Context: an optimization exercise on an open-source flow, tuned for small area and a short achievable clock period. The choices shown serve that exercise and are no tape-out recipe.
At most, simulation tests tie the RTL to the original design; equivalence was not proved.
Not every run is shown, and edits may drop behaviour that the tests do not exercise.
Only the layout flow was run in runs 2 to 4; the RTL was not checked for function there.

<file path="run.sh">
#!/bin/bash
# synth_recipe.tcl (not shown) runs the flow's synth.tcl, then flattens the netlist and writes it again
# the make line also repeats each setting of config.mk as NAME=value (left out here)
make -C /OpenROAD-flow-scripts/flow DESIGN_CONFIG=/design/flow/config.mk WORK_HOME=/design/flow/orfs CLKGATE_MAP_FILE= SYNTH_SCRIPT=/design/flow/synth_recipe.tcl finish
</file>
<file path="config.mk">
export PLATFORM = sky130hd
export DESIGN_NAME = systolic_array_4x4
export DESIGN_NICKNAME = systolic_array_4x4
export VERILOG_FILES = /design/flow/design.v
export SDC_FILE = /design/flow/constraint.sdc
export NUM_CORES = 4
export LEC_CHECK = 0
export CAP_MARGIN = 20
export CORE_MARGIN = 2
export CORE_UTILIZATION = 40
export SETUP_SLACK_MARGIN = 3.8
export SLEW_MARGIN = 20
export SYNTH_HIERARCHICAL = 1
export SYNTH_MINIMUM_KEEP_SIZE = 0
export TNS_END_PERCENT = 0
</file>
<file path="constraint.sdc">
create_clock -name core_clock -period 7.5 [get_ports {clk}]
set_input_delay 1.5000 -clock core_clock [delete_from_list [all_inputs] [get_ports {clk}]]
set_output_delay 1.5000 -clock core_clock [all_outputs]
set_load 0.01 [all_outputs]
</file>
<file path="design.v">
module fsm_pe (A, B, S, C, SO, CO);
	input  [31:0] A;
	input  [15:0] B;
	input  [31:0] S, C;
	output [31:0] SO, CO;
	wire one0;
	wire two0;
	wire neg0;
	wire pp1;
	wire q2;
	wire pp3;
	wire q4;
	wire pp5;
	wire q6;
	wire pp7;
	wire q8;
	wire pp9;
	wire q10;
	wire pp11;
	wire q12;
	wire pp13;
	wire q14;
	wire pp15;
	wire q16;
	wire pp17;
	wire q18;
	wire pp19;
	wire q20;
	wire pp21;
	wire q22;
	wire pp23;
	wire q24;
	wire pp25;
	wire q26;
	wire pp27;
	wire q28;
	wire pp29;
	wire q30;
	wire pp31;
	wire q32;
	wire pp33;
	wire q34;
	wire pp35;
	wire q36;
	wire pp37;
	wire q38;
	wire pp39;
	wire q40;
	wire pp41;
	wire q42;
	wire pp43;
	wire q44;
	wire pp45;
	wire q46;
	wire pp47;
	wire q48;
	wire pp49;
	wire q50;
	wire pp51;
	wire q52;
	wire pp53;
	wire q54;
	wire pp55;
	wire q56;
	wire pp57;
	wire q58;
	wire pp59;
	wire q60;
	wire pp61;
	wire q62;
	wire pp63;
	wire q64;
	wire one1;
	wire two1;
	wire neg1;
	wire pp65;
	wire q66;
	wire pp67;
	wire q68;
	wire pp69;
	wire q70;
	wire pp71;
	wire q72;
	wire pp73;
	wire q74;
	wire pp75;
	wire q76;
	wire pp77;
	wire q78;
	wire pp79;
	wire q80;
	wire pp81;
	wire q82;
	wire pp83;
	wire q84;
	wire pp85;
	wire q86;
	wire pp87;
	wire q88;
	wire pp89;
	wire q90;
	wire pp91;
	wire q92;
	wire pp93;
	wire q94;
	wire pp95;
	wire q96;
	wire pp97;
	wire q98;
	wire pp99;
	wire q100;
	wire pp101;
	wire q102;
	wire pp103;
	wire q104;
	wire pp105;
	wire q106;
	wire pp107;
	wire q108;
	wire pp109;
	wire q110;
	wire pp111;
	wire q112;
	wire pp113;
	wire q114;
	wire pp115;
	wire q116;
	wire pp117;
	wire q118;
	wire pp119;
	wire q120;
	wire pp121;
	wire q122;
	wire pp123;
	wire q124;
	wire one2;
	wire two2;
	wire neg2;
	wire pp125;
	wire q126;
	wire pp127;
	wire q128;
	wire pp129;
	wire q130;
	wire pp131;
	wire q132;
	wire pp133;
	wire q134;
	wire pp135;
	wire q136;
	wire pp137;
	wire q138;
	wire pp139;
	wire q140;
	wire pp141;
	wire q142;
	wire pp143;
	wire q144;
	wire pp145;
	wire q146;
	wire pp147;
	wire q148;
	wire pp149;
	wire q150;
	wire pp151;
	wire q152;
	wire pp153;
	wire q154;
	wire pp155;
	wire q156;
	wire pp157;
	wire q158;
	wire pp159;
	wire q160;
	wire pp161;
	wire q162;
	wire pp163;
	wire q164;
	wire pp165;
	wire q166;
	wire pp167;
	wire q168;
	wire pp169;
	wire q170;
	wire pp171;
	wire q172;
	wire pp173;
	wire q174;
	wire pp175;
	wire q176;
	wire pp177;
	wire q178;
	wire pp179;
	wire q180;
	wire one3;
	wire two3;
	wire neg3;
	wire pp181;
	wire q182;
	wire pp183;
	wire q184;
	wire pp185;
	wire q186;
	wire pp187;
	wire q188;
	wire pp189;
	wire q190;
	wire pp191;
	wire q192;
	wire pp193;
	wire q194;
	wire pp195;
	wire q196;
	wire pp197;
	wire q198;
	wire pp199;
	wire q200;
	wire pp201;
	wire q202;
	wire pp203;
	wire q204;
	wire pp205;
	wire q206;
	wire pp207;
	wire q208;
	wire pp209;
	wire q210;
	wire pp211;
	wire q212;
	wire pp213;
	wire q214;
	wire pp215;
	wire q216;
	wire pp217;
	wire q218;
	wire pp219;
	wire q220;
	wire pp221;
	wire q222;
	wire pp223;
	wire q224;
	wire pp225;
	wire q226;
	wire pp227;
	wire q228;
	wire pp229;
	wire q230;
	wire pp231;
	wire q232;
	wire one4;
	wire two4;
	wire neg4;
	wire pp233;
	wire q234;
	wire pp235;
	wire q236;
	wire pp237;
	wire q238;
	wire pp239;
	wire q240;
	wire pp241;
	wire q242;
	wire pp243;
	wire q244;
	wire pp245;
	wire q246;
	wire pp247;
	wire q248;
	wire pp249;
	wire q250;
	wire pp251;
	wire q252;
	wire pp253;
	wire q254;
	wire pp255;
	wire q256;
	wire pp257;
	wire q258;
	wire pp259;
	wire q260;
	wire pp261;
	wire q262;
	wire pp263;
	wire q264;
	wire pp265;
	wire q266;
	wire pp267;
	wire q268;
	wire pp269;
	wire q270;
	wire pp271;
	wire q272;
	wire pp273;
	wire q274;
	wire pp275;
	wire q276;
	wire pp277;
	wire q278;
	wire pp279;
	wire q280;
	wire one5;
	wire two5;
	wire neg5;
	wire pp281;
	wire q282;
	wire pp283;
	wire q284;
	wire pp285;
	wire q286;
	wire pp287;
	wire q288;
	wire pp289;
	wire q290;
	wire pp291;
	wire q292;
	wire pp293;
	wire q294;
	wire pp295;
	wire q296;
	wire pp297;
	wire q298;
	wire pp299;
	wire q300;
	wire pp301;
	wire q302;
	wire pp303;
	wire q304;
	wire pp305;
	wire q306;
	wire pp307;
	wire q308;
	wire pp309;
	wire q310;
	wire pp311;
	wire q312;
	wire pp313;
	wire q314;
	wire pp315;
	wire q316;
	wire pp317;
	wire q318;
	wire pp319;
	wire q320;
	wire pp321;
	wire q322;
	wire pp323;
	wire q324;
	wire one6;
	wire two6;
	wire neg6;
	wire pp325;
	wire q326;
	wire pp327;
	wire q328;
	wire pp329;
	wire q330;
	wire pp331;
	wire q332;
	wire pp333;
	wire q334;
	wire pp335;
	wire q336;
	wire pp337;
	wire q338;
	wire pp339;
	wire q340;
	wire pp341;
	wire q342;
	wire pp343;
	wire q344;
	wire pp345;
	wire q346;
	wire pp347;
	wire q348;
	wire pp349;
	wire q350;
	wire pp351;
	wire q352;
	wire pp353;
	wire q354;
	wire pp355;
	wire q356;
	wire pp357;
	wire q358;
	wire pp359;
	wire q360;
	wire pp361;
	wire q362;
	wire pp363;
	wire q364;
	wire one7;
	wire two7;
	wire neg7;
	wire pp365;
	wire q366;
	wire pp367;
	wire q368;
	wire pp369;
	wire q370;
	wire pp371;
	wire q372;
	wire pp373;
	wire q374;
	wire pp375;
	wire q376;
	wire pp377;
	wire q378;
	wire pp379;
	wire q380;
	wire pp381;
	wire q382;
	wire pp383;
	wire q384;
	wire pp385;
	wire q386;
	wire pp387;
	wire q388;
	wire pp389;
	wire q390;
	wire pp391;
	wire q392;
	wire pp393;
	wire q394;
	wire pp395;
	wire q396;
	wire pp397;
	wire q398;
	wire pp399;
	wire q400;
	wire pp401;
	wire pp402;
	wire pp403;
	wire pp404;
	wire pp405;
	wire pp406;
	wire pp407;
	wire pp408;
	wire pp409;
	wire pp410;
	wire pp411;
	wire pp412;
	wire pp413;
	wire pp414;
	wire pp415;
	wire pp416;
	wire s417;
	wire c418;
	wire s419;
	wire c420;
	wire s421;
	wire c422;
	wire s423;
	wire c424;
	wire s425;
	wire c426;
	wire s427;
	wire c428;
	wire s429;
	wire c430;
	wire s431;
	wire c432;
	wire s433;
	wire c434;
	wire s435;
	wire c436;
	wire s437;
	wire c438;
	wire s439;
	wire c440;
	wire s441;
	wire c442;
	wire s443;
	wire c444;
	wire s445;
	wire c446;
	wire s447;
	wire c448;
	wire s449;
	wire c450;
	wire s451;
	wire c452;
	wire s453;
	wire c454;
	wire s455;
	wire c456;
	wire s457;
	wire c458;
	wire s459;
	wire c460;
	wire s461;
	wire c462;
	wire s463;
	wire c464;
	wire s465;
	wire c466;
	wire s467;
	wire c468;
	wire s469;
	wire c470;
	wire s471;
	wire c472;
	wire s473;
	wire c474;
	wire s475;
	wire c476;
	wire s477;
	wire c478;
	wire s479;
	wire c480;
	wire s481;
	wire c482;
	wire s483;
	wire c484;
	wire s485;
	wire c486;
	wire s487;
	wire c488;
	wire s489;
	wire c490;
	wire s491;
	wire c492;
	wire s493;
	wire c494;
	wire s495;
	wire c496;
	wire s497;
	wire c498;
	wire s499;
	wire c500;
	wire s501;
	wire c502;
	wire s503;
	wire c504;
	wire s505;
	wire c506;
	wire s507;
	wire c508;
	wire s509;
	wire c510;
	wire s511;
	wire c512;
	wire s513;
	wire c514;
	wire s515;
	wire c516;
	wire s517;
	wire c518;
	wire s519;
	wire c520;
	wire s521;
	wire c522;
	wire s523;
	wire c524;
	wire s525;
	wire c526;
	wire s527;
	wire c528;
	wire s529;
	wire c530;
	wire s531;
	wire c532;
	wire s533;
	wire c534;
	wire s535;
	wire c536;
	wire s537;
	wire c538;
	wire s539;
	wire c540;
	wire s541;
	wire c542;
	wire s543;
	wire c544;
	wire s545;
	wire c546;
	wire s547;
	wire c548;
	wire s549;
	wire c550;
	wire s551;
	wire c552;
	wire s553;
	wire c554;
	wire s555;
	wire c556;
	wire s557;
	wire c558;
	wire s559;
	wire c560;
	wire s561;
	wire c562;
	wire s563;
	wire c564;
	wire s565;
	wire c566;
	wire s567;
	wire c568;
	wire s569;
	wire c570;
	wire s571;
	wire c572;
	wire s573;
	wire c574;
	wire s575;
	wire c576;
	wire s577;
	wire c578;
	wire s579;
	wire c580;
	wire s581;
	wire c582;
	wire s583;
	wire c584;
	wire s585;
	wire c586;
	wire s587;
	wire c588;
	wire s589;
	wire c590;
	wire s591;
	wire c592;
	wire s593;
	wire c594;
	wire s595;
	wire c596;
	wire s597;
	wire c598;
	wire s599;
	wire c600;
	wire s601;
	wire c602;
	wire s603;
	wire c604;
	wire s605;
	wire c606;
	wire s607;
	wire c608;
	wire s609;
	wire c610;
	wire s611;
	wire c612;
	wire s613;
	wire c614;
	wire s615;
	wire c616;
	wire s617;
	wire c618;
	wire s619;
	wire c620;
	wire s621;
	wire c622;
	wire s623;
	wire c624;
	wire s625;
	wire c626;
	wire s627;
	wire c628;
	wire s629;
	wire c630;
	wire s631;
	wire c632;
	wire s633;
	wire c634;
	wire s635;
	wire c636;
	wire s637;
	wire c638;
	wire s639;
	wire c640;
	wire s641;
	wire c642;
	wire s643;
	wire c644;
	wire s645;
	wire c646;
	wire s647;
	wire c648;
	wire s649;
	wire c650;
	wire s651;
	wire c652;
	wire s653;
	wire c654;
	wire s655;
	wire c656;
	wire s657;
	wire c658;
	wire s659;
	wire c660;
	wire s661;
	wire c662;
	wire s663;
	wire c664;
	wire s665;
	wire c666;
	wire s667;
	wire c668;
	wire s669;
	wire c670;
	wire s671;
	wire c672;
	wire s673;
	wire c674;
	wire s675;
	wire c676;
	wire s677;
	wire c678;
	wire s679;
	wire c680;
	wire s681;
	wire c682;
	wire s683;
	wire c684;
	wire s685;
	wire c686;
	wire s687;
	wire c688;
	wire s689;
	wire c690;
	wire s691;
	wire c692;
	wire s693;
	wire c694;
	wire s695;
	wire c696;
	wire s697;
	wire c698;
	wire s699;
	wire c700;
	wire s701;
	wire c702;
	wire s703;
	wire c704;
	wire s705;
	wire c706;
	wire s707;
	wire c708;
	wire s709;
	wire c710;
	wire s711;
	wire c712;
	wire s713;
	wire c714;
	wire s715;
	wire c716;
	wire s717;
	wire c718;
	wire s719;
	wire c720;
	wire s721;
	wire c722;
	wire s723;
	wire c724;
	wire s725;
	wire c726;
	wire s727;
	wire c728;
	wire s729;
	wire c730;
	wire s731;
	wire c732;
	wire s733;
	wire c734;
	wire s735;
	wire c736;
	wire s737;
	wire c738;
	wire s739;
	wire c740;
	wire s741;
	wire c742;
	wire s743;
	wire c744;
	wire s745;
	wire c746;
	wire s747;
	wire c748;
	wire s749;
	wire c750;
	wire s751;
	wire c752;
	wire s753;
	wire c754;
	wire s755;
	wire c756;
	wire s757;
	wire c758;
	wire s759;
	wire c760;
	wire s761;
	wire c762;
	wire s763;
	wire c764;
	wire s765;
	wire c766;
	wire s767;
	wire c768;
	wire s769;
	wire c770;
	wire s771;
	wire c772;
	wire s773;
	wire c774;
	wire s775;
	wire c776;
	wire s777;
	wire c778;
	wire s779;
	wire c780;
	wire s781;
	wire c782;
	wire s783;
	wire c784;
	wire s785;
	wire c786;
	wire s787;
	wire c788;
	wire s789;
	wire c790;
	wire s791;
	wire c792;
	wire s793;
	wire c794;
	wire s795;
	wire c796;
	wire s797;
	wire c798;
	wire s799;
	wire c800;
	wire s801;
	wire c802;
	wire s803;
	wire c804;
	wire s805;
	wire c806;
	wire s807;
	wire c808;
	wire s809;
	wire c810;
	wire s811;
	wire c812;
	wire s813;
	wire c814;
	wire s815;
	wire c816;
	wire s817;
	wire c818;
	wire s819;
	wire c820;
	wire s821;
	wire c822;
	wire s823;
	wire c824;
	wire s825;
	wire c826;
	wire s827;
	wire c828;
	wire s829;
	wire c830;
	wire s831;
	wire s832;
	wire s833;
	wire s834;
	wire s835;
	wire s836;
	wire s837;
	wire s838;
	wire s839;
	wire s840;
	wire s841;
	wire s842;
	wire s843;
	wire s844;
	wire s845;
	wire s846;
	wire s847;
	wire s848;
	assign one0 = B[0] ^ 1'b0;
	assign two0 = (B[1] & ~B[0] & ~1'b0) | (~B[1] & B[0] & 1'b0);
	assign neg0 = B[1];
	pe_ao22 uq2 (.a(one0), .b(A[0]), .c(two0), .d(1'b0), .y(q2));
	pe_xor2 upp1 (.a(q2), .b(neg0), .y(pp1));
	pe_ao22 uq4 (.a(one0), .b(A[1]), .c(two0), .d(A[0]), .y(q4));
	pe_xor2 upp3 (.a(q4), .b(neg0), .y(pp3));
	pe_ao22 uq6 (.a(one0), .b(A[2]), .c(two0), .d(A[1]), .y(q6));
	pe_xor2 upp5 (.a(q6), .b(neg0), .y(pp5));
	pe_ao22 uq8 (.a(one0), .b(A[3]), .c(two0), .d(A[2]), .y(q8));
	pe_xor2 upp7 (.a(q8), .b(neg0), .y(pp7));
	pe_ao22 uq10 (.a(one0), .b(A[4]), .c(two0), .d(A[3]), .y(q10));
	pe_xor2 upp9 (.a(q10), .b(neg0), .y(pp9));
	pe_ao22 uq12 (.a(one0), .b(A[5]), .c(two0), .d(A[4]), .y(q12));
	pe_xor2 upp11 (.a(q12), .b(neg0), .y(pp11));
	pe_ao22 uq14 (.a(one0), .b(A[6]), .c(two0), .d(A[5]), .y(q14));
	pe_xor2 upp13 (.a(q14), .b(neg0), .y(pp13));
	pe_ao22 uq16 (.a(one0), .b(A[7]), .c(two0), .d(A[6]), .y(q16));
	pe_xor2 upp15 (.a(q16), .b(neg0), .y(pp15));
	pe_ao22 uq18 (.a(one0), .b(A[8]), .c(two0), .d(A[7]), .y(q18));
	pe_xor2 upp17 (.a(q18), .b(neg0), .y(pp17));
	pe_ao22 uq20 (.a(one0), .b(A[9]), .c(two0), .d(A[8]), .y(q20));
	pe_xor2 upp19 (.a(q20), .b(neg0), .y(pp19));
	pe_ao22 uq22 (.a(one0), .b(A[10]), .c(two0), .d(A[9]), .y(q22));
	pe_xor2 upp21 (.a(q22), .b(neg0), .y(pp21));
	pe_ao22 uq24 (.a(one0), .b(A[11]), .c(two0), .d(A[10]), .y(q24));
	pe_xor2 upp23 (.a(q24), .b(neg0), .y(pp23));
	pe_ao22 uq26 (.a(one0), .b(A[12]), .c(two0), .d(A[11]), .y(q26));
	pe_xor2 upp25 (.a(q26), .b(neg0), .y(pp25));
	pe_ao22 uq28 (.a(one0), .b(A[13]), .c(two0), .d(A[12]), .y(q28));
	pe_xor2 upp27 (.a(q28), .b(neg0), .y(pp27));
	pe_ao22 uq30 (.a(one0), .b(A[14]), .c(two0), .d(A[13]), .y(q30));
	pe_xor2 upp29 (.a(q30), .b(neg0), .y(pp29));
	pe_ao22 uq32 (.a(one0), .b(A[15]), .c(two0), .d(A[14]), .y(q32));
	pe_xor2 upp31 (.a(q32), .b(neg0), .y(pp31));
	pe_ao22 uq34 (.a(one0), .b(A[16]), .c(two0), .d(A[15]), .y(q34));
	pe_xor2 upp33 (.a(q34), .b(neg0), .y(pp33));
	pe_ao22 uq36 (.a(one0), .b(A[17]), .c(two0), .d(A[16]), .y(q36));
	pe_xor2 upp35 (.a(q36), .b(neg0), .y(pp35));
	pe_ao22 uq38 (.a(one0), .b(A[18]), .c(two0), .d(A[17]), .y(q38));
	pe_xor2 upp37 (.a(q38), .b(neg0), .y(pp37));
	pe_ao22 uq40 (.a(one0), .b(A[19]), .c(two0), .d(A[18]), .y(q40));
	pe_xor2 upp39 (.a(q40), .b(neg0), .y(pp39));
	pe_ao22 uq42 (.a(one0), .b(A[20]), .c(two0), .d(A[19]), .y(q42));
	pe_xor2 upp41 (.a(q42), .b(neg0), .y(pp41));
	pe_ao22 uq44 (.a(one0), .b(A[21]), .c(two0), .d(A[20]), .y(q44));
	pe_xor2 upp43 (.a(q44), .b(neg0), .y(pp43));
	pe_ao22 uq46 (.a(one0), .b(A[22]), .c(two0), .d(A[21]), .y(q46));
	pe_xor2 upp45 (.a(q46), .b(neg0), .y(pp45));
	pe_ao22 uq48 (.a(one0), .b(A[23]), .c(two0), .d(A[22]), .y(q48));
	pe_xor2 upp47 (.a(q48), .b(neg0), .y(pp47));
	pe_ao22 uq50 (.a(one0), .b(A[24]), .c(two0), .d(A[23]), .y(q50));
	pe_xor2 upp49 (.a(q50), .b(neg0), .y(pp49));
	pe_ao22 uq52 (.a(one0), .b(A[25]), .c(two0), .d(A[24]), .y(q52));
	pe_xor2 upp51 (.a(q52), .b(neg0), .y(pp51));
	pe_ao22 uq54 (.a(one0), .b(A[26]), .c(two0), .d(A[25]), .y(q54));
	pe_xor2 upp53 (.a(q54), .b(neg0), .y(pp53));
	pe_ao22 uq56 (.a(one0), .b(A[27]), .c(two0), .d(A[26]), .y(q56));
	pe_xor2 upp55 (.a(q56), .b(neg0), .y(pp55));
	pe_ao22 uq58 (.a(one0), .b(A[28]), .c(two0), .d(A[27]), .y(q58));
	pe_xor2 upp57 (.a(q58), .b(neg0), .y(pp57));
	pe_ao22 uq60 (.a(one0), .b(A[29]), .c(two0), .d(A[28]), .y(q60));
	pe_xor2 upp59 (.a(q60), .b(neg0), .y(pp59));
	pe_ao22 uq62 (.a(one0), .b(A[30]), .c(two0), .d(A[29]), .y(q62));
	pe_xor2 upp61 (.a(q62), .b(neg0), .y(pp61));
	pe_ao22 uq64 (.a(one0), .b(A[31]), .c(two0), .d(A[30]), .y(q64));
	pe_xor2 upp63 (.a(q64), .b(neg0), .y(pp63));
	assign one1 = B[2] ^ B[1];
	assign two1 = (B[3] & ~B[2] & ~B[1]) | (~B[3] & B[2] & B[1]);
	assign neg1 = B[3];
	pe_ao22 uq66 (.a(one1), .b(A[0]), .c(two1), .d(1'b0), .y(q66));
	pe_xor2 upp65 (.a(q66), .b(neg1), .y(pp65));
	pe_ao22 uq68 (.a(one1), .b(A[1]), .c(two1), .d(A[0]), .y(q68));
	pe_xor2 upp67 (.a(q68), .b(neg1), .y(pp67));
	pe_ao22 uq70 (.a(one1), .b(A[2]), .c(two1), .d(A[1]), .y(q70));
	pe_xor2 upp69 (.a(q70), .b(neg1), .y(pp69));
	pe_ao22 uq72 (.a(one1), .b(A[3]), .c(two1), .d(A[2]), .y(q72));
	pe_xor2 upp71 (.a(q72), .b(neg1), .y(pp71));
	pe_ao22 uq74 (.a(one1), .b(A[4]), .c(two1), .d(A[3]), .y(q74));
	pe_xor2 upp73 (.a(q74), .b(neg1), .y(pp73));
	pe_ao22 uq76 (.a(one1), .b(A[5]), .c(two1), .d(A[4]), .y(q76));
	pe_xor2 upp75 (.a(q76), .b(neg1), .y(pp75));
	pe_ao22 uq78 (.a(one1), .b(A[6]), .c(two1), .d(A[5]), .y(q78));
	pe_xor2 upp77 (.a(q78), .b(neg1), .y(pp77));
	pe_ao22 uq80 (.a(one1), .b(A[7]), .c(two1), .d(A[6]), .y(q80));
	pe_xor2 upp79 (.a(q80), .b(neg1), .y(pp79));
	pe_ao22 uq82 (.a(one1), .b(A[8]), .c(two1), .d(A[7]), .y(q82));
	pe_xor2 upp81 (.a(q82), .b(neg1), .y(pp81));
	pe_ao22 uq84 (.a(one1), .b(A[9]), .c(two1), .d(A[8]), .y(q84));
	pe_xor2 upp83 (.a(q84), .b(neg1), .y(pp83));
	pe_ao22 uq86 (.a(one1), .b(A[10]), .c(two1), .d(A[9]), .y(q86));
	pe_xor2 upp85 (.a(q86), .b(neg1), .y(pp85));
	pe_ao22 uq88 (.a(one1), .b(A[11]), .c(two1), .d(A[10]), .y(q88));
	pe_xor2 upp87 (.a(q88), .b(neg1), .y(pp87));
	pe_ao22 uq90 (.a(one1), .b(A[12]), .c(two1), .d(A[11]), .y(q90));
	pe_xor2 upp89 (.a(q90), .b(neg1), .y(pp89));
	pe_ao22 uq92 (.a(one1), .b(A[13]), .c(two1), .d(A[12]), .y(q92));
	pe_xor2 upp91 (.a(q92), .b(neg1), .y(pp91));
	pe_ao22 uq94 (.a(one1), .b(A[14]), .c(two1), .d(A[13]), .y(q94));
	pe_xor2 upp93 (.a(q94), .b(neg1), .y(pp93));
	pe_ao22 uq96 (.a(one1), .b(A[15]), .c(two1), .d(A[14]), .y(q96));
	pe_xor2 upp95 (.a(q96), .b(neg1), .y(pp95));
	pe_ao22 uq98 (.a(one1), .b(A[16]), .c(two1), .d(A[15]), .y(q98));
	pe_xor2 upp97 (.a(q98), .b(neg1), .y(pp97));
	pe_ao22 uq100 (.a(one1), .b(A[17]), .c(two1), .d(A[16]), .y(q100));
	pe_xor2 upp99 (.a(q100), .b(neg1), .y(pp99));
	pe_ao22 uq102 (.a(one1), .b(A[18]), .c(two1), .d(A[17]), .y(q102));
	pe_xor2 upp101 (.a(q102), .b(neg1), .y(pp101));
	pe_ao22 uq104 (.a(one1), .b(A[19]), .c(two1), .d(A[18]), .y(q104));
	pe_xor2 upp103 (.a(q104), .b(neg1), .y(pp103));
	pe_ao22 uq106 (.a(one1), .b(A[20]), .c(two1), .d(A[19]), .y(q106));
	pe_xor2 upp105 (.a(q106), .b(neg1), .y(pp105));
	pe_ao22 uq108 (.a(one1), .b(A[21]), .c(two1), .d(A[20]), .y(q108));
	pe_xor2 upp107 (.a(q108), .b(neg1), .y(pp107));
	pe_ao22 uq110 (.a(one1), .b(A[22]), .c(two1), .d(A[21]), .y(q110));
	pe_xor2 upp109 (.a(q110), .b(neg1), .y(pp109));
	pe_ao22 uq112 (.a(one1), .b(A[23]), .c(two1), .d(A[22]), .y(q112));
	pe_xor2 upp111 (.a(q112), .b(neg1), .y(pp111));
	pe_ao22 uq114 (.a(one1), .b(A[24]), .c(two1), .d(A[23]), .y(q114));
	pe_xor2 upp113 (.a(q114), .b(neg1), .y(pp113));
	pe_ao22 uq116 (.a(one1), .b(A[25]), .c(two1), .d(A[24]), .y(q116));
	pe_xor2 upp115 (.a(q116), .b(neg1), .y(pp115));
	pe_ao22 uq118 (.a(one1), .b(A[26]), .c(two1), .d(A[25]), .y(q118));
	pe_xor2 upp117 (.a(q118), .b(neg1), .y(pp117));
	pe_ao22 uq120 (.a(one1), .b(A[27]), .c(two1), .d(A[26]), .y(q120));
	pe_xor2 upp119 (.a(q120), .b(neg1), .y(pp119));
	pe_ao22 uq122 (.a(one1), .b(A[28]), .c(two1), .d(A[27]), .y(q122));
	pe_xor2 upp121 (.a(q122), .b(neg1), .y(pp121));
	pe_ao22 uq124 (.a(one1), .b(A[29]), .c(two1), .d(A[28]), .y(q124));
	pe_xor2 upp123 (.a(q124), .b(neg1), .y(pp123));
	assign one2 = B[4] ^ B[3];
	assign two2 = (B[5] & ~B[4] & ~B[3]) | (~B[5] & B[4] & B[3]);
	assign neg2 = B[5];
	pe_ao22 uq126 (.a(one2), .b(A[0]), .c(two2), .d(1'b0), .y(q126));
	pe_xor2 upp125 (.a(q126), .b(neg2), .y(pp125));
	pe_ao22 uq128 (.a(one2), .b(A[1]), .c(two2), .d(A[0]), .y(q128));
	pe_xor2 upp127 (.a(q128), .b(neg2), .y(pp127));
	pe_ao22 uq130 (.a(one2), .b(A[2]), .c(two2), .d(A[1]), .y(q130));
	pe_xor2 upp129 (.a(q130), .b(neg2), .y(pp129));
	pe_ao22 uq132 (.a(one2), .b(A[3]), .c(two2), .d(A[2]), .y(q132));
	pe_xor2 upp131 (.a(q132), .b(neg2), .y(pp131));
	pe_ao22 uq134 (.a(one2), .b(A[4]), .c(two2), .d(A[3]), .y(q134));
	pe_xor2 upp133 (.a(q134), .b(neg2), .y(pp133));
	pe_ao22 uq136 (.a(one2), .b(A[5]), .c(two2), .d(A[4]), .y(q136));
	pe_xor2 upp135 (.a(q136), .b(neg2), .y(pp135));
	pe_ao22 uq138 (.a(one2), .b(A[6]), .c(two2), .d(A[5]), .y(q138));
	pe_xor2 upp137 (.a(q138), .b(neg2), .y(pp137));
	pe_ao22 uq140 (.a(one2), .b(A[7]), .c(two2), .d(A[6]), .y(q140));
	pe_xor2 upp139 (.a(q140), .b(neg2), .y(pp139));
	pe_ao22 uq142 (.a(one2), .b(A[8]), .c(two2), .d(A[7]), .y(q142));
	pe_xor2 upp141 (.a(q142), .b(neg2), .y(pp141));
	pe_ao22 uq144 (.a(one2), .b(A[9]), .c(two2), .d(A[8]), .y(q144));
	pe_xor2 upp143 (.a(q144), .b(neg2), .y(pp143));
	pe_ao22 uq146 (.a(one2), .b(A[10]), .c(two2), .d(A[9]), .y(q146));
	pe_xor2 upp145 (.a(q146), .b(neg2), .y(pp145));
	pe_ao22 uq148 (.a(one2), .b(A[11]), .c(two2), .d(A[10]), .y(q148));
	pe_xor2 upp147 (.a(q148), .b(neg2), .y(pp147));
	pe_ao22 uq150 (.a(one2), .b(A[12]), .c(two2), .d(A[11]), .y(q150));
	pe_xor2 upp149 (.a(q150), .b(neg2), .y(pp149));
	pe_ao22 uq152 (.a(one2), .b(A[13]), .c(two2), .d(A[12]), .y(q152));
	pe_xor2 upp151 (.a(q152), .b(neg2), .y(pp151));
	pe_ao22 uq154 (.a(one2), .b(A[14]), .c(two2), .d(A[13]), .y(q154));
	pe_xor2 upp153 (.a(q154), .b(neg2), .y(pp153));
	pe_ao22 uq156 (.a(one2), .b(A[15]), .c(two2), .d(A[14]), .y(q156));
	pe_xor2 upp155 (.a(q156), .b(neg2), .y(pp155));
	pe_ao22 uq158 (.a(one2), .b(A[16]), .c(two2), .d(A[15]), .y(q158));
	pe_xor2 upp157 (.a(q158), .b(neg2), .y(pp157));
	pe_ao22 uq160 (.a(one2), .b(A[17]), .c(two2), .d(A[16]), .y(q160));
	pe_xor2 upp159 (.a(q160), .b(neg2), .y(pp159));
	pe_ao22 uq162 (.a(one2), .b(A[18]), .c(two2), .d(A[17]), .y(q162));
	pe_xor2 upp161 (.a(q162), .b(neg2), .y(pp161));
	pe_ao22 uq164 (.a(one2), .b(A[19]), .c(two2), .d(A[18]), .y(q164));
	pe_xor2 upp163 (.a(q164), .b(neg2), .y(pp163));
	pe_ao22 uq166 (.a(one2), .b(A[20]), .c(two2), .d(A[19]), .y(q166));
	pe_xor2 upp165 (.a(q166), .b(neg2), .y(pp165));
	pe_ao22 uq168 (.a(one2), .b(A[21]), .c(two2), .d(A[20]), .y(q168));
	pe_xor2 upp167 (.a(q168), .b(neg2), .y(pp167));
	pe_ao22 uq170 (.a(one2), .b(A[22]), .c(two2), .d(A[21]), .y(q170));
	pe_xor2 upp169 (.a(q170), .b(neg2), .y(pp169));
	pe_ao22 uq172 (.a(one2), .b(A[23]), .c(two2), .d(A[22]), .y(q172));
	pe_xor2 upp171 (.a(q172), .b(neg2), .y(pp171));
	pe_ao22 uq174 (.a(one2), .b(A[24]), .c(two2), .d(A[23]), .y(q174));
	pe_xor2 upp173 (.a(q174), .b(neg2), .y(pp173));
	pe_ao22 uq176 (.a(one2), .b(A[25]), .c(two2), .d(A[24]), .y(q176));
	pe_xor2 upp175 (.a(q176), .b(neg2), .y(pp175));
	pe_ao22 uq178 (.a(one2), .b(A[26]), .c(two2), .d(A[25]), .y(q178));
	pe_xor2 upp177 (.a(q178), .b(neg2), .y(pp177));
	pe_ao22 uq180 (.a(one2), .b(A[27]), .c(two2), .d(A[26]), .y(q180));
	pe_xor2 upp179 (.a(q180), .b(neg2), .y(pp179));
	assign one3 = B[6] ^ B[5];
	assign two3 = (B[7] & ~B[6] & ~B[5]) | (~B[7] & B[6] & B[5]);
	assign neg3 = B[7];
	pe_ao22 uq182 (.a(one3), .b(A[0]), .c(two3), .d(1'b0), .y(q182));
	pe_xor2 upp181 (.a(q182), .b(neg3), .y(pp181));
	pe_ao22 uq184 (.a(one3), .b(A[1]), .c(two3), .d(A[0]), .y(q184));
	pe_xor2 upp183 (.a(q184), .b(neg3), .y(pp183));
	pe_ao22 uq186 (.a(one3), .b(A[2]), .c(two3), .d(A[1]), .y(q186));
	pe_xor2 upp185 (.a(q186), .b(neg3), .y(pp185));
	pe_ao22 uq188 (.a(one3), .b(A[3]), .c(two3), .d(A[2]), .y(q188));
	pe_xor2 upp187 (.a(q188), .b(neg3), .y(pp187));
	pe_ao22 uq190 (.a(one3), .b(A[4]), .c(two3), .d(A[3]), .y(q190));
	pe_xor2 upp189 (.a(q190), .b(neg3), .y(pp189));
	pe_ao22 uq192 (.a(one3), .b(A[5]), .c(two3), .d(A[4]), .y(q192));
	pe_xor2 upp191 (.a(q192), .b(neg3), .y(pp191));
	pe_ao22 uq194 (.a(one3), .b(A[6]), .c(two3), .d(A[5]), .y(q194));
	pe_xor2 upp193 (.a(q194), .b(neg3), .y(pp193));
	pe_ao22 uq196 (.a(one3), .b(A[7]), .c(two3), .d(A[6]), .y(q196));
	pe_xor2 upp195 (.a(q196), .b(neg3), .y(pp195));
	pe_ao22 uq198 (.a(one3), .b(A[8]), .c(two3), .d(A[7]), .y(q198));
	pe_xor2 upp197 (.a(q198), .b(neg3), .y(pp197));
	pe_ao22 uq200 (.a(one3), .b(A[9]), .c(two3), .d(A[8]), .y(q200));
	pe_xor2 upp199 (.a(q200), .b(neg3), .y(pp199));
	pe_ao22 uq202 (.a(one3), .b(A[10]), .c(two3), .d(A[9]), .y(q202));
	pe_xor2 upp201 (.a(q202), .b(neg3), .y(pp201));
	pe_ao22 uq204 (.a(one3), .b(A[11]), .c(two3), .d(A[10]), .y(q204));
	pe_xor2 upp203 (.a(q204), .b(neg3), .y(pp203));
	pe_ao22 uq206 (.a(one3), .b(A[12]), .c(two3), .d(A[11]), .y(q206));
	pe_xor2 upp205 (.a(q206), .b(neg3), .y(pp205));
	pe_ao22 uq208 (.a(one3), .b(A[13]), .c(two3), .d(A[12]), .y(q208));
	pe_xor2 upp207 (.a(q208), .b(neg3), .y(pp207));
	pe_ao22 uq210 (.a(one3), .b(A[14]), .c(two3), .d(A[13]), .y(q210));
	pe_xor2 upp209 (.a(q210), .b(neg3), .y(pp209));
	pe_ao22 uq212 (.a(one3), .b(A[15]), .c(two3), .d(A[14]), .y(q212));
	pe_xor2 upp211 (.a(q212), .b(neg3), .y(pp211));
	pe_ao22 uq214 (.a(one3), .b(A[16]), .c(two3), .d(A[15]), .y(q214));
	pe_xor2 upp213 (.a(q214), .b(neg3), .y(pp213));
	pe_ao22 uq216 (.a(one3), .b(A[17]), .c(two3), .d(A[16]), .y(q216));
	pe_xor2 upp215 (.a(q216), .b(neg3), .y(pp215));
	pe_ao22 uq218 (.a(one3), .b(A[18]), .c(two3), .d(A[17]), .y(q218));
	pe_xor2 upp217 (.a(q218), .b(neg3), .y(pp217));
	pe_ao22 uq220 (.a(one3), .b(A[19]), .c(two3), .d(A[18]), .y(q220));
	pe_xor2 upp219 (.a(q220), .b(neg3), .y(pp219));
	pe_ao22 uq222 (.a(one3), .b(A[20]), .c(two3), .d(A[19]), .y(q222));
	pe_xor2 upp221 (.a(q222), .b(neg3), .y(pp221));
	pe_ao22 uq224 (.a(one3), .b(A[21]), .c(two3), .d(A[20]), .y(q224));
	pe_xor2 upp223 (.a(q224), .b(neg3), .y(pp223));
	pe_ao22 uq226 (.a(one3), .b(A[22]), .c(two3), .d(A[21]), .y(q226));
	pe_xor2 upp225 (.a(q226), .b(neg3), .y(pp225));
	pe_ao22 uq228 (.a(one3), .b(A[23]), .c(two3), .d(A[22]), .y(q228));
	pe_xor2 upp227 (.a(q228), .b(neg3), .y(pp227));
	pe_ao22 uq230 (.a(one3), .b(A[24]), .c(two3), .d(A[23]), .y(q230));
	pe_xor2 upp229 (.a(q230), .b(neg3), .y(pp229));
	pe_ao22 uq232 (.a(one3), .b(A[25]), .c(two3), .d(A[24]), .y(q232));
	pe_xor2 upp231 (.a(q232), .b(neg3), .y(pp231));
	assign one4 = B[8] ^ B[7];
	assign two4 = (B[9] & ~B[8] & ~B[7]) | (~B[9] & B[8] & B[7]);
	assign neg4 = B[9];
	pe_ao22 uq234 (.a(one4), .b(A[0]), .c(two4), .d(1'b0), .y(q234));
	pe_xor2 upp233 (.a(q234), .b(neg4), .y(pp233));
	pe_ao22 uq236 (.a(one4), .b(A[1]), .c(two4), .d(A[0]), .y(q236));
	pe_xor2 upp235 (.a(q236), .b(neg4), .y(pp235));
	pe_ao22 uq238 (.a(one4), .b(A[2]), .c(two4), .d(A[1]), .y(q238));
	pe_xor2 upp237 (.a(q238), .b(neg4), .y(pp237));
	pe_ao22 uq240 (.a(one4), .b(A[3]), .c(two4), .d(A[2]), .y(q240));
	pe_xor2 upp239 (.a(q240), .b(neg4), .y(pp239));
	pe_ao22 uq242 (.a(one4), .b(A[4]), .c(two4), .d(A[3]), .y(q242));
	pe_xor2 upp241 (.a(q242), .b(neg4), .y(pp241));
	pe_ao22 uq244 (.a(one4), .b(A[5]), .c(two4), .d(A[4]), .y(q244));
	pe_xor2 upp243 (.a(q244), .b(neg4), .y(pp243));
	pe_ao22 uq246 (.a(one4), .b(A[6]), .c(two4), .d(A[5]), .y(q246));
	pe_xor2 upp245 (.a(q246), .b(neg4), .y(pp245));
	pe_ao22 uq248 (.a(one4), .b(A[7]), .c(two4), .d(A[6]), .y(q248));
	pe_xor2 upp247 (.a(q248), .b(neg4), .y(pp247));
	pe_ao22 uq250 (.a(one4), .b(A[8]), .c(two4), .d(A[7]), .y(q250));
	pe_xor2 upp249 (.a(q250), .b(neg4), .y(pp249));
	pe_ao22 uq252 (.a(one4), .b(A[9]), .c(two4), .d(A[8]), .y(q252));
	pe_xor2 upp251 (.a(q252), .b(neg4), .y(pp251));
	pe_ao22 uq254 (.a(one4), .b(A[10]), .c(two4), .d(A[9]), .y(q254));
	pe_xor2 upp253 (.a(q254), .b(neg4), .y(pp253));
	pe_ao22 uq256 (.a(one4), .b(A[11]), .c(two4), .d(A[10]), .y(q256));
	pe_xor2 upp255 (.a(q256), .b(neg4), .y(pp255));
	pe_ao22 uq258 (.a(one4), .b(A[12]), .c(two4), .d(A[11]), .y(q258));
	pe_xor2 upp257 (.a(q258), .b(neg4), .y(pp257));
	pe_ao22 uq260 (.a(one4), .b(A[13]), .c(two4), .d(A[12]), .y(q260));
	pe_xor2 upp259 (.a(q260), .b(neg4), .y(pp259));
	pe_ao22 uq262 (.a(one4), .b(A[14]), .c(two4), .d(A[13]), .y(q262));
	pe_xor2 upp261 (.a(q262), .b(neg4), .y(pp261));
	pe_ao22 uq264 (.a(one4), .b(A[15]), .c(two4), .d(A[14]), .y(q264));
	pe_xor2 upp263 (.a(q264), .b(neg4), .y(pp263));
	pe_ao22 uq266 (.a(one4), .b(A[16]), .c(two4), .d(A[15]), .y(q266));
	pe_xor2 upp265 (.a(q266), .b(neg4), .y(pp265));
	pe_ao22 uq268 (.a(one4), .b(A[17]), .c(two4), .d(A[16]), .y(q268));
	pe_xor2 upp267 (.a(q268), .b(neg4), .y(pp267));
	pe_ao22 uq270 (.a(one4), .b(A[18]), .c(two4), .d(A[17]), .y(q270));
	pe_xor2 upp269 (.a(q270), .b(neg4), .y(pp269));
	pe_ao22 uq272 (.a(one4), .b(A[19]), .c(two4), .d(A[18]), .y(q272));
	pe_xor2 upp271 (.a(q272), .b(neg4), .y(pp271));
	pe_ao22 uq274 (.a(one4), .b(A[20]), .c(two4), .d(A[19]), .y(q274));
	pe_xor2 upp273 (.a(q274), .b(neg4), .y(pp273));
	pe_ao22 uq276 (.a(one4), .b(A[21]), .c(two4), .d(A[20]), .y(q276));
	pe_xor2 upp275 (.a(q276), .b(neg4), .y(pp275));
	pe_ao22 uq278 (.a(one4), .b(A[22]), .c(two4), .d(A[21]), .y(q278));
	pe_xor2 upp277 (.a(q278), .b(neg4), .y(pp277));
	pe_ao22 uq280 (.a(one4), .b(A[23]), .c(two4), .d(A[22]), .y(q280));
	pe_xor2 upp279 (.a(q280), .b(neg4), .y(pp279));
	assign one5 = B[10] ^ B[9];
	assign two5 = (B[11] & ~B[10] & ~B[9]) | (~B[11] & B[10] & B[9]);
	assign neg5 = B[11];
	pe_ao22 uq282 (.a(one5), .b(A[0]), .c(two5), .d(1'b0), .y(q282));
	pe_xor2 upp281 (.a(q282), .b(neg5), .y(pp281));
	pe_ao22 uq284 (.a(one5), .b(A[1]), .c(two5), .d(A[0]), .y(q284));
	pe_xor2 upp283 (.a(q284), .b(neg5), .y(pp283));
	pe_ao22 uq286 (.a(one5), .b(A[2]), .c(two5), .d(A[1]), .y(q286));
	pe_xor2 upp285 (.a(q286), .b(neg5), .y(pp285));
	pe_ao22 uq288 (.a(one5), .b(A[3]), .c(two5), .d(A[2]), .y(q288));
	pe_xor2 upp287 (.a(q288), .b(neg5), .y(pp287));
	pe_ao22 uq290 (.a(one5), .b(A[4]), .c(two5), .d(A[3]), .y(q290));
	pe_xor2 upp289 (.a(q290), .b(neg5), .y(pp289));
	pe_ao22 uq292 (.a(one5), .b(A[5]), .c(two5), .d(A[4]), .y(q292));
	pe_xor2 upp291 (.a(q292), .b(neg5), .y(pp291));
	pe_ao22 uq294 (.a(one5), .b(A[6]), .c(two5), .d(A[5]), .y(q294));
	pe_xor2 upp293 (.a(q294), .b(neg5), .y(pp293));
	pe_ao22 uq296 (.a(one5), .b(A[7]), .c(two5), .d(A[6]), .y(q296));
	pe_xor2 upp295 (.a(q296), .b(neg5), .y(pp295));
	pe_ao22 uq298 (.a(one5), .b(A[8]), .c(two5), .d(A[7]), .y(q298));
	pe_xor2 upp297 (.a(q298), .b(neg5), .y(pp297));
	pe_ao22 uq300 (.a(one5), .b(A[9]), .c(two5), .d(A[8]), .y(q300));
	pe_xor2 upp299 (.a(q300), .b(neg5), .y(pp299));
	pe_ao22 uq302 (.a(one5), .b(A[10]), .c(two5), .d(A[9]), .y(q302));
	pe_xor2 upp301 (.a(q302), .b(neg5), .y(pp301));
	pe_ao22 uq304 (.a(one5), .b(A[11]), .c(two5), .d(A[10]), .y(q304));
	pe_xor2 upp303 (.a(q304), .b(neg5), .y(pp303));
	pe_ao22 uq306 (.a(one5), .b(A[12]), .c(two5), .d(A[11]), .y(q306));
	pe_xor2 upp305 (.a(q306), .b(neg5), .y(pp305));
	pe_ao22 uq308 (.a(one5), .b(A[13]), .c(two5), .d(A[12]), .y(q308));
	pe_xor2 upp307 (.a(q308), .b(neg5), .y(pp307));
	pe_ao22 uq310 (.a(one5), .b(A[14]), .c(two5), .d(A[13]), .y(q310));
	pe_xor2 upp309 (.a(q310), .b(neg5), .y(pp309));
	pe_ao22 uq312 (.a(one5), .b(A[15]), .c(two5), .d(A[14]), .y(q312));
	pe_xor2 upp311 (.a(q312), .b(neg5), .y(pp311));
	pe_ao22 uq314 (.a(one5), .b(A[16]), .c(two5), .d(A[15]), .y(q314));
	pe_xor2 upp313 (.a(q314), .b(neg5), .y(pp313));
	pe_ao22 uq316 (.a(one5), .b(A[17]), .c(two5), .d(A[16]), .y(q316));
	pe_xor2 upp315 (.a(q316), .b(neg5), .y(pp315));
	pe_ao22 uq318 (.a(one5), .b(A[18]), .c(two5), .d(A[17]), .y(q318));
	pe_xor2 upp317 (.a(q318), .b(neg5), .y(pp317));
	pe_ao22 uq320 (.a(one5), .b(A[19]), .c(two5), .d(A[18]), .y(q320));
	pe_xor2 upp319 (.a(q320), .b(neg5), .y(pp319));
	pe_ao22 uq322 (.a(one5), .b(A[20]), .c(two5), .d(A[19]), .y(q322));
	pe_xor2 upp321 (.a(q322), .b(neg5), .y(pp321));
	pe_ao22 uq324 (.a(one5), .b(A[21]), .c(two5), .d(A[20]), .y(q324));
	pe_xor2 upp323 (.a(q324), .b(neg5), .y(pp323));
	assign one6 = B[12] ^ B[11];
	assign two6 = (B[13] & ~B[12] & ~B[11]) | (~B[13] & B[12] & B[11]);
	assign neg6 = B[13];
	pe_ao22 uq326 (.a(one6), .b(A[0]), .c(two6), .d(1'b0), .y(q326));
	pe_xor2 upp325 (.a(q326), .b(neg6), .y(pp325));
	pe_ao22 uq328 (.a(one6), .b(A[1]), .c(two6), .d(A[0]), .y(q328));
	pe_xor2 upp327 (.a(q328), .b(neg6), .y(pp327));
	pe_ao22 uq330 (.a(one6), .b(A[2]), .c(two6), .d(A[1]), .y(q330));
	pe_xor2 upp329 (.a(q330), .b(neg6), .y(pp329));
	pe_ao22 uq332 (.a(one6), .b(A[3]), .c(two6), .d(A[2]), .y(q332));
	pe_xor2 upp331 (.a(q332), .b(neg6), .y(pp331));
	pe_ao22 uq334 (.a(one6), .b(A[4]), .c(two6), .d(A[3]), .y(q334));
	pe_xor2 upp333 (.a(q334), .b(neg6), .y(pp333));
	pe_ao22 uq336 (.a(one6), .b(A[5]), .c(two6), .d(A[4]), .y(q336));
	pe_xor2 upp335 (.a(q336), .b(neg6), .y(pp335));
	pe_ao22 uq338 (.a(one6), .b(A[6]), .c(two6), .d(A[5]), .y(q338));
	pe_xor2 upp337 (.a(q338), .b(neg6), .y(pp337));
	pe_ao22 uq340 (.a(one6), .b(A[7]), .c(two6), .d(A[6]), .y(q340));
	pe_xor2 upp339 (.a(q340), .b(neg6), .y(pp339));
	pe_ao22 uq342 (.a(one6), .b(A[8]), .c(two6), .d(A[7]), .y(q342));
	pe_xor2 upp341 (.a(q342), .b(neg6), .y(pp341));
	pe_ao22 uq344 (.a(one6), .b(A[9]), .c(two6), .d(A[8]), .y(q344));
	pe_xor2 upp343 (.a(q344), .b(neg6), .y(pp343));
	pe_ao22 uq346 (.a(one6), .b(A[10]), .c(two6), .d(A[9]), .y(q346));
	pe_xor2 upp345 (.a(q346), .b(neg6), .y(pp345));
	pe_ao22 uq348 (.a(one6), .b(A[11]), .c(two6), .d(A[10]), .y(q348));
	pe_xor2 upp347 (.a(q348), .b(neg6), .y(pp347));
	pe_ao22 uq350 (.a(one6), .b(A[12]), .c(two6), .d(A[11]), .y(q350));
	pe_xor2 upp349 (.a(q350), .b(neg6), .y(pp349));
	pe_ao22 uq352 (.a(one6), .b(A[13]), .c(two6), .d(A[12]), .y(q352));
	pe_xor2 upp351 (.a(q352), .b(neg6), .y(pp351));
	pe_ao22 uq354 (.a(one6), .b(A[14]), .c(two6), .d(A[13]), .y(q354));
	pe_xor2 upp353 (.a(q354), .b(neg6), .y(pp353));
	pe_ao22 uq356 (.a(one6), .b(A[15]), .c(two6), .d(A[14]), .y(q356));
	pe_xor2 upp355 (.a(q356), .b(neg6), .y(pp355));
	pe_ao22 uq358 (.a(one6), .b(A[16]), .c(two6), .d(A[15]), .y(q358));
	pe_xor2 upp357 (.a(q358), .b(neg6), .y(pp357));
	pe_ao22 uq360 (.a(one6), .b(A[17]), .c(two6), .d(A[16]), .y(q360));
	pe_xor2 upp359 (.a(q360), .b(neg6), .y(pp359));
	pe_ao22 uq362 (.a(one6), .b(A[18]), .c(two6), .d(A[17]), .y(q362));
	pe_xor2 upp361 (.a(q362), .b(neg6), .y(pp361));
	pe_ao22 uq364 (.a(one6), .b(A[19]), .c(two6), .d(A[18]), .y(q364));
	pe_xor2 upp363 (.a(q364), .b(neg6), .y(pp363));
	assign one7 = B[14] ^ B[13];
	assign two7 = (B[15] & ~B[14] & ~B[13]) | (~B[15] & B[14] & B[13]);
	assign neg7 = B[15];
	pe_ao22 uq366 (.a(one7), .b(A[0]), .c(two7), .d(1'b0), .y(q366));
	pe_xor2 upp365 (.a(q366), .b(neg7), .y(pp365));
	pe_ao22 uq368 (.a(one7), .b(A[1]), .c(two7), .d(A[0]), .y(q368));
	pe_xor2 upp367 (.a(q368), .b(neg7), .y(pp367));
	pe_ao22 uq370 (.a(one7), .b(A[2]), .c(two7), .d(A[1]), .y(q370));
	pe_xor2 upp369 (.a(q370), .b(neg7), .y(pp369));
	pe_ao22 uq372 (.a(one7), .b(A[3]), .c(two7), .d(A[2]), .y(q372));
	pe_xor2 upp371 (.a(q372), .b(neg7), .y(pp371));
	pe_ao22 uq374 (.a(one7), .b(A[4]), .c(two7), .d(A[3]), .y(q374));
	pe_xor2 upp373 (.a(q374), .b(neg7), .y(pp373));
	pe_ao22 uq376 (.a(one7), .b(A[5]), .c(two7), .d(A[4]), .y(q376));
	pe_xor2 upp375 (.a(q376), .b(neg7), .y(pp375));
	pe_ao22 uq378 (.a(one7), .b(A[6]), .c(two7), .d(A[5]), .y(q378));
	pe_xor2 upp377 (.a(q378), .b(neg7), .y(pp377));
	pe_ao22 uq380 (.a(one7), .b(A[7]), .c(two7), .d(A[6]), .y(q380));
	pe_xor2 upp379 (.a(q380), .b(neg7), .y(pp379));
	pe_ao22 uq382 (.a(one7), .b(A[8]), .c(two7), .d(A[7]), .y(q382));
	pe_xor2 upp381 (.a(q382), .b(neg7), .y(pp381));
	pe_ao22 uq384 (.a(one7), .b(A[9]), .c(two7), .d(A[8]), .y(q384));
	pe_xor2 upp383 (.a(q384), .b(neg7), .y(pp383));
	pe_ao22 uq386 (.a(one7), .b(A[10]), .c(two7), .d(A[9]), .y(q386));
	pe_xor2 upp385 (.a(q386), .b(neg7), .y(pp385));
	pe_ao22 uq388 (.a(one7), .b(A[11]), .c(two7), .d(A[10]), .y(q388));
	pe_xor2 upp387 (.a(q388), .b(neg7), .y(pp387));
	pe_ao22 uq390 (.a(one7), .b(A[12]), .c(two7), .d(A[11]), .y(q390));
	pe_xor2 upp389 (.a(q390), .b(neg7), .y(pp389));
	pe_ao22 uq392 (.a(one7), .b(A[13]), .c(two7), .d(A[12]), .y(q392));
	pe_xor2 upp391 (.a(q392), .b(neg7), .y(pp391));
	pe_ao22 uq394 (.a(one7), .b(A[14]), .c(two7), .d(A[13]), .y(q394));
	pe_xor2 upp393 (.a(q394), .b(neg7), .y(pp393));
	pe_ao22 uq396 (.a(one7), .b(A[15]), .c(two7), .d(A[14]), .y(q396));
	pe_xor2 upp395 (.a(q396), .b(neg7), .y(pp395));
	pe_ao22 uq398 (.a(one7), .b(A[16]), .c(two7), .d(A[15]), .y(q398));
	pe_xor2 upp397 (.a(q398), .b(neg7), .y(pp397));
	pe_ao22 uq400 (.a(one7), .b(A[17]), .c(two7), .d(A[16]), .y(q400));
	pe_xor2 upp399 (.a(q400), .b(neg7), .y(pp399));
	assign pp401 = A[0] & B[15];
	assign pp402 = A[1] & B[15];
	assign pp403 = A[2] & B[15];
	assign pp404 = A[3] & B[15];
	assign pp405 = A[4] & B[15];
	assign pp406 = A[5] & B[15];
	assign pp407 = A[6] & B[15];
	assign pp408 = A[7] & B[15];
	assign pp409 = A[8] & B[15];
	assign pp410 = A[9] & B[15];
	assign pp411 = A[10] & B[15];
	assign pp412 = A[11] & B[15];
	assign pp413 = A[12] & B[15];
	assign pp414 = A[13] & B[15];
	assign pp415 = A[14] & B[15];
	assign pp416 = A[15] & B[15];
	pe_fa us417 (.a(S[0]), .b(C[0]), .c(neg0), .s(s417), .co(c418));
	pe_fa us419 (.a(S[1]), .b(C[1]), .c(c418), .s(s419), .co(c420));
	pe_fa us421 (.a(S[2]), .b(C[2]), .c(neg1), .s(s421), .co(c422));
	pe_fa us423 (.a(s421), .b(pp5), .c(pp65), .s(s423), .co(c424));
	pe_fa us425 (.a(S[3]), .b(C[3]), .c(c422), .s(s425), .co(c426));
	pe_fa us427 (.a(pp7), .b(pp67), .c(s425), .s(s427), .co(c428));
	pe_fa us429 (.a(S[4]), .b(C[4]), .c(neg2), .s(s429), .co(c430));
	pe_fa us431 (.a(s429), .b(pp9), .c(pp69), .s(s431), .co(c432));
	pe_fa us433 (.a(pp125), .b(c426), .c(s431), .s(s433), .co(c434));
	pe_fa us435 (.a(S[5]), .b(C[5]), .c(c430), .s(s435), .co(c436));
	pe_fa us437 (.a(pp11), .b(pp71), .c(pp127), .s(s437), .co(c438));
	pe_fa us439 (.a(s435), .b(c432), .c(s437), .s(s439), .co(c440));
	pe_fa us441 (.a(S[6]), .b(C[6]), .c(neg3), .s(s441), .co(c442));
	pe_fa us443 (.a(s441), .b(pp13), .c(pp73), .s(s443), .co(c444));
	pe_fa us445 (.a(pp129), .b(pp181), .c(c436), .s(s445), .co(c446));
	pe_fa us447 (.a(c438), .b(s443), .c(s445), .s(s447), .co(c448));
	pe_fa us449 (.a(S[7]), .b(C[7]), .c(c442), .s(s449), .co(c450));
	pe_fa us451 (.a(pp15), .b(pp75), .c(pp131), .s(s451), .co(c452));
	pe_fa us453 (.a(pp183), .b(s449), .c(c444), .s(s453), .co(c454));
	pe_fa us455 (.a(s451), .b(c446), .c(s453), .s(s455), .co(c456));
	pe_fa us457 (.a(S[8]), .b(C[8]), .c(neg4), .s(s457), .co(c458));
	pe_fa us459 (.a(s457), .b(pp17), .c(pp77), .s(s459), .co(c460));
	pe_fa us461 (.a(pp133), .b(pp185), .c(pp233), .s(s461), .co(c462));
	pe_fa us463 (.a(c450), .b(c452), .c(s459), .s(s463), .co(c464));
	pe_fa us465 (.a(s461), .b(c454), .c(s463), .s(s465), .co(c466));
	pe_fa us467 (.a(S[9]), .b(C[9]), .c(c458), .s(s467), .co(c468));
	pe_fa us469 (.a(pp19), .b(pp79), .c(pp135), .s(s469), .co(c470));
	pe_fa us471 (.a(pp187), .b(pp235), .c(s467), .s(s471), .co(c472));
	pe_fa us473 (.a(c460), .b(c462), .c(s469), .s(s473), .co(c474));
	pe_fa us475 (.a(s471), .b(c464), .c(s473), .s(s475), .co(c476));
	pe_fa us477 (.a(S[10]), .b(C[10]), .c(neg5), .s(s477), .co(c478));
	pe_fa us479 (.a(s477), .b(pp21), .c(pp81), .s(s479), .co(c480));
	pe_fa us481 (.a(pp137), .b(pp189), .c(pp237), .s(s481), .co(c482));
	pe_fa us483 (.a(pp281), .b(c468), .c(c470), .s(s483), .co(c484));
	pe_fa us485 (.a(s479), .b(s481), .c(c472), .s(s485), .co(c486));
	pe_fa us487 (.a(c474), .b(s483), .c(s485), .s(s487), .co(c488));
	pe_fa us489 (.a(S[11]), .b(C[11]), .c(c478), .s(s489), .co(c490));
	pe_fa us491 (.a(pp23), .b(pp83), .c(pp139), .s(s491), .co(c492));
	pe_fa us493 (.a(pp191), .b(pp239), .c(pp283), .s(s493), .co(c494));
	pe_fa us495 (.a(s489), .b(c480), .c(c482), .s(s495), .co(c496));
	pe_fa us497 (.a(s491), .b(s493), .c(c484), .s(s497), .co(c498));
	pe_fa us499 (.a(s495), .b(c486), .c(s497), .s(s499), .co(c500));
	pe_fa us501 (.a(S[12]), .b(C[12]), .c(neg6), .s(s501), .co(c502));
	pe_fa us503 (.a(s501), .b(pp25), .c(pp85), .s(s503), .co(c504));
	pe_fa us505 (.a(pp141), .b(pp193), .c(pp241), .s(s505), .co(c506));
	pe_fa us507 (.a(pp285), .b(pp325), .c(c490), .s(s507), .co(c508));
	pe_fa us509 (.a(c492), .b(c494), .c(s503), .s(s509), .co(c510));
	pe_fa us511 (.a(s505), .b(s507), .c(c496), .s(s511), .co(c512));
	pe_fa us513 (.a(s509), .b(c498), .c(s511), .s(s513), .co(c514));
	pe_fa us515 (.a(S[13]), .b(C[13]), .c(c502), .s(s515), .co(c516));
	pe_fa us517 (.a(pp27), .b(pp87), .c(pp143), .s(s517), .co(c518));
	pe_fa us519 (.a(pp195), .b(pp243), .c(pp287), .s(s519), .co(c520));
	pe_fa us521 (.a(pp327), .b(s515), .c(c504), .s(s521), .co(c522));
	pe_fa us523 (.a(c506), .b(s517), .c(s519), .s(s523), .co(c524));
	pe_fa us525 (.a(c508), .b(c510), .c(s521), .s(s525), .co(c526));
	pe_fa us527 (.a(s523), .b(c512), .c(s525), .s(s527), .co(c528));
	pe_fa us529 (.a(S[14]), .b(C[14]), .c(neg7), .s(s529), .co(c530));
	pe_fa us531 (.a(s529), .b(pp29), .c(pp89), .s(s531), .co(c532));
	pe_fa us533 (.a(pp145), .b(pp197), .c(pp245), .s(s533), .co(c534));
	pe_fa us535 (.a(pp289), .b(pp329), .c(pp365), .s(s535), .co(c536));
	pe_fa us537 (.a(c516), .b(c518), .c(c520), .s(s537), .co(c538));
	pe_fa us539 (.a(s531), .b(s533), .c(s535), .s(s539), .co(c540));
	pe_fa us541 (.a(c522), .b(c524), .c(s537), .s(s541), .co(c542));
	pe_fa us543 (.a(s539), .b(c526), .c(s541), .s(s543), .co(c544));
	pe_fa us545 (.a(S[15]), .b(C[15]), .c(c530), .s(s545), .co(c546));
	pe_fa us547 (.a(pp31), .b(pp91), .c(pp147), .s(s547), .co(c548));
	pe_fa us549 (.a(pp199), .b(pp247), .c(pp291), .s(s549), .co(c550));
	pe_fa us551 (.a(pp331), .b(pp367), .c(s545), .s(s551), .co(c552));
	pe_fa us553 (.a(c532), .b(c534), .c(c536), .s(s553), .co(c554));
	pe_fa us555 (.a(s547), .b(s549), .c(s551), .s(s555), .co(c556));
	pe_fa us557 (.a(c538), .b(c540), .c(s553), .s(s557), .co(c558));
	pe_fa us559 (.a(s555), .b(c542), .c(s557), .s(s559), .co(c560));
	pe_fa us561 (.a(S[16]), .b(C[16]), .c(pp401), .s(s561), .co(c562));
	pe_fa us563 (.a(pp33), .b(pp93), .c(pp149), .s(s563), .co(c564));
	pe_fa us565 (.a(pp201), .b(pp249), .c(pp293), .s(s565), .co(c566));
	pe_fa us567 (.a(pp333), .b(pp369), .c(c546), .s(s567), .co(c568));
	pe_fa us569 (.a(s561), .b(c548), .c(c550), .s(s569), .co(c570));
	pe_fa us571 (.a(s563), .b(s565), .c(c552), .s(s571), .co(c572));
	pe_fa us573 (.a(s567), .b(c554), .c(s569), .s(s573), .co(c574));
	pe_fa us575 (.a(s571), .b(c556), .c(c558), .s(s575), .co(c576));
	pe_fa us577 (.a(s573), .b(c560), .c(s575), .s(s577), .co(c578));
	pe_fa us579 (.a(S[17]), .b(C[17]), .c(pp402), .s(s579), .co(c580));
	pe_fa us581 (.a(pp35), .b(pp95), .c(pp151), .s(s581), .co(c582));
	pe_fa us583 (.a(pp203), .b(pp251), .c(pp295), .s(s583), .co(c584));
	pe_fa us585 (.a(pp335), .b(pp371), .c(c562), .s(s585), .co(c586));
	pe_fa us587 (.a(s579), .b(c564), .c(c566), .s(s587), .co(c588));
	pe_fa us589 (.a(s581), .b(s583), .c(c568), .s(s589), .co(c590));
	pe_fa us591 (.a(s585), .b(c570), .c(s587), .s(s591), .co(c592));
	pe_fa us593 (.a(s589), .b(c572), .c(c574), .s(s593), .co(c594));
	pe_fa us595 (.a(s591), .b(c576), .c(s593), .s(s595), .co(c596));
	pe_fa us597 (.a(S[18]), .b(C[18]), .c(pp403), .s(s597), .co(c598));
	pe_fa us599 (.a(pp37), .b(pp97), .c(pp153), .s(s599), .co(c600));
	pe_fa us601 (.a(pp205), .b(pp253), .c(pp297), .s(s601), .co(c602));
	pe_fa us603 (.a(pp337), .b(pp373), .c(c580), .s(s603), .co(c604));
	pe_fa us605 (.a(s597), .b(c582), .c(c584), .s(s605), .co(c606));
	pe_fa us607 (.a(s599), .b(s601), .c(c586), .s(s607), .co(c608));
	pe_fa us609 (.a(s603), .b(c588), .c(s605), .s(s609), .co(c610));
	pe_fa us611 (.a(c590), .b(s607), .c(c592), .s(s611), .co(c612));
	pe_fa us613 (.a(s609), .b(c594), .c(s611), .s(s613), .co(c614));
	pe_fa us615 (.a(S[19]), .b(C[19]), .c(pp404), .s(s615), .co(c616));
	pe_fa us617 (.a(pp39), .b(pp99), .c(pp155), .s(s617), .co(c618));
	pe_fa us619 (.a(pp207), .b(pp255), .c(pp299), .s(s619), .co(c620));
	pe_fa us621 (.a(pp339), .b(pp375), .c(c598), .s(s621), .co(c622));
	pe_fa us623 (.a(s615), .b(c600), .c(c602), .s(s623), .co(c624));
	pe_fa us625 (.a(s617), .b(s619), .c(c604), .s(s625), .co(c626));
	pe_fa us627 (.a(s621), .b(c606), .c(s623), .s(s627), .co(c628));
	pe_fa us629 (.a(c608), .b(s625), .c(c610), .s(s629), .co(c630));
	pe_fa us631 (.a(s627), .b(c612), .c(s629), .s(s631), .co(c632));
	pe_fa us633 (.a(S[20]), .b(C[20]), .c(pp405), .s(s633), .co(c634));
	pe_fa us635 (.a(pp41), .b(pp101), .c(pp157), .s(s635), .co(c636));
	pe_fa us637 (.a(pp209), .b(pp257), .c(pp301), .s(s637), .co(c638));
	pe_fa us639 (.a(pp341), .b(pp377), .c(c616), .s(s639), .co(c640));
	pe_fa us641 (.a(s633), .b(c618), .c(c620), .s(s641), .co(c642));
	pe_fa us643 (.a(s635), .b(s637), .c(c622), .s(s643), .co(c644));
	pe_fa us645 (.a(s639), .b(c624), .c(s641), .s(s645), .co(c646));
	pe_fa us647 (.a(c626), .b(s643), .c(c628), .s(s647), .co(c648));
	pe_fa us649 (.a(s645), .b(c630), .c(s647), .s(s649), .co(c650));
	pe_fa us651 (.a(S[21]), .b(C[21]), .c(pp406), .s(s651), .co(c652));
	pe_fa us653 (.a(pp43), .b(pp103), .c(pp159), .s(s653), .co(c654));
	pe_fa us655 (.a(pp211), .b(pp259), .c(pp303), .s(s655), .co(c656));
	pe_fa us657 (.a(pp343), .b(pp379), .c(c634), .s(s657), .co(c658));
	pe_fa us659 (.a(s651), .b(c636), .c(c638), .s(s659), .co(c660));
	pe_fa us661 (.a(s653), .b(s655), .c(c640), .s(s661), .co(c662));
	pe_fa us663 (.a(s657), .b(c642), .c(s659), .s(s663), .co(c664));
	pe_fa us665 (.a(c644), .b(s661), .c(c646), .s(s665), .co(c666));
	pe_fa us667 (.a(s663), .b(c648), .c(s665), .s(s667), .co(c668));
	pe_fa us669 (.a(S[22]), .b(C[22]), .c(pp407), .s(s669), .co(c670));
	pe_fa us671 (.a(pp45), .b(pp105), .c(pp161), .s(s671), .co(c672));
	pe_fa us673 (.a(pp213), .b(pp261), .c(pp305), .s(s673), .co(c674));
	pe_fa us675 (.a(pp345), .b(pp381), .c(c652), .s(s675), .co(c676));
	pe_fa us677 (.a(s669), .b(c654), .c(c656), .s(s677), .co(c678));
	pe_fa us679 (.a(s671), .b(s673), .c(c658), .s(s679), .co(c680));
	pe_fa us681 (.a(s675), .b(c660), .c(s677), .s(s681), .co(c682));
	pe_fa us683 (.a(c662), .b(s679), .c(c664), .s(s683), .co(c684));
	pe_fa us685 (.a(s681), .b(c666), .c(s683), .s(s685), .co(c686));
	pe_fa us687 (.a(S[23]), .b(C[23]), .c(pp408), .s(s687), .co(c688));
	pe_fa us689 (.a(pp47), .b(pp107), .c(pp163), .s(s689), .co(c690));
	pe_fa us691 (.a(pp215), .b(pp263), .c(pp307), .s(s691), .co(c692));
	pe_fa us693 (.a(pp347), .b(pp383), .c(c670), .s(s693), .co(c694));
	pe_fa us695 (.a(s687), .b(c672), .c(c674), .s(s695), .co(c696));
	pe_fa us697 (.a(s689), .b(s691), .c(c676), .s(s697), .co(c698));
	pe_fa us699 (.a(s693), .b(c678), .c(s695), .s(s699), .co(c700));
	pe_fa us701 (.a(c680), .b(s697), .c(c682), .s(s701), .co(c702));
	pe_fa us703 (.a(s699), .b(c684), .c(s701), .s(s703), .co(c704));
	pe_fa us705 (.a(S[24]), .b(C[24]), .c(pp409), .s(s705), .co(c706));
	pe_fa us707 (.a(pp49), .b(pp109), .c(pp165), .s(s707), .co(c708));
	pe_fa us709 (.a(pp217), .b(pp265), .c(pp309), .s(s709), .co(c710));
	pe_fa us711 (.a(pp349), .b(pp385), .c(c688), .s(s711), .co(c712));
	pe_fa us713 (.a(s705), .b(c690), .c(c692), .s(s713), .co(c714));
	pe_fa us715 (.a(s707), .b(s709), .c(c694), .s(s715), .co(c716));
	pe_fa us717 (.a(s711), .b(c696), .c(s713), .s(s717), .co(c718));
	pe_fa us719 (.a(c698), .b(s715), .c(c700), .s(s719), .co(c720));
	pe_fa us721 (.a(s717), .b(c702), .c(s719), .s(s721), .co(c722));
	pe_fa us723 (.a(S[25]), .b(C[25]), .c(pp410), .s(s723), .co(c724));
	pe_fa us725 (.a(pp51), .b(pp111), .c(pp167), .s(s725), .co(c726));
	pe_fa us727 (.a(pp219), .b(pp267), .c(pp311), .s(s727), .co(c728));
	pe_fa us729 (.a(pp351), .b(pp387), .c(c706), .s(s729), .co(c730));
	pe_fa us731 (.a(s723), .b(c708), .c(c710), .s(s731), .co(c732));
	pe_fa us733 (.a(s725), .b(s727), .c(c712), .s(s733), .co(c734));
	pe_fa us735 (.a(s729), .b(c714), .c(s731), .s(s735), .co(c736));
	pe_fa us737 (.a(c716), .b(s733), .c(c718), .s(s737), .co(c738));
	pe_fa us739 (.a(s735), .b(c720), .c(s737), .s(s739), .co(c740));
	pe_fa us741 (.a(S[26]), .b(C[26]), .c(pp411), .s(s741), .co(c742));
	pe_fa us743 (.a(pp53), .b(pp113), .c(pp169), .s(s743), .co(c744));
	pe_fa us745 (.a(pp221), .b(pp269), .c(pp313), .s(s745), .co(c746));
	pe_fa us747 (.a(pp353), .b(pp389), .c(c724), .s(s747), .co(c748));
	pe_fa us749 (.a(s741), .b(c726), .c(c728), .s(s749), .co(c750));
	pe_fa us751 (.a(s743), .b(s745), .c(c730), .s(s751), .co(c752));
	pe_fa us753 (.a(s747), .b(c732), .c(s749), .s(s753), .co(c754));
	pe_fa us755 (.a(c734), .b(s751), .c(c736), .s(s755), .co(c756));
	pe_fa us757 (.a(s753), .b(c738), .c(s755), .s(s757), .co(c758));
	pe_fa us759 (.a(S[27]), .b(C[27]), .c(pp412), .s(s759), .co(c760));
	pe_fa us761 (.a(pp55), .b(pp115), .c(pp171), .s(s761), .co(c762));
	pe_fa us763 (.a(pp223), .b(pp271), .c(pp315), .s(s763), .co(c764));
	pe_fa us765 (.a(pp355), .b(pp391), .c(c742), .s(s765), .co(c766));
	pe_fa us767 (.a(s759), .b(c744), .c(c746), .s(s767), .co(c768));
	pe_fa us769 (.a(s761), .b(s763), .c(c748), .s(s769), .co(c770));
	pe_fa us771 (.a(s765), .b(c750), .c(s767), .s(s771), .co(c772));
	pe_fa us773 (.a(c752), .b(s769), .c(c754), .s(s773), .co(c774));
	pe_fa us775 (.a(s771), .b(c756), .c(s773), .s(s775), .co(c776));
	pe_fa us777 (.a(S[28]), .b(C[28]), .c(pp413), .s(s777), .co(c778));
	pe_fa us779 (.a(pp57), .b(pp117), .c(pp173), .s(s779), .co(c780));
	pe_fa us781 (.a(pp225), .b(pp273), .c(pp317), .s(s781), .co(c782));
	pe_fa us783 (.a(pp357), .b(pp393), .c(c760), .s(s783), .co(c784));
	pe_fa us785 (.a(s777), .b(c762), .c(c764), .s(s785), .co(c786));
	pe_fa us787 (.a(s779), .b(s781), .c(c766), .s(s787), .co(c788));
	pe_fa us789 (.a(s783), .b(c768), .c(s785), .s(s789), .co(c790));
	pe_fa us791 (.a(c770), .b(s787), .c(c772), .s(s791), .co(c792));
	pe_fa us793 (.a(s789), .b(c774), .c(s791), .s(s793), .co(c794));
	pe_fa us795 (.a(S[29]), .b(C[29]), .c(pp414), .s(s795), .co(c796));
	pe_fa us797 (.a(pp59), .b(pp119), .c(pp175), .s(s797), .co(c798));
	pe_fa us799 (.a(pp227), .b(pp275), .c(pp319), .s(s799), .co(c800));
	pe_fa us801 (.a(pp359), .b(pp395), .c(c778), .s(s801), .co(c802));
	pe_fa us803 (.a(s795), .b(c780), .c(c782), .s(s803), .co(c804));
	pe_fa us805 (.a(s797), .b(s799), .c(c784), .s(s805), .co(c806));
	pe_fa us807 (.a(s801), .b(c786), .c(s803), .s(s807), .co(c808));
	pe_fa us809 (.a(c788), .b(s805), .c(c790), .s(s809), .co(c810));
	pe_fa us811 (.a(s807), .b(c792), .c(s809), .s(s811), .co(c812));
	pe_fa us813 (.a(S[30]), .b(C[30]), .c(pp415), .s(s813), .co(c814));
	pe_fa us815 (.a(pp61), .b(pp121), .c(pp177), .s(s815), .co(c816));
	pe_fa us817 (.a(pp229), .b(pp277), .c(pp321), .s(s817), .co(c818));
	pe_fa us819 (.a(pp361), .b(pp397), .c(c796), .s(s819), .co(c820));
	pe_fa us821 (.a(s813), .b(c798), .c(c800), .s(s821), .co(c822));
	pe_fa us823 (.a(s815), .b(s817), .c(c802), .s(s823), .co(c824));
	pe_fa us825 (.a(s819), .b(c804), .c(s821), .s(s825), .co(c826));
	pe_fa us827 (.a(c806), .b(s823), .c(c808), .s(s827), .co(c828));
	pe_fa us829 (.a(s825), .b(c810), .c(s827), .s(s829), .co(c830));
	pe_xor2 us831 (.a(S[31]), .b(C[31]), .y(s831));
	pe_xor2 us832 (.a(s831), .b(pp416), .y(s832));
	pe_xor2 us833 (.a(pp63), .b(pp123), .y(s833));
	pe_xor2 us834 (.a(pp179), .b(pp231), .y(s834));
	pe_xor2 us835 (.a(pp279), .b(pp323), .y(s835));
	pe_xor2 us836 (.a(pp363), .b(pp399), .y(s836));
	pe_xor2 us837 (.a(s832), .b(c814), .y(s837));
	pe_xor2 us838 (.a(s833), .b(s834), .y(s838));
	pe_xor2 us839 (.a(s835), .b(s836), .y(s839));
	pe_xor2 us840 (.a(c816), .b(c818), .y(s840));
	pe_xor2 us841 (.a(s837), .b(s838), .y(s841));
	pe_xor2 us842 (.a(s839), .b(c820), .y(s842));
	pe_xor2 us843 (.a(s840), .b(s841), .y(s843));
	pe_xor2 us844 (.a(c822), .b(s842), .y(s844));
	pe_xor2 us845 (.a(s843), .b(c824), .y(s845));
	pe_xor2 us846 (.a(s844), .b(s845), .y(s846));
	pe_xor2 us847 (.a(c826), .b(s846), .y(s847));
	pe_xor2 us848 (.a(s847), .b(c828), .y(s848));
	assign SO[0] = s417;
	assign CO[0] = pp1;
	assign SO[1] = pp3;
	assign CO[1] = s419;
	assign SO[2] = c420;
	assign CO[2] = s423;
	assign SO[3] = c424;
	assign CO[3] = s427;
	assign SO[4] = c428;
	assign CO[4] = s433;
	assign SO[5] = c434;
	assign CO[5] = s439;
	assign SO[6] = c440;
	assign CO[6] = s447;
	assign SO[7] = c448;
	assign CO[7] = s455;
	assign SO[8] = c456;
	assign CO[8] = s465;
	assign SO[9] = c466;
	assign CO[9] = s475;
	assign SO[10] = c476;
	assign CO[10] = s487;
	assign SO[11] = c488;
	assign CO[11] = s499;
	assign SO[12] = c500;
	assign CO[12] = s513;
	assign SO[13] = c514;
	assign CO[13] = s527;
	assign SO[14] = c528;
	assign CO[14] = s543;
	assign SO[15] = c544;
	assign CO[15] = s559;
	assign SO[16] = s577;
	assign CO[16] = 1'b0;
	assign SO[17] = c578;
	assign CO[17] = s595;
	assign SO[18] = c596;
	assign CO[18] = s613;
	assign SO[19] = c614;
	assign CO[19] = s631;
	assign SO[20] = c632;
	assign CO[20] = s649;
	assign SO[21] = c650;
	assign CO[21] = s667;
	assign SO[22] = c668;
	assign CO[22] = s685;
	assign SO[23] = c686;
	assign CO[23] = s703;
	assign SO[24] = c704;
	assign CO[24] = s721;
	assign SO[25] = c722;
	assign CO[25] = s739;
	assign SO[26] = c740;
	assign CO[26] = s757;
	assign SO[27] = c758;
	assign CO[27] = s775;
	assign SO[28] = c776;
	assign CO[28] = s793;
	assign SO[29] = c794;
	assign CO[29] = s811;
	assign SO[30] = c812;
	assign CO[30] = s829;
	assign SO[31] = c830;
	assign CO[31] = s848;
endmodule
module pe_ao22 (a, b, c, d, y);
	input a, b, c, d;
	output y;
	assign y = (a & b) | (c & d);
endmodule
module pe_xor2 (a, b, y);
	input a, b;
	output y;
	assign y = a ^ b;
endmodule
module pe_fa (a, b, c, s, co);
	input a, b, c;
	output s, co;
	assign s = a ^ b ^ c;
	assign co = (a & b) | (a & c) | (b & c);
endmodule
module pe_cpa (a, b, y);
	input  [31:0] a, b;
	output [31:0] y;
	assign y = a + b;
endmodule
`timescale 1ns/1ns
module systolic_array_4x4(
		      FDi0, FDi4, FDi8, FDi12,
		      RD0, RD1, RD2, RD3,
		      clk, rst, result_ld,
		      FDo0, FDo4, FDo8, FDo12,
		      sa_GD0, sa_GD1, sa_GD2, sa_GD3);
	parameter DATA_WIDTH=16;
	input [DATA_WIDTH-1:0] FDi0, FDi4, FDi8, FDi12;
	input [(2*DATA_WIDTH)-1:0] RD0, RD1, RD2, RD3;
	input clk, rst, result_ld;
	output [(2*DATA_WIDTH)-1:0] sa_GD0, sa_GD1, sa_GD2, sa_GD3;
	output [DATA_WIDTH-1:0] FDo0, FDo4, FDo8, FDo12;
	localparam S_RESET = 3'd0, S_CALC = 3'd1, S_LOAD = 3'd2, S_D1 = 3'd3,
	           S_D2 = 3'd4, S_DRAIN = 3'd5;
	reg [2:0] state;
	reg [2:0] n_state;
	always @(*) begin
		case (state)
			S_RESET: n_state = S_CALC;
			S_CALC:  n_state = result_ld ? S_LOAD : S_CALC;
			S_LOAD:  n_state = S_D1;
			S_D1:    n_state = S_D2;
			default: n_state = S_DRAIN;
		endcase
	end
	always @(posedge clk)
		if (rst) state <= S_RESET;
		else     state <= n_state;
	wire calc  = (n_state == S_CALC);                        
	wire load  = (state == S_CALC) && result_ld;             
	wire shift = load || state == S_LOAD || state == S_D1;
	wire win   = shift || state == S_D2;
	wire sh    = shift & ~rst;
	wire ac    = ~shift & ~rst;
	wire [31:0] RD_n [0:3];
	wire [15:0] FD_w [0:3];
	assign RD_n[0] = RD0; assign RD_n[1] = RD1; assign RD_n[2] = RD2; assign RD_n[3] = RD3;
	assign FD_w[0] = FDi0; assign FD_w[1] = FDi4; assign FD_w[2] = FDi8; assign FD_w[3] = FDi12;
	reg  [31:0] GD  [0:15];
	reg  [15:0] FDo [0:15];
	reg  [31:0] S   [0:15];
	reg  [31:0] C   [0:15];
	wire [31:0] SO  [0:15];
	wire [31:0] CO  [0:15];
	wire [31:0] res [0:3];
	genvar r, c;
	generate
		for (r = 0; r < 4; r = r + 1) begin : row
			for (c = 0; c < 4; c = c + 1) begin : col
				localparam integer i = r*4 + c;
				wire [31:0] rd_in = (r == 0) ? RD_n[c] : GD[i-4];
				wire [15:0] fd_in = (c == 0) ? FD_w[r] : FDo[i-1];
				fsm_pe mac (.A(rd_in), .B(fd_in), .S(S[i]), .C(C[i]), .SO(SO[i]), .CO(CO[i]));
				if (r == 0) begin : acc_top
					always @(posedge clk)
						if (rst) begin
							S[i] <= 0;
							C[i] <= 0;
						end else begin
							S[i] <= SO[i];
							C[i] <= CO[i];
						end
				end else begin : acc_shift
					always @(posedge clk) begin
						S[i] <= ({32{sh}} & S[i-4]) | ({32{ac}} & SO[i]);
						C[i] <= ({32{sh}} & C[i-4]) | ({32{ac}} & CO[i]);
					end
				end
				if (r < 3) begin : gd_pass
					always @(posedge clk)
						if (rst) GD[i] <= 0;
						else     GD[i] <= rd_in;
				end else begin : gd_out
					pe_cpa cpa (.a(S[i]), .b(C[i]), .y(res[c]));
					always @(posedge clk)
						if (rst)      GD[i] <= 0;
						else if (win) GD[i] <= res[c];
						else          GD[i] <= rd_in;
				end
				if (c == 0) begin : fdo_hold
					always @(posedge clk)
						if (rst)       FDo[i] <= 0;
						else if (calc) FDo[i] <= fd_in;
				end else if (c < 3) begin : fdo_pass
					always @(posedge clk)
						if (rst) FDo[i] <= 0;
						else     FDo[i] <= fd_in;
				end
			end
		end
	endgenerate
	assign sa_GD0 = GD[12]; assign sa_GD1 = GD[13]; assign sa_GD2 = GD[14]; assign sa_GD3 = GD[15];
	assign FDo0 = FDo[0]; assign FDo4 = FDo[4]; assign FDo8 = FDo[8]; assign FDo12 = FDo[12];
endmodule
</file>
==> results_tabular.tex, run 1 <==
\begin{tabular}{lr}
\hline
Metric & Value \\
\hline
\multicolumn{2}{l}{\textbf{Outcome}} \\
\quad Outcome & timing/DRC/antenna clean \\
\multicolumn{2}{l}{\textbf{Placement}} \\
\quad Post-DP Area & 205000 sq um \\
\quad Total half-perimeter wirelength after legalization and detailed placement & 522000 um \\
\multicolumn{2}{l}{\textbf{STA}} \\
\quad Timing-limited maximum frequency & 0.233 GHz \\
\quad Worst Clk Skew & 0.0931 ns \\
\quad Final period utilization & 57.2\% \\
\quad Slew at the pin closest to its max-slew limit & 1.19 ns \\
\quad Worst slack on hold paths & 0.488 ns \\
\multicolumn{2}{l}{\textbf{Yosys}} \\
\quad Number of enable flip-flop cells after synthesis & 0 \\
\quad Fraction of registers with async set/reset & 0\% \\
\quad Synth area leaders & sky130\_fd\_sc\_hd\_\_fa\_1, sky130\_fd\_sc\_hd\_\_a22o\_1, sky130\_fd\_sc\_hd\_\_dfxtp\_1, sky130\_fd\_sc\_hd\_\_xor2\_1, sky130\_fd\_sc\_hd\_\_buf\_4 \\
\quad Post-synthesis adder-cell area fraction & 34.5\% \\
\quad Cell count after synthesis & 17000 \\
\quad Flops \& latches, synth & 1731 \\
\quad Per-instance average area after synthesis & 11.6 sq um \\
\quad Share of the synthesized area in compound gates (AO/OA/AOI/OAI) & 19.7\% \\
\quad Cell accounting for the most synthesized area & sky130\_fd\_sc\_hd\_\_fa\_1 \\
\quad Synth Area in XOR/XNOR & 16.5\% \\
\quad Largest family of logic cells by synthesized area & adder cells \\
\quad Most common cell in the synthesized netlist & sky130\_fd\_sc\_hd\_\_a22o\_1 \\
\quad Dominant synthesized flop cell & sky130\_fd\_sc\_hd\_\_dfxtp\_1 \\
\multicolumn{2}{l}{\textbf{Detailed routing}} \\
\quad Highest metal layer with signal wires & met5 \\
\quad Average detailed-routed wire length per instance & 32.5 um \\
\quad TritonRoute pass-1 iters & 8 \\
\quad Final ANT Viol Nets & 0 \\
\quad Vias per Instance & 6.16 \\
\quad Drc violations & 0 \\
\quad First DRT Iteration DRCs & 17400 \\
\quad Routed met2 length & 342000 um \\
\multicolumn{2}{l}{\textbf{Finish}} \\
\quad Clock buffer count in the final layout & 278 \\
\quad Final \#Nets & 21200 \\
\quad Area used by multi-input combinational logic & 158000 sq um \\
\quad Buffer share of cell area & 7.83\% \\
\quad Proportion of layout cells with a drive suffix above 1 & 14.2\% \\
\quad Ant diodes & 8 \\
\quad Leading cell category by total area & multi-input gates \\
\quad Most common library cell in the layout ignoring fill and taps & sky130\_fd\_sc\_hd\_\_a22o\_1 \\
\quad Fraction of area in multi-input gates & 69.7\% \\
\multicolumn{2}{l}{\textbf{Worst setup path}} \\
\quad CP Class & in2reg \\
\quad Maximum single-stage delay on the critical path & 0.53 ns \\
\quad End point of the critical path & C[12][18] \\
\quad Data arrival, critical path & 5.11 ns \\
\quad Launch point of the critical path & FDi12[13] \\
\quad Peak fanout along the critical path & 12 \\
\quad Bufs and invs on worst path & 4 \\
\quad Worst reg2reg path endpoint & S[13][16] \\
\quad FF-to-FF path depth & 8 \\
\quad Most common cell on crit path & sky130\_fd\_sc\_hd\_\_fa\_1 \\
\quad Kind of cell with the highest combined delay on the critical path & adder cells \\
\quad Critical path data required time & 8.32 ns \\
\multicolumn{2}{l}{\textbf{Global routing}} \\
\quad Remaining global-route overflow & 0 \\
\quad Largest net degree at the start of global routing & 215 \\
\quad Total global-route track usage & 30.6\% \\
\quad Global-route wire length before repair & 1120000 um \\
\quad Number of antenna violations at the first check in global routing & 38 \\
\multicolumn{2}{l}{\textbf{Floorplan}} \\
\quad Std-Cell Core Area & 490000 sq um \\
\quad Tap cells & 6475 \\
\quad Full die area & 498000 sq um \\
\multicolumn{2}{l}{\textbf{Clock network}} \\
\quad Total of hold buffers inserted after clock tree synthesis & 0 \\
\quad CTS tree & built \\
\quad Setup repair bufs after CTS & 478 \\
\quad Clk sink count & 1731 \\
\quad Number of instances resized during post-cts repair & 1077 \\
\quad Clock network latency to the later pin of the worst-skew pair & 1.02 ns \\
\multicolumn{2}{l}{\textbf{Worst hold path}} \\
\quad Worst min-delay path category & reg2reg \\
\hline
\end{tabular}
==> run 1: tightest hold or removal path, delay by kind of cell (launching register included) <==
| kind | cells | cell delay (ns) |
|---|---|---|
| AND/OR/NAND/NOR | 1 | 0.06 |
| multiplexers | 1 | 0.08 |
| flip-flops | 1 | 0.31 |
==> run 1: metrics by stage <==
stage               util (%)  worst slack [ns]
floorplan                  -              2.49
global placement        41.9              1.53
detailed placement      41.9              1.45
CTS                     45.7              3.34
global route            46.2              3.23
finish                  46.2              3.21
==> run 1: Yosys stat by module (local to each module, per instance) <==
module,flops+latches,cells inside,cell area (sq um),copies in the design
pe_xor2,0,1,8.76,3488
pe_ao22,0,1,8.76,3200
pe_cpa,0,271,1860,4
pe_fa,0,1,20.0,3312
systolic_array_4x4,1731,4175,51600,1
fsm_pe,0,111,805,16
Figure 1. Register map, names as in the netlist (run 1).
Other sequential cells in the stronger grey, the rest of the logic in the fainter grey.
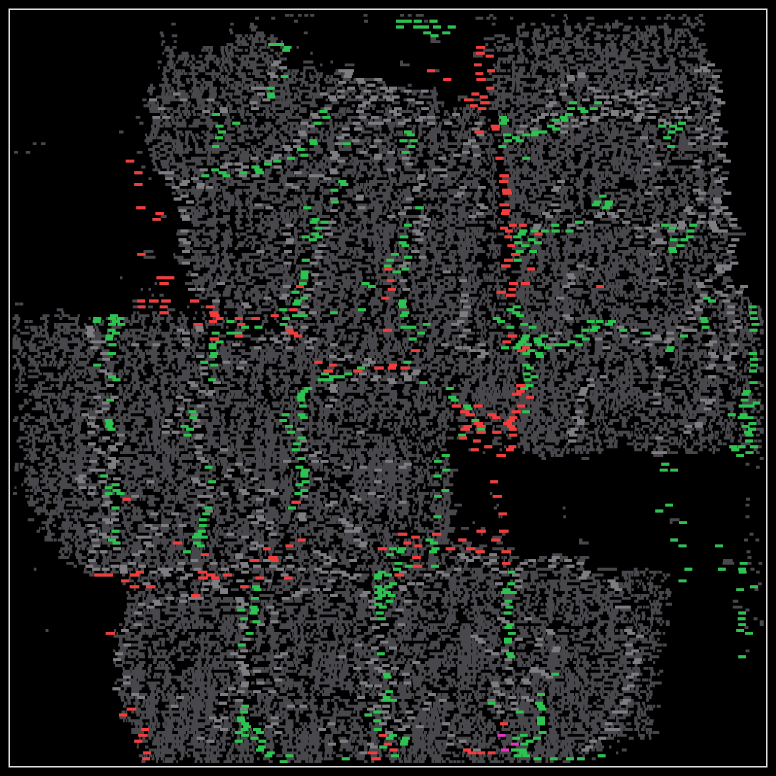
legend:
  magenta:
    name_in_the_netlist: state
    sequential_cells: 3
  green:
    name_in_the_netlist: GD
    sequential_cells: 512
    where: widely spread
  red:
    name_in_the_netlist: FDo
    sequential_cells: 192
not coloured: 1024
Register Area: 35100 sq um
utilization of the core after routing: 46.2%
flip-flop and latch share of the layout cell area: 15.5%

Figure 2. M2 wires (run 1).
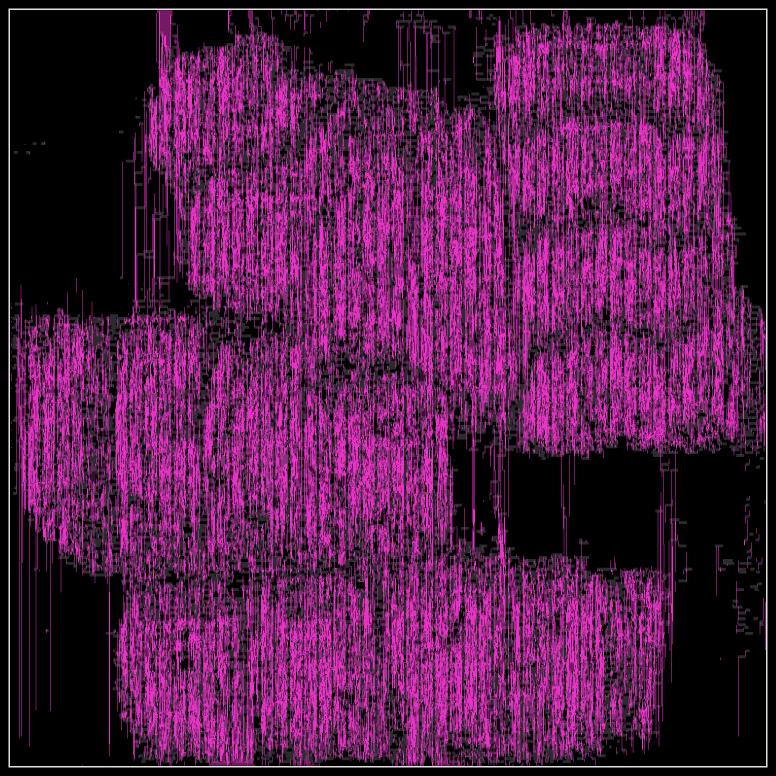
share of all routed wire: 43%
wire length on this layer: 342 mm
wire length after detailed routing: 787000 um
met2 GRT Util: 45.5%
vias post-DR: 149000

Figure 3. Final layout (run 1).
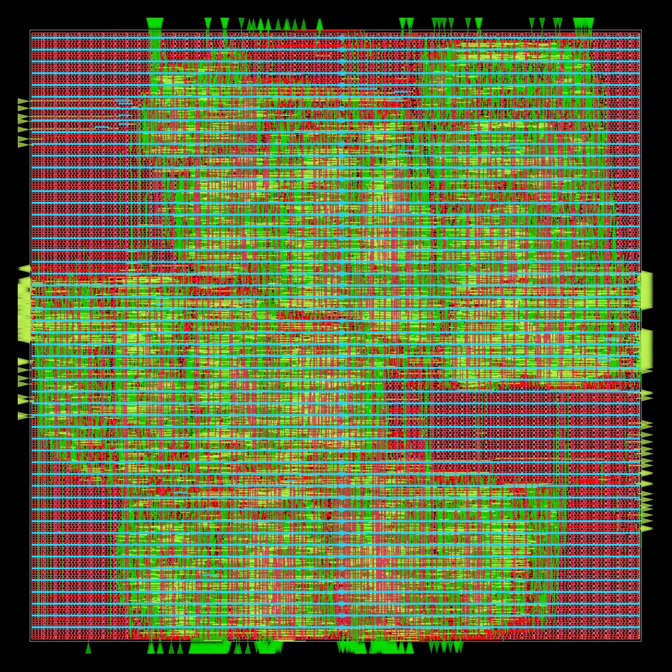
I/O pin count: 387
finished layout cell area: 227000 sq um
Cell Count, Final, Fillers Out: 24300
die boundary width: 705 um
die height: 705 um

==> run 2, diff against run 1 <==
--- a/design.v
+++ b/design.v
@@ -866,15 +866,6 @@
 	wire s837;
 	wire s838;
 	wire s839;
-	wire s840;
-	wire s841;
-	wire s842;
-	wire s843;
-	wire s844;
-	wire s845;
-	wire s846;
-	wire s847;
-	wire s848;
 	assign one0 = B[0] ^ 1'b0;
 	assign two0 = (B[1] & ~B[0] & ~1'b0) | (~B[1] & B[0] & 1'b0);
 	assign neg0 = B[1];
@@ -1522,24 +1513,15 @@
 	pe_fa us825 (.a(s819), .b(c804), .c(s821), .s(s825), .co(c826));
 	pe_fa us827 (.a(c806), .b(s823), .c(c808), .s(s827), .co(c828));
 	pe_fa us829 (.a(s825), .b(c810), .c(s827), .s(s829), .co(c830));
-	pe_xor2 us831 (.a(S[31]), .b(C[31]), .y(s831));
-	pe_xor2 us832 (.a(s831), .b(pp416), .y(s832));
-	pe_xor2 us833 (.a(pp63), .b(pp123), .y(s833));
-	pe_xor2 us834 (.a(pp179), .b(pp231), .y(s834));
-	pe_xor2 us835 (.a(pp279), .b(pp323), .y(s835));
-	pe_xor2 us836 (.a(pp363), .b(pp399), .y(s836));
-	pe_xor2 us837 (.a(s832), .b(c814), .y(s837));
-	pe_xor2 us838 (.a(s833), .b(s834), .y(s838));
-	pe_xor2 us839 (.a(s835), .b(s836), .y(s839));
-	pe_xor2 us840 (.a(c816), .b(c818), .y(s840));
-	pe_xor2 us841 (.a(s837), .b(s838), .y(s841));
-	pe_xor2 us842 (.a(s839), .b(c820), .y(s842));
-	pe_xor2 us843 (.a(s840), .b(s841), .y(s843));
-	pe_xor2 us844 (.a(c822), .b(s842), .y(s844));
-	pe_xor2 us845 (.a(s843), .b(c824), .y(s845));
-	pe_xor2 us846 (.a(s844), .b(s845), .y(s846));
-	pe_xor2 us847 (.a(c826), .b(s846), .y(s847));
-	pe_xor2 us848 (.a(s847), .b(c828), .y(s848));
+	assign s831 = S[31] ^ C[31] ^ pp416;
+	assign s832 = pp63 ^ pp123 ^ pp179;
+	assign s833 = pp231 ^ pp279 ^ pp323;
+	assign s834 = pp363 ^ pp399 ^ c814;
+	assign s835 = s831 ^ c816 ^ c818;
+	assign s836 = s832 ^ s833 ^ c820;
+	assign s837 = s834 ^ c822 ^ s835;
+	assign s838 = c824 ^ s836 ^ c826;
+	assign s839 = s837 ^ c828 ^ s838;
 	assign SO[0] = s417;
 	assign CO[0] = pp1;
 	assign SO[1] = pp3;
@@ -1603,7 +1585,7 @@
 	assign SO[30] = c812;
 	assign CO[30] = s829;
 	assign SO[31] = c830;
-	assign CO[31] = s848;
+	assign CO[31] = s839;
 endmodule
 module pe_ao22 (a, b, c, d, y);
 	input a, b, c, d;
--- a/config.mk
+++ b/config.mk
@@ -8,8 +8,7 @@
 export CAP_MARGIN = 20
 export CORE_MARGIN = 2
 export CORE_UTILIZATION = 40
-export SETUP_SLACK_MARGIN = 3.8
+export SETUP_SLACK_MARGIN = 3.6
 export SLEW_MARGIN = 20
 export SYNTH_HIERARCHICAL = 1
 export SYNTH_MINIMUM_KEEP_SIZE = 0
-export TNS_END_PERCENT = 0
Figure 4. Final layout (run 2).
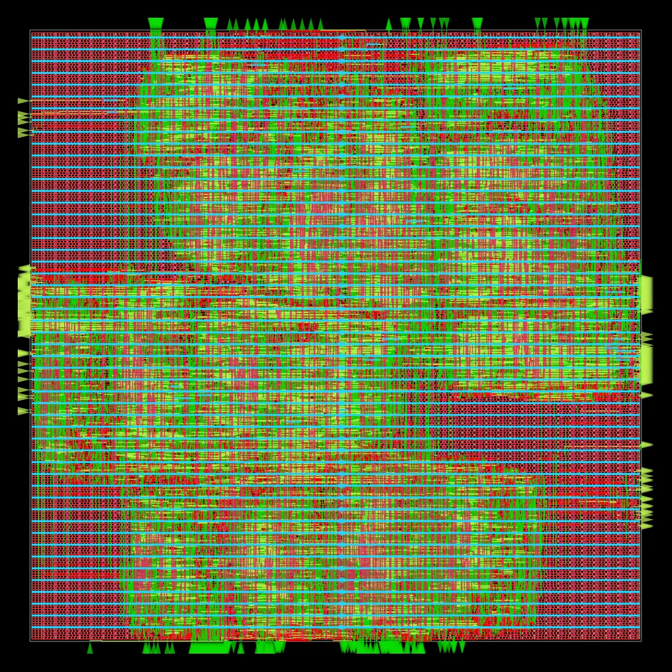
finished layout cell area: 244000 sq um
number of rows created at floorplan: 257
Cell Count, Final, Fillers Out: 25300
utilization of the core after routing: 49.9%

Figure 5. Register map, names as in the netlist (run 2).
Other sequential cells in the stronger grey, the rest of the logic in the fainter grey.
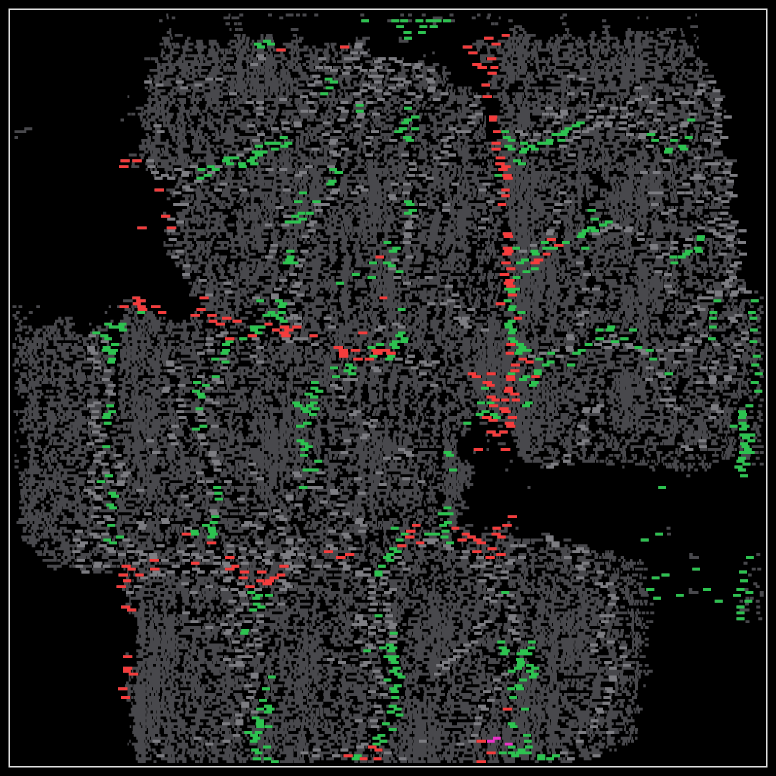
legend:
  magenta:
    name_in_the_netlist: state
    sequential_cells: 3
  green:
    name_in_the_netlist: GD
    sequential_cells: 512
    where: widely spread
  red:
    name_in_the_netlist: FDo
    sequential_cells: 192
not coloured: 1024
Register Area: 35300 sq um
flip-flop and latch share of the layout cell area: 14.4%

Figure 6. M2 wires (run 2).
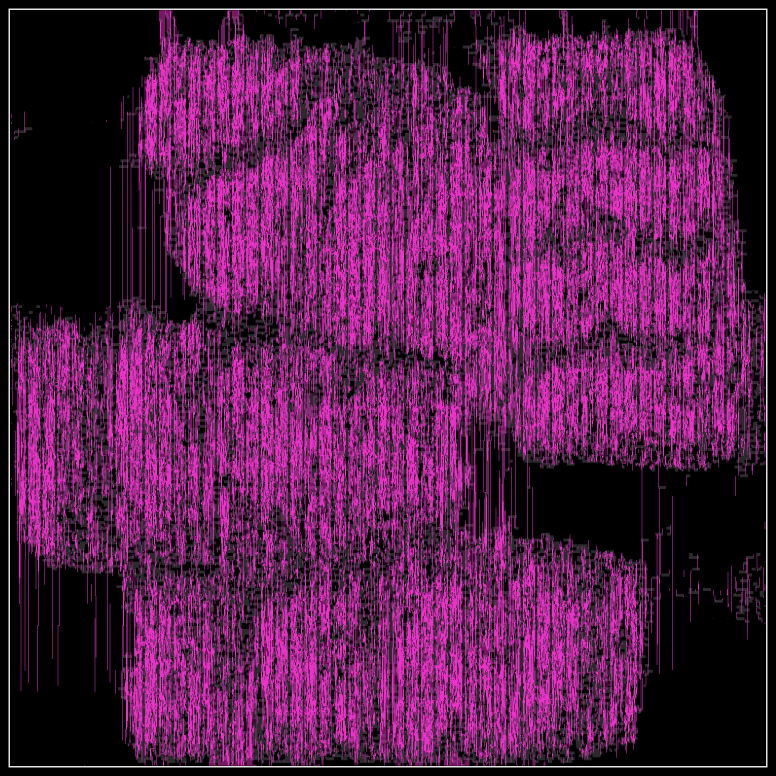
share of all routed wire: 43%
main direction: vertical
longest straight run: 202 um
nets with wire on the layer: 19003
met2 GRT Util: 48.3%
vias post-DR: 157000

==> run 2 against run 1 <==
  * Non-clock buffer count is 926 higher
  * Still clean
  * Die area is 0.10% lower
  * Critical path type unchanged
  * Routed wire length is 7.0% higher
  * Synthesized area is 0.10% lower
  * Clock-buffer cell count stayed put
  * Worst setup slack better by 0.026 ns
  * Sequential cell count stayed put
  * Clock skew is 0.011 ns higher
  * Cell count is 4.1% higher
  * Critical path depth is 1 higher
==> results_tabular.tex, run 2 <==
\begin{tabular}{lr}
\hline
Metric & Value \\
\hline
\multicolumn{2}{l}{\textbf{STA}} \\
\quad Final setup margin & 3.24 ns (+0.0261 ns) \\
\quad Timing-limited maximum frequency & 0.235 GHz (+0.61\%) \\
\quad Worst Clk Skew & 0.104 ns (+0.0111 ns) \\
\quad Worst slack on hold paths & 0.491 ns (+0.00385 ns) \\
\quad Slew at the pin closest to its max-slew limit & 1.23 ns (+0.0416 ns) \\
\quad Final period utilization & 56.9\% (-0.35 points) \\
\quad Final slew viol count & 0 \\
\multicolumn{2}{l}{\textbf{Yosys}} \\
\quad Post-synthesis adder-cell area fraction & 34.6\% (+0.035 points) \\
\quad Flops \& latches, synth & 1731 (unchanged) \\
\quad Synth Area in XOR/XNOR & 16.7\% (+0.12 points) \\
\quad Cell count after synthesis & 17100 (+0.094\%) \\
\quad Most common cell in the synthesized netlist & sky130\_fd\_sc\_hd\_\_a22o\_1 \\
\quad Per-instance average area after synthesis & 11.5 sq um (-0.20\%) \\
\quad Cell types with the highest counts after synthesis & sky130\_fd\_sc\_hd\_\_a22o\_1, sky130\_fd\_sc\_hd\_\_xor2\_1, sky130\_fd\_sc\_hd\_\_fa\_1 \\
\quad Fraction of registers with async set/reset & 0\% (unchanged) \\
\quad Largest family of logic cells by synthesized area & adder cells \\
\quad Share of the synthesized area in compound gates (AO/OA/AOI/OAI) & 19.7\% (about the same) \\
\quad Cell accounting for the most synthesized area & sky130\_fd\_sc\_hd\_\_fa\_1 \\
\quad Number of enable flip-flop cells after synthesis & 0 (unchanged) \\
\multicolumn{2}{l}{\textbf{Detailed routing}} \\
\quad Drc violations & 0 (unchanged) \\
\quad TritonRoute pass-1 iters & 9 (+1) \\
\quad Average detailed-routed wire length per instance & 33.3 um (+2.7\%) \\
\quad Wire length after detailed routing & 842000 um (+7.0\%) \\
\quad Vias per Instance & 6.20 (+0.62\%) \\
\quad First DRT Iteration DRCs & 18800 (+7.6\%) \\
\quad Highest metal layer with signal wires & met5 \\
\quad Final ANT Viol Nets & 0 (unchanged) \\
\quad Routed met2 length & 358000 um (+4.8\%) \\
\multicolumn{2}{l}{\textbf{Floorplan}} \\
\quad Full die area & 497000 sq um (-0.10\%) \\
\quad Die height & 705 um (about the same) \\
\quad I/O pin count & 387 (unchanged) \\
\quad Std-Cell Core Area & 490000 sq um (about the same) \\
\multicolumn{2}{l}{\textbf{Worst setup path}} \\
\quad RR Startpoint & GD[4][14] \\
\quad Maximum single-stage delay on the critical path & 0.54 ns (about the same) \\
\quad Number of cells on the critical path & 14 \\
\quad Kind of cell with the highest combined delay on the critical path & adder cells \\
\quad Worst reg2reg path endpoint & S[8][16] \\
\quad Launch point of the critical path & FDi8[5] \\
\quad Bufs and invs on worst path & 4 (unchanged) \\
\quad Peak fanout along the critical path & 8 (-4) \\
\quad Critical-path cell list & buf\_16 > nand3b\_1 > buf\_4 > o21ai\_4 > buf\_12 > buf\_6 > a22o\_1 > xor2\_2 > fa\_2 > fa\_2 > fa\_2 > fa\_2 > fa\_2 > a22o\_1 \\
\quad End point of the critical path & C[8][25] \\
\quad Most common cell on crit path & sky130\_fd\_sc\_hd\_\_fa\_2 \\
\quad FF-to-FF path depth & 8 (unchanged) \\
\quad Critical path data required time & 8.34 ns (+0.02 ns) \\
\quad Data arrival, critical path & 5.10 ns (about the same) \\
\quad CP Class & in2reg \\
\multicolumn{2}{l}{\textbf{Global routing}} \\
\quad Remaining global-route overflow & 0 (unchanged) \\
\quad Total global-route track usage & 32.8\% (+2.2 points) \\
\quad Number of antenna violations at the first check in global routing & 51 (+34\%) \\
\quad Global-route wire length before repair & 1200000 um (+6.4\%) \\
\quad Met1 GRT Util & 42.6\% \\
\quad Largest net degree at the start of global routing & 213 (-0.93\%) \\
\multicolumn{2}{l}{\textbf{Placement}} \\
\quad Total half-perimeter wirelength after legalization and detailed placement & 518000 um (-0.81\%) \\
\quad Minimum setup slack after placement & 1.46 ns (+0.0108 ns) \\
\quad Post-DP Area & 209000 sq um (+1.5\%) \\
\quad Placed Instances & 23000 \\
\quad Final Wtd Congestion & 0.949 \\
\multicolumn{2}{l}{\textbf{Clock network}} \\
\quad Total of hold buffers inserted after clock tree synthesis & 0 (unchanged) \\
\quad Clock network latency to the later pin of the worst-skew pair & 1.01 ns (about the same) \\
\quad Setup repair bufs after CTS & 1429 (+200\%) \\
\quad Clk sink count & 1731 (unchanged) \\
\quad Number of instances resized during post-cts repair & 1726 (+60\%) \\
\multicolumn{2}{l}{\textbf{Worst hold path}} \\
\quad Worst min-delay path category & reg2reg \\
\multicolumn{2}{l}{\textbf{Finish}} \\
\quad Most common library cell in the layout ignoring fill and taps & sky130\_fd\_sc\_hd\_\_a22o\_1 \\
\quad Final \#Nets & 22200 (+4.7\%) \\
\quad Proportion of layout cells with a drive suffix above 1 & 26.8\% (+13 points) \\
\multicolumn{2}{l}{\textbf{Outcome}} \\
\quad Outcome & timing/DRC/antenna clean \\
\hline
\end{tabular}
run 2: changes by cell type in the layout (fill, tap and decap cells not counted), sizes merged, moves of 37 or more:
| cell | previous run | this run |
|---|---|---|
| buf | 1141 | 2125 |
| clkdlybuf4s50 | 222 | 182 |
| nand2 | 244 | 292 |
| o21ai | 175 | 245 |
| o22ai | 37 | 0 |
| xnor2 | 84 | 308 |
| xor2 | 3667 | 3431 |
run 2: worst reg2reg max path: cells and delay by family, from the launching register on:
family	cells	cell delay [ns]
AOI/OAI and AO/OA	2	0.58
xor gates and xnor gates	1	0.24
adders and majority gates	5	2.18
DFF	1	0.99
run 2: area by class of cell:
class	count	area (sq um)	share of cell area, %
sequential	1731	35300	14.4
antenna	13	32.5	0.0133
multi-input combinational	14100	165000	67.4
tap	6475	8100	3.32
clock inverter	116	1410	0.579
inverter	57	214	0.0876
timing repair buffer	2470	28600	11.7
clock buffer	278	6090	2.49
--- run 3 (changed files replaced; the others as in run 2) ---
==> design.v <==
module fsm_pe (RD, FDi, clk, rst, GD, FDo, result, result_ld);
	parameter DATA_WIDTH=16,
			reset=0,
			calc_0=1,
			calc_1=2,
			ld_result=3,
			drain_0=4,
			drain_1=5;
	input [(2*DATA_WIDTH)-1:0] RD;
	input [DATA_WIDTH-1:0] FDi;
	input clk, rst, result_ld;
	output reg [DATA_WIDTH-1:0] FDo;
	output reg [(2*DATA_WIDTH)-1:0] GD;
	output reg [(2*DATA_WIDTH)-1:0] result;
	wire [(2*DATA_WIDTH)-1:0] multi;
	reg [2:0] p_state, n_state;
	always @(*)
	begin
		case (p_state)
			reset:     n_state = calc_0;
			calc_0:    n_state = result_ld ? ld_result : calc_1;
			calc_1:    n_state = result_ld ? ld_result : calc_0;
			ld_result: n_state = drain_0;
			drain_0:   n_state = drain_1;
			drain_1:   n_state = drain_0;
			default:   n_state = reset;
		endcase
	end
	assign multi = RD*FDi;
	always @(posedge clk)
	begin
		if (rst) begin
			p_state <= reset;
			result  <= 0;
			FDo     <= 0;
			GD      <= 0;
		end
		else begin
			p_state <= n_state;
			case (n_state)
				reset: begin
					result <= 0;
					FDo    <= 0;
					GD     <= 0;
				end
				calc_0, calc_1: begin
					result <= result + multi;
					FDo    <= FDi;
					GD     <= RD;
				end
				ld_result: begin
					GD <= result;
				end
				default: begin  
					GD <= RD;
				end
			endcase
		end
	end
endmodule
`timescale 1ns/1ns
module systolic_array_4x4(
		      FDi0, FDi4, FDi8, FDi12,
		      RD0, RD1, RD2, RD3,
		      clk, rst, result_ld,
		      FDo0, FDo4, FDo8, FDo12,
		      sa_GD0, sa_GD1, sa_GD2, sa_GD3);
	parameter DATA_WIDTH=16;
	input [DATA_WIDTH-1:0] FDi0, FDi4, FDi8, FDi12;
	input [(2*DATA_WIDTH)-1:0] RD0, RD1, RD2, RD3;
	input clk, rst, result_ld;
	output [(2*DATA_WIDTH)-1:0] sa_GD0, sa_GD1, sa_GD2, sa_GD3;
	output [DATA_WIDTH-1:0] FDo0, FDo4, FDo8, FDo12;
	wire [(2*DATA_WIDTH)-1:0] result[0:15];
	wire [(2*DATA_WIDTH)-1:0] GD[0:15];
	wire [DATA_WIDTH-1:0] FDo[0:15];
	fsm_pe P0 (RD0, FDi0, clk, rst, GD[0], FDo0, result[0], result_ld);
	fsm_pe P1 (RD1, FDo0, clk, rst, GD[1], FDo[1], result[1], result_ld);
	fsm_pe P2 (RD2, FDo[1], clk, rst, GD[2], FDo[2], result[2], result_ld);
	fsm_pe P3 (RD3, FDo[2], clk, rst, GD[3], FDo[3], result[3], result_ld);
	fsm_pe P4 (GD[0], FDi4, clk, rst, GD[4], FDo4, result[4], result_ld);
	fsm_pe P8 (GD[4], FDi8, clk, rst, GD[8], FDo8, result[8], result_ld);
	fsm_pe P12 (GD[8], FDi12, clk, rst, sa_GD0, FDo12, result[12], result_ld);
	fsm_pe P5 (GD[1], FDo4, clk, rst, GD[5], FDo[5], result[5], result_ld);
	fsm_pe P6 (GD[2], FDo[5], clk, rst, GD[6], FDo[6], result[6], result_ld);
	fsm_pe P7 (GD[3], FDo[6], clk, rst, GD[7], FDo[7], result[7], result_ld);
	fsm_pe P9 (GD[5], FDo8, clk, rst, GD[9], FDo[9], result[9], result_ld);
	fsm_pe P10 (GD[6], FDo[9], clk, rst, GD[10], FDo[10], result[10], result_ld);
	fsm_pe P11 (GD[7], FDo[10], clk, rst, GD[11], FDo[11], result[11], result_ld);
	fsm_pe P13 (GD[9], FDo12, clk, rst, sa_GD1, FDo[13], result[13], result_ld);
	fsm_pe P14 (GD[10], FDo[13], clk, rst, sa_GD2, FDo[14], result[14], result_ld);
	fsm_pe P15 (GD[11], FDo[14], clk, rst, sa_GD3, FDo[15], result[15], result_ld);
endmodule
==> config.mk <==
export PLATFORM = sky130hd
export DESIGN_NAME = systolic_array_4x4
export DESIGN_NICKNAME = systolic_array_4x4
export VERILOG_FILES = /design/flow/design.v
export SDC_FILE = /design/flow/constraint.sdc
export NUM_CORES = 4
export LEC_CHECK = 0
export CAP_MARGIN = 20
export CORE_MARGIN = 2
export CORE_UTILIZATION = 40
export SLEW_MARGIN = 20
Figure 7. Final layout (run 3).
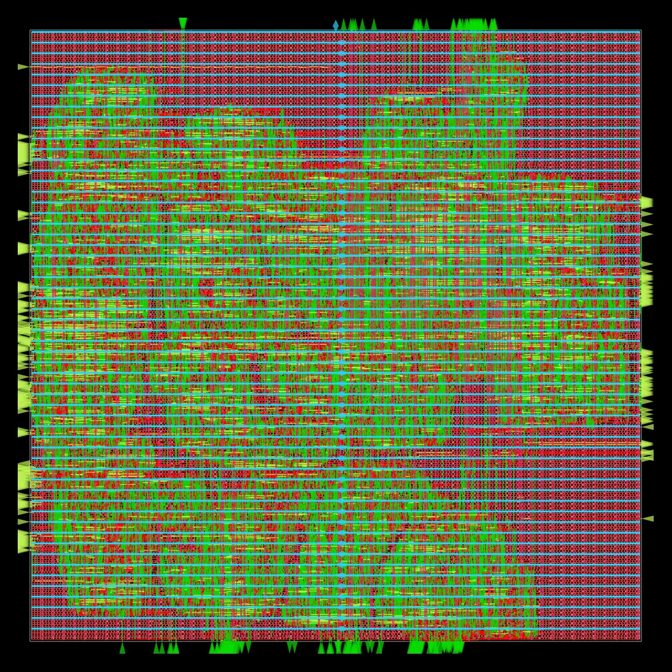
Cell Count, Final, Fillers Out: 36700
finished layout cell area: 268000 sq um
die boundary width: 780 um
die height: 780 um

Figure 8. M2 wires (run 3).
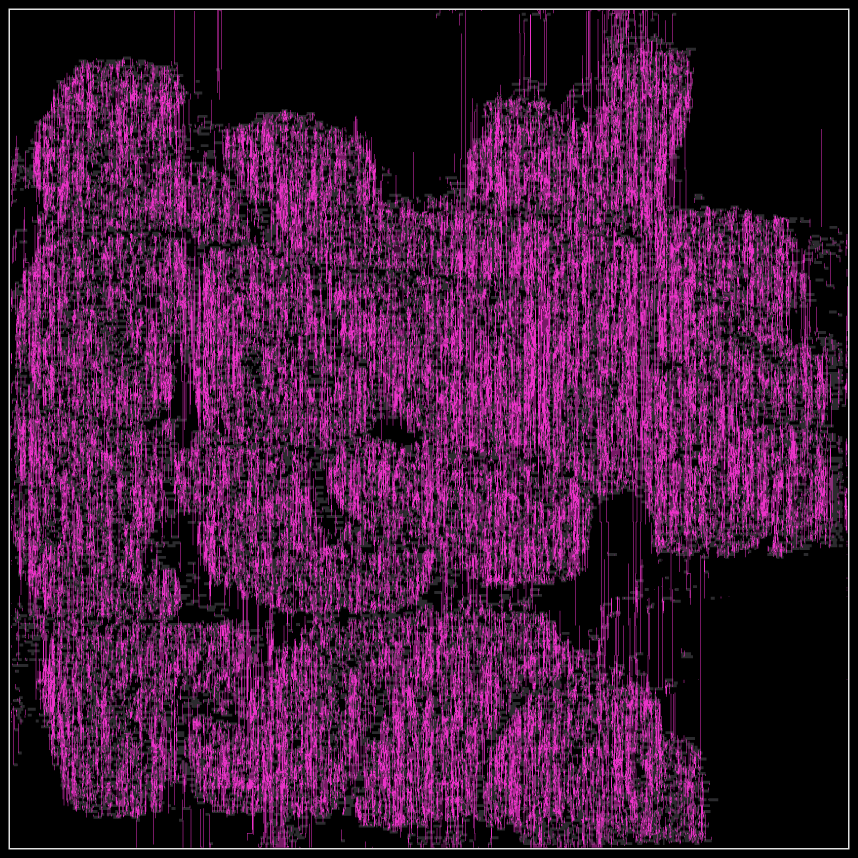
share of all routed wire: 46%
nets with wire on the layer: 29709
main direction: vertical
met2 GRT Util: 38.6%
wire length after detailed routing: 713000 um
vias post-DR: 184000

Figure 9. I/O nets highlighted (run 3).
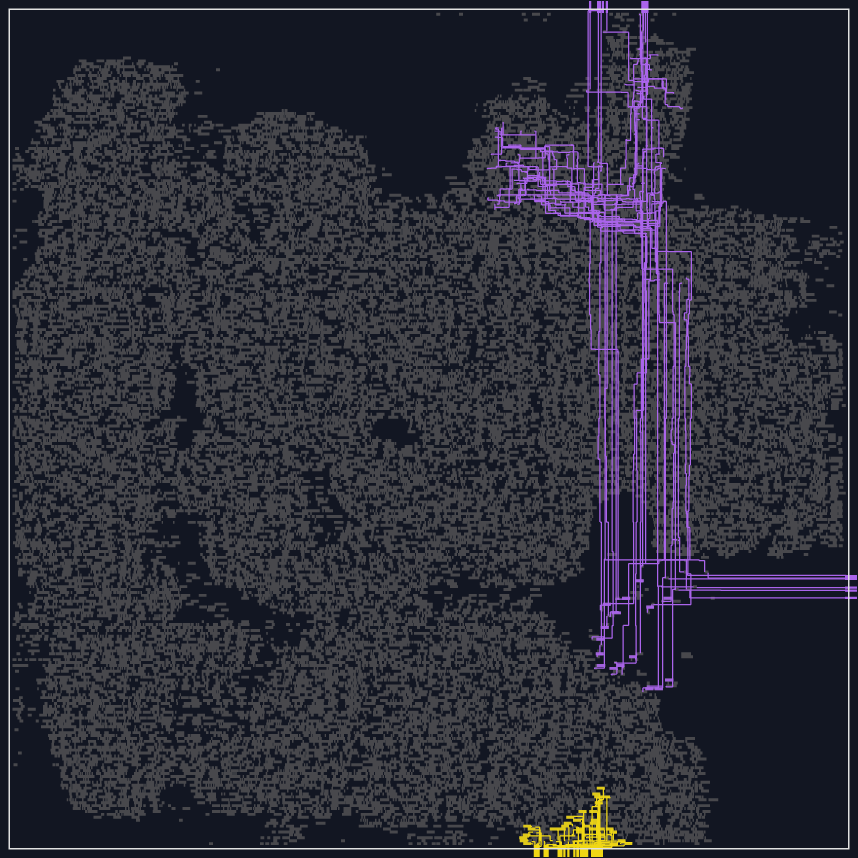
legend:
  purple:
    port: FDo12
    direction: output
    end_cells: 16
    buffers: 28
    wire: 15000 um
  yellow:
    port: sa_GD0
    direction: output
    end_cells: 32
    buffers: 32
    wire: 1250 um
number of port buffers: 386

==> run 3 against run 2 <==
  * Register-to-register slack worse by 3.1 ns
  * Synthesized cell count up 64%
  * Sequential share of layout area down 5.0 points
  * Utilization down 5.3 points
  * Cell count up 45%
  * First-iteration DRC count down 33%
  * Clock-buffer cell count down 59
  * Global-route usage down 9.0 points
  * Via count up 17%
  * Critical path depth up 11
  * Highest routed layer is now met4
==> results_tabular.tex, run 3 <==
\begin{tabular}{lr}
\hline
Metric & Value \\
\hline
\multicolumn{2}{l}{\textbf{Clock network}} \\
\quad Clk sink count & 1264 (-27\%) \\
\multicolumn{2}{l}{\textbf{Floorplan}} \\
\quad Std-Cell Core Area & 602000 sq um (+23\%) \\
\quad I/O pin count & 387 (unchanged) \\
\quad Full die area & 609000 sq um (+23\%) \\
\multicolumn{2}{l}{\textbf{Yosys}} \\
\quad Synth Area in XOR/XNOR & 3.13\% (-14 points) \\
\quad Largest family of logic cells by synthesized area & adder cells \\
\quad Number of enable flip-flop cells after synthesis & 0 (unchanged) \\
\quad Flops \& latches, synth & 1264 (-27\%) \\
\quad Cell types with the highest counts after synthesis & sky130\_fd\_sc\_hd\_\_inv\_1, sky130\_fd\_sc\_hd\_\_fa\_1, sky130\_fd\_sc\_hd\_\_nand2\_1 \\
\quad Per-instance average area after synthesis & 8.62 sq um (-25\%) \\
\quad Share of the synthesized area in compound gates (AO/OA/AOI/OAI) & 7.06\% (-13 points) \\
\multicolumn{2}{l}{\textbf{Finish}} \\
\quad Fraction of area in multi-input gates & 68.5\% (+1.1 points) \\
\quad Register Area & 25300 sq um (-28\%) \\
\quad Utilization of the core after routing & 44.5\% (-5.3 points) \\
\quad Final \#Nets & 35100 (+58\%) \\
\quad Flip-flop and latch share of the layout cell area & 9.45\% (-5.0 points) \\
\quad Leading cell category by total area & multi-input gates \\
\quad Most common library cell in the layout ignoring fill and taps & sky130\_fd\_sc\_hd\_\_inv\_1 \\
\quad Layout buffer count excluding clock buffers & 1772 (-28\%) \\
\multicolumn{2}{l}{\textbf{Placement}} \\
\quad Minimum setup slack after placement & -0.838 ns (-2.29 ns) \\
\quad Total half-perimeter wirelength after legalization and detailed placement & 579000 um (+12\%) \\
\multicolumn{2}{l}{\textbf{Worst setup path}} \\
\quad End point of the critical path & P12.result[31] \\
\quad Kind of cell with the highest combined delay on the critical path & adder cells \\
\quad Peak fanout along the critical path & 13 (+5) \\
\quad Most common cell on crit path & sky130\_fd\_sc\_hd\_\_fa\_1 \\
\quad Bufs and invs on worst path & 7 (+3) \\
\quad RR Startpoint & P6.FDo[5] \\
\multicolumn{2}{l}{\textbf{Global routing}} \\
\quad Largest net degree at the start of global routing & 131 (-38\%) \\
\multicolumn{2}{l}{\textbf{STA}} \\
\quad Final slew viol count & 0 (unchanged) \\
\multicolumn{2}{l}{\textbf{Detailed routing}} \\
\quad Final ANT Viol Nets & 0 (unchanged) \\
\quad Routed met2 length & 329000 um (-8.2\%) \\
\quad TritonRoute pass-1 iters & 6 (-3) \\
\quad Highest metal layer with signal wires & met4 \\
\multicolumn{2}{l}{\textbf{Outcome}} \\
\quad Outcome & timing/DRC/antenna clean \\
\multicolumn{2}{l}{\textbf{Worst hold path}} \\
\quad Worst min-delay path category & reg2reg \\
\hline
\end{tabular}
[run 3: changes by cell type in the layout (fill, tap and decap cells not counted), sizes merged, moves of 335 or more]
cell / change
inv: +7149
nand2: +3925
a22o: -3837
xor2: -3212
fa: +2028
and2: +2026
nor2: +1172
a22oi: +987
ha: +964
nor2b: -739
buf: -737
dfxtp: -467
xnor2: +335
[run 3: repair_timing]
| action | 4_1_cts | 5_1_grt |
|---|---|---|
| buffers inserted | 0 | 1 |
| setup endpoints to repair | 0 | 4 |
| gates resized for setup | 0 | 10 |
[run 3: logic make-up (layout without fill, tap and decap cells)]
logic type	Yosys count	count (layout)
multiplexers	13	13
AND/OR/NAND/NOR	8283	8283
AO/OA/AOI/OAI	2427	2427
buffers and inverters	8671	9300
flip-flops	1264	1264
other	0	41
XOR/XNOR	862	862
adder cells (fa/ha/maj)	6443	6443
==> run 4, diff against run 3 <==
==> design.v (replaced) <==
module fsm_pe #(parameter DATA_WIDTH = 16, parameter DEFER = 0, parameter FDO_HOLD = 1) (
	input  clk, rst, calc, load,
	input  [(2*DATA_WIDTH)-1:0] RD,
	input  [DATA_WIDTH-1:0] FDi,
	output reg [(2*DATA_WIDTH)-1:0] GD,
	output reg [DATA_WIDTH-1:0] FDo
);
	reg  [(2*DATA_WIDTH)-1:0] acc;
	wire [(2*DATA_WIDTH)-1:0] sum = DEFER ? acc + GD * FDo : acc + RD * FDi;
	always @(posedge clk) begin
		if (rst) begin
			acc <= 0;
			GD  <= 0;
			FDo <= 0;
		end else begin
			acc <= sum;
			if (load) GD <= DEFER ? sum : acc;
			else      GD <= RD;
			if (calc || !FDO_HOLD) FDo <= FDi;
		end
	end
endmodule
`timescale 1ns/1ns
module systolic_array_4x4(
		      FDi0, FDi4, FDi8, FDi12,
		      RD0, RD1, RD2, RD3,
		      clk, rst, result_ld,
		      FDo0, FDo4, FDo8, FDo12,
		      sa_GD0, sa_GD1, sa_GD2, sa_GD3);
	parameter DATA_WIDTH=16;
	input [DATA_WIDTH-1:0] FDi0, FDi4, FDi8, FDi12;
	input [(2*DATA_WIDTH)-1:0] RD0, RD1, RD2, RD3;
	input clk, rst, result_ld;
	output [(2*DATA_WIDTH)-1:0] sa_GD0, sa_GD1, sa_GD2, sa_GD3;
	output [DATA_WIDTH-1:0] FDo0, FDo4, FDo8, FDo12;
	localparam S_RESET = 2'd0, S_CALC = 2'd1, S_LOAD = 2'd2, S_DRAIN = 2'd3;
	reg [1:0] state;
	reg [1:0] n_state;
	always @(*) begin
		case (state)
			S_RESET: n_state = S_CALC;
			S_CALC:  n_state = result_ld ? S_LOAD : S_CALC;
			default: n_state = S_DRAIN;
		endcase
	end
	always @(posedge clk)
		if (rst) state <= S_RESET;
		else     state <= n_state;
	wire calc = (n_state == S_CALC);
	wire load = (n_state == S_LOAD);
	wire [(2*DATA_WIDTH)-1:0] RD_n [0:3];
	wire [DATA_WIDTH-1:0]     FD_w [0:3];
	assign RD_n[0] = RD0; assign RD_n[1] = RD1; assign RD_n[2] = RD2; assign RD_n[3] = RD3;
	assign FD_w[0] = FDi0; assign FD_w[1] = FDi4; assign FD_w[2] = FDi8; assign FD_w[3] = FDi12;
	wire [(2*DATA_WIDTH)-1:0] GD  [0:15];
	wire [DATA_WIDTH-1:0]     FDo [0:15];
	genvar r, c;
	generate
		for (r = 0; r < 4; r = r + 1) begin : row
			for (c = 0; c < 4; c = c + 1) begin : col
				fsm_pe #(.DATA_WIDTH(DATA_WIDTH), .DEFER((r == 0 || c == 0) ? 1 : 0),
				         .FDO_HOLD(c == 0 ? 1 : 0)) pe (
					.clk(clk), .rst(rst), .calc(calc), .load(load),
					.RD (r == 0 ? RD_n[c] : GD[(r-1)*4 + c]),
					.FDi(c == 0 ? FD_w[r] : FDo[r*4 + c - 1]),
					.GD (GD[r*4 + c]),
					.FDo(FDo[r*4 + c]));
			end
		end
	endgenerate
	assign sa_GD0 = GD[12]; assign sa_GD1 = GD[13]; assign sa_GD2 = GD[14]; assign sa_GD3 = GD[15];
	assign FDo0 = FDo[0]; assign FDo4 = FDo[4]; assign FDo8 = FDo[8]; assign FDo12 = FDo[12];
endmodule
Figure 10. Register map, names as in the netlist (run 4).
Other sequential cells in the stronger grey, the rest of the logic in the fainter grey.
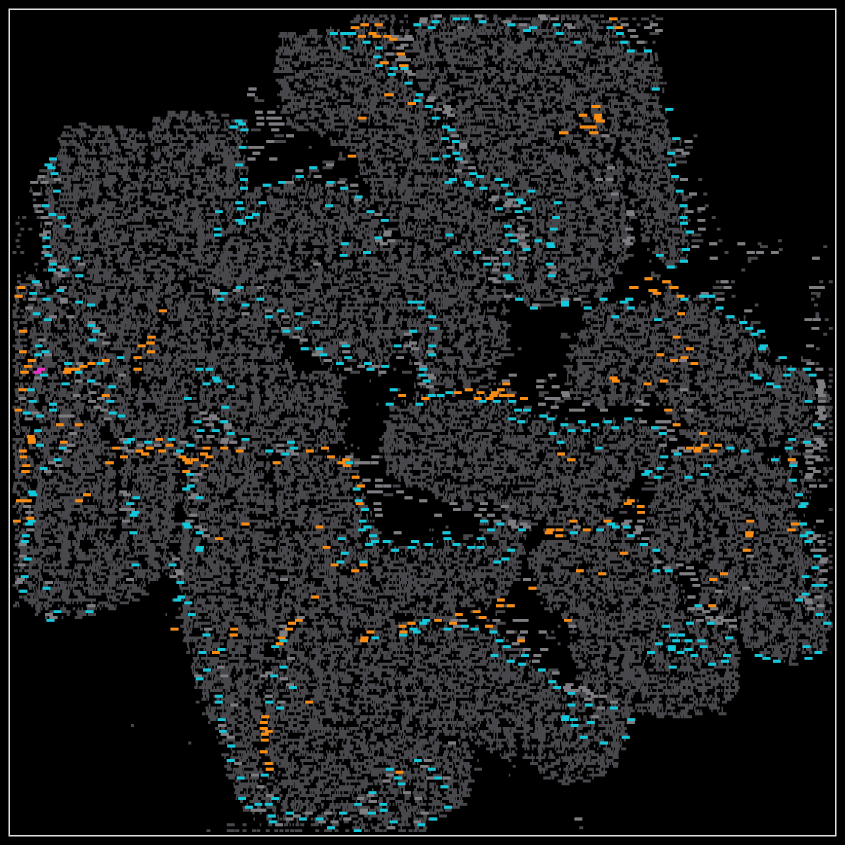
legend:
  orange:
    name_in_the_netlist: row.col.pe.FDo
    sequential_cells: 208
    where: widely spread
  cyan:
    name_in_the_netlist: row.col.pe.acc
    sequential_cells: 512
    where: widely spread
  magenta:
    name_in_the_netlist: state
    sequential_cells: 2
not coloured: 512
Register Area: 24800 sq um
utilization of the core after routing: 43.8%
flip-flop and latch share of the layout cell area: 9.73%

Figure 11. M2 wires (run 4).
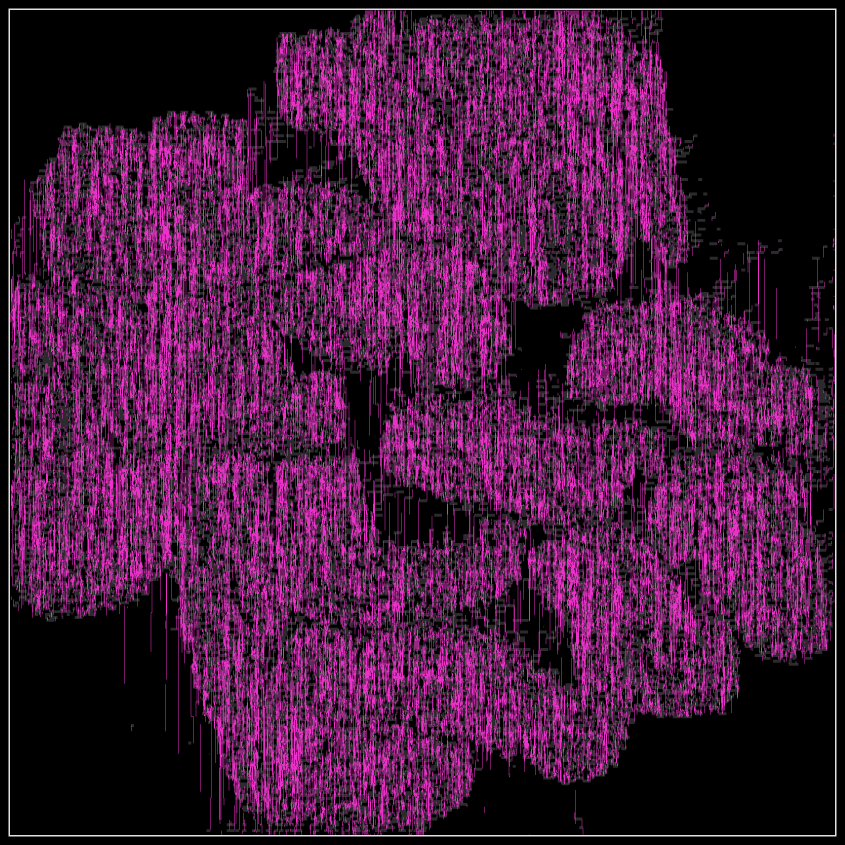
nets with wire on the layer: 28675
main direction: vertical
longest straight run: 138 um
vias post-DR: 172000
wire length after detailed routing: 666000 um
met2 GRT Util: 38.8%

Figure 12. Final layout (run 4).
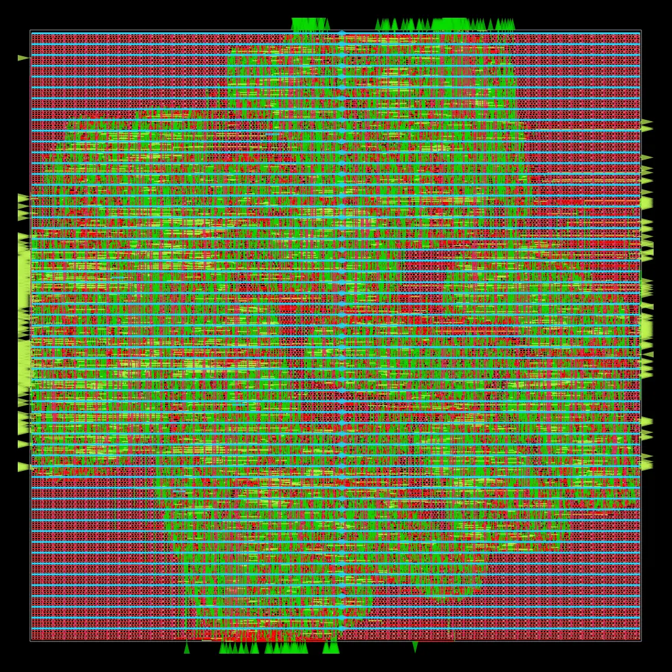
die height: 769 um
number of rows created at floorplan: 280

==> run 4 against run 3 <==
  * Highest routed layer is now met5
  * Hold slack got worse by 0.039 ns
  * Still clean on timing, DRC and antenna
  * Via count fell by 6.2%
  * Non-clock buffer count fell by 647
  * Utilization fell by 0.76 points
  * Maximum frequency fell by 0.41%
  * Sequential cell count fell by 30
  * Die area fell by 3.0%
  * Critical path depth fell by 2
==> results_tabular.tex, run 4 <==
\begin{tabular}{lr}
\hline
Metric & Value \\
\hline
\multicolumn{2}{l}{\textbf{Outcome}} \\
\quad Outcome & timing/DRC/antenna clean \\
\multicolumn{2}{l}{\textbf{STA}} \\
\quad Final hold vios & 0 \\
\quad Final slew viol count & 0 (unchanged) \\
\multicolumn{2}{l}{\textbf{Detailed routing}} \\
\quad Routed met2 length & 315000 um (-4.1\%) \\
\quad Drc violations & 0 \\
\quad Final ANT Viol Nets & 0 (unchanged) \\
\quad TritonRoute pass-1 iters & 6 (unchanged) \\
\multicolumn{2}{l}{\textbf{Worst setup path}} \\
\quad Reg-to-reg setup timing slack & 0.30 ns \\
\quad CP startpoint kind & flop \\
\quad RR Startpoint & row[0].col[3].pe.GD[7] \\
\quad Most common cell on crit path & sky130\_fd\_sc\_hd\_\_fa\_1 \\
\quad Kind of cell with the highest combined delay on the critical path & adder cells \\
\quad Peak fanout along the critical path & 16 (+3) \\
\quad End point of the critical path & row[1].col[3].pe.acc[30] \\
\quad Bufs and invs on worst path & 5 (-2) \\
\multicolumn{2}{l}{\textbf{Floorplan}} \\
\quad I/O pin count & 387 (unchanged) \\
\quad Std-Cell Core Area & 582000 sq um (-3.3\%) \\
\quad Die boundary width & 769 um (-1.5\%) \\
\quad Full die area & 591000 sq um (-3.0\%) \\
\multicolumn{2}{l}{\textbf{Yosys}} \\
\quad Cell types with the highest counts after synthesis & sky130\_fd\_sc\_hd\_\_inv\_1, sky130\_fd\_sc\_hd\_\_fa\_1, sky130\_fd\_sc\_hd\_\_nand2\_1 \\
\quad Flops \& latches, synth & 1234 (-2.4\%) \\
\quad Dominant synthesized flop cell & sky130\_fd\_sc\_hd\_\_dfxtp\_1 \\
\quad Number of enable flip-flop cells after synthesis & 0 (unchanged) \\
\quad Per-instance average area after synthesis & 8.56 sq um (-0.72\%) \\
\multicolumn{2}{l}{\textbf{Clock network}} \\
\quad Number of instances resized during post-cts repair & 0 (unchanged) \\
\quad Clk sink count & 1234 (-2.4\%) \\
\quad Setup repair bufs after CTS & 0 (unchanged) \\
\multicolumn{2}{l}{\textbf{Placement}} \\
\quad Total half-perimeter wirelength after legalization and detailed placement & 536000 um (-7.4\%) \\
\quad Number of port buffers & 386 (unchanged) \\
\quad Minimum setup slack after placement & 0.222 ns (+1.06 ns) \\
\multicolumn{2}{l}{\textbf{Finish}} \\
\quad Final \#Nets & 33800 (-3.5\%) \\
\quad Most common library cell in the layout ignoring fill and taps & sky130\_fd\_sc\_hd\_\_inv\_1 \\
\quad Cell Count, Final, Fillers Out & 35100 (-4.2\%) \\
\multicolumn{2}{l}{\textbf{Worst hold path}} \\
\quad Worst min-delay path category & reg2reg \\
\multicolumn{2}{l}{\textbf{Global routing}} \\
\quad Global-route wire length before repair & 1080000 um \\
\hline
\end{tabular}
==> run 4: cell count changes after synthesis, sizes merged, moves of 34 or more <==
cell,delta
a22o,-131
clkbuf,-71
o21ai,-57
nand2,+1012
a22oi,-988
and2,-230
xnor2,-40
nor2,-669
xor2,+34
nor2b,+208
inv,+53
o22a,+104
a21oi,+352
==> run 4: final cells by class <==
| type | instances | area (sq um) |
|---|---|---|
| Timing Repair Buffer | 1125 | 10000 |
| Tap cell | 7755 | 9700 |
| Fill cell | 57200 | 327000 |
| Sequential cell | 1234 | 24800 |
| Multi-Input combinational cell | 17400 | 177000 |
| Clock inverter | 96 | 1440 |
| Clock buffer | 230 | 4940 |
| Inverter | 7256 | 27200 |
| Antenna cell | 18 | 45.0 |
==> run 4: logic make-up after synthesis <==
family | Yosys count | synth area share, %
buf+inv | 8665 | 13.9
simple gates | 8548 | 16.5
fa+ha+maj | 6432 | 51.6
compound gates | 1570 | 4.18
flops | 1234 | 10.6
xor+xnor | 856 | 3.21
mux | 2 | 0.00910
==> run 4: per-stage QoR <==
step                cell area (sq um)  hold WS [ns]
finish                         255000         0.418
global route                   255000         0.455
CTS                            255000         0.415
detailed placement             248000         0.445
global placement               248000         0.442
floorplan                      234000         0.429
--- run 5: outline of the changes from run 4 ---
design.v: 73 -> 1723 lines; modules unchanged: 0
  fsm_pe: edited, 22 -> 1607 lines
  pe_ao22: new, 5 lines
  pe_xor2: new, 5 lines
  pe_fa: new, 6 lines
  pe_cpa: new, 5 lines
  systolic_array_4x4: edited, 50 -> 94 lines
==> module pe_fa as of run 5 <==
module pe_fa (a, b, c, s, co);
	input a, b, c;
	output s, co;
	assign s = a ^ b ^ c;
	assign co = (a & b) | (a & c) | (b & c);
endmodule
==> module pe_ao22 as of run 5 <==
module pe_ao22 (a, b, c, d, y);
	input a, b, c, d;
	output y;
	assign y = (a & b) | (c & d);
endmodule
==> module pe_xor2 as of run 5 <==
module pe_xor2 (a, b, y);
	input a, b;
	output y;
	assign y = a ^ b;
endmodule
==> module pe_cpa as of run 5 <==
module pe_cpa (a, b, y);
	input  [31:0] a, b;
	output [31:0] y;
	assign y = a + b;
endmodule
==> module systolic_array_4x4 as of run 5 <==
module systolic_array_4x4(
		      FDi0, FDi4, FDi8, FDi12,
		      RD0, RD1, RD2, RD3,
		      clk, rst, result_ld,
		      FDo0, FDo4, FDo8, FDo12,
		      sa_GD0, sa_GD1, sa_GD2, sa_GD3);
	parameter DATA_WIDTH=16;
	input [DATA_WIDTH-1:0] FDi0, FDi4, FDi8, FDi12;
	input [(2*DATA_WIDTH)-1:0] RD0, RD1, RD2, RD3;
	input clk, rst, result_ld;
	output [(2*DATA_WIDTH)-1:0] sa_GD0, sa_GD1, sa_GD2, sa_GD3;
	output [DATA_WIDTH-1:0] FDo0, FDo4, FDo8, FDo12;
	localparam S_RESET = 3'd0, S_CALC = 3'd1, S_LOAD = 3'd2, S_D1 = 3'd3,
	           S_D2 = 3'd4, S_DRAIN = 3'd5;
	reg [2:0] state;
	reg [2:0] n_state;
	always @(*) begin
		case (state)
			S_RESET: n_state = S_CALC;
			S_CALC:  n_state = result_ld ? S_LOAD : S_CALC;
			S_LOAD:  n_state = S_D1;
			S_D1:    n_state = S_D2;
			default: n_state = S_DRAIN;
		endcase
	end
	always @(posedge clk)
		if (rst) state <= S_RESET;
		else     state <= n_state;
	wire calc  = (n_state == S_CALC);                        
	wire load  = (state == S_CALC) && result_ld;             
	wire shift = load || state == S_LOAD || state == S_D1;
	wire win   = shift || state == S_D2;
	wire sh    = shift & ~rst;
	wire ac    = ~shift & ~rst;
	wire [31:0] RD_n [0:3];
	wire [15:0] FD_w [0:3];
	assign RD_n[0] = RD0; assign RD_n[1] = RD1; assign RD_n[2] = RD2; assign RD_n[3] = RD3;
	assign FD_w[0] = FDi0; assign FD_w[1] = FDi4; assign FD_w[2] = FDi8; assign FD_w[3] = FDi12;
	reg  [31:0] GD  [0:15];
	reg  [15:0] FDo [0:15];
	reg  [31:0] S   [0:15];
	reg  [31:0] C   [0:15];
	wire [31:0] SO  [0:15];
	wire [31:0] CO  [0:15];
	wire [31:0] res [0:3];
	genvar r, c;
	generate
		for (r = 0; r < 4; r = r + 1) begin : row
			for (c = 0; c < 4; c = c + 1) begin : col
				localparam integer i = r*4 + c;
				wire [31:0] rd_in = (r == 0) ? RD_n[c] : GD[i-4];
				wire [15:0] fd_in = (c == 0) ? FD_w[r] : FDo[i-1];
				fsm_pe mac (.A(rd_in), .B(fd_in), .S(S[i]), .C(C[i]), .SO(SO[i]), .CO(CO[i]));
				if (r == 0) begin : acc_top
					always @(posedge clk)
						if (rst) begin
							S[i] <= 0;
							C[i] <= 0;
						end else begin
							S[i] <= SO[i];
							C[i] <= CO[i];
						end
				end else begin : acc_shift
					always @(posedge clk) begin
						S[i] <= ({32{sh}} & S[i-4]) | ({32{ac}} & SO[i]);
						C[i] <= ({32{sh}} & C[i-4]) | ({32{ac}} & CO[i]);
					end
				end
				if (r < 3) begin : gd_pass
					always @(posedge clk)
						if (rst) GD[i] <= 0;
						else     GD[i] <= rd_in;
				end else begin : gd_out
					pe_cpa cpa (.a(S[i]), .b(C[i]), .y(res[c]));
					always @(posedge clk)
						if (rst)      GD[i] <= 0;
						else if (win) GD[i] <= res[c];
						else          GD[i] <= rd_in;
				end
				if (c == 0) begin : fdo_hold
					always @(posedge clk)
						if (rst)       FDo[i] <= 0;
						else if (calc) FDo[i] <= fd_in;
				end else if (c < 3) begin : fdo_pass
					always @(posedge clk)
						if (rst) FDo[i] <= 0;
						else     FDo[i] <= fd_in;
				end
			end
		end
	endgenerate
	assign sa_GD0 = GD[12]; assign sa_GD1 = GD[13]; assign sa_GD2 = GD[14]; assign sa_GD3 = GD[15];
	assign FDo0 = FDo[0]; assign FDo4 = FDo[4]; assign FDo8 = FDo[8]; assign FDo12 = FDo[12];
endmodule
--- a/config.mk
+++ b/config.mk
@@ -8,4 +8,10 @@
 export CAP_MARGIN = 20
 export CORE_MARGIN = 2
-export CORE_UTILIZATION = 40
+export CORE_UTILIZATION = 66
+export CTS_BUF_LIST = sky130_fd_sc_hd__clkbuf_4 sky130_fd_sc_hd__clkbuf_8
+export PLACE_DENSITY = 0.74
+export SETUP_SLACK_MARGIN = 3.8
 export SLEW_MARGIN = 20
+export SYNTH_HIERARCHICAL = 1
+export SYNTH_MINIMUM_KEEP_SIZE = 0
+export TNS_END_PERCENT = 0
Figure 13. Final layout (run 5).
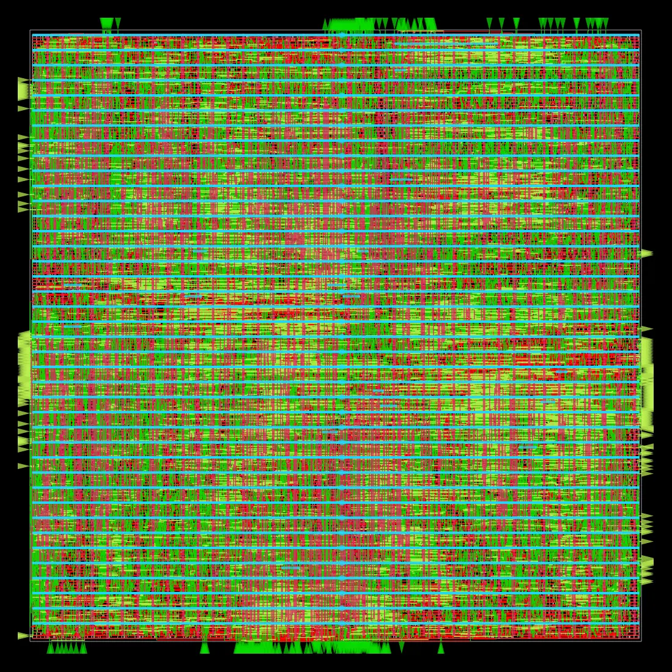
number of rows created at floorplan: 200
wire length after detailed routing: 699000 um

Figure 14. Register map, names as in the netlist (run 5).
Other sequential cells in the stronger grey, the rest of the logic in the fainter grey.
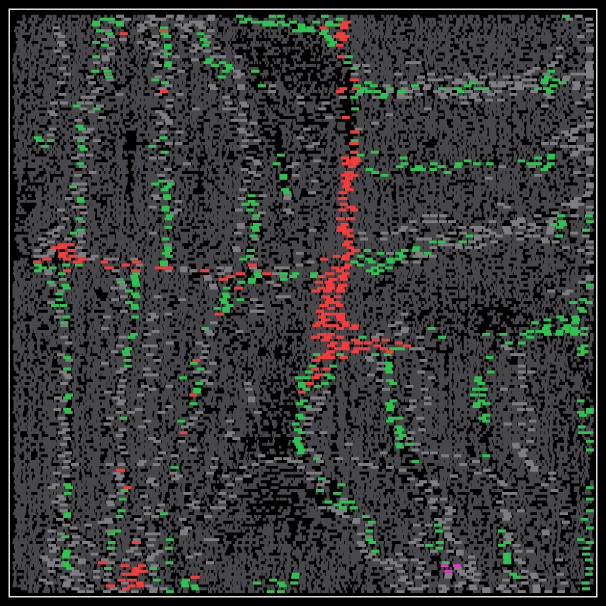
legend:
  magenta:
    name_in_the_netlist: state
    sequential_cells: 3
  red:
    name_in_the_netlist: FDo
    sequential_cells: 192
  green:
    name_in_the_netlist: GD
    sequential_cells: 512
    where: widely spread
Register Area: 35000 sq um
utilization of the core after routing: 73.5%
flip-flop and latch share of the layout cell area: 16.0%

Figure 15. M2 wires (run 5).
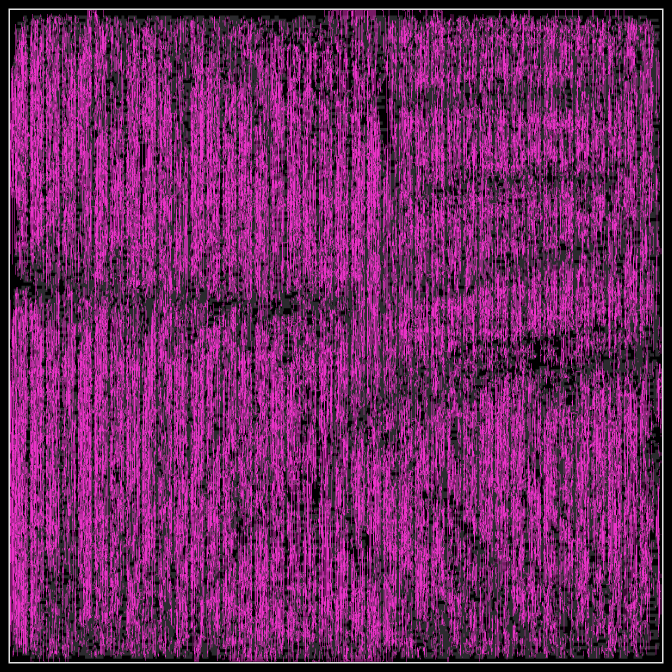
share of all routed wire: 44%
nets with wire on the layer: 19069
met2 GRT Util: 68.6%
vias post-DR: 151000

==> run 5 against run 4 <==
  * Hold slack improved by 0.063 ns
  * Die area decreased by 49%
  * Routed wire length increased by 4.9%
  * Clock-buffer cell count increased by 219
  * Sequential cell count increased by 497
  * Critical path type is now in2reg
==> results_tabular.tex, run 5 <==
\begin{tabular}{lr}
\hline
Metric & Value \\
\hline
\multicolumn{2}{l}{\textbf{Outcome}} \\
\quad Outcome & timing/DRC/antenna clean \\
\multicolumn{2}{l}{\textbf{STA}} \\
\quad Final hold vios & 0 (unchanged) \\
\quad Final slew viol count & 0 (unchanged) \\
\quad RSZ-0062 raised after global routing & yes \\
\quad Worst slack on hold paths & 0.481 ns (+0.0627 ns) \\
\quad Final period utilization & 55.6\% \\
\multicolumn{2}{l}{\textbf{Floorplan}} \\
\quad Die height & 551 um (-28\%) \\
\quad Die boundary width & 551 um (-28\%) \\
\quad Full die area & 304000 sq um (-49\%) \\
\quad I/O pin count & 387 (unchanged) \\
\multicolumn{2}{l}{\textbf{Detailed routing}} \\
\quad Drc violations & 0 (unchanged) \\
\quad TritonRoute pass-1 iters & 8 (+2) \\
\quad Final ANT Viol Nets & 0 (unchanged) \\
\quad Routed met2 length & 306000 um (-2.9\%) \\
\multicolumn{2}{l}{\textbf{Yosys}} \\
\quad Post-synthesis adder-cell area fraction & 35.1\% (-17 points) \\
\quad Per-instance average area after synthesis & 11.5 sq um (+35\%) \\
\quad Synth Area in XOR/XNOR & 16.0\% (+13 points) \\
\quad Cell types with the highest counts after synthesis & sky130\_fd\_sc\_hd\_\_a22o\_1, sky130\_fd\_sc\_hd\_\_xor2\_1, sky130\_fd\_sc\_hd\_\_fa\_1 \\
\quad Flops \& latches, synth & 1731 (+40\%) \\
\quad Dominant synthesized flop cell & sky130\_fd\_sc\_hd\_\_dfxtp\_1 \\
\quad Mux share of post-synthesis cell area & 0.668\% (+0.66 points) \\
\quad Area share of and/or/nand/nor cells after synthesis & 6.15\% (-10 points) \\
\quad Number of enable flip-flop cells after synthesis & 0 (unchanged) \\
\quad Share of the synthesized area in compound gates (AO/OA/AOI/OAI) & 19.6\% (+15 points) \\
\quad Largest family of logic cells by synthesized area & adder cells \\
\multicolumn{2}{l}{\textbf{Worst hold path}} \\
\quad Worst min-delay path category & reg2reg \\
\multicolumn{2}{l}{\textbf{Worst setup path}} \\
\quad Bufs and invs on worst path & 1 (-4) \\
\quad Peak fanout along the critical path & 4 (-12) \\
\quad Reg-to-reg setup timing slack & 3.36 ns (+3.06 ns) \\
\quad RR Startpoint & GD[9][11] \\
\quad Kind of cell with the highest combined delay on the critical path & adder cells \\
\quad Most common cell on crit path & sky130\_fd\_sc\_hd\_\_fa\_1 \\
\quad CP startpoint kind & primary input \\
\multicolumn{2}{l}{\textbf{Placement}} \\
\quad Total half-perimeter wirelength after legalization and detailed placement & 510000 um (-5.0\%) \\
\quad Post-DP Area & 201000 sq um (-19\%) \\
\quad Minimum setup slack after placement & 1.23 ns (+1.01 ns) \\
\quad Number of port buffers & 386 (unchanged) \\
\multicolumn{2}{l}{\textbf{Finish}} \\
\quad ClkCell Share & 3.33\% (+0.83 points) \\
\quad Most common library cell in the layout ignoring fill and taps & sky130\_fd\_sc\_hd\_\_a22o\_1 \\
\quad Ant diodes & 38 (+20) \\
\quad Clock buffer count in the final layout & 449 (+95\%) \\
\quad Non-clock inverter count in the final layout & 57 (-99\%) \\
\quad Finished layout cell area & 219000 sq um (-14\%) \\
\quad Area used by multi-input combinational logic & 157000 sq um (-11\%) \\
\quad Multi-input logic cell count & 14000 (-19\%) \\
\quad Number of sequential cells in the layout & 1731 (+40\%) \\
\quad Final \#Nets & 21100 (-38\%) \\
\quad Leading cell category by total area & multi-input gates \\
\quad Buffer share of cell area & 6.59\% (+2.7 points) \\
\quad Cell Count, Final, Fillers Out & 21600 (-38\%) \\
\quad Layout buffer count excluding clock buffers & 1258 (+12\%) \\
\quad Fill cell instance count of the final layout & 21200 (-63\%) \\
\multicolumn{2}{l}{\textbf{Global routing}} \\
\quad Met1 GRT Util & 56.6\% \\
\quad Global-route wire length before repair & 1020000 um (-5.3\%) \\
\multicolumn{2}{l}{\textbf{Clock network}} \\
\quad H-tree level count & 5 \\
\quad Clk sink count & 1731 (+40\%) \\
\quad Setup repair bufs after CTS & 348 (+348) \\
\quad Number of instances resized during post-cts repair & 1183 (+1183) \\
\quad Clock network latency to the later pin of the worst-skew pair & 1.15 ns \\
\hline
\end{tabular}
[run 5: changes by cell type in the layout (fill, tap and decap cells not counted), moves of 354 or more]
| cell | delta |
|---|---|
| sky130_fd_sc_hd__a22o_1 | +3967 |
| sky130_fd_sc_hd__nand2_1 | -5004 |
| sky130_fd_sc_hd__dfxtp_1 | +440 |
| sky130_fd_sc_hd__and2_1 | -1780 |
| sky130_fd_sc_hd__a21oi_1 | -519 |
| sky130_fd_sc_hd__xor2_1 | +3235 |
| sky130_fd_sc_hd__nor2_1 | -533 |
| sky130_fd_sc_hd__ha_1 | -942 |
| sky130_fd_sc_hd__clkbuf_8 | +354 |
| sky130_fd_sc_hd__inv_1 | -7198 |
| sky130_fd_sc_hd__nor2b_1 | +506 |
| sky130_fd_sc_hd__xnor2_1 | -519 |
| sky130_fd_sc_hd__fa_1 | -2287 |
[run 5: worst max path at each step]
stage / to / slack (ns) / start
2_1_floorplan: S[4][16] / 2.20 / FDi4[1]
3_3_place_gp: C[4][26] / 1.29 / FDi4[3]
3_5_place_dp: S[4][16] / 1.23 / FDi4[15]
4_1_cts: C[13][23] / 3.44 / FDo[12][2]
5_1_grt: C[8][26] / 3.31 / FDi8[5]
6_report: C[0][29] / 3.33 / RD0[27]
==> run 6, diff against run 5 <==
--- a/config.mk
+++ b/config.mk
@@ -7,9 +7,8 @@
 export LEC_CHECK = 0
 export CAP_MARGIN = 20
 export CORE_MARGIN = 2
-export CORE_UTILIZATION = 66
+export CORE_UTILIZATION = 55
 export CTS_BUF_LIST = sky130_fd_sc_hd__clkbuf_4 sky130_fd_sc_hd__clkbuf_8
-export PLACE_DENSITY = 0.74
 export SETUP_SLACK_MARGIN = 3.8
 export SLEW_MARGIN = 20
 export SYNTH_HIERARCHICAL = 1
Figure 16. Final layout (run 6).
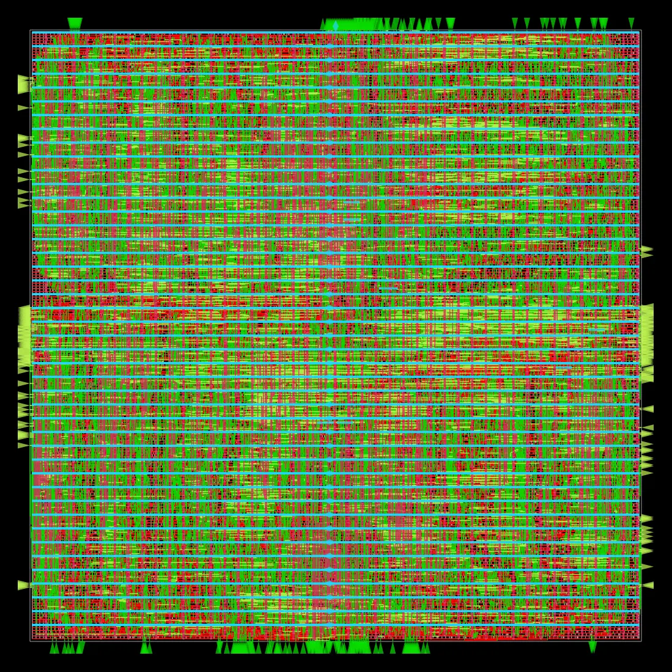
utilization of the core after routing: 61.7%
Cell Count, Final, Fillers Out: 22500
full die area: 364000 sq um
number of rows created at floorplan: 220
die boundary width: 604 um

Figure 17. Register map, names as in the netlist (run 6).
Other sequential cells in the stronger grey, the rest of the logic in the fainter grey.
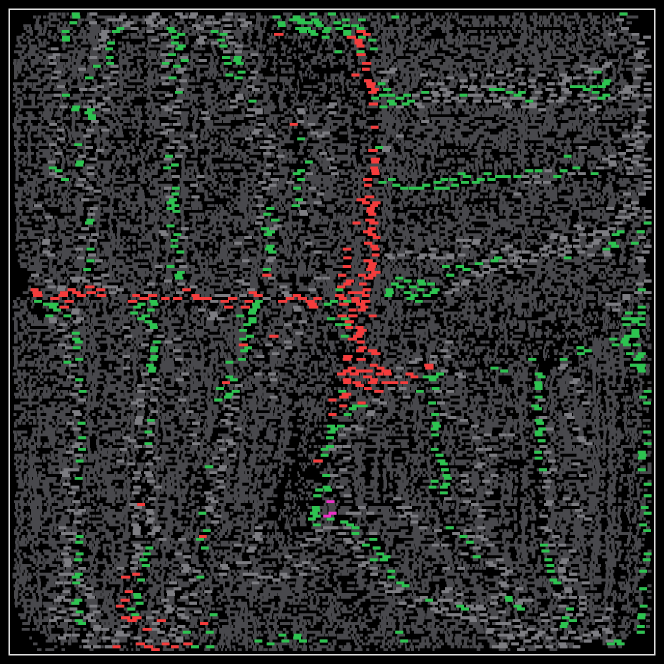
legend:
  magenta:
    name_in_the_netlist: state
    sequential_cells: 3
  red:
    name_in_the_netlist: FDo
    sequential_cells: 192
  green:
    name_in_the_netlist: GD
    sequential_cells: 512
    where: widely spread
not coloured: 1024
flip-flop and latch share of the layout cell area: 15.8%
Register Area: 35000 sq um

Figure 18. M2 wires (run 6).
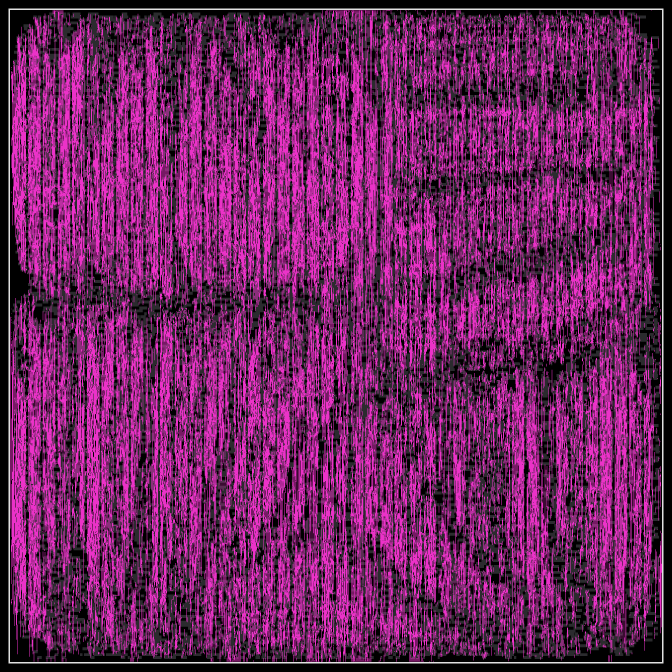
longest straight run: 224 um
share of all routed wire: 46%
nets with wire on the layer: 18739
main direction: vertical
wire length after detailed routing: 724000 um
met2 GRT Util: 61.9%

==> run 6 against run 5 <==
  * Clock-buffer cell count is 18 higher
  * Worst setup slack better by 0.031 ns
  * Sequential cell count stayed put
  * Still clean on timing, DRC and antenna
  * Critical path depth is 1 higher
  * Synthesized cell count stayed put
==> results_tabular.tex, run 6 <==
\begin{tabular}{lr}
\hline
Metric & Value \\
\hline
\multicolumn{2}{l}{\textbf{Yosys}} \\
\quad Largest family of logic cells by synthesized area & adder cells \\
\quad Most common cell in the synthesized netlist & sky130\_fd\_sc\_hd\_\_a22o\_1 \\
\quad Count of distinct cell types in the synthesized netlist & 59 \\
\quad Per-instance average area after synthesis & 11.5 sq um (unchanged) \\
\quad Cell count after synthesis & 17100 \\
\quad Cell types with the highest counts after synthesis & sky130\_fd\_sc\_hd\_\_a22o\_1, sky130\_fd\_sc\_hd\_\_xor2\_1, sky130\_fd\_sc\_hd\_\_fa\_1 \\
\quad Post-synthesis adder-cell area fraction & 35.1\% (unchanged) \\
\quad Number of enable flip-flop cells after synthesis & 0 (unchanged) \\
\quad Synth area leaders & sky130\_fd\_sc\_hd\_\_fa\_1, sky130\_fd\_sc\_hd\_\_a22o\_1, sky130\_fd\_sc\_hd\_\_dfxtp\_1, sky130\_fd\_sc\_hd\_\_xor2\_1, sky130\_fd\_sc\_hd\_\_buf\_4 \\
\quad Flops \& latches, synth & 1731 (unchanged) \\
\quad Area share of and/or/nand/nor cells after synthesis & 6.15\% (unchanged) \\
\quad Mux share of post-synthesis cell area & 0.668\% (unchanged) \\
\quad Synth Area in XOR/XNOR & 16.0\% (unchanged) \\
\quad Dominant synthesized flop cell & sky130\_fd\_sc\_hd\_\_dfxtp\_1 \\
\quad Share of the synthesized area in compound gates (AO/OA/AOI/OAI) & 19.6\% (unchanged) \\
\quad Fraction of registers with async set/reset & 0\% \\
\quad Netlist Area Pre-Place & 198000 sq um \\
\multicolumn{2}{l}{\textbf{Detailed routing}} \\
\quad Detailed-routed wire length on met3 & 63200 um \\
\quad First DRT Iteration DRCs & 15500 \\
\quad Routed met2 length & 330000 um (+7.9\%) \\
\quad Drc violations & 0 (unchanged) \\
\quad TritonRoute pass-1 iters & 8 (unchanged) \\
\quad Vias post-DR & 147000 (-2.7\%) \\
\quad Final ANT Viol Nets & 0 (unchanged) \\
\multicolumn{2}{l}{\textbf{Worst hold path}} \\
\quad Worst min-delay path category & reg2reg \\
\quad Hold Crit Start & C[6][14] \\
\quad Number of cells on the worst hold path & 1 \\
\quad End of the worst hold path & C[10][14] \\
\multicolumn{2}{l}{\textbf{Outcome}} \\
\quad Outcome & timing/DRC/antenna clean \\
\multicolumn{2}{l}{\textbf{STA}} \\
\quad Worst Clk Skew & 0.0752 ns \\
\quad Final slew viol count & 0 (unchanged) \\
\quad Final hold vios & 0 (unchanged) \\
\quad Final period utilization & 55.2\% (-0.41 points) \\
\quad Timing-limited maximum frequency & 0.241 GHz \\
\quad Worst slew slack as a fraction of its limit & 20.2\% \\
\quad Slew at the pin closest to its max-slew limit & 1.19 ns \\
\quad Setup TNS & 0 ns \\
\quad Shortest period the worst path allows & 4.14 ns \\
\quad Final setup violation count & 0 \\
\quad Final setup margin & 3.36 ns \\
\quad Worst slack on hold paths & 0.488 ns (+0.00734 ns) \\
\quad RSZ-0062 raised after global routing & yes \\
\multicolumn{2}{l}{\textbf{Placement}} \\
\quad Final Wtd Congestion & 0.964 \\
\quad Total half-perimeter wirelength after legalization and detailed placement & 535000 um (+5.0\%) \\
\quad Number of port buffers & 386 (unchanged) \\
\quad Minimum setup slack after placement & 1.04 ns (-0.191 ns) \\
\quad Post-DP Area & 202000 sq um (+0.61\%) \\
\quad Placed Instances & 21300 \\
\multicolumn{2}{l}{\textbf{Worst setup path}} \\
\quad End point of the critical path & GD[15][31] \\
\quad Reg-to-reg setup timing slack & 3.36 ns (about the same) \\
\quad Peak fanout along the critical path & 5 (+1) \\
\quad Data arrival, critical path & 5.04 ns \\
\quad Cell with the largest stage delay on the worst path & sky130\_fd\_sc\_hd\_\_mux2i\_1 \\
\quad RR Startpoint & C[15][1] \\
\quad CP startpoint kind & flop \\
\quad Crit end category & flop \\
\quad Worst reg2reg path endpoint & GD[15][31] \\
\quad Bufs and invs on worst path & 0 (-1) \\
\quad Launch point of the critical path & C[15][1] \\
\quad Kind of cell with the highest combined delay on the critical path & compound AO/OA/AOI/OAI gates \\
\quad FF-to-FF path depth & 10 \\
\multicolumn{2}{l}{\textbf{Floorplan}} \\
\quad Std-Cell Core Area & 358000 sq um \\
\quad I/O pin count & 387 (unchanged) \\
\multicolumn{2}{l}{\textbf{Finish}} \\
\quad Final \#Nets & 21100 (+0.062\%) \\
\quad Finished layout cell area & 221000 sq um (+1.1\%) \\
\quad Area used by multi-input combinational logic & 157000 sq um (+0.19\%) \\
\quad Fill cell instance count of the final layout & 29800 (+40\%) \\
\quad Area growth from synthesis to final layout & 11.9\% \\
\quad Most common library cell in the layout ignoring fill and taps & sky130\_fd\_sc\_hd\_\_a22o\_1 \\
\multicolumn{2}{l}{\textbf{Clock network}} \\
\quad H-tree level count & 5 (unchanged) \\
\quad Number of buffers created by CTS & 329 \\
\quad Clk sink count & 1731 (unchanged) \\
\quad Buffer type at the clock tree root & sky130\_fd\_sc\_hd\_\_clkbuf\_8 \\
\quad Number of instances resized during post-cts repair & 1324 (+12\%) \\
\quad CTS tree & built \\
\quad Clock network latency to the later pin of the worst-skew pair & 1.18 ns (+0.03 ns) \\
\quad Setup repair bufs after CTS & 366 (+5.2\%) \\
\quad Clock transition at the register clock pins on the worst setup and hold paths after CTS & 0.06 ns \\
\multicolumn{2}{l}{\textbf{Flow run}} \\
\quad MaxCap Viol Count & 0 \\
\multicolumn{2}{l}{\textbf{Global routing}} \\
\quad Global-route wire length before repair & 1050000 um (+2.9\%) \\
\quad Met1 GRT Util & 49.9\% (-6.7 points) \\
\quad Total global-route track usage & 39.2\% \\
\quad Number of global-route vias before repair & 157000 \\
\hline
\end{tabular}
run 6: cell count changes in the layout (fill, tap and decap cells not counted), moves of 10 or more:
cell and delta:
sky130_fd_sc_hd__fa_1 -83, sky130_fd_sc_hd__fa_2 +83, sky130_fd_sc_hd__dfxtp_1 -30, sky130_fd_sc_hd__buf_4 -28, sky130_fd_sc_hd__clkbuf_8 +20, sky130_fd_sc_hd__buf_12 +19
sky130_fd_sc_hd__dfxtp_2 +19, sky130_fd_sc_hd__xor2_2 +18, sky130_fd_sc_hd__xor2_1 -17, sky130_fd_sc_hd__clkbuf_2 -16, sky130_fd_sc_hd__clkdlybuf4s15_2 +14, sky130_fd_sc_hd__buf_16 +13
sky130_fd_sc_hd__dfxtp_4 +11, sky130_fd_sc_hd__o21ai_2 +10
run 6: layout make-up:
class | instances | area share [%]
Antenna cell | 42 | 0.0475
Tap cell | 4773 | 2.70
Timing Repair Buffer | 1262 | 6.81
Sequential cell | 1731 | 15.8
Multi-Input combinational cell | 14000 | 71.1
Clock buffer | 467 | 2.72
Clock inverter | 117 | 0.707
Inverter | 57 | 0.0968
## Run 7: large edit since run 6, in outline
design.v: 1723 -> 2075 lines; modules unchanged: 4
  pe_cpa: edited, 5 -> 327 lines
  pe_ha: new, 6 lines
  pe_gp: new, 6 lines
  pe_gg: new, 5 lines
  systolic_array_4x4: edited, 94 -> 107 lines
==> module systolic_array_4x4 as of run 7 <==
module systolic_array_4x4(
		      FDi0, FDi4, FDi8, FDi12,
		      RD0, RD1, RD2, RD3,
		      clk, rst, result_ld,
		      FDo0, FDo4, FDo8, FDo12,
		      sa_GD0, sa_GD1, sa_GD2, sa_GD3);
	parameter DATA_WIDTH=16;
	input [DATA_WIDTH-1:0] FDi0, FDi4, FDi8, FDi12;
	input [(2*DATA_WIDTH)-1:0] RD0, RD1, RD2, RD3;
	input clk, rst, result_ld;
	output [(2*DATA_WIDTH)-1:0] sa_GD0, sa_GD1, sa_GD2, sa_GD3;
	output [DATA_WIDTH-1:0] FDo0, FDo4, FDo8, FDo12;
	localparam S_RESET = 3'd0, S_CALC = 3'd1, S_LOAD = 3'd2, S_D1 = 3'd3,
	           S_D2 = 3'd4, S_DRAIN = 3'd5;
	reg [2:0] state;
	reg [2:0] n_state;
	always @(*) begin
		case (state)
			S_RESET: n_state = S_CALC;
			S_CALC:  n_state = result_ld ? S_LOAD : S_CALC;
			S_LOAD:  n_state = S_D1;
			S_D1:    n_state = S_D2;
			default: n_state = S_DRAIN;
		endcase
	end
	always @(posedge clk)
		if (rst) state <= S_RESET;
		else     state <= n_state;
	wire calc = (n_state == S_CALC);                   
	wire load = (state == S_CALC) && result_ld;        
	reg q3, q2, q1, q0;
	always @(posedge clk) begin
		q3 <= !rst && n_state == S_CALC;
		q2 <= !rst && n_state == S_LOAD;
		q1 <= !rst && n_state == S_D1;
		q0 <= !rst && n_state == S_D2;
	end
	wire win  = load || state == S_LOAD || state == S_D1 || state == S_D2;
	wire [31:0] RD_n [0:3];
	wire [15:0] FD_w [0:3];
	assign RD_n[0] = RD0; assign RD_n[1] = RD1; assign RD_n[2] = RD2; assign RD_n[3] = RD3;
	assign FD_w[0] = FDi0; assign FD_w[1] = FDi4; assign FD_w[2] = FDi8; assign FD_w[3] = FDi12;
	reg  [31:0] GD  [0:15];
	reg  [15:0] FDo [0:15];    
	reg  [15:0] FDz [0:3];     
	reg  [31:0] S   [0:15];
	reg  [31:0] C   [0:15];
	wire [31:0] SO  [0:15];
	wire [31:0] CO  [0:15];
	genvar r, c;
	generate
		for (r = 0; r < 4; r = r + 1) begin : row
			for (c = 0; c < 4; c = c + 1) begin : col
				localparam integer i = r*4 + c;
				wire [31:0] rd_in = (r == 0) ? RD_n[c] : GD[i-4];
				wire [15:0] fd_in = (c == 0) ? FD_w[r] : FDo[i-1];
				if (r < 3) begin : own
					fsm_pe mac (.A(GD[i]), .B(c == 0 ? FDz[r] : FDo[i]),
					            .S(S[i]), .C(C[i]), .SO(SO[i]), .CO(CO[i]));
				end else begin : direct
					fsm_pe mac (.A(rd_in), .B(fd_in),
					            .S(S[i]), .C(C[i]), .SO(SO[i]), .CO(CO[i]));
				end
				always @(posedge clk)
					if (rst) begin
						S[i] <= 0;
						C[i] <= 0;
					end else begin
						S[i] <= SO[i];
						C[i] <= CO[i];
					end
				if (r < 3) begin : gd_pass
					always @(posedge clk)
						if (rst) GD[i] <= 0;
						else     GD[i] <= rd_in;
				end else begin : gd_out
					wire [31:0] sa = ({32{q3}} & S[i]) | ({32{q2}} & S[i-4]) |
					                 ({32{q1}} & S[i-8]) | ({32{q0}} & S[i-12]);
					wire [31:0] ca = ({32{q3}} & C[i]) | ({32{q2}} & C[i-4]) |
					                 ({32{q1}} & C[i-8]) | ({32{q0}} & C[i-12]);
					wire [31:0] res;
					pe_cpa cpa (.a(sa), .b(ca), .y(res));
					always @(posedge clk)
						if (rst)      GD[i] <= 0;
						else if (win) GD[i] <= res;
						else          GD[i] <= rd_in;
				end
				if (c == 0) begin : fdo_hold
					always @(posedge clk)
						if (rst)       FDo[i] <= 0;
						else if (calc) FDo[i] <= fd_in;
					if (r < 3) begin : fdz
						always @(posedge clk)
							if (calc && !rst) FDz[r] <= fd_in;
							else              FDz[r] <= 0;
					end
				end else if (c < 3 || r < 3) begin : fdo_pass
					always @(posedge clk)
						if (calc && !rst) FDo[i] <= fd_in;
						else              FDo[i] <= 0;
				end
			end
		end
	endgenerate
	assign sa_GD0 = GD[12]; assign sa_GD1 = GD[13]; assign sa_GD2 = GD[14]; assign sa_GD3 = GD[15];
	assign FDo0 = FDo[0]; assign FDo4 = FDo[4]; assign FDo8 = FDo[8]; assign FDo12 = FDo[12];
endmodule
==> module pe_ha as of run 7 <==
module pe_ha (a, b, s, c);
	input a, b;
	output s, c;
	assign s = a ^ b;
	assign c = a & b;
endmodule
==> module pe_gp as of run 7 <==
module pe_gp (gh, ph, gl, pl, g, p);
	input gh, ph, gl, pl;
	output g, p;
	assign g = gh | (ph & gl);
	assign p = ph & pl;
endmodule
==> module pe_gg as of run 7 <==
module pe_gg (gh, ph, gl, g);
	input gh, ph, gl;
	output g;
	assign g = gh | (ph & gl);
endmodule
--- a/config.mk
+++ b/config.mk
@@ -9,5 +9,4 @@
 export CORE_MARGIN = 2
 export CORE_UTILIZATION = 55
-export CTS_BUF_LIST = sky130_fd_sc_hd__clkbuf_4 sky130_fd_sc_hd__clkbuf_8
 export SETUP_SLACK_MARGIN = 3.8
 export SLEW_MARGIN = 20
Figure 19. M2 wires (run 7).
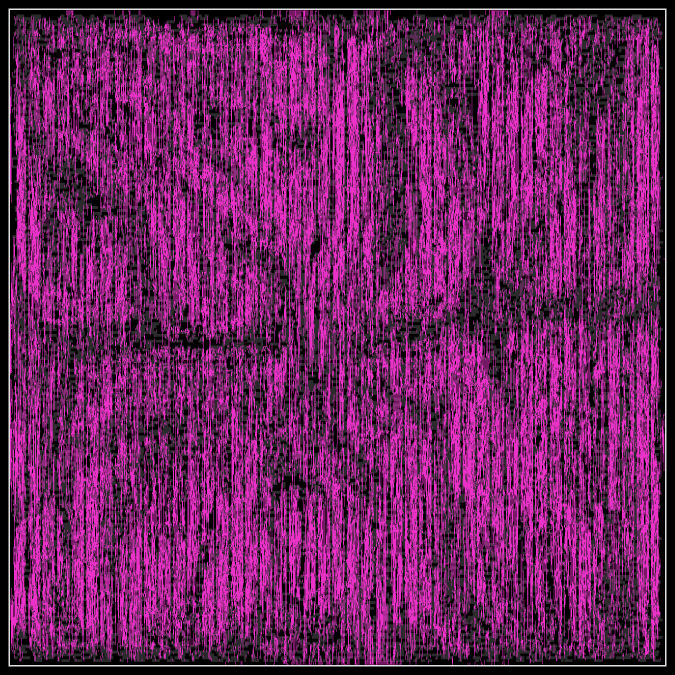
wire length on this layer: 344 mm
longest straight run: 197 um
share of all routed wire: 45%
main direction: vertical
met2 GRT Util: 63.0%
vias post-DR: 151000
wire length after detailed routing: 758000 um

Figure 20. Final layout (run 7).
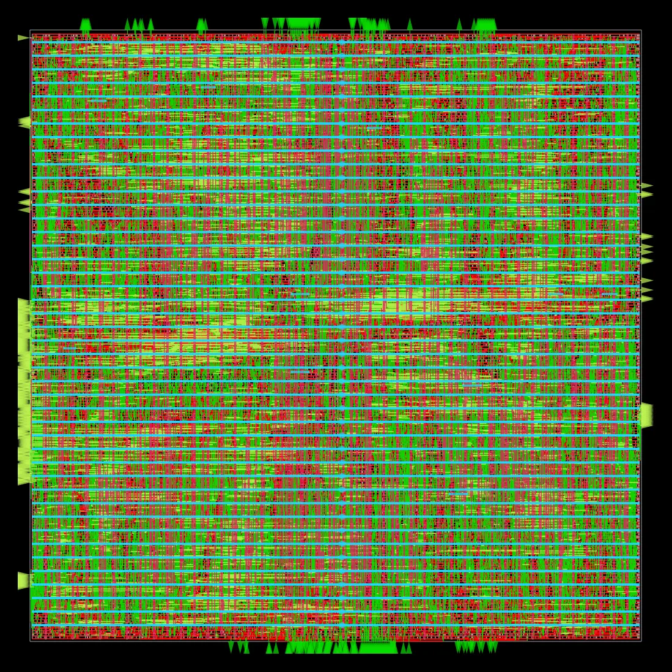
utilization of the core after routing: 60.9%
die boundary width: 613 um

Figure 21. Register map, names as in the netlist (run 7).
Other sequential cells in the stronger grey, the rest of the logic in the fainter grey.
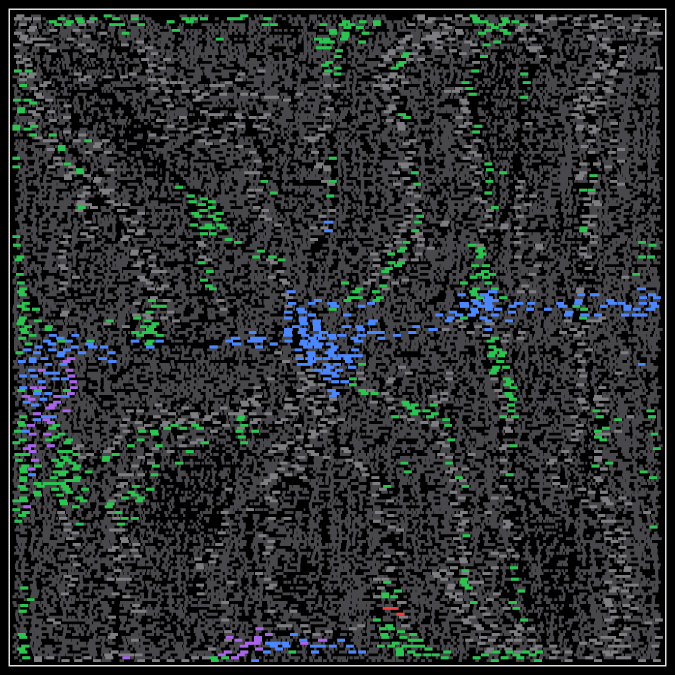
legend:
  green:
    name_in_the_netlist: GD
    sequential_cells: 512
    where: widely spread
  purple:
    name_in_the_netlist: FDz
    sequential_cells: 48
  blue:
    name_in_the_netlist: FDo
    sequential_cells: 240
    where: a band across the middle
  red:
    name_in_the_netlist: state
    sequential_cells: 3
Register Area: 36900 sq um
flip-flop and latch share of the layout cell area: 16.4%

==> run 7 against run 6 <==
  * Die area up 3.3%
  * Utilization down 0.83 points
  * Via count up 2.8%
  * Hold slack worse by 0.024 ns
  * Clock-buffer cell count down 191
  * Cell count up 4.2%
  * Critical path type unchanged
==> results_tabular.tex, run 7 <==
\begin{tabular}{lr}
\hline
Metric & Value \\
\hline
\multicolumn{2}{l}{\textbf{STA}} \\
\quad Worst slack on hold paths & 0.464 ns (-0.0245 ns) \\
\quad Final setup violation count & 0 (unchanged) \\
\quad Worst slew slack as a fraction of its limit & 19.4\% (-0.77 points) \\
\quad Slew at the pin closest to its max-slew limit & 1.21 ns (+0.0170 ns) \\
\quad Setup TNS & 0 ns (unchanged) \\
\quad RSZ-0062 raised after global routing & yes \\
\quad Final setup margin & 3.29 ns (-0.0732 ns) \\
\quad Shortest period the worst path allows & 4.21 ns (+0.0732 ns) \\
\quad Worst Clk Skew & 0.0910 ns (+0.0158 ns) \\
\quad Final slew viol count & 0 (unchanged) \\
\quad Final period utilization & 56.2\% (+0.98 points) \\
\multicolumn{2}{l}{\textbf{Floorplan}} \\
\quad Std-Cell Core Area & 369000 sq um (+3.1\%) \\
\quad Number of rows created at floorplan & 223 (+1.4\%) \\
\quad I/O pin count & 387 (unchanged) \\
\quad Full die area & 376000 sq um (+3.3\%) \\
\multicolumn{2}{l}{\textbf{Detailed routing}} \\
\quad Detailed-routed wire length on met3 & 64500 um (+2.2\%) \\
\quad Final ANT Viol Nets & 0 (unchanged) \\
\quad First DRT Iteration DRCs & 14800 (-4.9\%) \\
\quad TritonRoute pass-1 iters & 6 (-2) \\
\quad Routed met2 length & 344000 um (+4.2\%) \\
\multicolumn{2}{l}{\textbf{Worst setup path}} \\
\quad Crit end category & flop \\
\quad Kind of cell with the highest combined delay on the critical path & compound AO/OA/AOI/OAI gates \\
\quad Launch point of the critical path & q1 \\
\quad RR Startpoint & q1 \\
\quad CP startpoint kind & flop \\
\quad Peak fanout along the critical path & 128 (+123) \\
\quad Cell with the largest stage delay on the worst path & sky130\_fd\_sc\_hd\_\_a22oi\_1 \\
\quad FF-to-FF path depth & 12 (+2) \\
\quad Worst reg2reg path endpoint & GD[13][28] \\
\quad Data arrival, critical path & 5.04 ns (about the same) \\
\quad Reg-to-reg setup timing slack & 3.29 ns (-0.07 ns) \\
\quad End point of the critical path & GD[13][28] \\
\multicolumn{2}{l}{\textbf{Finish}} \\
\quad Layout buffer count excluding clock buffers & 1124 (-11\%) \\
\quad Non-clock inverter count in the final layout & 0 (-100\%) \\
\quad Multi-input logic cell count & 15000 (+7.1\%) \\
\quad Fill cell instance count of the final layout & 31400 (+5.5\%) \\
\quad Ant diodes & 86 (+100\%) \\
\quad Leading cell category by total area & multi-input gates \\
\quad ClkCell Share & 3.55\% (+0.12 points) \\
\quad Most common library cell in the layout ignoring fill and taps & sky130\_fd\_sc\_hd\_\_xor2\_1 \\
\quad Fraction of area in multi-input gates & 71.6\% (+0.53 points) \\
\quad Final \#Nets & 21900 (+3.8\%) \\
\quad Clock buffer count in the final layout & 276 (-41\%) \\
\quad Buffer share of cell area & 5.59\% (-1.2 points) \\
\multicolumn{2}{l}{\textbf{Clock network}} \\
\quad Clk sink count & 1831 (+5.8\%) \\
\quad CTS tree & built \\
\quad Setup repair bufs after CTS & 243 (-34\%) \\
\quad Number of instances resized during post-cts repair & 698 (-47\%) \\
\quad Buffer type at the clock tree root & sky130\_fd\_sc\_hd\_\_clkbuf\_16 \\
\quad Clock network latency to the later pin of the worst-skew pair & 1.00 ns (-0.18 ns) \\
\quad H-tree level count & 4 (-1) \\
\quad Number of buffers created by CTS & 224 (-32\%) \\
\multicolumn{2}{l}{\textbf{Yosys}} \\
\quad Netlist Area Pre-Place & 204000 sq um (+3.3\%) \\
\quad Synth area leaders & sky130\_fd\_sc\_hd\_\_fa\_1, sky130\_fd\_sc\_hd\_\_dfxtp\_1, sky130\_fd\_sc\_hd\_\_xor2\_1, sky130\_fd\_sc\_hd\_\_a22o\_1, sky130\_fd\_sc\_hd\_\_nor2b\_1 \\
\quad Mux share of post-synthesis cell area & 0.00551\% (-0.66 points) \\
\quad Most common cell in the synthesized netlist & sky130\_fd\_sc\_hd\_\_xor2\_1 \\
\quad Dominant synthesized flop cell & sky130\_fd\_sc\_hd\_\_dfxtp\_1 \\
\quad Count of distinct cell types in the synthesized netlist & 35 (-41\%) \\
\quad Fraction of registers with async set/reset & 0\% (unchanged) \\
\quad Largest family of logic cells by synthesized area & adder cells \\
\quad Cell count after synthesis & 18200 (+6.3\%) \\
\quad Share of the synthesized area in compound gates (AO/OA/AOI/OAI) & 18.8\% (-0.73 points) \\
\quad Post-synthesis adder-cell area fraction & 33.9\% (-1.1 points) \\
\quad Synth Area in XOR/XNOR & 15.5\% (-0.48 points) \\
\quad Area share of and/or/nand/nor cells after synthesis & 9.10\% (+2.9 points) \\
\quad Per-instance average area after synthesis & 11.2 sq um (-2.8\%) \\
\multicolumn{2}{l}{\textbf{Global routing}} \\
\quad Total global-route track usage & 39.9\% (+0.70 points) \\
\quad Met1 GRT Util & 49.9\% (about the same) \\
\quad Number of global-route vias before repair & 163000 (+3.6\%) \\
\quad Global-route wire length before repair & 1100000 um (+4.5\%) \\
\multicolumn{2}{l}{\textbf{Placement}} \\
\quad Total half-perimeter wirelength after legalization and detailed placement & 567000 um (+6.1\%) \\
\quad Final Wtd Congestion & 0.984 (+2.0\%) \\
\multicolumn{2}{l}{\textbf{Outcome}} \\
\quad Outcome & timing/DRC/antenna clean \\
\multicolumn{2}{l}{\textbf{Flow run}} \\
\quad MaxCap Viol Count & 0 (unchanged) \\
\multicolumn{2}{l}{\textbf{Worst hold path}} \\
\quad Hold Crit Start & GD[5][0] \\
\quad Number of cells on the worst hold path & 1 (unchanged) \\
\hline
\end{tabular}
run 7: cell types whose count changed after synthesis, sizes merged, moves of 98 or more:
| cell | delta |
|---|---|
| a22o | -768 |
| nor2b | +632 |
| and2 | +596 |
| a22oi | +508 |
| a21o | +435 |
| nand2b | -256 |
| nand2 | +174 |
| clkbuf | +154 |
| mux2i | -132 |
| a21bo | +128 |
| buf | -125 |
| nand3 | +108 |
| dfxtp | +100 |
| nor2 | -98 |
run 7: logic make-up (layout without fill, tap and decap cells):
| logic type | Yosys count | in the layout |
|---|---|---|
| AOI/OAI and AO/OA | 4645 | 4647 |
| adders and majority gates | 3552 | 3552 |
| xor gates and xnor gates | 3612 | 3612 |
| muxes | 1 | 1 |
| buffers and inverters | 1432 | 1535 |
| other | 16 | 102 |
| and+or+nand+nor | 3138 | 3175 |
| DFF | 1831 | 1831 |
run 7: metrics by stage:
| stage | std cells | cell area, sq um | util, % |
|---|---|---|---|
| global route | 23400 | 225000 | 60.9 |
| global placement | 22600 | 210000 | 56.7 |
| floorplan | 18200 | 205000 | - |
| CTS | 23300 | 224000 | 60.7 |
| finish | 23400 | 225000 | 60.9 |
| detailed placement | 22600 | 210000 | 56.7 |
==> run 8: too many edits to list; what changed since run 7 <==
design.v: 2075 -> 3787 lines; modules unchanged: 7
  fsm_pe: edited, 1607 -> 1559 lines
  pe_enc: new, 29 lines
  pe_mul2: new, 1460 lines
  pe_acc2: new, 262 lines
  systolic_array_4x4: edited, 107 -> 116 lines
==> module pe_enc as of run 8 <==
module pe_enc (B, E);
	input  [15:0] B;
	output [24:0] E;
	assign E[0] = B[0] ^ 1'b0;
	assign E[8] = (B[1] & ~B[0] & ~1'b0) | (~B[1] & B[0] & 1'b0);
	assign E[16] = B[1] & ~(B[0] & 1'b0);
	assign E[1] = B[2] ^ B[1];
	assign E[9] = (B[3] & ~B[2] & ~B[1]) | (~B[3] & B[2] & B[1]);
	assign E[17] = B[3] & ~(B[2] & B[1]);
	assign E[2] = B[4] ^ B[3];
	assign E[10] = (B[5] & ~B[4] & ~B[3]) | (~B[5] & B[4] & B[3]);
	assign E[18] = B[5] & ~(B[4] & B[3]);
	assign E[3] = B[6] ^ B[5];
	assign E[11] = (B[7] & ~B[6] & ~B[5]) | (~B[7] & B[6] & B[5]);
	assign E[19] = B[7] & ~(B[6] & B[5]);
	assign E[4] = B[8] ^ B[7];
	assign E[12] = (B[9] & ~B[8] & ~B[7]) | (~B[9] & B[8] & B[7]);
	assign E[20] = B[9] & ~(B[8] & B[7]);
	assign E[5] = B[10] ^ B[9];
	assign E[13] = (B[11] & ~B[10] & ~B[9]) | (~B[11] & B[10] & B[9]);
	assign E[21] = B[11] & ~(B[10] & B[9]);
	assign E[6] = B[12] ^ B[11];
	assign E[14] = (B[13] & ~B[12] & ~B[11]) | (~B[13] & B[12] & B[11]);
	assign E[22] = B[13] & ~(B[12] & B[11]);
	assign E[7] = B[14] ^ B[13];
	assign E[15] = (B[15] & ~B[14] & ~B[13]) | (~B[15] & B[14] & B[13]);
	assign E[23] = B[15] & ~(B[14] & B[13]);
	assign E[24] = B[15];
endmodule
==> module pe_acc2 as of run 8 <==
module pe_acc2 (S, C, P0, P1, SO, CO);
	input  [31:0] S, C, P0, P1;
	output [31:0] SO, CO;
	wire s1;
	wire c2;
	wire s3;
	wire c4;
	wire s5;
	wire c6;
	wire s7;
	wire c8;
	wire s9;
	wire c10;
	wire s11;
	wire c12;
	wire s13;
	wire c14;
	wire s15;
	wire c16;
	wire s17;
	wire c18;
	wire s19;
	wire c20;
	wire s21;
	wire c22;
	wire s23;
	wire c24;
	wire s25;
	wire c26;
	wire s27;
	wire c28;
	wire s29;
	wire c30;
	wire s31;
	wire c32;
	wire s33;
	wire c34;
	wire s35;
	wire c36;
	wire s37;
	wire c38;
	wire s39;
	wire c40;
	wire s41;
	wire c42;
	wire s43;
	wire c44;
	wire s45;
	wire c46;
	wire s47;
	wire c48;
	wire s49;
	wire c50;
	wire s51;
	wire c52;
	wire s53;
	wire c54;
	wire s55;
	wire c56;
	wire s57;
	wire c58;
	wire s59;
	wire c60;
	wire s61;
	wire c62;
	wire s63;
	wire s64;
	wire s65;
	wire c66;
	wire s67;
	wire c68;
	wire s69;
	wire c70;
	wire s71;
	wire c72;
	wire s73;
	wire c74;
	wire s75;
	wire c76;
	wire s77;
	wire c78;
	wire s79;
	wire c80;
	wire s81;
	wire c82;
	wire s83;
	wire c84;
	wire s85;
	wire c86;
	wire s87;
	wire c88;
	wire s89;
	wire c90;
	wire s91;
	wire c92;
	wire s93;
	wire c94;
	wire s95;
	wire c96;
	wire s97;
	wire c98;
	wire s99;
	wire c100;
	wire s101;
	wire c102;
	wire s103;
	wire c104;
	wire s105;
	wire c106;
	wire s107;
	wire c108;
	wire s109;
	wire c110;
	wire s111;
	wire c112;
	wire s113;
	wire c114;
	wire s115;
	wire c116;
	wire s117;
	wire c118;
	wire s119;
	wire c120;
	wire s121;
	wire c122;
	wire s123;
	wire c124;
	wire s125;
	wire c126;
	wire s127;
	wire s128;
	pe_ha us1 (.a(S[0]), .b(C[0]), .s(s1), .c(c2));
	pe_fa us3 (.a(S[1]), .b(C[1]), .c(P0[1]), .s(s3), .co(c4));
	pe_fa us5 (.a(S[2]), .b(C[2]), .c(P0[2]), .s(s5), .co(c6));
	pe_fa us7 (.a(S[3]), .b(C[3]), .c(P0[3]), .s(s7), .co(c8));
	pe_fa us9 (.a(S[4]), .b(C[4]), .c(P0[4]), .s(s9), .co(c10));
	pe_fa us11 (.a(S[5]), .b(C[5]), .c(P0[5]), .s(s11), .co(c12));
	pe_fa us13 (.a(S[6]), .b(C[6]), .c(P0[6]), .s(s13), .co(c14));
	pe_fa us15 (.a(S[7]), .b(C[7]), .c(P0[7]), .s(s15), .co(c16));
	pe_fa us17 (.a(S[8]), .b(C[8]), .c(P0[8]), .s(s17), .co(c18));
	pe_fa us19 (.a(S[9]), .b(C[9]), .c(P0[9]), .s(s19), .co(c20));
	pe_fa us21 (.a(S[10]), .b(C[10]), .c(P0[10]), .s(s21), .co(c22));
	pe_fa us23 (.a(S[11]), .b(C[11]), .c(P0[11]), .s(s23), .co(c24));
	pe_fa us25 (.a(S[12]), .b(C[12]), .c(P0[12]), .s(s25), .co(c26));
	pe_fa us27 (.a(S[13]), .b(C[13]), .c(P0[13]), .s(s27), .co(c28));
	pe_fa us29 (.a(S[14]), .b(C[14]), .c(P0[14]), .s(s29), .co(c30));
	pe_fa us31 (.a(S[15]), .b(C[15]), .c(P0[15]), .s(s31), .co(c32));
	pe_fa us33 (.a(S[16]), .b(C[16]), .c(P0[16]), .s(s33), .co(c34));
	pe_fa us35 (.a(S[17]), .b(C[17]), .c(P0[17]), .s(s35), .co(c36));
	pe_fa us37 (.a(S[18]), .b(C[18]), .c(P0[18]), .s(s37), .co(c38));
	pe_fa us39 (.a(S[19]), .b(C[19]), .c(P0[19]), .s(s39), .co(c40));
	pe_fa us41 (.a(S[20]), .b(C[20]), .c(P0[20]), .s(s41), .co(c42));
	pe_fa us43 (.a(S[21]), .b(C[21]), .c(P0[21]), .s(s43), .co(c44));
	pe_fa us45 (.a(S[22]), .b(C[22]), .c(P0[22]), .s(s45), .co(c46));
	pe_fa us47 (.a(S[23]), .b(C[23]), .c(P0[23]), .s(s47), .co(c48));
	pe_fa us49 (.a(S[24]), .b(C[24]), .c(P0[24]), .s(s49), .co(c50));
	pe_fa us51 (.a(S[25]), .b(C[25]), .c(P0[25]), .s(s51), .co(c52));
	pe_fa us53 (.a(S[26]), .b(C[26]), .c(P0[26]), .s(s53), .co(c54));
	pe_fa us55 (.a(S[27]), .b(C[27]), .c(P0[27]), .s(s55), .co(c56));
	pe_fa us57 (.a(S[28]), .b(C[28]), .c(P0[28]), .s(s57), .co(c58));
	pe_fa us59 (.a(S[29]), .b(C[29]), .c(P0[29]), .s(s59), .co(c60));
	pe_fa us61 (.a(S[30]), .b(C[30]), .c(P0[30]), .s(s61), .co(c62));
	pe_xor2 us63 (.a(S[31]), .b(C[31]), .y(s63));
	pe_xor2 us64 (.a(P0[31]), .b(P1[31]), .y(s64));
	pe_ha us65 (.a(P0[0]), .b(P1[0]), .s(s65), .c(c66));
	pe_fa us67 (.a(P1[1]), .b(c2), .c(s3), .s(s67), .co(c68));
	pe_fa us69 (.a(P1[2]), .b(c4), .c(s5), .s(s69), .co(c70));
	pe_fa us71 (.a(P1[3]), .b(c6), .c(s7), .s(s71), .co(c72));
	pe_fa us73 (.a(P1[4]), .b(c8), .c(s9), .s(s73), .co(c74));
	pe_fa us75 (.a(P1[5]), .b(c10), .c(s11), .s(s75), .co(c76));
	pe_fa us77 (.a(P1[6]), .b(c12), .c(s13), .s(s77), .co(c78));
	pe_fa us79 (.a(P1[7]), .b(c14), .c(s15), .s(s79), .co(c80));
	pe_fa us81 (.a(P1[8]), .b(c16), .c(s17), .s(s81), .co(c82));
	pe_fa us83 (.a(P1[9]), .b(c18), .c(s19), .s(s83), .co(c84));
	pe_fa us85 (.a(P1[10]), .b(c20), .c(s21), .s(s85), .co(c86));
	pe_fa us87 (.a(P1[11]), .b(c22), .c(s23), .s(s87), .co(c88));
	pe_fa us89 (.a(P1[12]), .b(c24), .c(s25), .s(s89), .co(c90));
	pe_fa us91 (.a(P1[13]), .b(c26), .c(s27), .s(s91), .co(c92));
	pe_fa us93 (.a(P1[14]), .b(c28), .c(s29), .s(s93), .co(c94));
	pe_fa us95 (.a(P1[15]), .b(c30), .c(s31), .s(s95), .co(c96));
	pe_fa us97 (.a(P1[16]), .b(c32), .c(s33), .s(s97), .co(c98));
	pe_fa us99 (.a(P1[17]), .b(c34), .c(s35), .s(s99), .co(c100));
	pe_fa us101 (.a(P1[18]), .b(c36), .c(s37), .s(s101), .co(c102));
	pe_fa us103 (.a(P1[19]), .b(c38), .c(s39), .s(s103), .co(c104));
	pe_fa us105 (.a(P1[20]), .b(c40), .c(s41), .s(s105), .co(c106));
	pe_fa us107 (.a(P1[21]), .b(c42), .c(s43), .s(s107), .co(c108));
	pe_fa us109 (.a(P1[22]), .b(c44), .c(s45), .s(s109), .co(c110));
	pe_fa us111 (.a(P1[23]), .b(c46), .c(s47), .s(s111), .co(c112));
	pe_fa us113 (.a(P1[24]), .b(c48), .c(s49), .s(s113), .co(c114));
	pe_fa us115 (.a(P1[25]), .b(c50), .c(s51), .s(s115), .co(c116));
	pe_fa us117 (.a(P1[26]), .b(c52), .c(s53), .s(s117), .co(c118));
	pe_fa us119 (.a(P1[27]), .b(c54), .c(s55), .s(s119), .co(c120));
	pe_fa us121 (.a(P1[28]), .b(c56), .c(s57), .s(s121), .co(c122));
	pe_fa us123 (.a(P1[29]), .b(c58), .c(s59), .s(s123), .co(c124));
	pe_fa us125 (.a(P1[30]), .b(c60), .c(s61), .s(s125), .co(c126));
	pe_xor2 us127 (.a(s63), .b(s64), .y(s127));
	pe_xor2 us128 (.a(c62), .b(c126), .y(s128));
	assign SO[0] = s65;
	assign CO[0] = s1;
	assign SO[1] = c66;
	assign CO[1] = s67;
	assign SO[2] = c68;
	assign CO[2] = s69;
	assign SO[3] = c70;
	assign CO[3] = s71;
	assign SO[4] = c72;
	assign CO[4] = s73;
	assign SO[5] = c74;
	assign CO[5] = s75;
	assign SO[6] = c76;
	assign CO[6] = s77;
	assign SO[7] = c78;
	assign CO[7] = s79;
	assign SO[8] = c80;
	assign CO[8] = s81;
	assign SO[9] = c82;
	assign CO[9] = s83;
	assign SO[10] = c84;
	assign CO[10] = s85;
	assign SO[11] = c86;
	assign CO[11] = s87;
	assign SO[12] = c88;
	assign CO[12] = s89;
	assign SO[13] = c90;
	assign CO[13] = s91;
	assign SO[14] = c92;
	assign CO[14] = s93;
	assign SO[15] = c94;
	assign CO[15] = s95;
	assign SO[16] = c96;
	assign CO[16] = s97;
	assign SO[17] = c98;
	assign CO[17] = s99;
	assign SO[18] = c100;
	assign CO[18] = s101;
	assign SO[19] = c102;
	assign CO[19] = s103;
	assign SO[20] = c104;
	assign CO[20] = s105;
	assign SO[21] = c106;
	assign CO[21] = s107;
	assign SO[22] = c108;
	assign CO[22] = s109;
	assign SO[23] = c110;
	assign CO[23] = s111;
	assign SO[24] = c112;
	assign CO[24] = s113;
	assign SO[25] = c114;
	assign CO[25] = s115;
	assign SO[26] = c116;
	assign CO[26] = s117;
	assign SO[27] = c118;
	assign CO[27] = s119;
	assign SO[28] = c120;
	assign CO[28] = s121;
	assign SO[29] = c122;
	assign CO[29] = s123;
	assign SO[30] = c124;
	assign CO[30] = s125;
	assign SO[31] = s127;
	assign CO[31] = s128;
endmodule
==> module systolic_array_4x4 as of run 8 <==
module systolic_array_4x4(
		      FDi0, FDi4, FDi8, FDi12,
		      RD0, RD1, RD2, RD3,
		      clk, rst, result_ld,
		      FDo0, FDo4, FDo8, FDo12,
		      sa_GD0, sa_GD1, sa_GD2, sa_GD3);
	parameter DATA_WIDTH=16;
	input [DATA_WIDTH-1:0] FDi0, FDi4, FDi8, FDi12;
	input [(2*DATA_WIDTH)-1:0] RD0, RD1, RD2, RD3;
	input clk, rst, result_ld;
	output [(2*DATA_WIDTH)-1:0] sa_GD0, sa_GD1, sa_GD2, sa_GD3;
	output [DATA_WIDTH-1:0] FDo0, FDo4, FDo8, FDo12;
	localparam S_RESET = 3'd0, S_CALC = 3'd1, S_LOAD = 3'd2, S_D1 = 3'd3,
	           S_D2 = 3'd4, S_DRAIN = 3'd5;
	reg [2:0] state;
	reg [2:0] n_state;
	always @(*) begin
		case (state)
			S_RESET: n_state = S_CALC;
			S_CALC:  n_state = result_ld ? S_LOAD : S_CALC;
			S_LOAD:  n_state = S_D1;
			S_D1:    n_state = S_D2;
			default: n_state = S_DRAIN;
		endcase
	end
	always @(posedge clk)
		if (rst) state <= S_RESET;
		else     state <= n_state;
	wire calc = (n_state == S_CALC);                   
	wire load = (state == S_CALC) && result_ld;        
	reg q3, q2, q1, q0;
	always @(posedge clk) begin
		q3 <= !rst && n_state == S_CALC;
		q2 <= !rst && n_state == S_LOAD;
		q1 <= !rst && n_state == S_D1;
		q0 <= !rst && n_state == S_D2;
	end
	wire win  = load || state == S_LOAD || state == S_D1 || state == S_D2;
	wire [31:0] RD_n [0:3];
	wire [15:0] FD_w [0:3];
	assign RD_n[0] = RD0; assign RD_n[1] = RD1; assign RD_n[2] = RD2; assign RD_n[3] = RD3;
	assign FD_w[0] = FDi0; assign FD_w[1] = FDi4; assign FD_w[2] = FDi8; assign FD_w[3] = FDi12;
	reg  [31:0] GD  [0:15];
	reg  [15:0] FDo [0:3];     
	reg  [24:0] E   [0:15];    
	reg  [31:0] S   [0:15];
	reg  [31:0] C   [0:15];
	wire [31:0] SO  [0:15];
	wire [31:0] CO  [0:15];
	wire [24:0] EF  [0:3];     
	genvar r, c;
	generate
		for (r = 0; r < 4; r = r + 1) begin : row
			pe_enc enc (.B(FD_w[r]), .E(EF[r]));
			always @(posedge clk)
				if (rst)       FDo[r] <= 0;
				else if (calc) FDo[r] <= FD_w[r];
			for (c = 0; c < 4; c = c + 1) begin : col
				localparam integer i = r*4 + c;
				wire [31:0] rd_in = (r == 0) ? RD_n[c] : GD[i-4];
				wire [24:0] e_in  = (c == 0) ? EF[r] : E[i-1];
				if (r < 3 || c < 3) begin : e_reg
					always @(posedge clk)
						if (calc && !rst) E[i] <= e_in;
						else              E[i] <= 0;
				end
				if (r < 3) begin : own
					fsm_pe mac (.A(GD[i]), .E(E[i]),
					            .S(S[i]), .C(C[i]), .SO(SO[i]), .CO(CO[i]));
				end else if (c > 0) begin : direct
					fsm_pe mac (.A(rd_in), .E(e_in),
					            .S(S[i]), .C(C[i]), .SO(SO[i]), .CO(CO[i]));
				end else begin : piped
					wire [31:0] p0, p1;
					reg  [31:0] P0, P1;
					pe_mul2 mul (.A(rd_in), .B(FD_w[r]), .P0(p0), .P1(p1));
					always @(posedge clk)
						if (rst) begin
							P0 <= 0; P1 <= 0;
						end else begin
							P0 <= p0; P1 <= p1;
						end
					pe_acc2 mac (.S(S[i]), .C(C[i]), .P0(P0), .P1(P1), .SO(SO[i]), .CO(CO[i]));
				end
				always @(posedge clk)
					if (rst) begin
						S[i] <= 0;
						C[i] <= 0;
					end else begin
						S[i] <= SO[i];
						C[i] <= CO[i];
					end
				if (r < 3) begin : gd_pass
					always @(posedge clk)
						if (rst) GD[i] <= 0;
						else     GD[i] <= rd_in;
				end else begin : gd_out
					wire [31:0] s3 = c == 0 ? SO[i] : S[i];
					wire [31:0] c3 = c == 0 ? CO[i] : C[i];
					wire [31:0] sa = ({32{q3}} & s3) | ({32{q2}} & S[i-4]) |
					                 ({32{q1}} & S[i-8]) | ({32{q0}} & S[i-12]);
					wire [31:0] ca = ({32{q3}} & c3) | ({32{q2}} & C[i-4]) |
					                 ({32{q1}} & C[i-8]) | ({32{q0}} & C[i-12]);
					wire [31:0] res;
					pe_cpa cpa (.a(sa), .b(ca), .y(res));
					always @(posedge clk)
						if (rst)      GD[i] <= 0;
						else if (win) GD[i] <= res;
						else          GD[i] <= rd_in;
				end
			end
		end
	endgenerate
	assign sa_GD0 = GD[12]; assign sa_GD1 = GD[13]; assign sa_GD2 = GD[14]; assign sa_GD3 = GD[15];
	assign FDo0 = FDo[0]; assign FDo4 = FDo[1]; assign FDo8 = FDo[2]; assign FDo12 = FDo[3];
endmodule
Figure 22. Register map, names as in the netlist (run 8).
Other sequential cells in the stronger grey, the rest of the logic in the fainter grey.
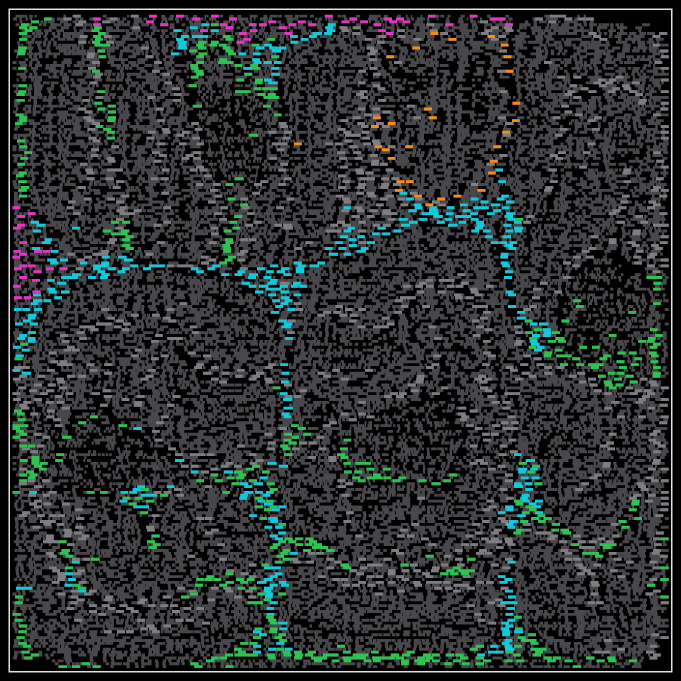
legend:
  orange:
    name_in_the_netlist: row.col.genblk2.piped.P1
    sequential_cells: 32
  green:
    name_in_the_netlist: GD
    sequential_cells: 512
    where: widely spread
  cyan:
    name_in_the_netlist: E
    sequential_cells: 375
    where: widely spread
  magenta:
    name_in_the_netlist: FDo
    sequential_cells: 64
not coloured: 1063
flip-flop and latch share of the layout cell area: 18.5%
Register Area: 41500 sq um
utilization of the core after routing: 59.6%

Figure 23. Final layout (run 8).
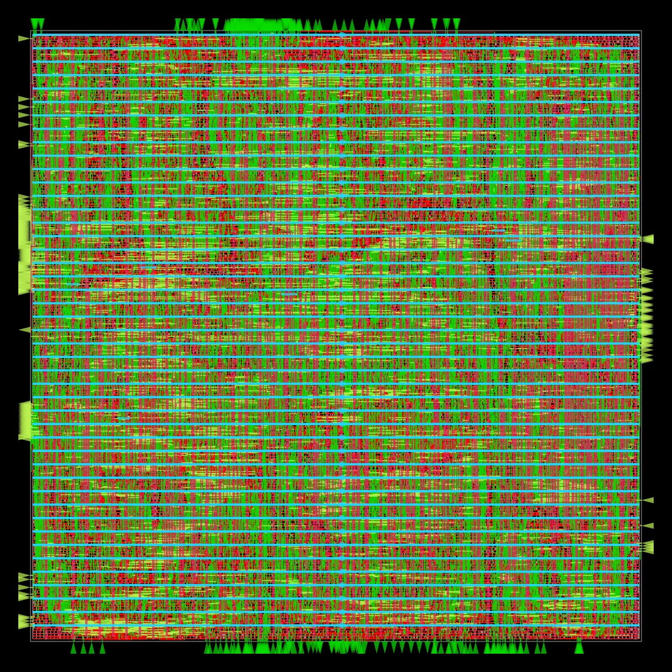
number of rows created at floorplan: 225
Cell Count, Final, Fillers Out: 23200
die boundary width: 619 um
finished layout cell area: 224000 sq um
die height: 619 um

Figure 24. M2 wires (run 8).
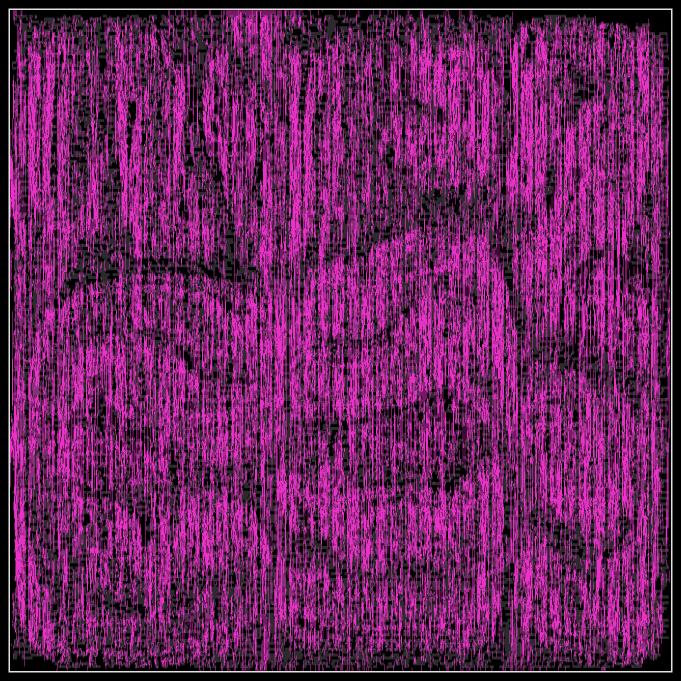
main direction: vertical
longest straight run: 238 um
nets with wire on the layer: 18910
wire length on this layer: 339 mm
share of all routed wire: 47%
vias post-DR: 147000
wire length after detailed routing: 728000 um

==> run 8 against run 7 <==
  * Design area shrank 0.26%
  * Global-route usage down 2.5 points
  * Critical path depth did not move
  * Register-to-register slack better by 0.24 ns
  * Highest routed layer unchanged
  * Sequential share of layout area is 2.1 points higher
  * Sequential cell count rose by 215
  * Cell count shrank 0.79%
==> results_tabular.tex, run 8 <==
\begin{tabular}{lr}
\hline
Metric & Value \\
\hline
\multicolumn{2}{l}{\textbf{STA}} \\
\quad Final setup margin & 3.52 ns (+0.238 ns) \\
\quad Worst slack on hold paths & 0.455 ns (-0.00928 ns) \\
\quad Shortest period the worst path allows & 3.98 ns (-0.238 ns) \\
\quad Worst slew slack as a fraction of its limit & 26.2\% (+6.8 points) \\
\quad Setup TNS & 0 ns (unchanged) \\
\quad Worst Clk Skew & 0.0539 ns (-0.0371 ns) \\
\quad RSZ-0062 raised after global routing & yes \\
\quad Final slew viol count & 0 (unchanged) \\
\quad Slew at the pin closest to its max-slew limit & 1.11 ns (-0.103 ns) \\
\quad Final period utilization & 53.0\% (-3.2 points) \\
\quad Final setup violation count & 0 (unchanged) \\
\multicolumn{2}{l}{\textbf{Placement}} \\
\quad Placed Instances & 22600 (+0.30\%) \\
\quad Final Wtd Congestion & 0.954 (-3.1\%) \\
\quad Minimum setup slack after placement & 1.49 ns \\
\quad Total half-perimeter wirelength after legalization and detailed placement & 549000 um (-3.3\%) \\
\quad Number of port buffers & 386 \\
\multicolumn{2}{l}{\textbf{Worst setup path}} \\
\quad Cell with the largest stage delay on the worst path & sky130\_fd\_sc\_hd\_\_dfxtp\_4 \\
\quad End point of the critical path & GD[13][25] \\
\quad FF-to-FF path depth & 12 (unchanged) \\
\quad Crit end category & flop \\
\quad RR Startpoint & q3 \\
\quad CP startpoint kind & flop \\
\quad Launch point of the critical path & q3 \\
\quad Data arrival, critical path & 4.76 ns (-0.28 ns) \\
\quad Reg-to-reg setup timing slack & 3.52 ns (+0.24 ns) \\
\quad Peak fanout along the critical path & 100 (-22\%) \\
\quad Critical path data required time & 8.28 ns \\
\quad Worst reg2reg path endpoint & GD[13][25] \\
\multicolumn{2}{l}{\textbf{Finish}} \\
\quad Fill cell instance count of the final layout & 32000 (+1.8\%) \\
\quad Area used by multi-input combinational logic & 158000 sq um \\
\quad Final \#Nets & 21700 (-1.1\%) \\
\quad Area growth from synthesis to final layout & 7.79\% \\
\quad Most common library cell in the layout ignoring fill and taps & sky130\_fd\_sc\_hd\_\_xor2\_1 \\
\multicolumn{2}{l}{\textbf{Clock network}} \\
\quad Buffer type at the clock tree root & sky130\_fd\_sc\_hd\_\_clkbuf\_16 \\
\quad Number of buffers created by CTS & 263 (+17\%) \\
\quad Clock transition at the register clock pins on the worst setup and hold paths after CTS & 0.06 ns \\
\quad Clk sink count & 2046 (+12\%) \\
\quad CTS tree & built \\
\quad Clock network latency to the later pin of the worst-skew pair & 0.97 ns (-0.03 ns) \\
\quad H-tree level count & 5 (+1) \\
\multicolumn{2}{l}{\textbf{Yosys}} \\
\quad Share of the synthesized area in compound gates (AO/OA/AOI/OAI) & 18.3\% (-0.52 points) \\
\quad Mux share of post-synthesis cell area & 0.00541\% (-0.00010 points) \\
\quad Post-synthesis adder-cell area fraction & 32.9\% (-0.99 points) \\
\quad Cell count after synthesis & 18400 (+0.82\%) \\
\quad Per-instance average area after synthesis & 11.3 sq um (+1.0\%) \\
\quad Dominant synthesized flop cell & sky130\_fd\_sc\_hd\_\_dfxtp\_1 \\
\quad Netlist Area Pre-Place & 208000 sq um (+1.9\%) \\
\quad Most common cell in the synthesized netlist & sky130\_fd\_sc\_hd\_\_xor2\_1 \\
\quad Largest family of logic cells by synthesized area & adder cells \\
\quad Synth area leaders & sky130\_fd\_sc\_hd\_\_fa\_1, sky130\_fd\_sc\_hd\_\_dfxtp\_1, sky130\_fd\_sc\_hd\_\_xor2\_1, sky130\_fd\_sc\_hd\_\_a22o\_1, sky130\_fd\_sc\_hd\_\_nor2b\_1 \\
\quad Count of distinct cell types in the synthesized netlist & 36 (+2.9\%) \\
\quad Synth Area in XOR/XNOR & 15.2\% (-0.28 points) \\
\quad Area share of and/or/nand/nor cells after synthesis & 8.92\% (-0.18 points) \\
\quad Flops \& latches, synth & 2046 \\
\quad Fraction of registers with async set/reset & 0\% (unchanged) \\
\quad Cell accounting for the most synthesized area & sky130\_fd\_sc\_hd\_\_fa\_1 \\
\multicolumn{2}{l}{\textbf{Detailed routing}} \\
\quad Final ANT Viol Nets & 0 (unchanged) \\
\quad TritonRoute pass-1 iters & 6 (unchanged) \\
\quad First DRT Iteration DRCs & 14900 (+0.72\%) \\
\quad Drc violations & 0 \\
\quad Average detailed-routed wire length per instance & 31.3 um \\
\quad Vias per Instance & 6.34 \\
\multicolumn{2}{l}{\textbf{Flow run}} \\
\quad MaxCap Viol Count & 0 (unchanged) \\
\multicolumn{2}{l}{\textbf{Global routing}} \\
\quad Global-route wire length before repair & 1060000 um (-3.9\%) \\
\quad Number of global-route vias before repair & 157000 (-3.8\%) \\
\quad Total global-route track usage & 37.4\% (-2.5 points) \\
\quad Largest net degree at the start of global routing & 193 \\
\multicolumn{2}{l}{\textbf{Outcome}} \\
\quad Outcome & timing/DRC/antenna clean \\
\multicolumn{2}{l}{\textbf{Worst hold path}} \\
\quad Hold Crit Start & FDo[2][4] \\
\quad Number of cells on the worst hold path & 2 (+1) \\
\multicolumn{2}{l}{\textbf{Floorplan}} \\
\quad Std-Cell Core Area & 376000 sq um (+1.8\%) \\
\quad Full die area & 383000 sq um (+1.9\%) \\
\quad I/O pin count & 387 (unchanged) \\
\hline
\end{tabular}
-- run 8: per-layer routing --
layer / up-vias / global-route usage, % / share of wire [%]
met5: - / 0 / 0.010
met4: 12 / 24.6 / 7.7
met3: 1820 / 5.51 / 6.8
met2: 7019 / 60.6 / 47
met1: 76200 / 46.6 / 39
li1: 62100 / - / -
-- run 8: per-stage QoR --
stage	utilization, %	instance area, sq um
after floorplan	-	208000
after global placement	56.3	212000
after detailed placement	56.3	212000
after CTS	59.2	222000
after global routing	59.6	224000
final	59.6	224000
-- run 8: what timing repair did --
action | 4_1_cts | 5_1_grt
gates cloned | 10 | 5
buffers inserted | 53 | 37
gates resized for setup | 415 | 326
pin swaps | 31 | 40
setup endpoints to repair | 637 | 579
-- run 8: worst max-delay path, delay by kind of cell (launching register included) --
kind            cells  cell delay (ns)
fa+ha+maj           1             0.28
simple gates        5             0.79
flops               1             0.65
compound gates      4             1.34
buf+inv             1             0.33
xor+xnor            1             0.15
-- run 8: final cells by class --
class	count	area share (%)
multi-input cells	14800	70.5
clock inverters	131	0.769
clock buffers	332	3.25
flip-flops and latches	2046	18.5
diodes	14	0.0156
repair buffers	896	4.16
well taps	4994	2.79
==> run 9, diff against run 8 <==
--- a/design.v
+++ b/design.v
@@ -3635,6 +3635,189 @@
 	pe_xor2 s30 (.a(p0[30]), .b(g5_29), .y(y[30]));
 	pe_xor2 s31 (.a(p0[31]), .b(g5_30), .y(y[31]));
 endmodule
+module pe_cpa_bk (a, b, y);
+	input  [31:0] a, b;
+	output [31:0] y;
+	wire [31:0] p0, g0;
+	pe_ha h0 (.a(a[0]), .b(b[0]), .s(p0[0]), .c(g0[0]));
+	pe_ha h1 (.a(a[1]), .b(b[1]), .s(p0[1]), .c(g0[1]));
+	pe_ha h2 (.a(a[2]), .b(b[2]), .s(p0[2]), .c(g0[2]));
+	pe_ha h3 (.a(a[3]), .b(b[3]), .s(p0[3]), .c(g0[3]));
+	pe_ha h4 (.a(a[4]), .b(b[4]), .s(p0[4]), .c(g0[4]));
+	pe_ha h5 (.a(a[5]), .b(b[5]), .s(p0[5]), .c(g0[5]));
+	pe_ha h6 (.a(a[6]), .b(b[6]), .s(p0[6]), .c(g0[6]));
+	pe_ha h7 (.a(a[7]), .b(b[7]), .s(p0[7]), .c(g0[7]));
+	pe_ha h8 (.a(a[8]), .b(b[8]), .s(p0[8]), .c(g0[8]));
+	pe_ha h9 (.a(a[9]), .b(b[9]), .s(p0[9]), .c(g0[9]));
+	pe_ha h10 (.a(a[10]), .b(b[10]), .s(p0[10]), .c(g0[10]));
+	pe_ha h11 (.a(a[11]), .b(b[11]), .s(p0[11]), .c(g0[11]));
+	pe_ha h12 (.a(a[12]), .b(b[12]), .s(p0[12]), .c(g0[12]));
+	pe_ha h13 (.a(a[13]), .b(b[13]), .s(p0[13]), .c(g0[13]));
+	pe_ha h14 (.a(a[14]), .b(b[14]), .s(p0[14]), .c(g0[14]));
+	pe_ha h15 (.a(a[15]), .b(b[15]), .s(p0[15]), .c(g0[15]));
+	pe_ha h16 (.a(a[16]), .b(b[16]), .s(p0[16]), .c(g0[16]));
+	pe_ha h17 (.a(a[17]), .b(b[17]), .s(p0[17]), .c(g0[17]));
+	pe_ha h18 (.a(a[18]), .b(b[18]), .s(p0[18]), .c(g0[18]));
+	pe_ha h19 (.a(a[19]), .b(b[19]), .s(p0[19]), .c(g0[19]));
+	pe_ha h20 (.a(a[20]), .b(b[20]), .s(p0[20]), .c(g0[20]));
+	pe_ha h21 (.a(a[21]), .b(b[21]), .s(p0[21]), .c(g0[21]));
+	pe_ha h22 (.a(a[22]), .b(b[22]), .s(p0[22]), .c(g0[22]));
+	pe_ha h23 (.a(a[23]), .b(b[23]), .s(p0[23]), .c(g0[23]));
+	pe_ha h24 (.a(a[24]), .b(b[24]), .s(p0[24]), .c(g0[24]));
+	pe_ha h25 (.a(a[25]), .b(b[25]), .s(p0[25]), .c(g0[25]));
+	pe_ha h26 (.a(a[26]), .b(b[26]), .s(p0[26]), .c(g0[26]));
+	pe_ha h27 (.a(a[27]), .b(b[27]), .s(p0[27]), .c(g0[27]));
+	pe_ha h28 (.a(a[28]), .b(b[28]), .s(p0[28]), .c(g0[28]));
+	pe_ha h29 (.a(a[29]), .b(b[29]), .s(p0[29]), .c(g0[29]));
+	pe_ha h30 (.a(a[30]), .b(b[30]), .s(p0[30]), .c(g0[30]));
+	pe_ha h31 (.a(a[31]), .b(b[31]), .s(p0[31]), .c(g0[31]));
+	wire bg1;
+	pe_gg b1 (.gh(g0[1]), .ph(p0[1]), .gl(g0[0]), .g(bg1));
+	wire bg2, bp2;
+	pe_gp b2 (.gh(g0[3]), .ph(p0[3]), .gl(g0[2]), .pl(p0[2]), .g(bg2), .p(bp2));
+	wire bg3, bp3;
+	pe_gp b3 (.gh(g0[5]), .ph(p0[5]), .gl(g0[4]), .pl(p0[4]), .g(bg3), .p(bp3));
+	wire bg4, bp4;
+	pe_gp b4 (.gh(g0[7]), .ph(p0[7]), .gl(g0[6]), .pl(p0[6]), .g(bg4), .p(bp4));
+	wire bg5, bp5;
+	pe_gp b5 (.gh(g0[9]), .ph(p0[9]), .gl(g0[8]), .pl(p0[8]), .g(bg5), .p(bp5));
+	wire bg6, bp6;
+	pe_gp b6 (.gh(g0[11]), .ph(p0[11]), .gl(g0[10]), .pl(p0[10]), .g(bg6), .p(bp6));
+	wire bg7, bp7;
+	pe_gp b7 (.gh(g0[13]), .ph(p0[13]), .gl(g0[12]), .pl(p0[12]), .g(bg7), .p(bp7));
+	wire bg8, bp8;
+	pe_gp b8 (.gh(g0[15]), .ph(p0[15]), .gl(g0[14]), .pl(p0[14]), .g(bg8), .p(bp8));
+	wire bg9, bp9;
+	pe_gp b9 (.gh(g0[17]), .ph(p0[17]), .gl(g0[16]), .pl(p0[16]), .g(bg9), .p(bp9));
+	wire bg10, bp10;
+	pe_gp b10 (.gh(g0[19]), .ph(p0[19]), .gl(g0[18]), .pl(p0[18]), .g(bg10), .p(bp10));
+	wire bg11, bp11;
+	pe_gp b11 (.gh(g0[21]), .ph(p0[21]), .gl(g0[20]), .pl(p0[20]), .g(bg11), .p(bp11));
+	wire bg12, bp12;
+	pe_gp b12 (.gh(g0[23]), .ph(p0[23]), .gl(g0[22]), .pl(p0[22]), .g(bg12), .p(bp12));
+	wire bg13, bp13;
+	pe_gp b13 (.gh(g0[25]), .ph(p0[25]), .gl(g0[24]), .pl(p0[24]), .g(bg13), .p(bp13));
+	wire bg14, bp14;
+	pe_gp b14 (.gh(g0[27]), .ph(p0[27]), .gl(g0[26]), .pl(p0[26]), .g(bg14), .p(bp14));
+	wire bg15, bp15;
+	pe_gp b15 (.gh(g0[29]), .ph(p0[29]), .gl(g0[28]), .pl(p0[28]), .g(bg15), .p(bp15));
+	wire bg16, bp16;
+	pe_gp b16 (.gh(g0[31]), .ph(p0[31]), .gl(g0[30]), .pl(p0[30]), .g(bg16), .p(bp16));
+	wire bg17;
+	pe_gg b17 (.gh(bg2), .ph(bp2), .gl(bg1), .g(bg17));
+	wire bg18, bp18;
+	pe_gp b18 (.gh(bg4), .ph(bp4), .gl(bg3), .pl(bp3), .g(bg18), .p(bp18));
+	wire bg19, bp19;
+	pe_gp b19 (.gh(bg6), .ph(bp6), .gl(bg5), .pl(bp5), .g(bg19), .p(bp19));
+	wire bg20, bp20;
+	pe_gp b20 (.gh(bg8), .ph(bp8), .gl(bg7), .pl(bp7), .g(bg20), .p(bp20));
+	wire bg21, bp21;
+	pe_gp b21 (.gh(bg10), .ph(bp10), .gl(bg9), .pl(bp9), .g(bg21), .p(bp21));
+	wire bg22, bp22;
+	pe_gp b22 (.gh(bg12), .ph(bp12), .gl(bg11), .pl(bp11), .g(bg22), .p(bp22));
+	wire bg23, bp23;
+	pe_gp b23 (.gh(bg14), .ph(bp14), .gl(bg13), .pl(bp13), .g(bg23), .p(bp23));
+	wire bg24, bp24;
+	pe_gp b24 (.gh(bg16), .ph(bp16), .gl(bg15), .pl(bp15), .g(bg24), .p(bp24));
+	wire bg25;
+	pe_gg b25 (.gh(bg18), .ph(bp18), .gl(bg17), .g(bg25));
+	wire bg26, bp26;
+	pe_gp b26 (.gh(bg20), .ph(bp20), .gl(bg19), .pl(bp19), .g(bg26), .p(bp26));
+	wire bg27, bp27;
+	pe_gp b27 (.gh(bg22), .ph(bp22), .gl(bg21), .pl(bp21), .g(bg27), .p(bp27));
+	wire bg28, bp28;
+	pe_gp b28 (.gh(bg24), .ph(bp24), .gl(bg23), .pl(bp23), .g(bg28), .p(bp28));
+	wire bg29;
+	pe_gg b29 (.gh(bg26), .ph(bp26), .gl(bg25), .g(bg29));
+	wire bg30, bp30;
+	pe_gp b30 (.gh(bg28), .ph(bp28), .gl(bg27), .pl(bp27), .g(bg30), .p(bp30));
+	wire bg31;
+	pe_gg b31 (.gh(bg30), .ph(bp30), .gl(bg29), .g(bg31));
+	wire bg32;
+	pe_gg b32 (.gh(bg27), .ph(bp27), .gl(bg29), .g(bg32));
+	wire bg33;
+	pe_gg b33 (.gh(bg19), .ph(bp19), .gl(bg25), .g(bg33));
+	wire bg34;
+	pe_gg b34 (.gh(bg21), .ph(bp21), .gl(bg29), .g(bg34));
+	wire bg35;
+	pe_gg b35 (.gh(bg23), .ph(bp23), .gl(bg32), .g(bg35));
+	wire bg36;
+	pe_gg b36 (.gh(bg3), .ph(bp3), .gl(bg17), .g(bg36));
+	wire bg37;
+	pe_gg b37 (.gh(bg5), .ph(bp5), .gl(bg25), .g(bg37));
+	wire bg38;
+	pe_gg b38 (.gh(bg7), .ph(bp7), .gl(bg33), .g(bg38));
+	wire bg39;
+	pe_gg b39 (.gh(bg9), .ph(bp9), .gl(bg29), .g(bg39));
+	wire bg40;
+	pe_gg b40 (.gh(bg11), .ph(bp11), .gl(bg34), .g(bg40));
+	wire bg41;
+	pe_gg b41 (.gh(bg13), .ph(bp13), .gl(bg32), .g(bg41));
+	wire bg42;
+	pe_gg b42 (.gh(bg15), .ph(bp15), .gl(bg35), .g(bg42));
+	wire bg43;
+	pe_gg b43 (.gh(g0[2]), .ph(p0[2]), .gl(bg1), .g(bg43));
+	wire bg44;
+	pe_gg b44 (.gh(g0[4]), .ph(p0[4]), .gl(bg17), .g(bg44));
+	wire bg45;
+	pe_gg b45 (.gh(g0[6]), .ph(p0[6]), .gl(bg36), .g(bg45));
+	wire bg46;
+	pe_gg b46 (.gh(g0[8]), .ph(p0[8]), .gl(bg25), .g(bg46));
+	wire bg47;
+	pe_gg b47 (.gh(g0[10]), .ph(p0[10]), .gl(bg37), .g(bg47));
+	wire bg48;
+	pe_gg b48 (.gh(g0[12]), .ph(p0[12]), .gl(bg33), .g(bg48));
+	wire bg49;
+	pe_gg b49 (.gh(g0[14]), .ph(p0[14]), .gl(bg38), .g(bg49));
+	wire bg50;
+	pe_gg b50 (.gh(g0[16]), .ph(p0[16]), .gl(bg29), .g(bg50));
+	wire bg51;
+	pe_gg b51 (.gh(g0[18]), .ph(p0[18]), .gl(bg39), .g(bg51));
+	wire bg52;
+	pe_gg b52 (.gh(g0[20]), .ph(p0[20]), .gl(bg34), .g(bg52));
+	wire bg53;
+	pe_gg b53 (.gh(g0[22]), .ph(p0[22]), .gl(bg40), .g(bg53));
+	wire bg54;
+	pe_gg b54 (.gh(g0[24]), .ph(p0[24]), .gl(bg32), .g(bg54));
+	wire bg55;
+	pe_gg b55 (.gh(g0[26]), .ph(p0[26]), .gl(bg41), .g(bg55));
+	wire bg56;
+	pe_gg b56 (.gh(g0[28]), .ph(p0[28]), .gl(bg35), .g(bg56));
+	wire bg57;
+	pe_gg b57 (.gh(g0[30]), .ph(p0[30]), .gl(bg42), .g(bg57));
+	assign y[0] = p0[0];
+	pe_xor2 t1 (.a(p0[1]), .b(g0[0]), .y(y[1]));
+	pe_xor2 t2 (.a(p0[2]), .b(bg1), .y(y[2]));
+	pe_xor2 t3 (.a(p0[3]), .b(bg43), .y(y[3]));
+	pe_xor2 t4 (.a(p0[4]), .b(bg17), .y(y[4]));
+	pe_xor2 t5 (.a(p0[5]), .b(bg44), .y(y[5]));
+	pe_xor2 t6 (.a(p0[6]), .b(bg36), .y(y[6]));
+	pe_xor2 t7 (.a(p0[7]), .b(bg45), .y(y[7]));
+	pe_xor2 t8 (.a(p0[8]), .b(bg25), .y(y[8]));
+	pe_xor2 t9 (.a(p0[9]), .b(bg46), .y(y[9]));
+	pe_xor2 t10 (.a(p0[10]), .b(bg37), .y(y[10]));
+	pe_xor2 t11 (.a(p0[11]), .b(bg47), .y(y[11]));
+	pe_xor2 t12 (.a(p0[12]), .b(bg33), .y(y[12]));
+	pe_xor2 t13 (.a(p0[13]), .b(bg48), .y(y[13]));
+	pe_xor2 t14 (.a(p0[14]), .b(bg38), .y(y[14]));
+	pe_xor2 t15 (.a(p0[15]), .b(bg49), .y(y[15]));
+	pe_xor2 t16 (.a(p0[16]), .b(bg29), .y(y[16]));
+	pe_xor2 t17 (.a(p0[17]), .b(bg50), .y(y[17]));
+	pe_xor2 t18 (.a(p0[18]), .b(bg39), .y(y[18]));
+	pe_xor2 t19 (.a(p0[19]), .b(bg51), .y(y[19]));
+	pe_xor2 t20 (.a(p0[20]), .b(bg34), .y(y[20]));
+	pe_xor2 t21 (.a(p0[21]), .b(bg52), .y(y[21]));
+	pe_xor2 t22 (.a(p0[22]), .b(bg40), .y(y[22]));
+	pe_xor2 t23 (.a(p0[23]), .b(bg53), .y(y[23]));
+	pe_xor2 t24 (.a(p0[24]), .b(bg32), .y(y[24]));
+	pe_xor2 t25 (.a(p0[25]), .b(bg54), .y(y[25]));
+	pe_xor2 t26 (.a(p0[26]), .b(bg41), .y(y[26]));
+	pe_xor2 t27 (.a(p0[27]), .b(bg55), .y(y[27]));
+	pe_xor2 t28 (.a(p0[28]), .b(bg35), .y(y[28]));
+	pe_xor2 t29 (.a(p0[29]), .b(bg56), .y(y[29]));
+	pe_xor2 t30 (.a(p0[30]), .b(bg42), .y(y[30]));
+	pe_xor2 t31 (.a(p0[31]), .b(bg57), .y(y[31]));
+endmodule
 module pe_ao22 (a, b, c, d, y);
 	input a, b, c, d;
 	output y;
@@ -3773,7 +3956,11 @@
 					wire [31:0] ca = ({32{q3}} & c3) | ({32{q2}} & C[i-4]) |
 					                 ({32{q1}} & C[i-8]) | ({32{q0}} & C[i-12]);
 					wire [31:0] res;
-					pe_cpa cpa (.a(sa), .b(ca), .y(res));
+					if (c == 0) begin : ks
+						pe_cpa cpa (.a(sa), .b(ca), .y(res));
+					end else begin : bk
+						pe_cpa_bk cpa (.a(sa), .b(ca), .y(res));
+					end
 					always @(posedge clk)
 						if (rst)      GD[i] <= 0;
 						else if (win) GD[i] <= res;
Figure 25. Final layout (run 9).
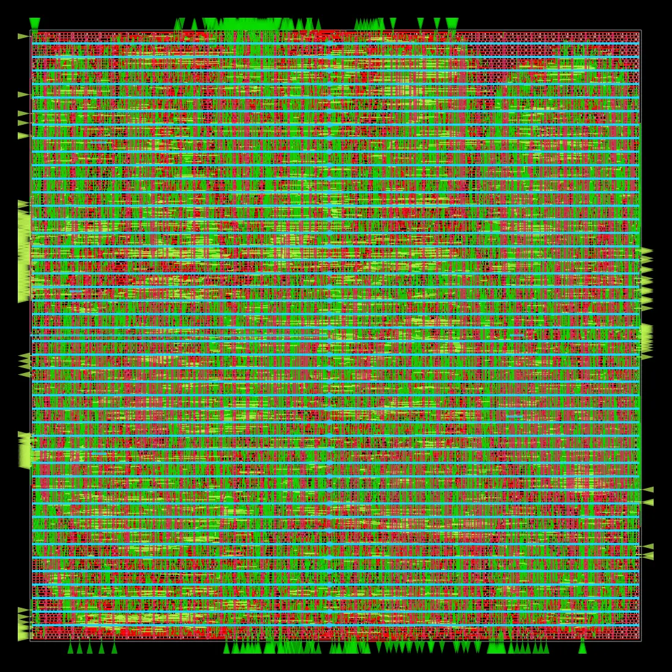
finished layout cell area: 221000 sq um
number of rows created at floorplan: 224

Figure 26. M2 wires (run 9).
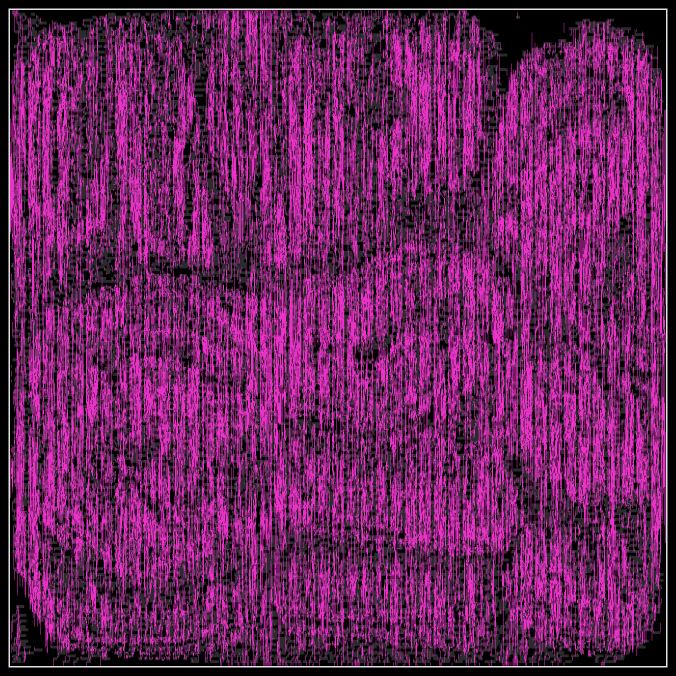
longest straight run: 234 um
share of all routed wire: 48%
main direction: vertical
wire length on this layer: 334 mm
nets with wire on the layer: 18664
vias post-DR: 144000
wire length after detailed routing: 702000 um
met2 GRT Util: 60.6%

Figure 27. Register map, names as in the netlist (run 9).
Other sequential cells in the stronger grey, the rest of the logic in the fainter grey.
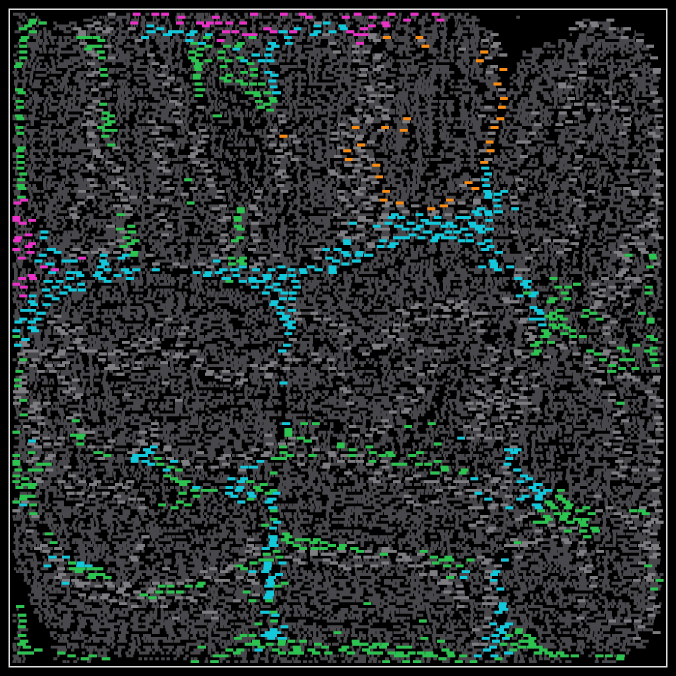
legend:
  cyan:
    name_in_the_netlist: E
    sequential_cells: 375
    where: widely spread
  magenta:
    name_in_the_netlist: FDo
    sequential_cells: 64
  orange:
    name_in_the_netlist: row.col.genblk2.piped.P1
    sequential_cells: 32
  green:
    name_in_the_netlist: GD
    sequential_cells: 512
    where: widely spread
Register Area: 41400 sq um
flip-flop and latch share of the layout cell area: 18.8%
utilization of the core after routing: 59.3%

==> run 9 against run 8 <==
  * Sequential cell count did not move
  * Still clean
  * Register-to-register slack improved by 0.09 ns
  * Highest routed layer unchanged
==> results_tabular.tex, run 9 <==
\begin{tabular}{lr}
\hline
Metric & Value \\
\hline
\multicolumn{2}{l}{\textbf{STA}} \\
\quad Final setup margin & 3.59 ns (+0.0707 ns) \\
\quad Slew at the pin closest to its max-slew limit & 1.15 ns (+0.0460 ns) \\
\quad Final slew viol count & 0 (unchanged) \\
\quad Final setup violation count & 0 (unchanged) \\
\quad Shortest period the worst path allows & 3.91 ns (-0.0707 ns) \\
\quad Worst slack on hold paths & 0.452 ns (-0.00268 ns) \\
\quad Setup TNS & 0 ns (unchanged) \\
\multicolumn{2}{l}{\textbf{Worst setup path}} \\
\quad Peak fanout along the critical path & 15 (-85\%) \\
\quad Data arrival, critical path & 4.70 ns (-0.06 ns) \\
\quad Kind of cell with the highest combined delay on the critical path & adder cells \\
\quad CP startpoint kind & primary input \\
\multicolumn{2}{l}{\textbf{Finish}} \\
\quad Fill cell instance count of the final layout & 31900 (-0.18\%) \\
\quad Final \#Nets & 21300 (-1.9\%) \\
\quad Most common library cell in the layout ignoring fill and taps & sky130\_fd\_sc\_hd\_\_xor2\_1 \\
\multicolumn{2}{l}{\textbf{Detailed routing}} \\
\quad Detailed-routed wire length on met3 & 42100 um (-15\%) \\
\quad Final ANT Viol Nets & 0 (unchanged) \\
\quad Vias per Instance & 6.31 (-0.39\%) \\
\multicolumn{2}{l}{\textbf{Floorplan}} \\
\quad Die height & 615 um (-0.71\%) \\
\quad Full die area & 378000 sq um (-1.4\%) \\
\multicolumn{2}{l}{\textbf{Clock network}} \\
\quad CTS tree & built \\
\quad Buffer type at the clock tree root & sky130\_fd\_sc\_hd\_\_clkbuf\_16 \\
\quad Clock network latency to the later pin of the worst-skew pair & 0.93 ns (-0.04 ns) \\
\multicolumn{2}{l}{\textbf{Flow run}} \\
\quad MaxCap Viol Count & 0 (unchanged) \\
\multicolumn{2}{l}{\textbf{Global routing}} \\
\quad Number of global-route vias before repair & 153000 (-2.2\%) \\
\multicolumn{2}{l}{\textbf{Outcome}} \\
\quad Outcome & timing/DRC/antenna clean \\
\multicolumn{2}{l}{\textbf{Yosys}} \\
\quad Fraction of registers with async set/reset & 0\% (unchanged) \\
\quad Per-instance average area after synthesis & 11.4 sq um (+0.94\%) \\
\quad Cell accounting for the most synthesized area & sky130\_fd\_sc\_hd\_\_fa\_1 \\
\quad Netlist Area Pre-Place & 205000 sq um (-1.4\%) \\
\quad Count of distinct cell types in the synthesized netlist & 36 (unchanged) \\
\quad Dominant synthesized flop cell & sky130\_fd\_sc\_hd\_\_dfxtp\_1 \\
\multicolumn{2}{l}{\textbf{Placement}} \\
\quad Placed Instances & 22200 (-2.0\%) \\
\quad Number of port buffers & 386 (unchanged) \\
\quad Total half-perimeter wirelength after legalization and detailed placement & 530000 um (-3.3\%) \\
\quad Final Wtd Congestion & 0.944 (-1.0\%) \\
\hline
\end{tabular}
==> run 9: changes by cell type after synthesis, sizes merged <==
cell	before	now
a21o	496	280
and2	1007	791
==> run 9: final timing paths <==
| path | startpoint | to | cells past startpoint |
|---|---|---|---|
| max | FDi12[5] | row[3].col[0].genblk2.piped.P1[22] | 12 |
| min | E[0][22] | E[1][22] | 1 |
| max reg2reg | S[12][17] | GD[12][18] | 13 |
| min reg2reg | E[0][22] | E[1][22] | 1 |
==> run 9: area by class of cell <==
class	count	share of cell area [%]
Sequential cell	2046	18.8
Tap cell	4972	2.82
Clock buffer	339	3.35
Clock inverter	121	0.788
Antenna cell	10	0.0113
Timing Repair Buffer	905	4.00
Multi-Input combinational cell	14400	70.3
==> run 9: cells by family after synthesis <==
group,count (synthesis),synth area share [%]
simple gates,2895,8.39
buf+inv,1532,4.97
flops,2046,20.0
xor+xnor,3612,15.4
fa+ha+maj,3491,33.4
compound gates,4352,17.8
mux,1,0.00549
other cells,16,0.0293
==> run 9: what timing repair did <==
action / in CTS / in global routing
resized for setup: 261 / 265
pin swaps: 4 / 32
gates cloned: 12 / 5
setup buffers: 52 / 40
endpoints found under the setup margin: 667 / 563
==> run 10, diff against run 9 <==
--- a/design.v
+++ b/design.v
@@ -3834,6 +3834,11 @@
 	assign s = a ^ b ^ c;
 	assign co = (a & b) | (a & c) | (b & c);
 endmodule
+module pe_ao21 (a, b, c, y);
+	input a, b, c;
+	output y;
+	assign y = (a & b) | c;
+endmodule
 module pe_ha (a, b, s, c);
 	input a, b;
 	output s, c;
@@ -3889,6 +3894,7 @@
 		q1 <= !rst && n_state == S_D1;
 		q0 <= !rst && n_state == S_D2;
 	end
+	wire clr3 = (state == S_RESET);
 	wire win  = load || state == S_LOAD || state == S_D1 || state == S_D2;
 	wire [31:0] RD_n [0:3];
 	wire [15:0] FD_w [0:3];
@@ -3928,16 +3934,13 @@
 					wire [31:0] p0, p1;
 					reg  [31:0] P0, P1;
 					pe_mul2 mul (.A(rd_in), .B(FD_w[r]), .P0(p0), .P1(p1));
-					always @(posedge clk)
-						if (rst) begin
-							P0 <= 0; P1 <= 0;
-						end else begin
-							P0 <= p0; P1 <= p1;
-						end
+					always @(posedge clk) begin
+						P0 <= p0; P1 <= p1;
+					end
 					pe_acc2 mac (.S(S[i]), .C(C[i]), .P0(P0), .P1(P1), .SO(SO[i]), .CO(CO[i]));
 				end
 				always @(posedge clk)
-					if (rst) begin
+					if (rst || (i == 12 && clr3)) begin
 						S[i] <= 0;
 						C[i] <= 0;
 					end else begin
@@ -3949,12 +3952,19 @@
 						if (rst) GD[i] <= 0;
 						else     GD[i] <= rd_in;
 				end else begin : gd_out
-					wire [31:0] s3 = c == 0 ? SO[i] : S[i];
-					wire [31:0] c3 = c == 0 ? CO[i] : C[i];
-					wire [31:0] sa = ({32{q3}} & s3) | ({32{q2}} & S[i-4]) |
-					                 ({32{q1}} & S[i-8]) | ({32{q0}} & S[i-12]);
-					wire [31:0] ca = ({32{q3}} & c3) | ({32{q2}} & C[i-4]) |
-					                 ({32{q1}} & C[i-8]) | ({32{q0}} & C[i-12]);
+					wire [31:0] s_lo = ({32{q2}} & S[i-4]) | ({32{q1}} & S[i-8]) | ({32{q0}} & S[i-12]);
+					wire [31:0] c_lo = ({32{q2}} & C[i-4]) | ({32{q1}} & C[i-8]) | ({32{q0}} & C[i-12]);
+					wire [31:0] sa, ca;
+					if (c == 0) begin : late
+						genvar b;
+						for (b = 0; b < 32; b = b + 1) begin : bit_
+							pe_ao21 ms (.a(q3), .b(SO[i][b]), .c(s_lo[b]), .y(sa[b]));
+							pe_ao21 mc (.a(q3), .b(CO[i][b]), .c(c_lo[b]), .y(ca[b]));
+						end
+					end else begin : early
+						assign sa = ({32{q3}} & S[i]) | s_lo;
+						assign ca = ({32{q3}} & C[i]) | c_lo;
+					end
 					wire [31:0] res;
 					if (c == 0) begin : ks
 						pe_cpa cpa (.a(sa), .b(ca), .y(res));
Figure 28. Final layout (run 10).
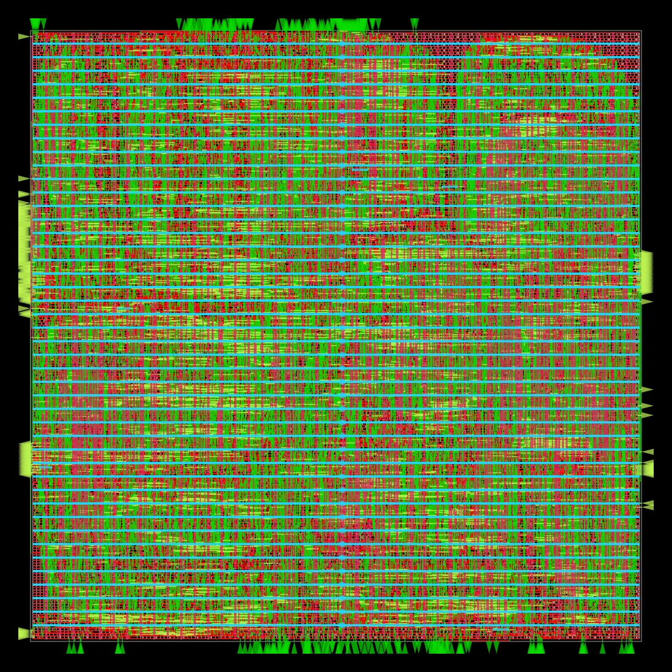
Cell Count, Final, Fillers Out: 22900
die height: 614 um
full die area: 377000 sq um
finished layout cell area: 223000 sq um

Figure 29. M2 wires (run 10).
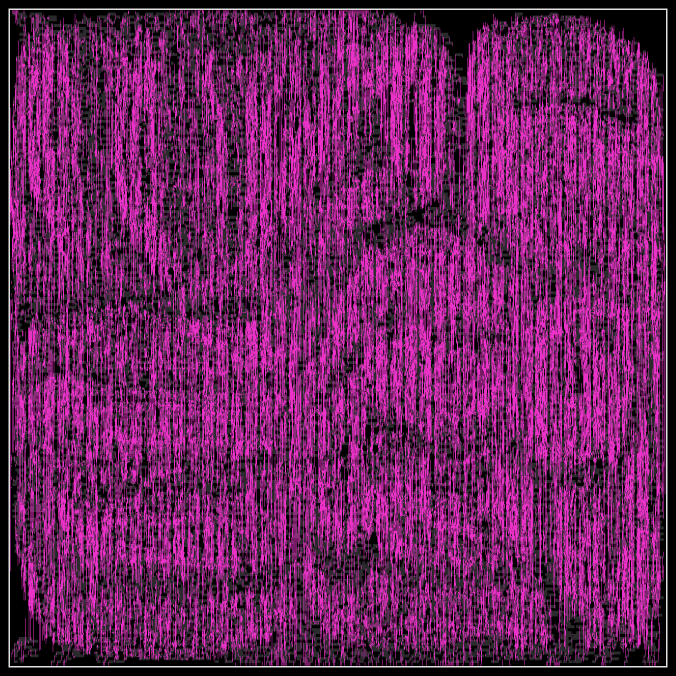
wire length on this layer: 338 mm
share of all routed wire: 47%
longest straight run: 254 um
nets with wire on the layer: 18782
main direction: vertical
wire length after detailed routing: 724000 um
vias post-DR: 145000
met2 GRT Util: 60.0%

Figure 30. Register map, names as in the netlist (run 10).
Other sequential cells in the stronger grey, the rest of the logic in the fainter grey.
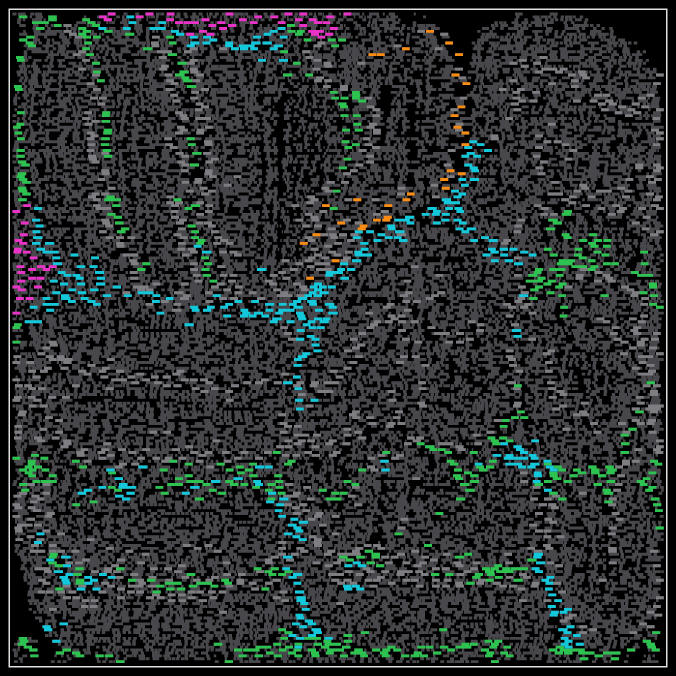
legend:
  orange:
    name_in_the_netlist: row.col.genblk2.piped.P1
    sequential_cells: 32
    where: north
  magenta:
    name_in_the_netlist: FDo
    sequential_cells: 64
  green:
    name_in_the_netlist: GD
    sequential_cells: 512
    where: widely spread
  cyan:
    name_in_the_netlist: E
    sequential_cells: 375
    where: widely spread
not coloured: 1063
Register Area: 41600 sq um
flip-flop and latch share of the layout cell area: 18.7%

==> run 10 against run 9 <==
  * Still clean
  * Via count up 0.87%
  * First-iteration DRC count up 7.9%
  * Hold slack gained 0.0041 ns
  * Utilization grew 0.72 points
  * Clock-buffer cell count fell by 31
  * Design area up 1.2%
  * Register-to-register slack gained 0.09 ns
  * Critical endpoint is now GD[12][27]
  * Largest cell class unchanged
==> results_tabular.tex, run 10 <==
\begin{tabular}{lr}
\hline
Metric & Value \\
\hline
\multicolumn{2}{l}{\textbf{Outcome}} \\
\quad Outcome & timing/DRC/antenna clean \\
\multicolumn{2}{l}{\textbf{Finish}} \\
\quad Ant diodes & 89 (+79) \\
\quad Fill cell instance count of the final layout & 31900 (-0.23\%) \\
\quad Multi-input logic cell count & 14300 (-0.87\%) \\
\quad Layout buffer count excluding clock buffers & 996 (+10\%) \\
\quad Buffer share of cell area & 5.02\% (+1.0 points) \\
\quad Non-clock inverter count in the final layout & 64 (+64) \\
\quad Fraction of area in multi-input gates & 69.5\% (-0.76 points) \\
\quad ClkCell Share & 3.83\% (-0.31 points) \\
\quad Utilization of the core after routing & 60.1\% (+0.72 points) \\
\quad Final \#Nets & 21300 (+0.042\%) \\
\quad Leading cell category by total area & multi-input gates \\
\multicolumn{2}{l}{\textbf{Yosys}} \\
\quad Count of distinct cell types in the synthesized netlist & 38 (+5.6\%) \\
\quad Dominant synthesized flop cell & sky130\_fd\_sc\_hd\_\_dfxtp\_1 \\
\quad Fraction of registers with async set/reset & 0\% (unchanged) \\
\quad Mux share of post-synthesis cell area & 0\% (-0.0055 points) \\
\quad Post-synthesis adder-cell area fraction & 33.5\% (+0.038 points) \\
\quad Netlist Area Pre-Place & 205000 sq um (-0.11\%) \\
\quad Area share of and/or/nand/nor cells after synthesis & 8.09\% (-0.30 points) \\
\quad Synth Area in XOR/XNOR & 15.4\% (+0.018 points) \\
\multicolumn{2}{l}{\textbf{Worst setup path}} \\
\quad Number of cells on the critical path & 14 (+2) \\
\quad FF-to-FF path depth & 14 (+1) \\
\quad RR Startpoint & q1 \\
\quad Data arrival, critical path & 4.72 ns (+0.02 ns) \\
\multicolumn{2}{l}{\textbf{Clock network}} \\
\quad Buffer type at the clock tree root & sky130\_fd\_sc\_hd\_\_clkbuf\_16 \\
\quad Clock network latency to the later pin of the worst-skew pair & 1.02 ns (+0.09 ns) \\
\multicolumn{2}{l}{\textbf{Worst hold path}} \\
\quad Number of cells on the worst hold path & 2 (+1) \\
\quad Hold Crit Start & FDo[1][14] \\
\multicolumn{2}{l}{\textbf{Placement}} \\
\quad Total half-perimeter wirelength after legalization and detailed placement & 532000 um (+0.26\%) \\
\quad Number of port buffers & 386 (unchanged) \\
\multicolumn{2}{l}{\textbf{STA}} \\
\quad Final slew viol count & 0 (unchanged) \\
\quad Setup TNS & 0 ns (unchanged) \\
\quad Final setup violation count & 0 (unchanged) \\
\quad Shortest period the worst path allows & 3.80 ns (-0.109 ns) \\
\multicolumn{2}{l}{\textbf{Global routing}} \\
\quad Number of global-route vias before repair & 153000 (-0.26\%) \\
\multicolumn{2}{l}{\textbf{Detailed routing}} \\
\quad Final ANT Viol Nets & 0 (unchanged) \\
\quad Detailed-routed wire length on met3 & 49200 um (+17\%) \\
\multicolumn{2}{l}{\textbf{Flow run}} \\
\quad MaxCap Viol Count & 0 (unchanged) \\
\multicolumn{2}{l}{\textbf{Floorplan}} \\
\quad Tap cells & 4972 (unchanged) \\
\quad Number of rows created at floorplan & 224 (unchanged) \\
\hline
\end{tabular}
run 10: changes by cell type after synthesis, moves of 16 or more:
cell	previous run	this run
sky130_fd_sc_hd__clkbuf_1	301	285
sky130_fd_sc_hd__nand2_1	396	332
sky130_fd_sc_hd__a22oi_1	512	384
sky130_fd_sc_hd__inv_1	0	64
sky130_fd_sc_hd__a21o_1	280	344
sky130_fd_sc_hd__a21bo_2	128	87
sky130_fd_sc_hd__a21bo_1	0	41
sky130_fd_sc_hd__a222oi_1	0	64
sky130_fd_sc_hd__and2_1	611	675
sky130_fd_sc_hd__nor2b_1	1512	1384
run 10: stage by stage:
stage               worst slack (ns)  instances  area [sq um]  hold slack, ns
floorplan                       2.67      17900        205000           0.458
global placement                1.61      22100        208000           0.441
detailed placement              1.53      22100        208000           0.448
CTS                             3.65      22600        219000           0.455
global route                    3.67      22900        223000           0.471
finish                          3.70      22900        223000           0.456
run 10: repair_timing:
action | 4_1_cts | 5_1_grt
cloned | 13 | 20
endpoints found under the setup margin | 670 | 528
resized for setup | 342 | 634
setup buffers | 70 | 126
pin swaps | 8 | 56
## Run 11: large edit since run 10, in outline
design.v: 3984 -> 3939 lines; modules unchanged: 12
  pe_mul2: edited, 1460 -> 1416 lines
  systolic_array_4x4: edited, 125 -> 124 lines
Figure 31. Final layout (run 11).
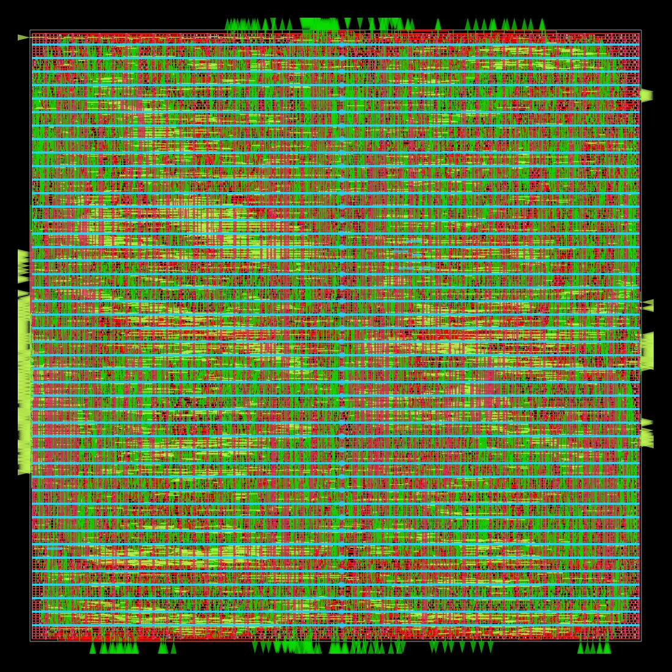
finished layout cell area: 222000 sq um
die height: 616 um

Figure 32. M2 wires (run 11).
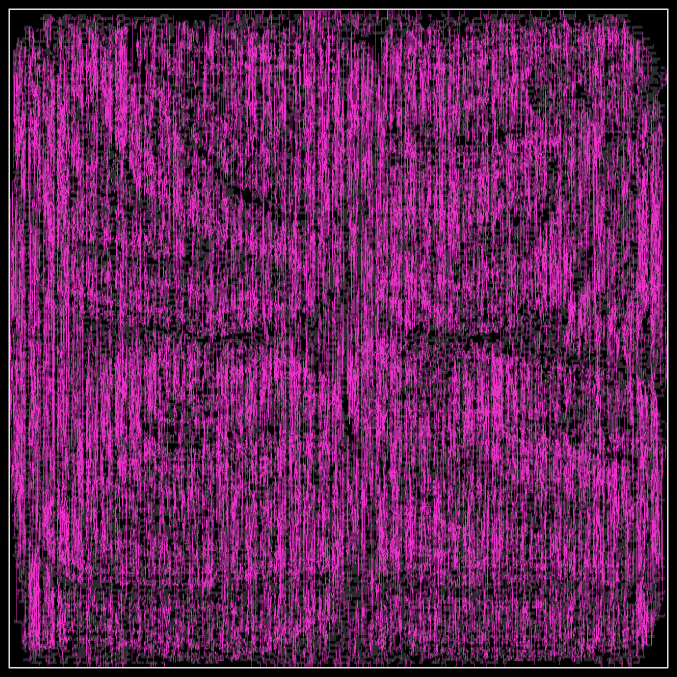
main direction: vertical
wire length on this layer: 325 mm
nets with wire on the layer: 18735
vias post-DR: 144000
wire length after detailed routing: 708000 um

Figure 33. Register map, names as in the netlist (run 11).
Other sequential cells in the stronger grey, the rest of the logic in the fainter grey.
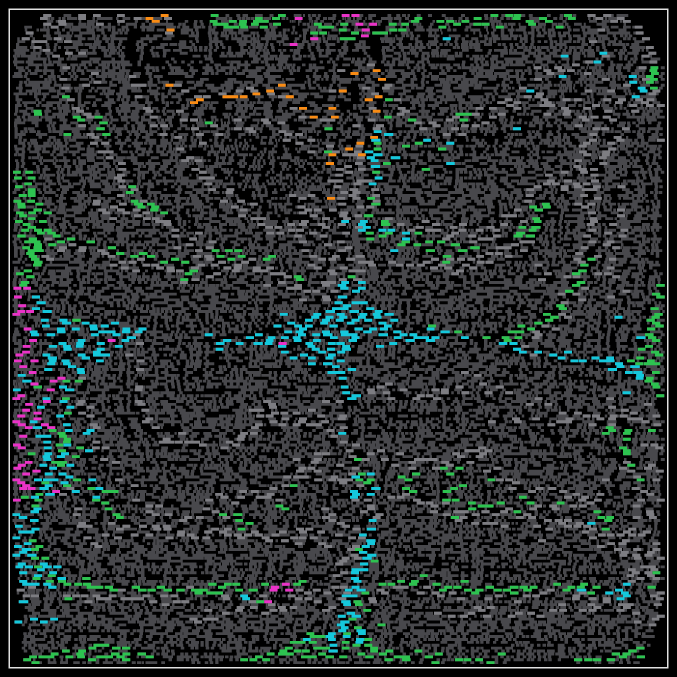
legend:
  magenta:
    name_in_the_netlist: FDo
    sequential_cells: 64
  orange:
    name_in_the_netlist: row.col.genblk2.piped.P1
    sequential_cells: 32
    where: north
  green:
    name_in_the_netlist: GD
    sequential_cells: 512
    where: widely spread
  cyan:
    name_in_the_netlist: E
    sequential_cells: 375
not coloured: 1063
flip-flop and latch share of the layout cell area: 18.7%
utilization of the core after routing: 59.6%

==> run 11 against run 10 <==
  * Highest routed layer unchanged
  * Sequential cell count stayed put
  * Critical endpoint is now C[8][27]
  * Largest cell class unchanged
==> results_tabular.tex, run 11 <==
\begin{tabular}{lr}
\hline
Metric & Value \\
\hline
\multicolumn{2}{l}{\textbf{Clock network}} \\
\quad Total of hold buffers inserted after clock tree synthesis & 0 \\
\quad H-tree level count & 5 \\
\quad Buffer type at the clock tree root & sky130\_fd\_sc\_hd\_\_clkbuf\_16 \\
\quad Clk sink count & 2046 \\
\quad Number of buffers created by CTS & 264 \\
\quad Clock network latency to the later pin of the worst-skew pair & 0.96 ns (-0.06 ns) \\
\quad Clock transition at the register clock pins on the worst setup and hold paths after CTS & 0.06 ns \\
\quad Clk buf depth & 4 \\
\multicolumn{2}{l}{\textbf{Yosys}} \\
\quad Per-instance average area after synthesis & 11.6 sq um \\
\quad Dominant synthesized flop cell & sky130\_fd\_sc\_hd\_\_dfxtp\_1 \\
\quad Synth area leaders & sky130\_fd\_sc\_hd\_\_fa\_1, sky130\_fd\_sc\_hd\_\_dfxtp\_1, sky130\_fd\_sc\_hd\_\_xor2\_1, sky130\_fd\_sc\_hd\_\_a22o\_1, sky130\_fd\_sc\_hd\_\_nor2b\_1 \\
\quad Proportion of synthesized chip area in sequential cells & 19.9\% \\
\quad Cell types with the highest counts after synthesis & sky130\_fd\_sc\_hd\_\_xor2\_1, sky130\_fd\_sc\_hd\_\_a22o\_1, sky130\_fd\_sc\_hd\_\_fa\_1 \\
\quad Area share of the leading cell type in the synthesized netlist & 32.2\% \\
\quad Count of distinct cell types in the synthesized netlist & 37 (-2.6\%) \\
\quad Cell accounting for the most synthesized area & sky130\_fd\_sc\_hd\_\_fa\_1 \\
\quad Fraction of registers with async set/reset & 0\% (unchanged) \\
\quad Yosys warning total & 17 \\
\quad Number of enable flip-flop cells after synthesis & 0 \\
\quad Flops \& latches, synth & 2046 \\
\quad Netlist Area Pre-Place & 206000 sq um (+0.49\%) \\
\multicolumn{2}{l}{\textbf{STA}} \\
\quad RSZ-0062 raised after global routing & yes \\
\quad Final hold vios & 0 \\
\quad Worst slack on hold paths & 0.452 ns (-0.00402 ns) \\
\quad Worst slew slack as a fraction of its limit & 23.2\% \\
\quad Final period utilization & 52.3\% \\
\quad Worst Clk Skew & 0.0557 ns \\
\quad Final setup violation count & 0 (unchanged) \\
\quad Final setup margin & 3.58 ns (-0.122 ns) \\
\quad Shortest period the worst path allows & 3.92 ns (+0.122 ns) \\
\quad Setup TNS & 0 ns (unchanged) \\
\quad Final slew viol count & 0 (unchanged) \\
\multicolumn{2}{l}{\textbf{Worst setup path}} \\
\quad Crit end category & flop \\
\quad Critical path data required time & 8.25 ns \\
\quad Most common cell on crit path & sky130\_fd\_sc\_hd\_\_fa\_1 \\
\quad Data arrival, critical path & 4.67 ns (-0.05 ns) \\
\quad Worst reg2reg path endpoint & C[8][27] \\
\quad FF-to-FF path depth & 8 (-6) \\
\quad Peak fanout along the critical path & 9 \\
\quad CP Class & reg2reg \\
\quad End point of the critical path & C[8][27] \\
\quad RR Startpoint & GD[8][25] \\
\quad Reg-to-reg setup timing slack & 3.58 ns \\
\quad Number of cells on the critical path & 8 (-6) \\
\multicolumn{2}{l}{\textbf{Global routing}} \\
\quad Number of antenna violations at the first check in global routing & 62 \\
\quad Number of global-route vias before repair & 155000 (+1.4\%) \\
\quad Total global-route track usage & 37.2\% \\
\quad Global-route wire length before repair & 1050000 um \\
\multicolumn{2}{l}{\textbf{Detailed routing}} \\
\quad Average detailed-routed wire length per instance & 31.0 um \\
\quad First DRT Iteration DRCs & 15900 \\
\quad Drc violations & 0 \\
\quad TritonRoute pass-1 iters & 6 \\
\quad Final ANT Viol Nets & 0 (unchanged) \\
\multicolumn{2}{l}{\textbf{Outcome}} \\
\quad Outcome & timing/DRC/antenna clean \\
\multicolumn{2}{l}{\textbf{Placement}} \\
\quad Final Wtd Congestion & 0.939 \\
\quad Number of port buffers & 386 (unchanged) \\
\quad Placed Instances & 22200 (+0.29\%) \\
\quad Post-DP Area & 210000 sq um (+0.81\%) \\
\quad Total half-perimeter wirelength after legalization and detailed placement & 552000 um (+3.9\%) \\
\quad Minimum setup slack after placement & 1.64 ns (+0.110 ns) \\
\multicolumn{2}{l}{\textbf{Floorplan}} \\
\quad Full die area & 379000 sq um (+0.49\%) \\
\quad Number of rows created at floorplan & 224 (unchanged) \\
\quad Die boundary width & 616 um \\
\quad I/O pin count & 387 \\
\multicolumn{2}{l}{\textbf{Finish}} \\
\quad Fill cell instance count of the final layout & 31800 (-0.18\%) \\
\quad Most frequent cells in the layout & sky130\_fd\_sc\_hd\_\_xor2\_1, sky130\_fd\_sc\_hd\_\_a22o\_1, sky130\_fd\_sc\_hd\_\_fa\_1 \\
\quad Most common library cell in the layout ignoring fill and taps & sky130\_fd\_sc\_hd\_\_xor2\_1 \\
\quad Cell Count, Final, Fillers Out & 22800 (-0.23\%) \\
\quad Final \#Nets & 21300 (-0.17\%) \\
\quad Registers with the most flip-flops & C: 512 flops, GD: 512 flops, S: 512 flops \\
\multicolumn{2}{l}{\textbf{Flow run}} \\
\quad MaxCap Viol Count & 0 (unchanged) \\
\multicolumn{2}{l}{\textbf{Worst hold path}} \\
\quad Hold Crit Start & FDo[3][9] \\
\quad Number of cells on the worst hold path & 2 (unchanged) \\
\quad End of the worst hold path & FDo[3][9] \\
\hline
\end{tabular}
-- run 11: cell type report --
type	instances	area (sq um)	share of cell area [%]
Multi-Input combinational cell	14300	156000	70.3
Sequential cell	2046	41500	18.7
Timing Repair Buffer	906	9020	4.07
Clock buffer	354	7550	3.40
Tap cell	4972	6220	2.80
Clock inverter	108	1460	0.659
Antenna cell	93	233	0.105
-- run 11: metal layers --
metal	global-route usage [%]	vias to the layer above	part of all wire, %
met1	46.7	74800	39
met4	25.2	12	7.9
met3	6.73	1579	7.5
li1	-	60700	-
met2	58.9	7355	46
met5	0	-	0.011
-- run 11: kinds of logic (layout without fill, tap and decap cells) --
kind of cell             after synthesis  in the layout  synth area share [%]
flip-flops                          2046           2046                  19.9
AND/OR/NAND/NOR                     2598           2598                  7.77
XOR/XNOR                            3612           3612                  15.4
multiplexers                           1              1               0.00547
adder cells (fa/ha/maj)             3498           3498                  33.3
other                                 16            109                0.0292
AO/OA/AOI/OAI                       4615           4615                  18.8
buffers and inverters               1416           1368                  4.76
-- run 11: repair_timing --
item                       4_1_cts  5_1_grt
pin swaps                        1       25
resized for setup              418       99
gates cloned                     7        3
setup endpoints to repair      654      550
setup buffers                   55       32

-- static timing again, ports no longer ideal --
Ports are ideal in the flow. The routed layouts listed here were re-timed in OpenROAD.
Step 1 sets driving cells, clkbuf_16 on the clock port and buf_2 on the other inputs (assumed; they add their load-dependent delay and slew).
Step 2, shift: input delay + t, output delay - t, t = (earliest + latest rising clock arrival at the registers) / 2. This alone moves slack from input paths to output paths.
a / b / c = ideal / step 1 / step 2; a / b = the first two.
run	t, ns	setup WS [ns]	latest minus earliest clock arrival (ns)	slew at the worst register clock pin (ns)
run 1	1.099	3.210 / 3.194 / 2.095	0.111 / 0.111	0.08 / 0.08
run 2	1.089	3.236 / 3.297 / 2.208	0.107 / 0.108	0.08 / 0.08
run 3	1.052	0.327 / 0.353 / -0.698	0.108 / 0.108	0.08 / 0.08
run 4	1.071	0.298 / 0.298 / 0.298	0.105 / 0.105	0.08 / 0.08
run 5	1.226	3.328 / 3.298 / 2.128	0.076 / 0.077	0.08 / 0.08
run 6	1.258	3.359 / 3.297 / 2.039	0.091 / 0.090	0.08 / 0.08
run 7	1.078	3.286 / 3.286 / 2.317	0.094 / 0.094	0.07 / 0.07
run 8	1.064	3.524 / 3.524 / 2.562	0.055 / 0.056	0.07 / 0.07
run 9	1.027	3.595 / 3.537 / 2.626	0.048 / 0.049	0.07 / 0.07
run 10	1.099	3.703 / 3.702 / 2.737	0.087 / 0.087	0.07 / 0.07
run 11	1.050	3.581 / 3.581 / 2.628	0.070 / 0.071	0.07 / 0.07
With both steps, setup timing fails in run 3, where it was met with ideal ports. The setup slack of run 6, which loses most, moves by -0.062 ns with the drivers and by -1.320 ns with both steps.
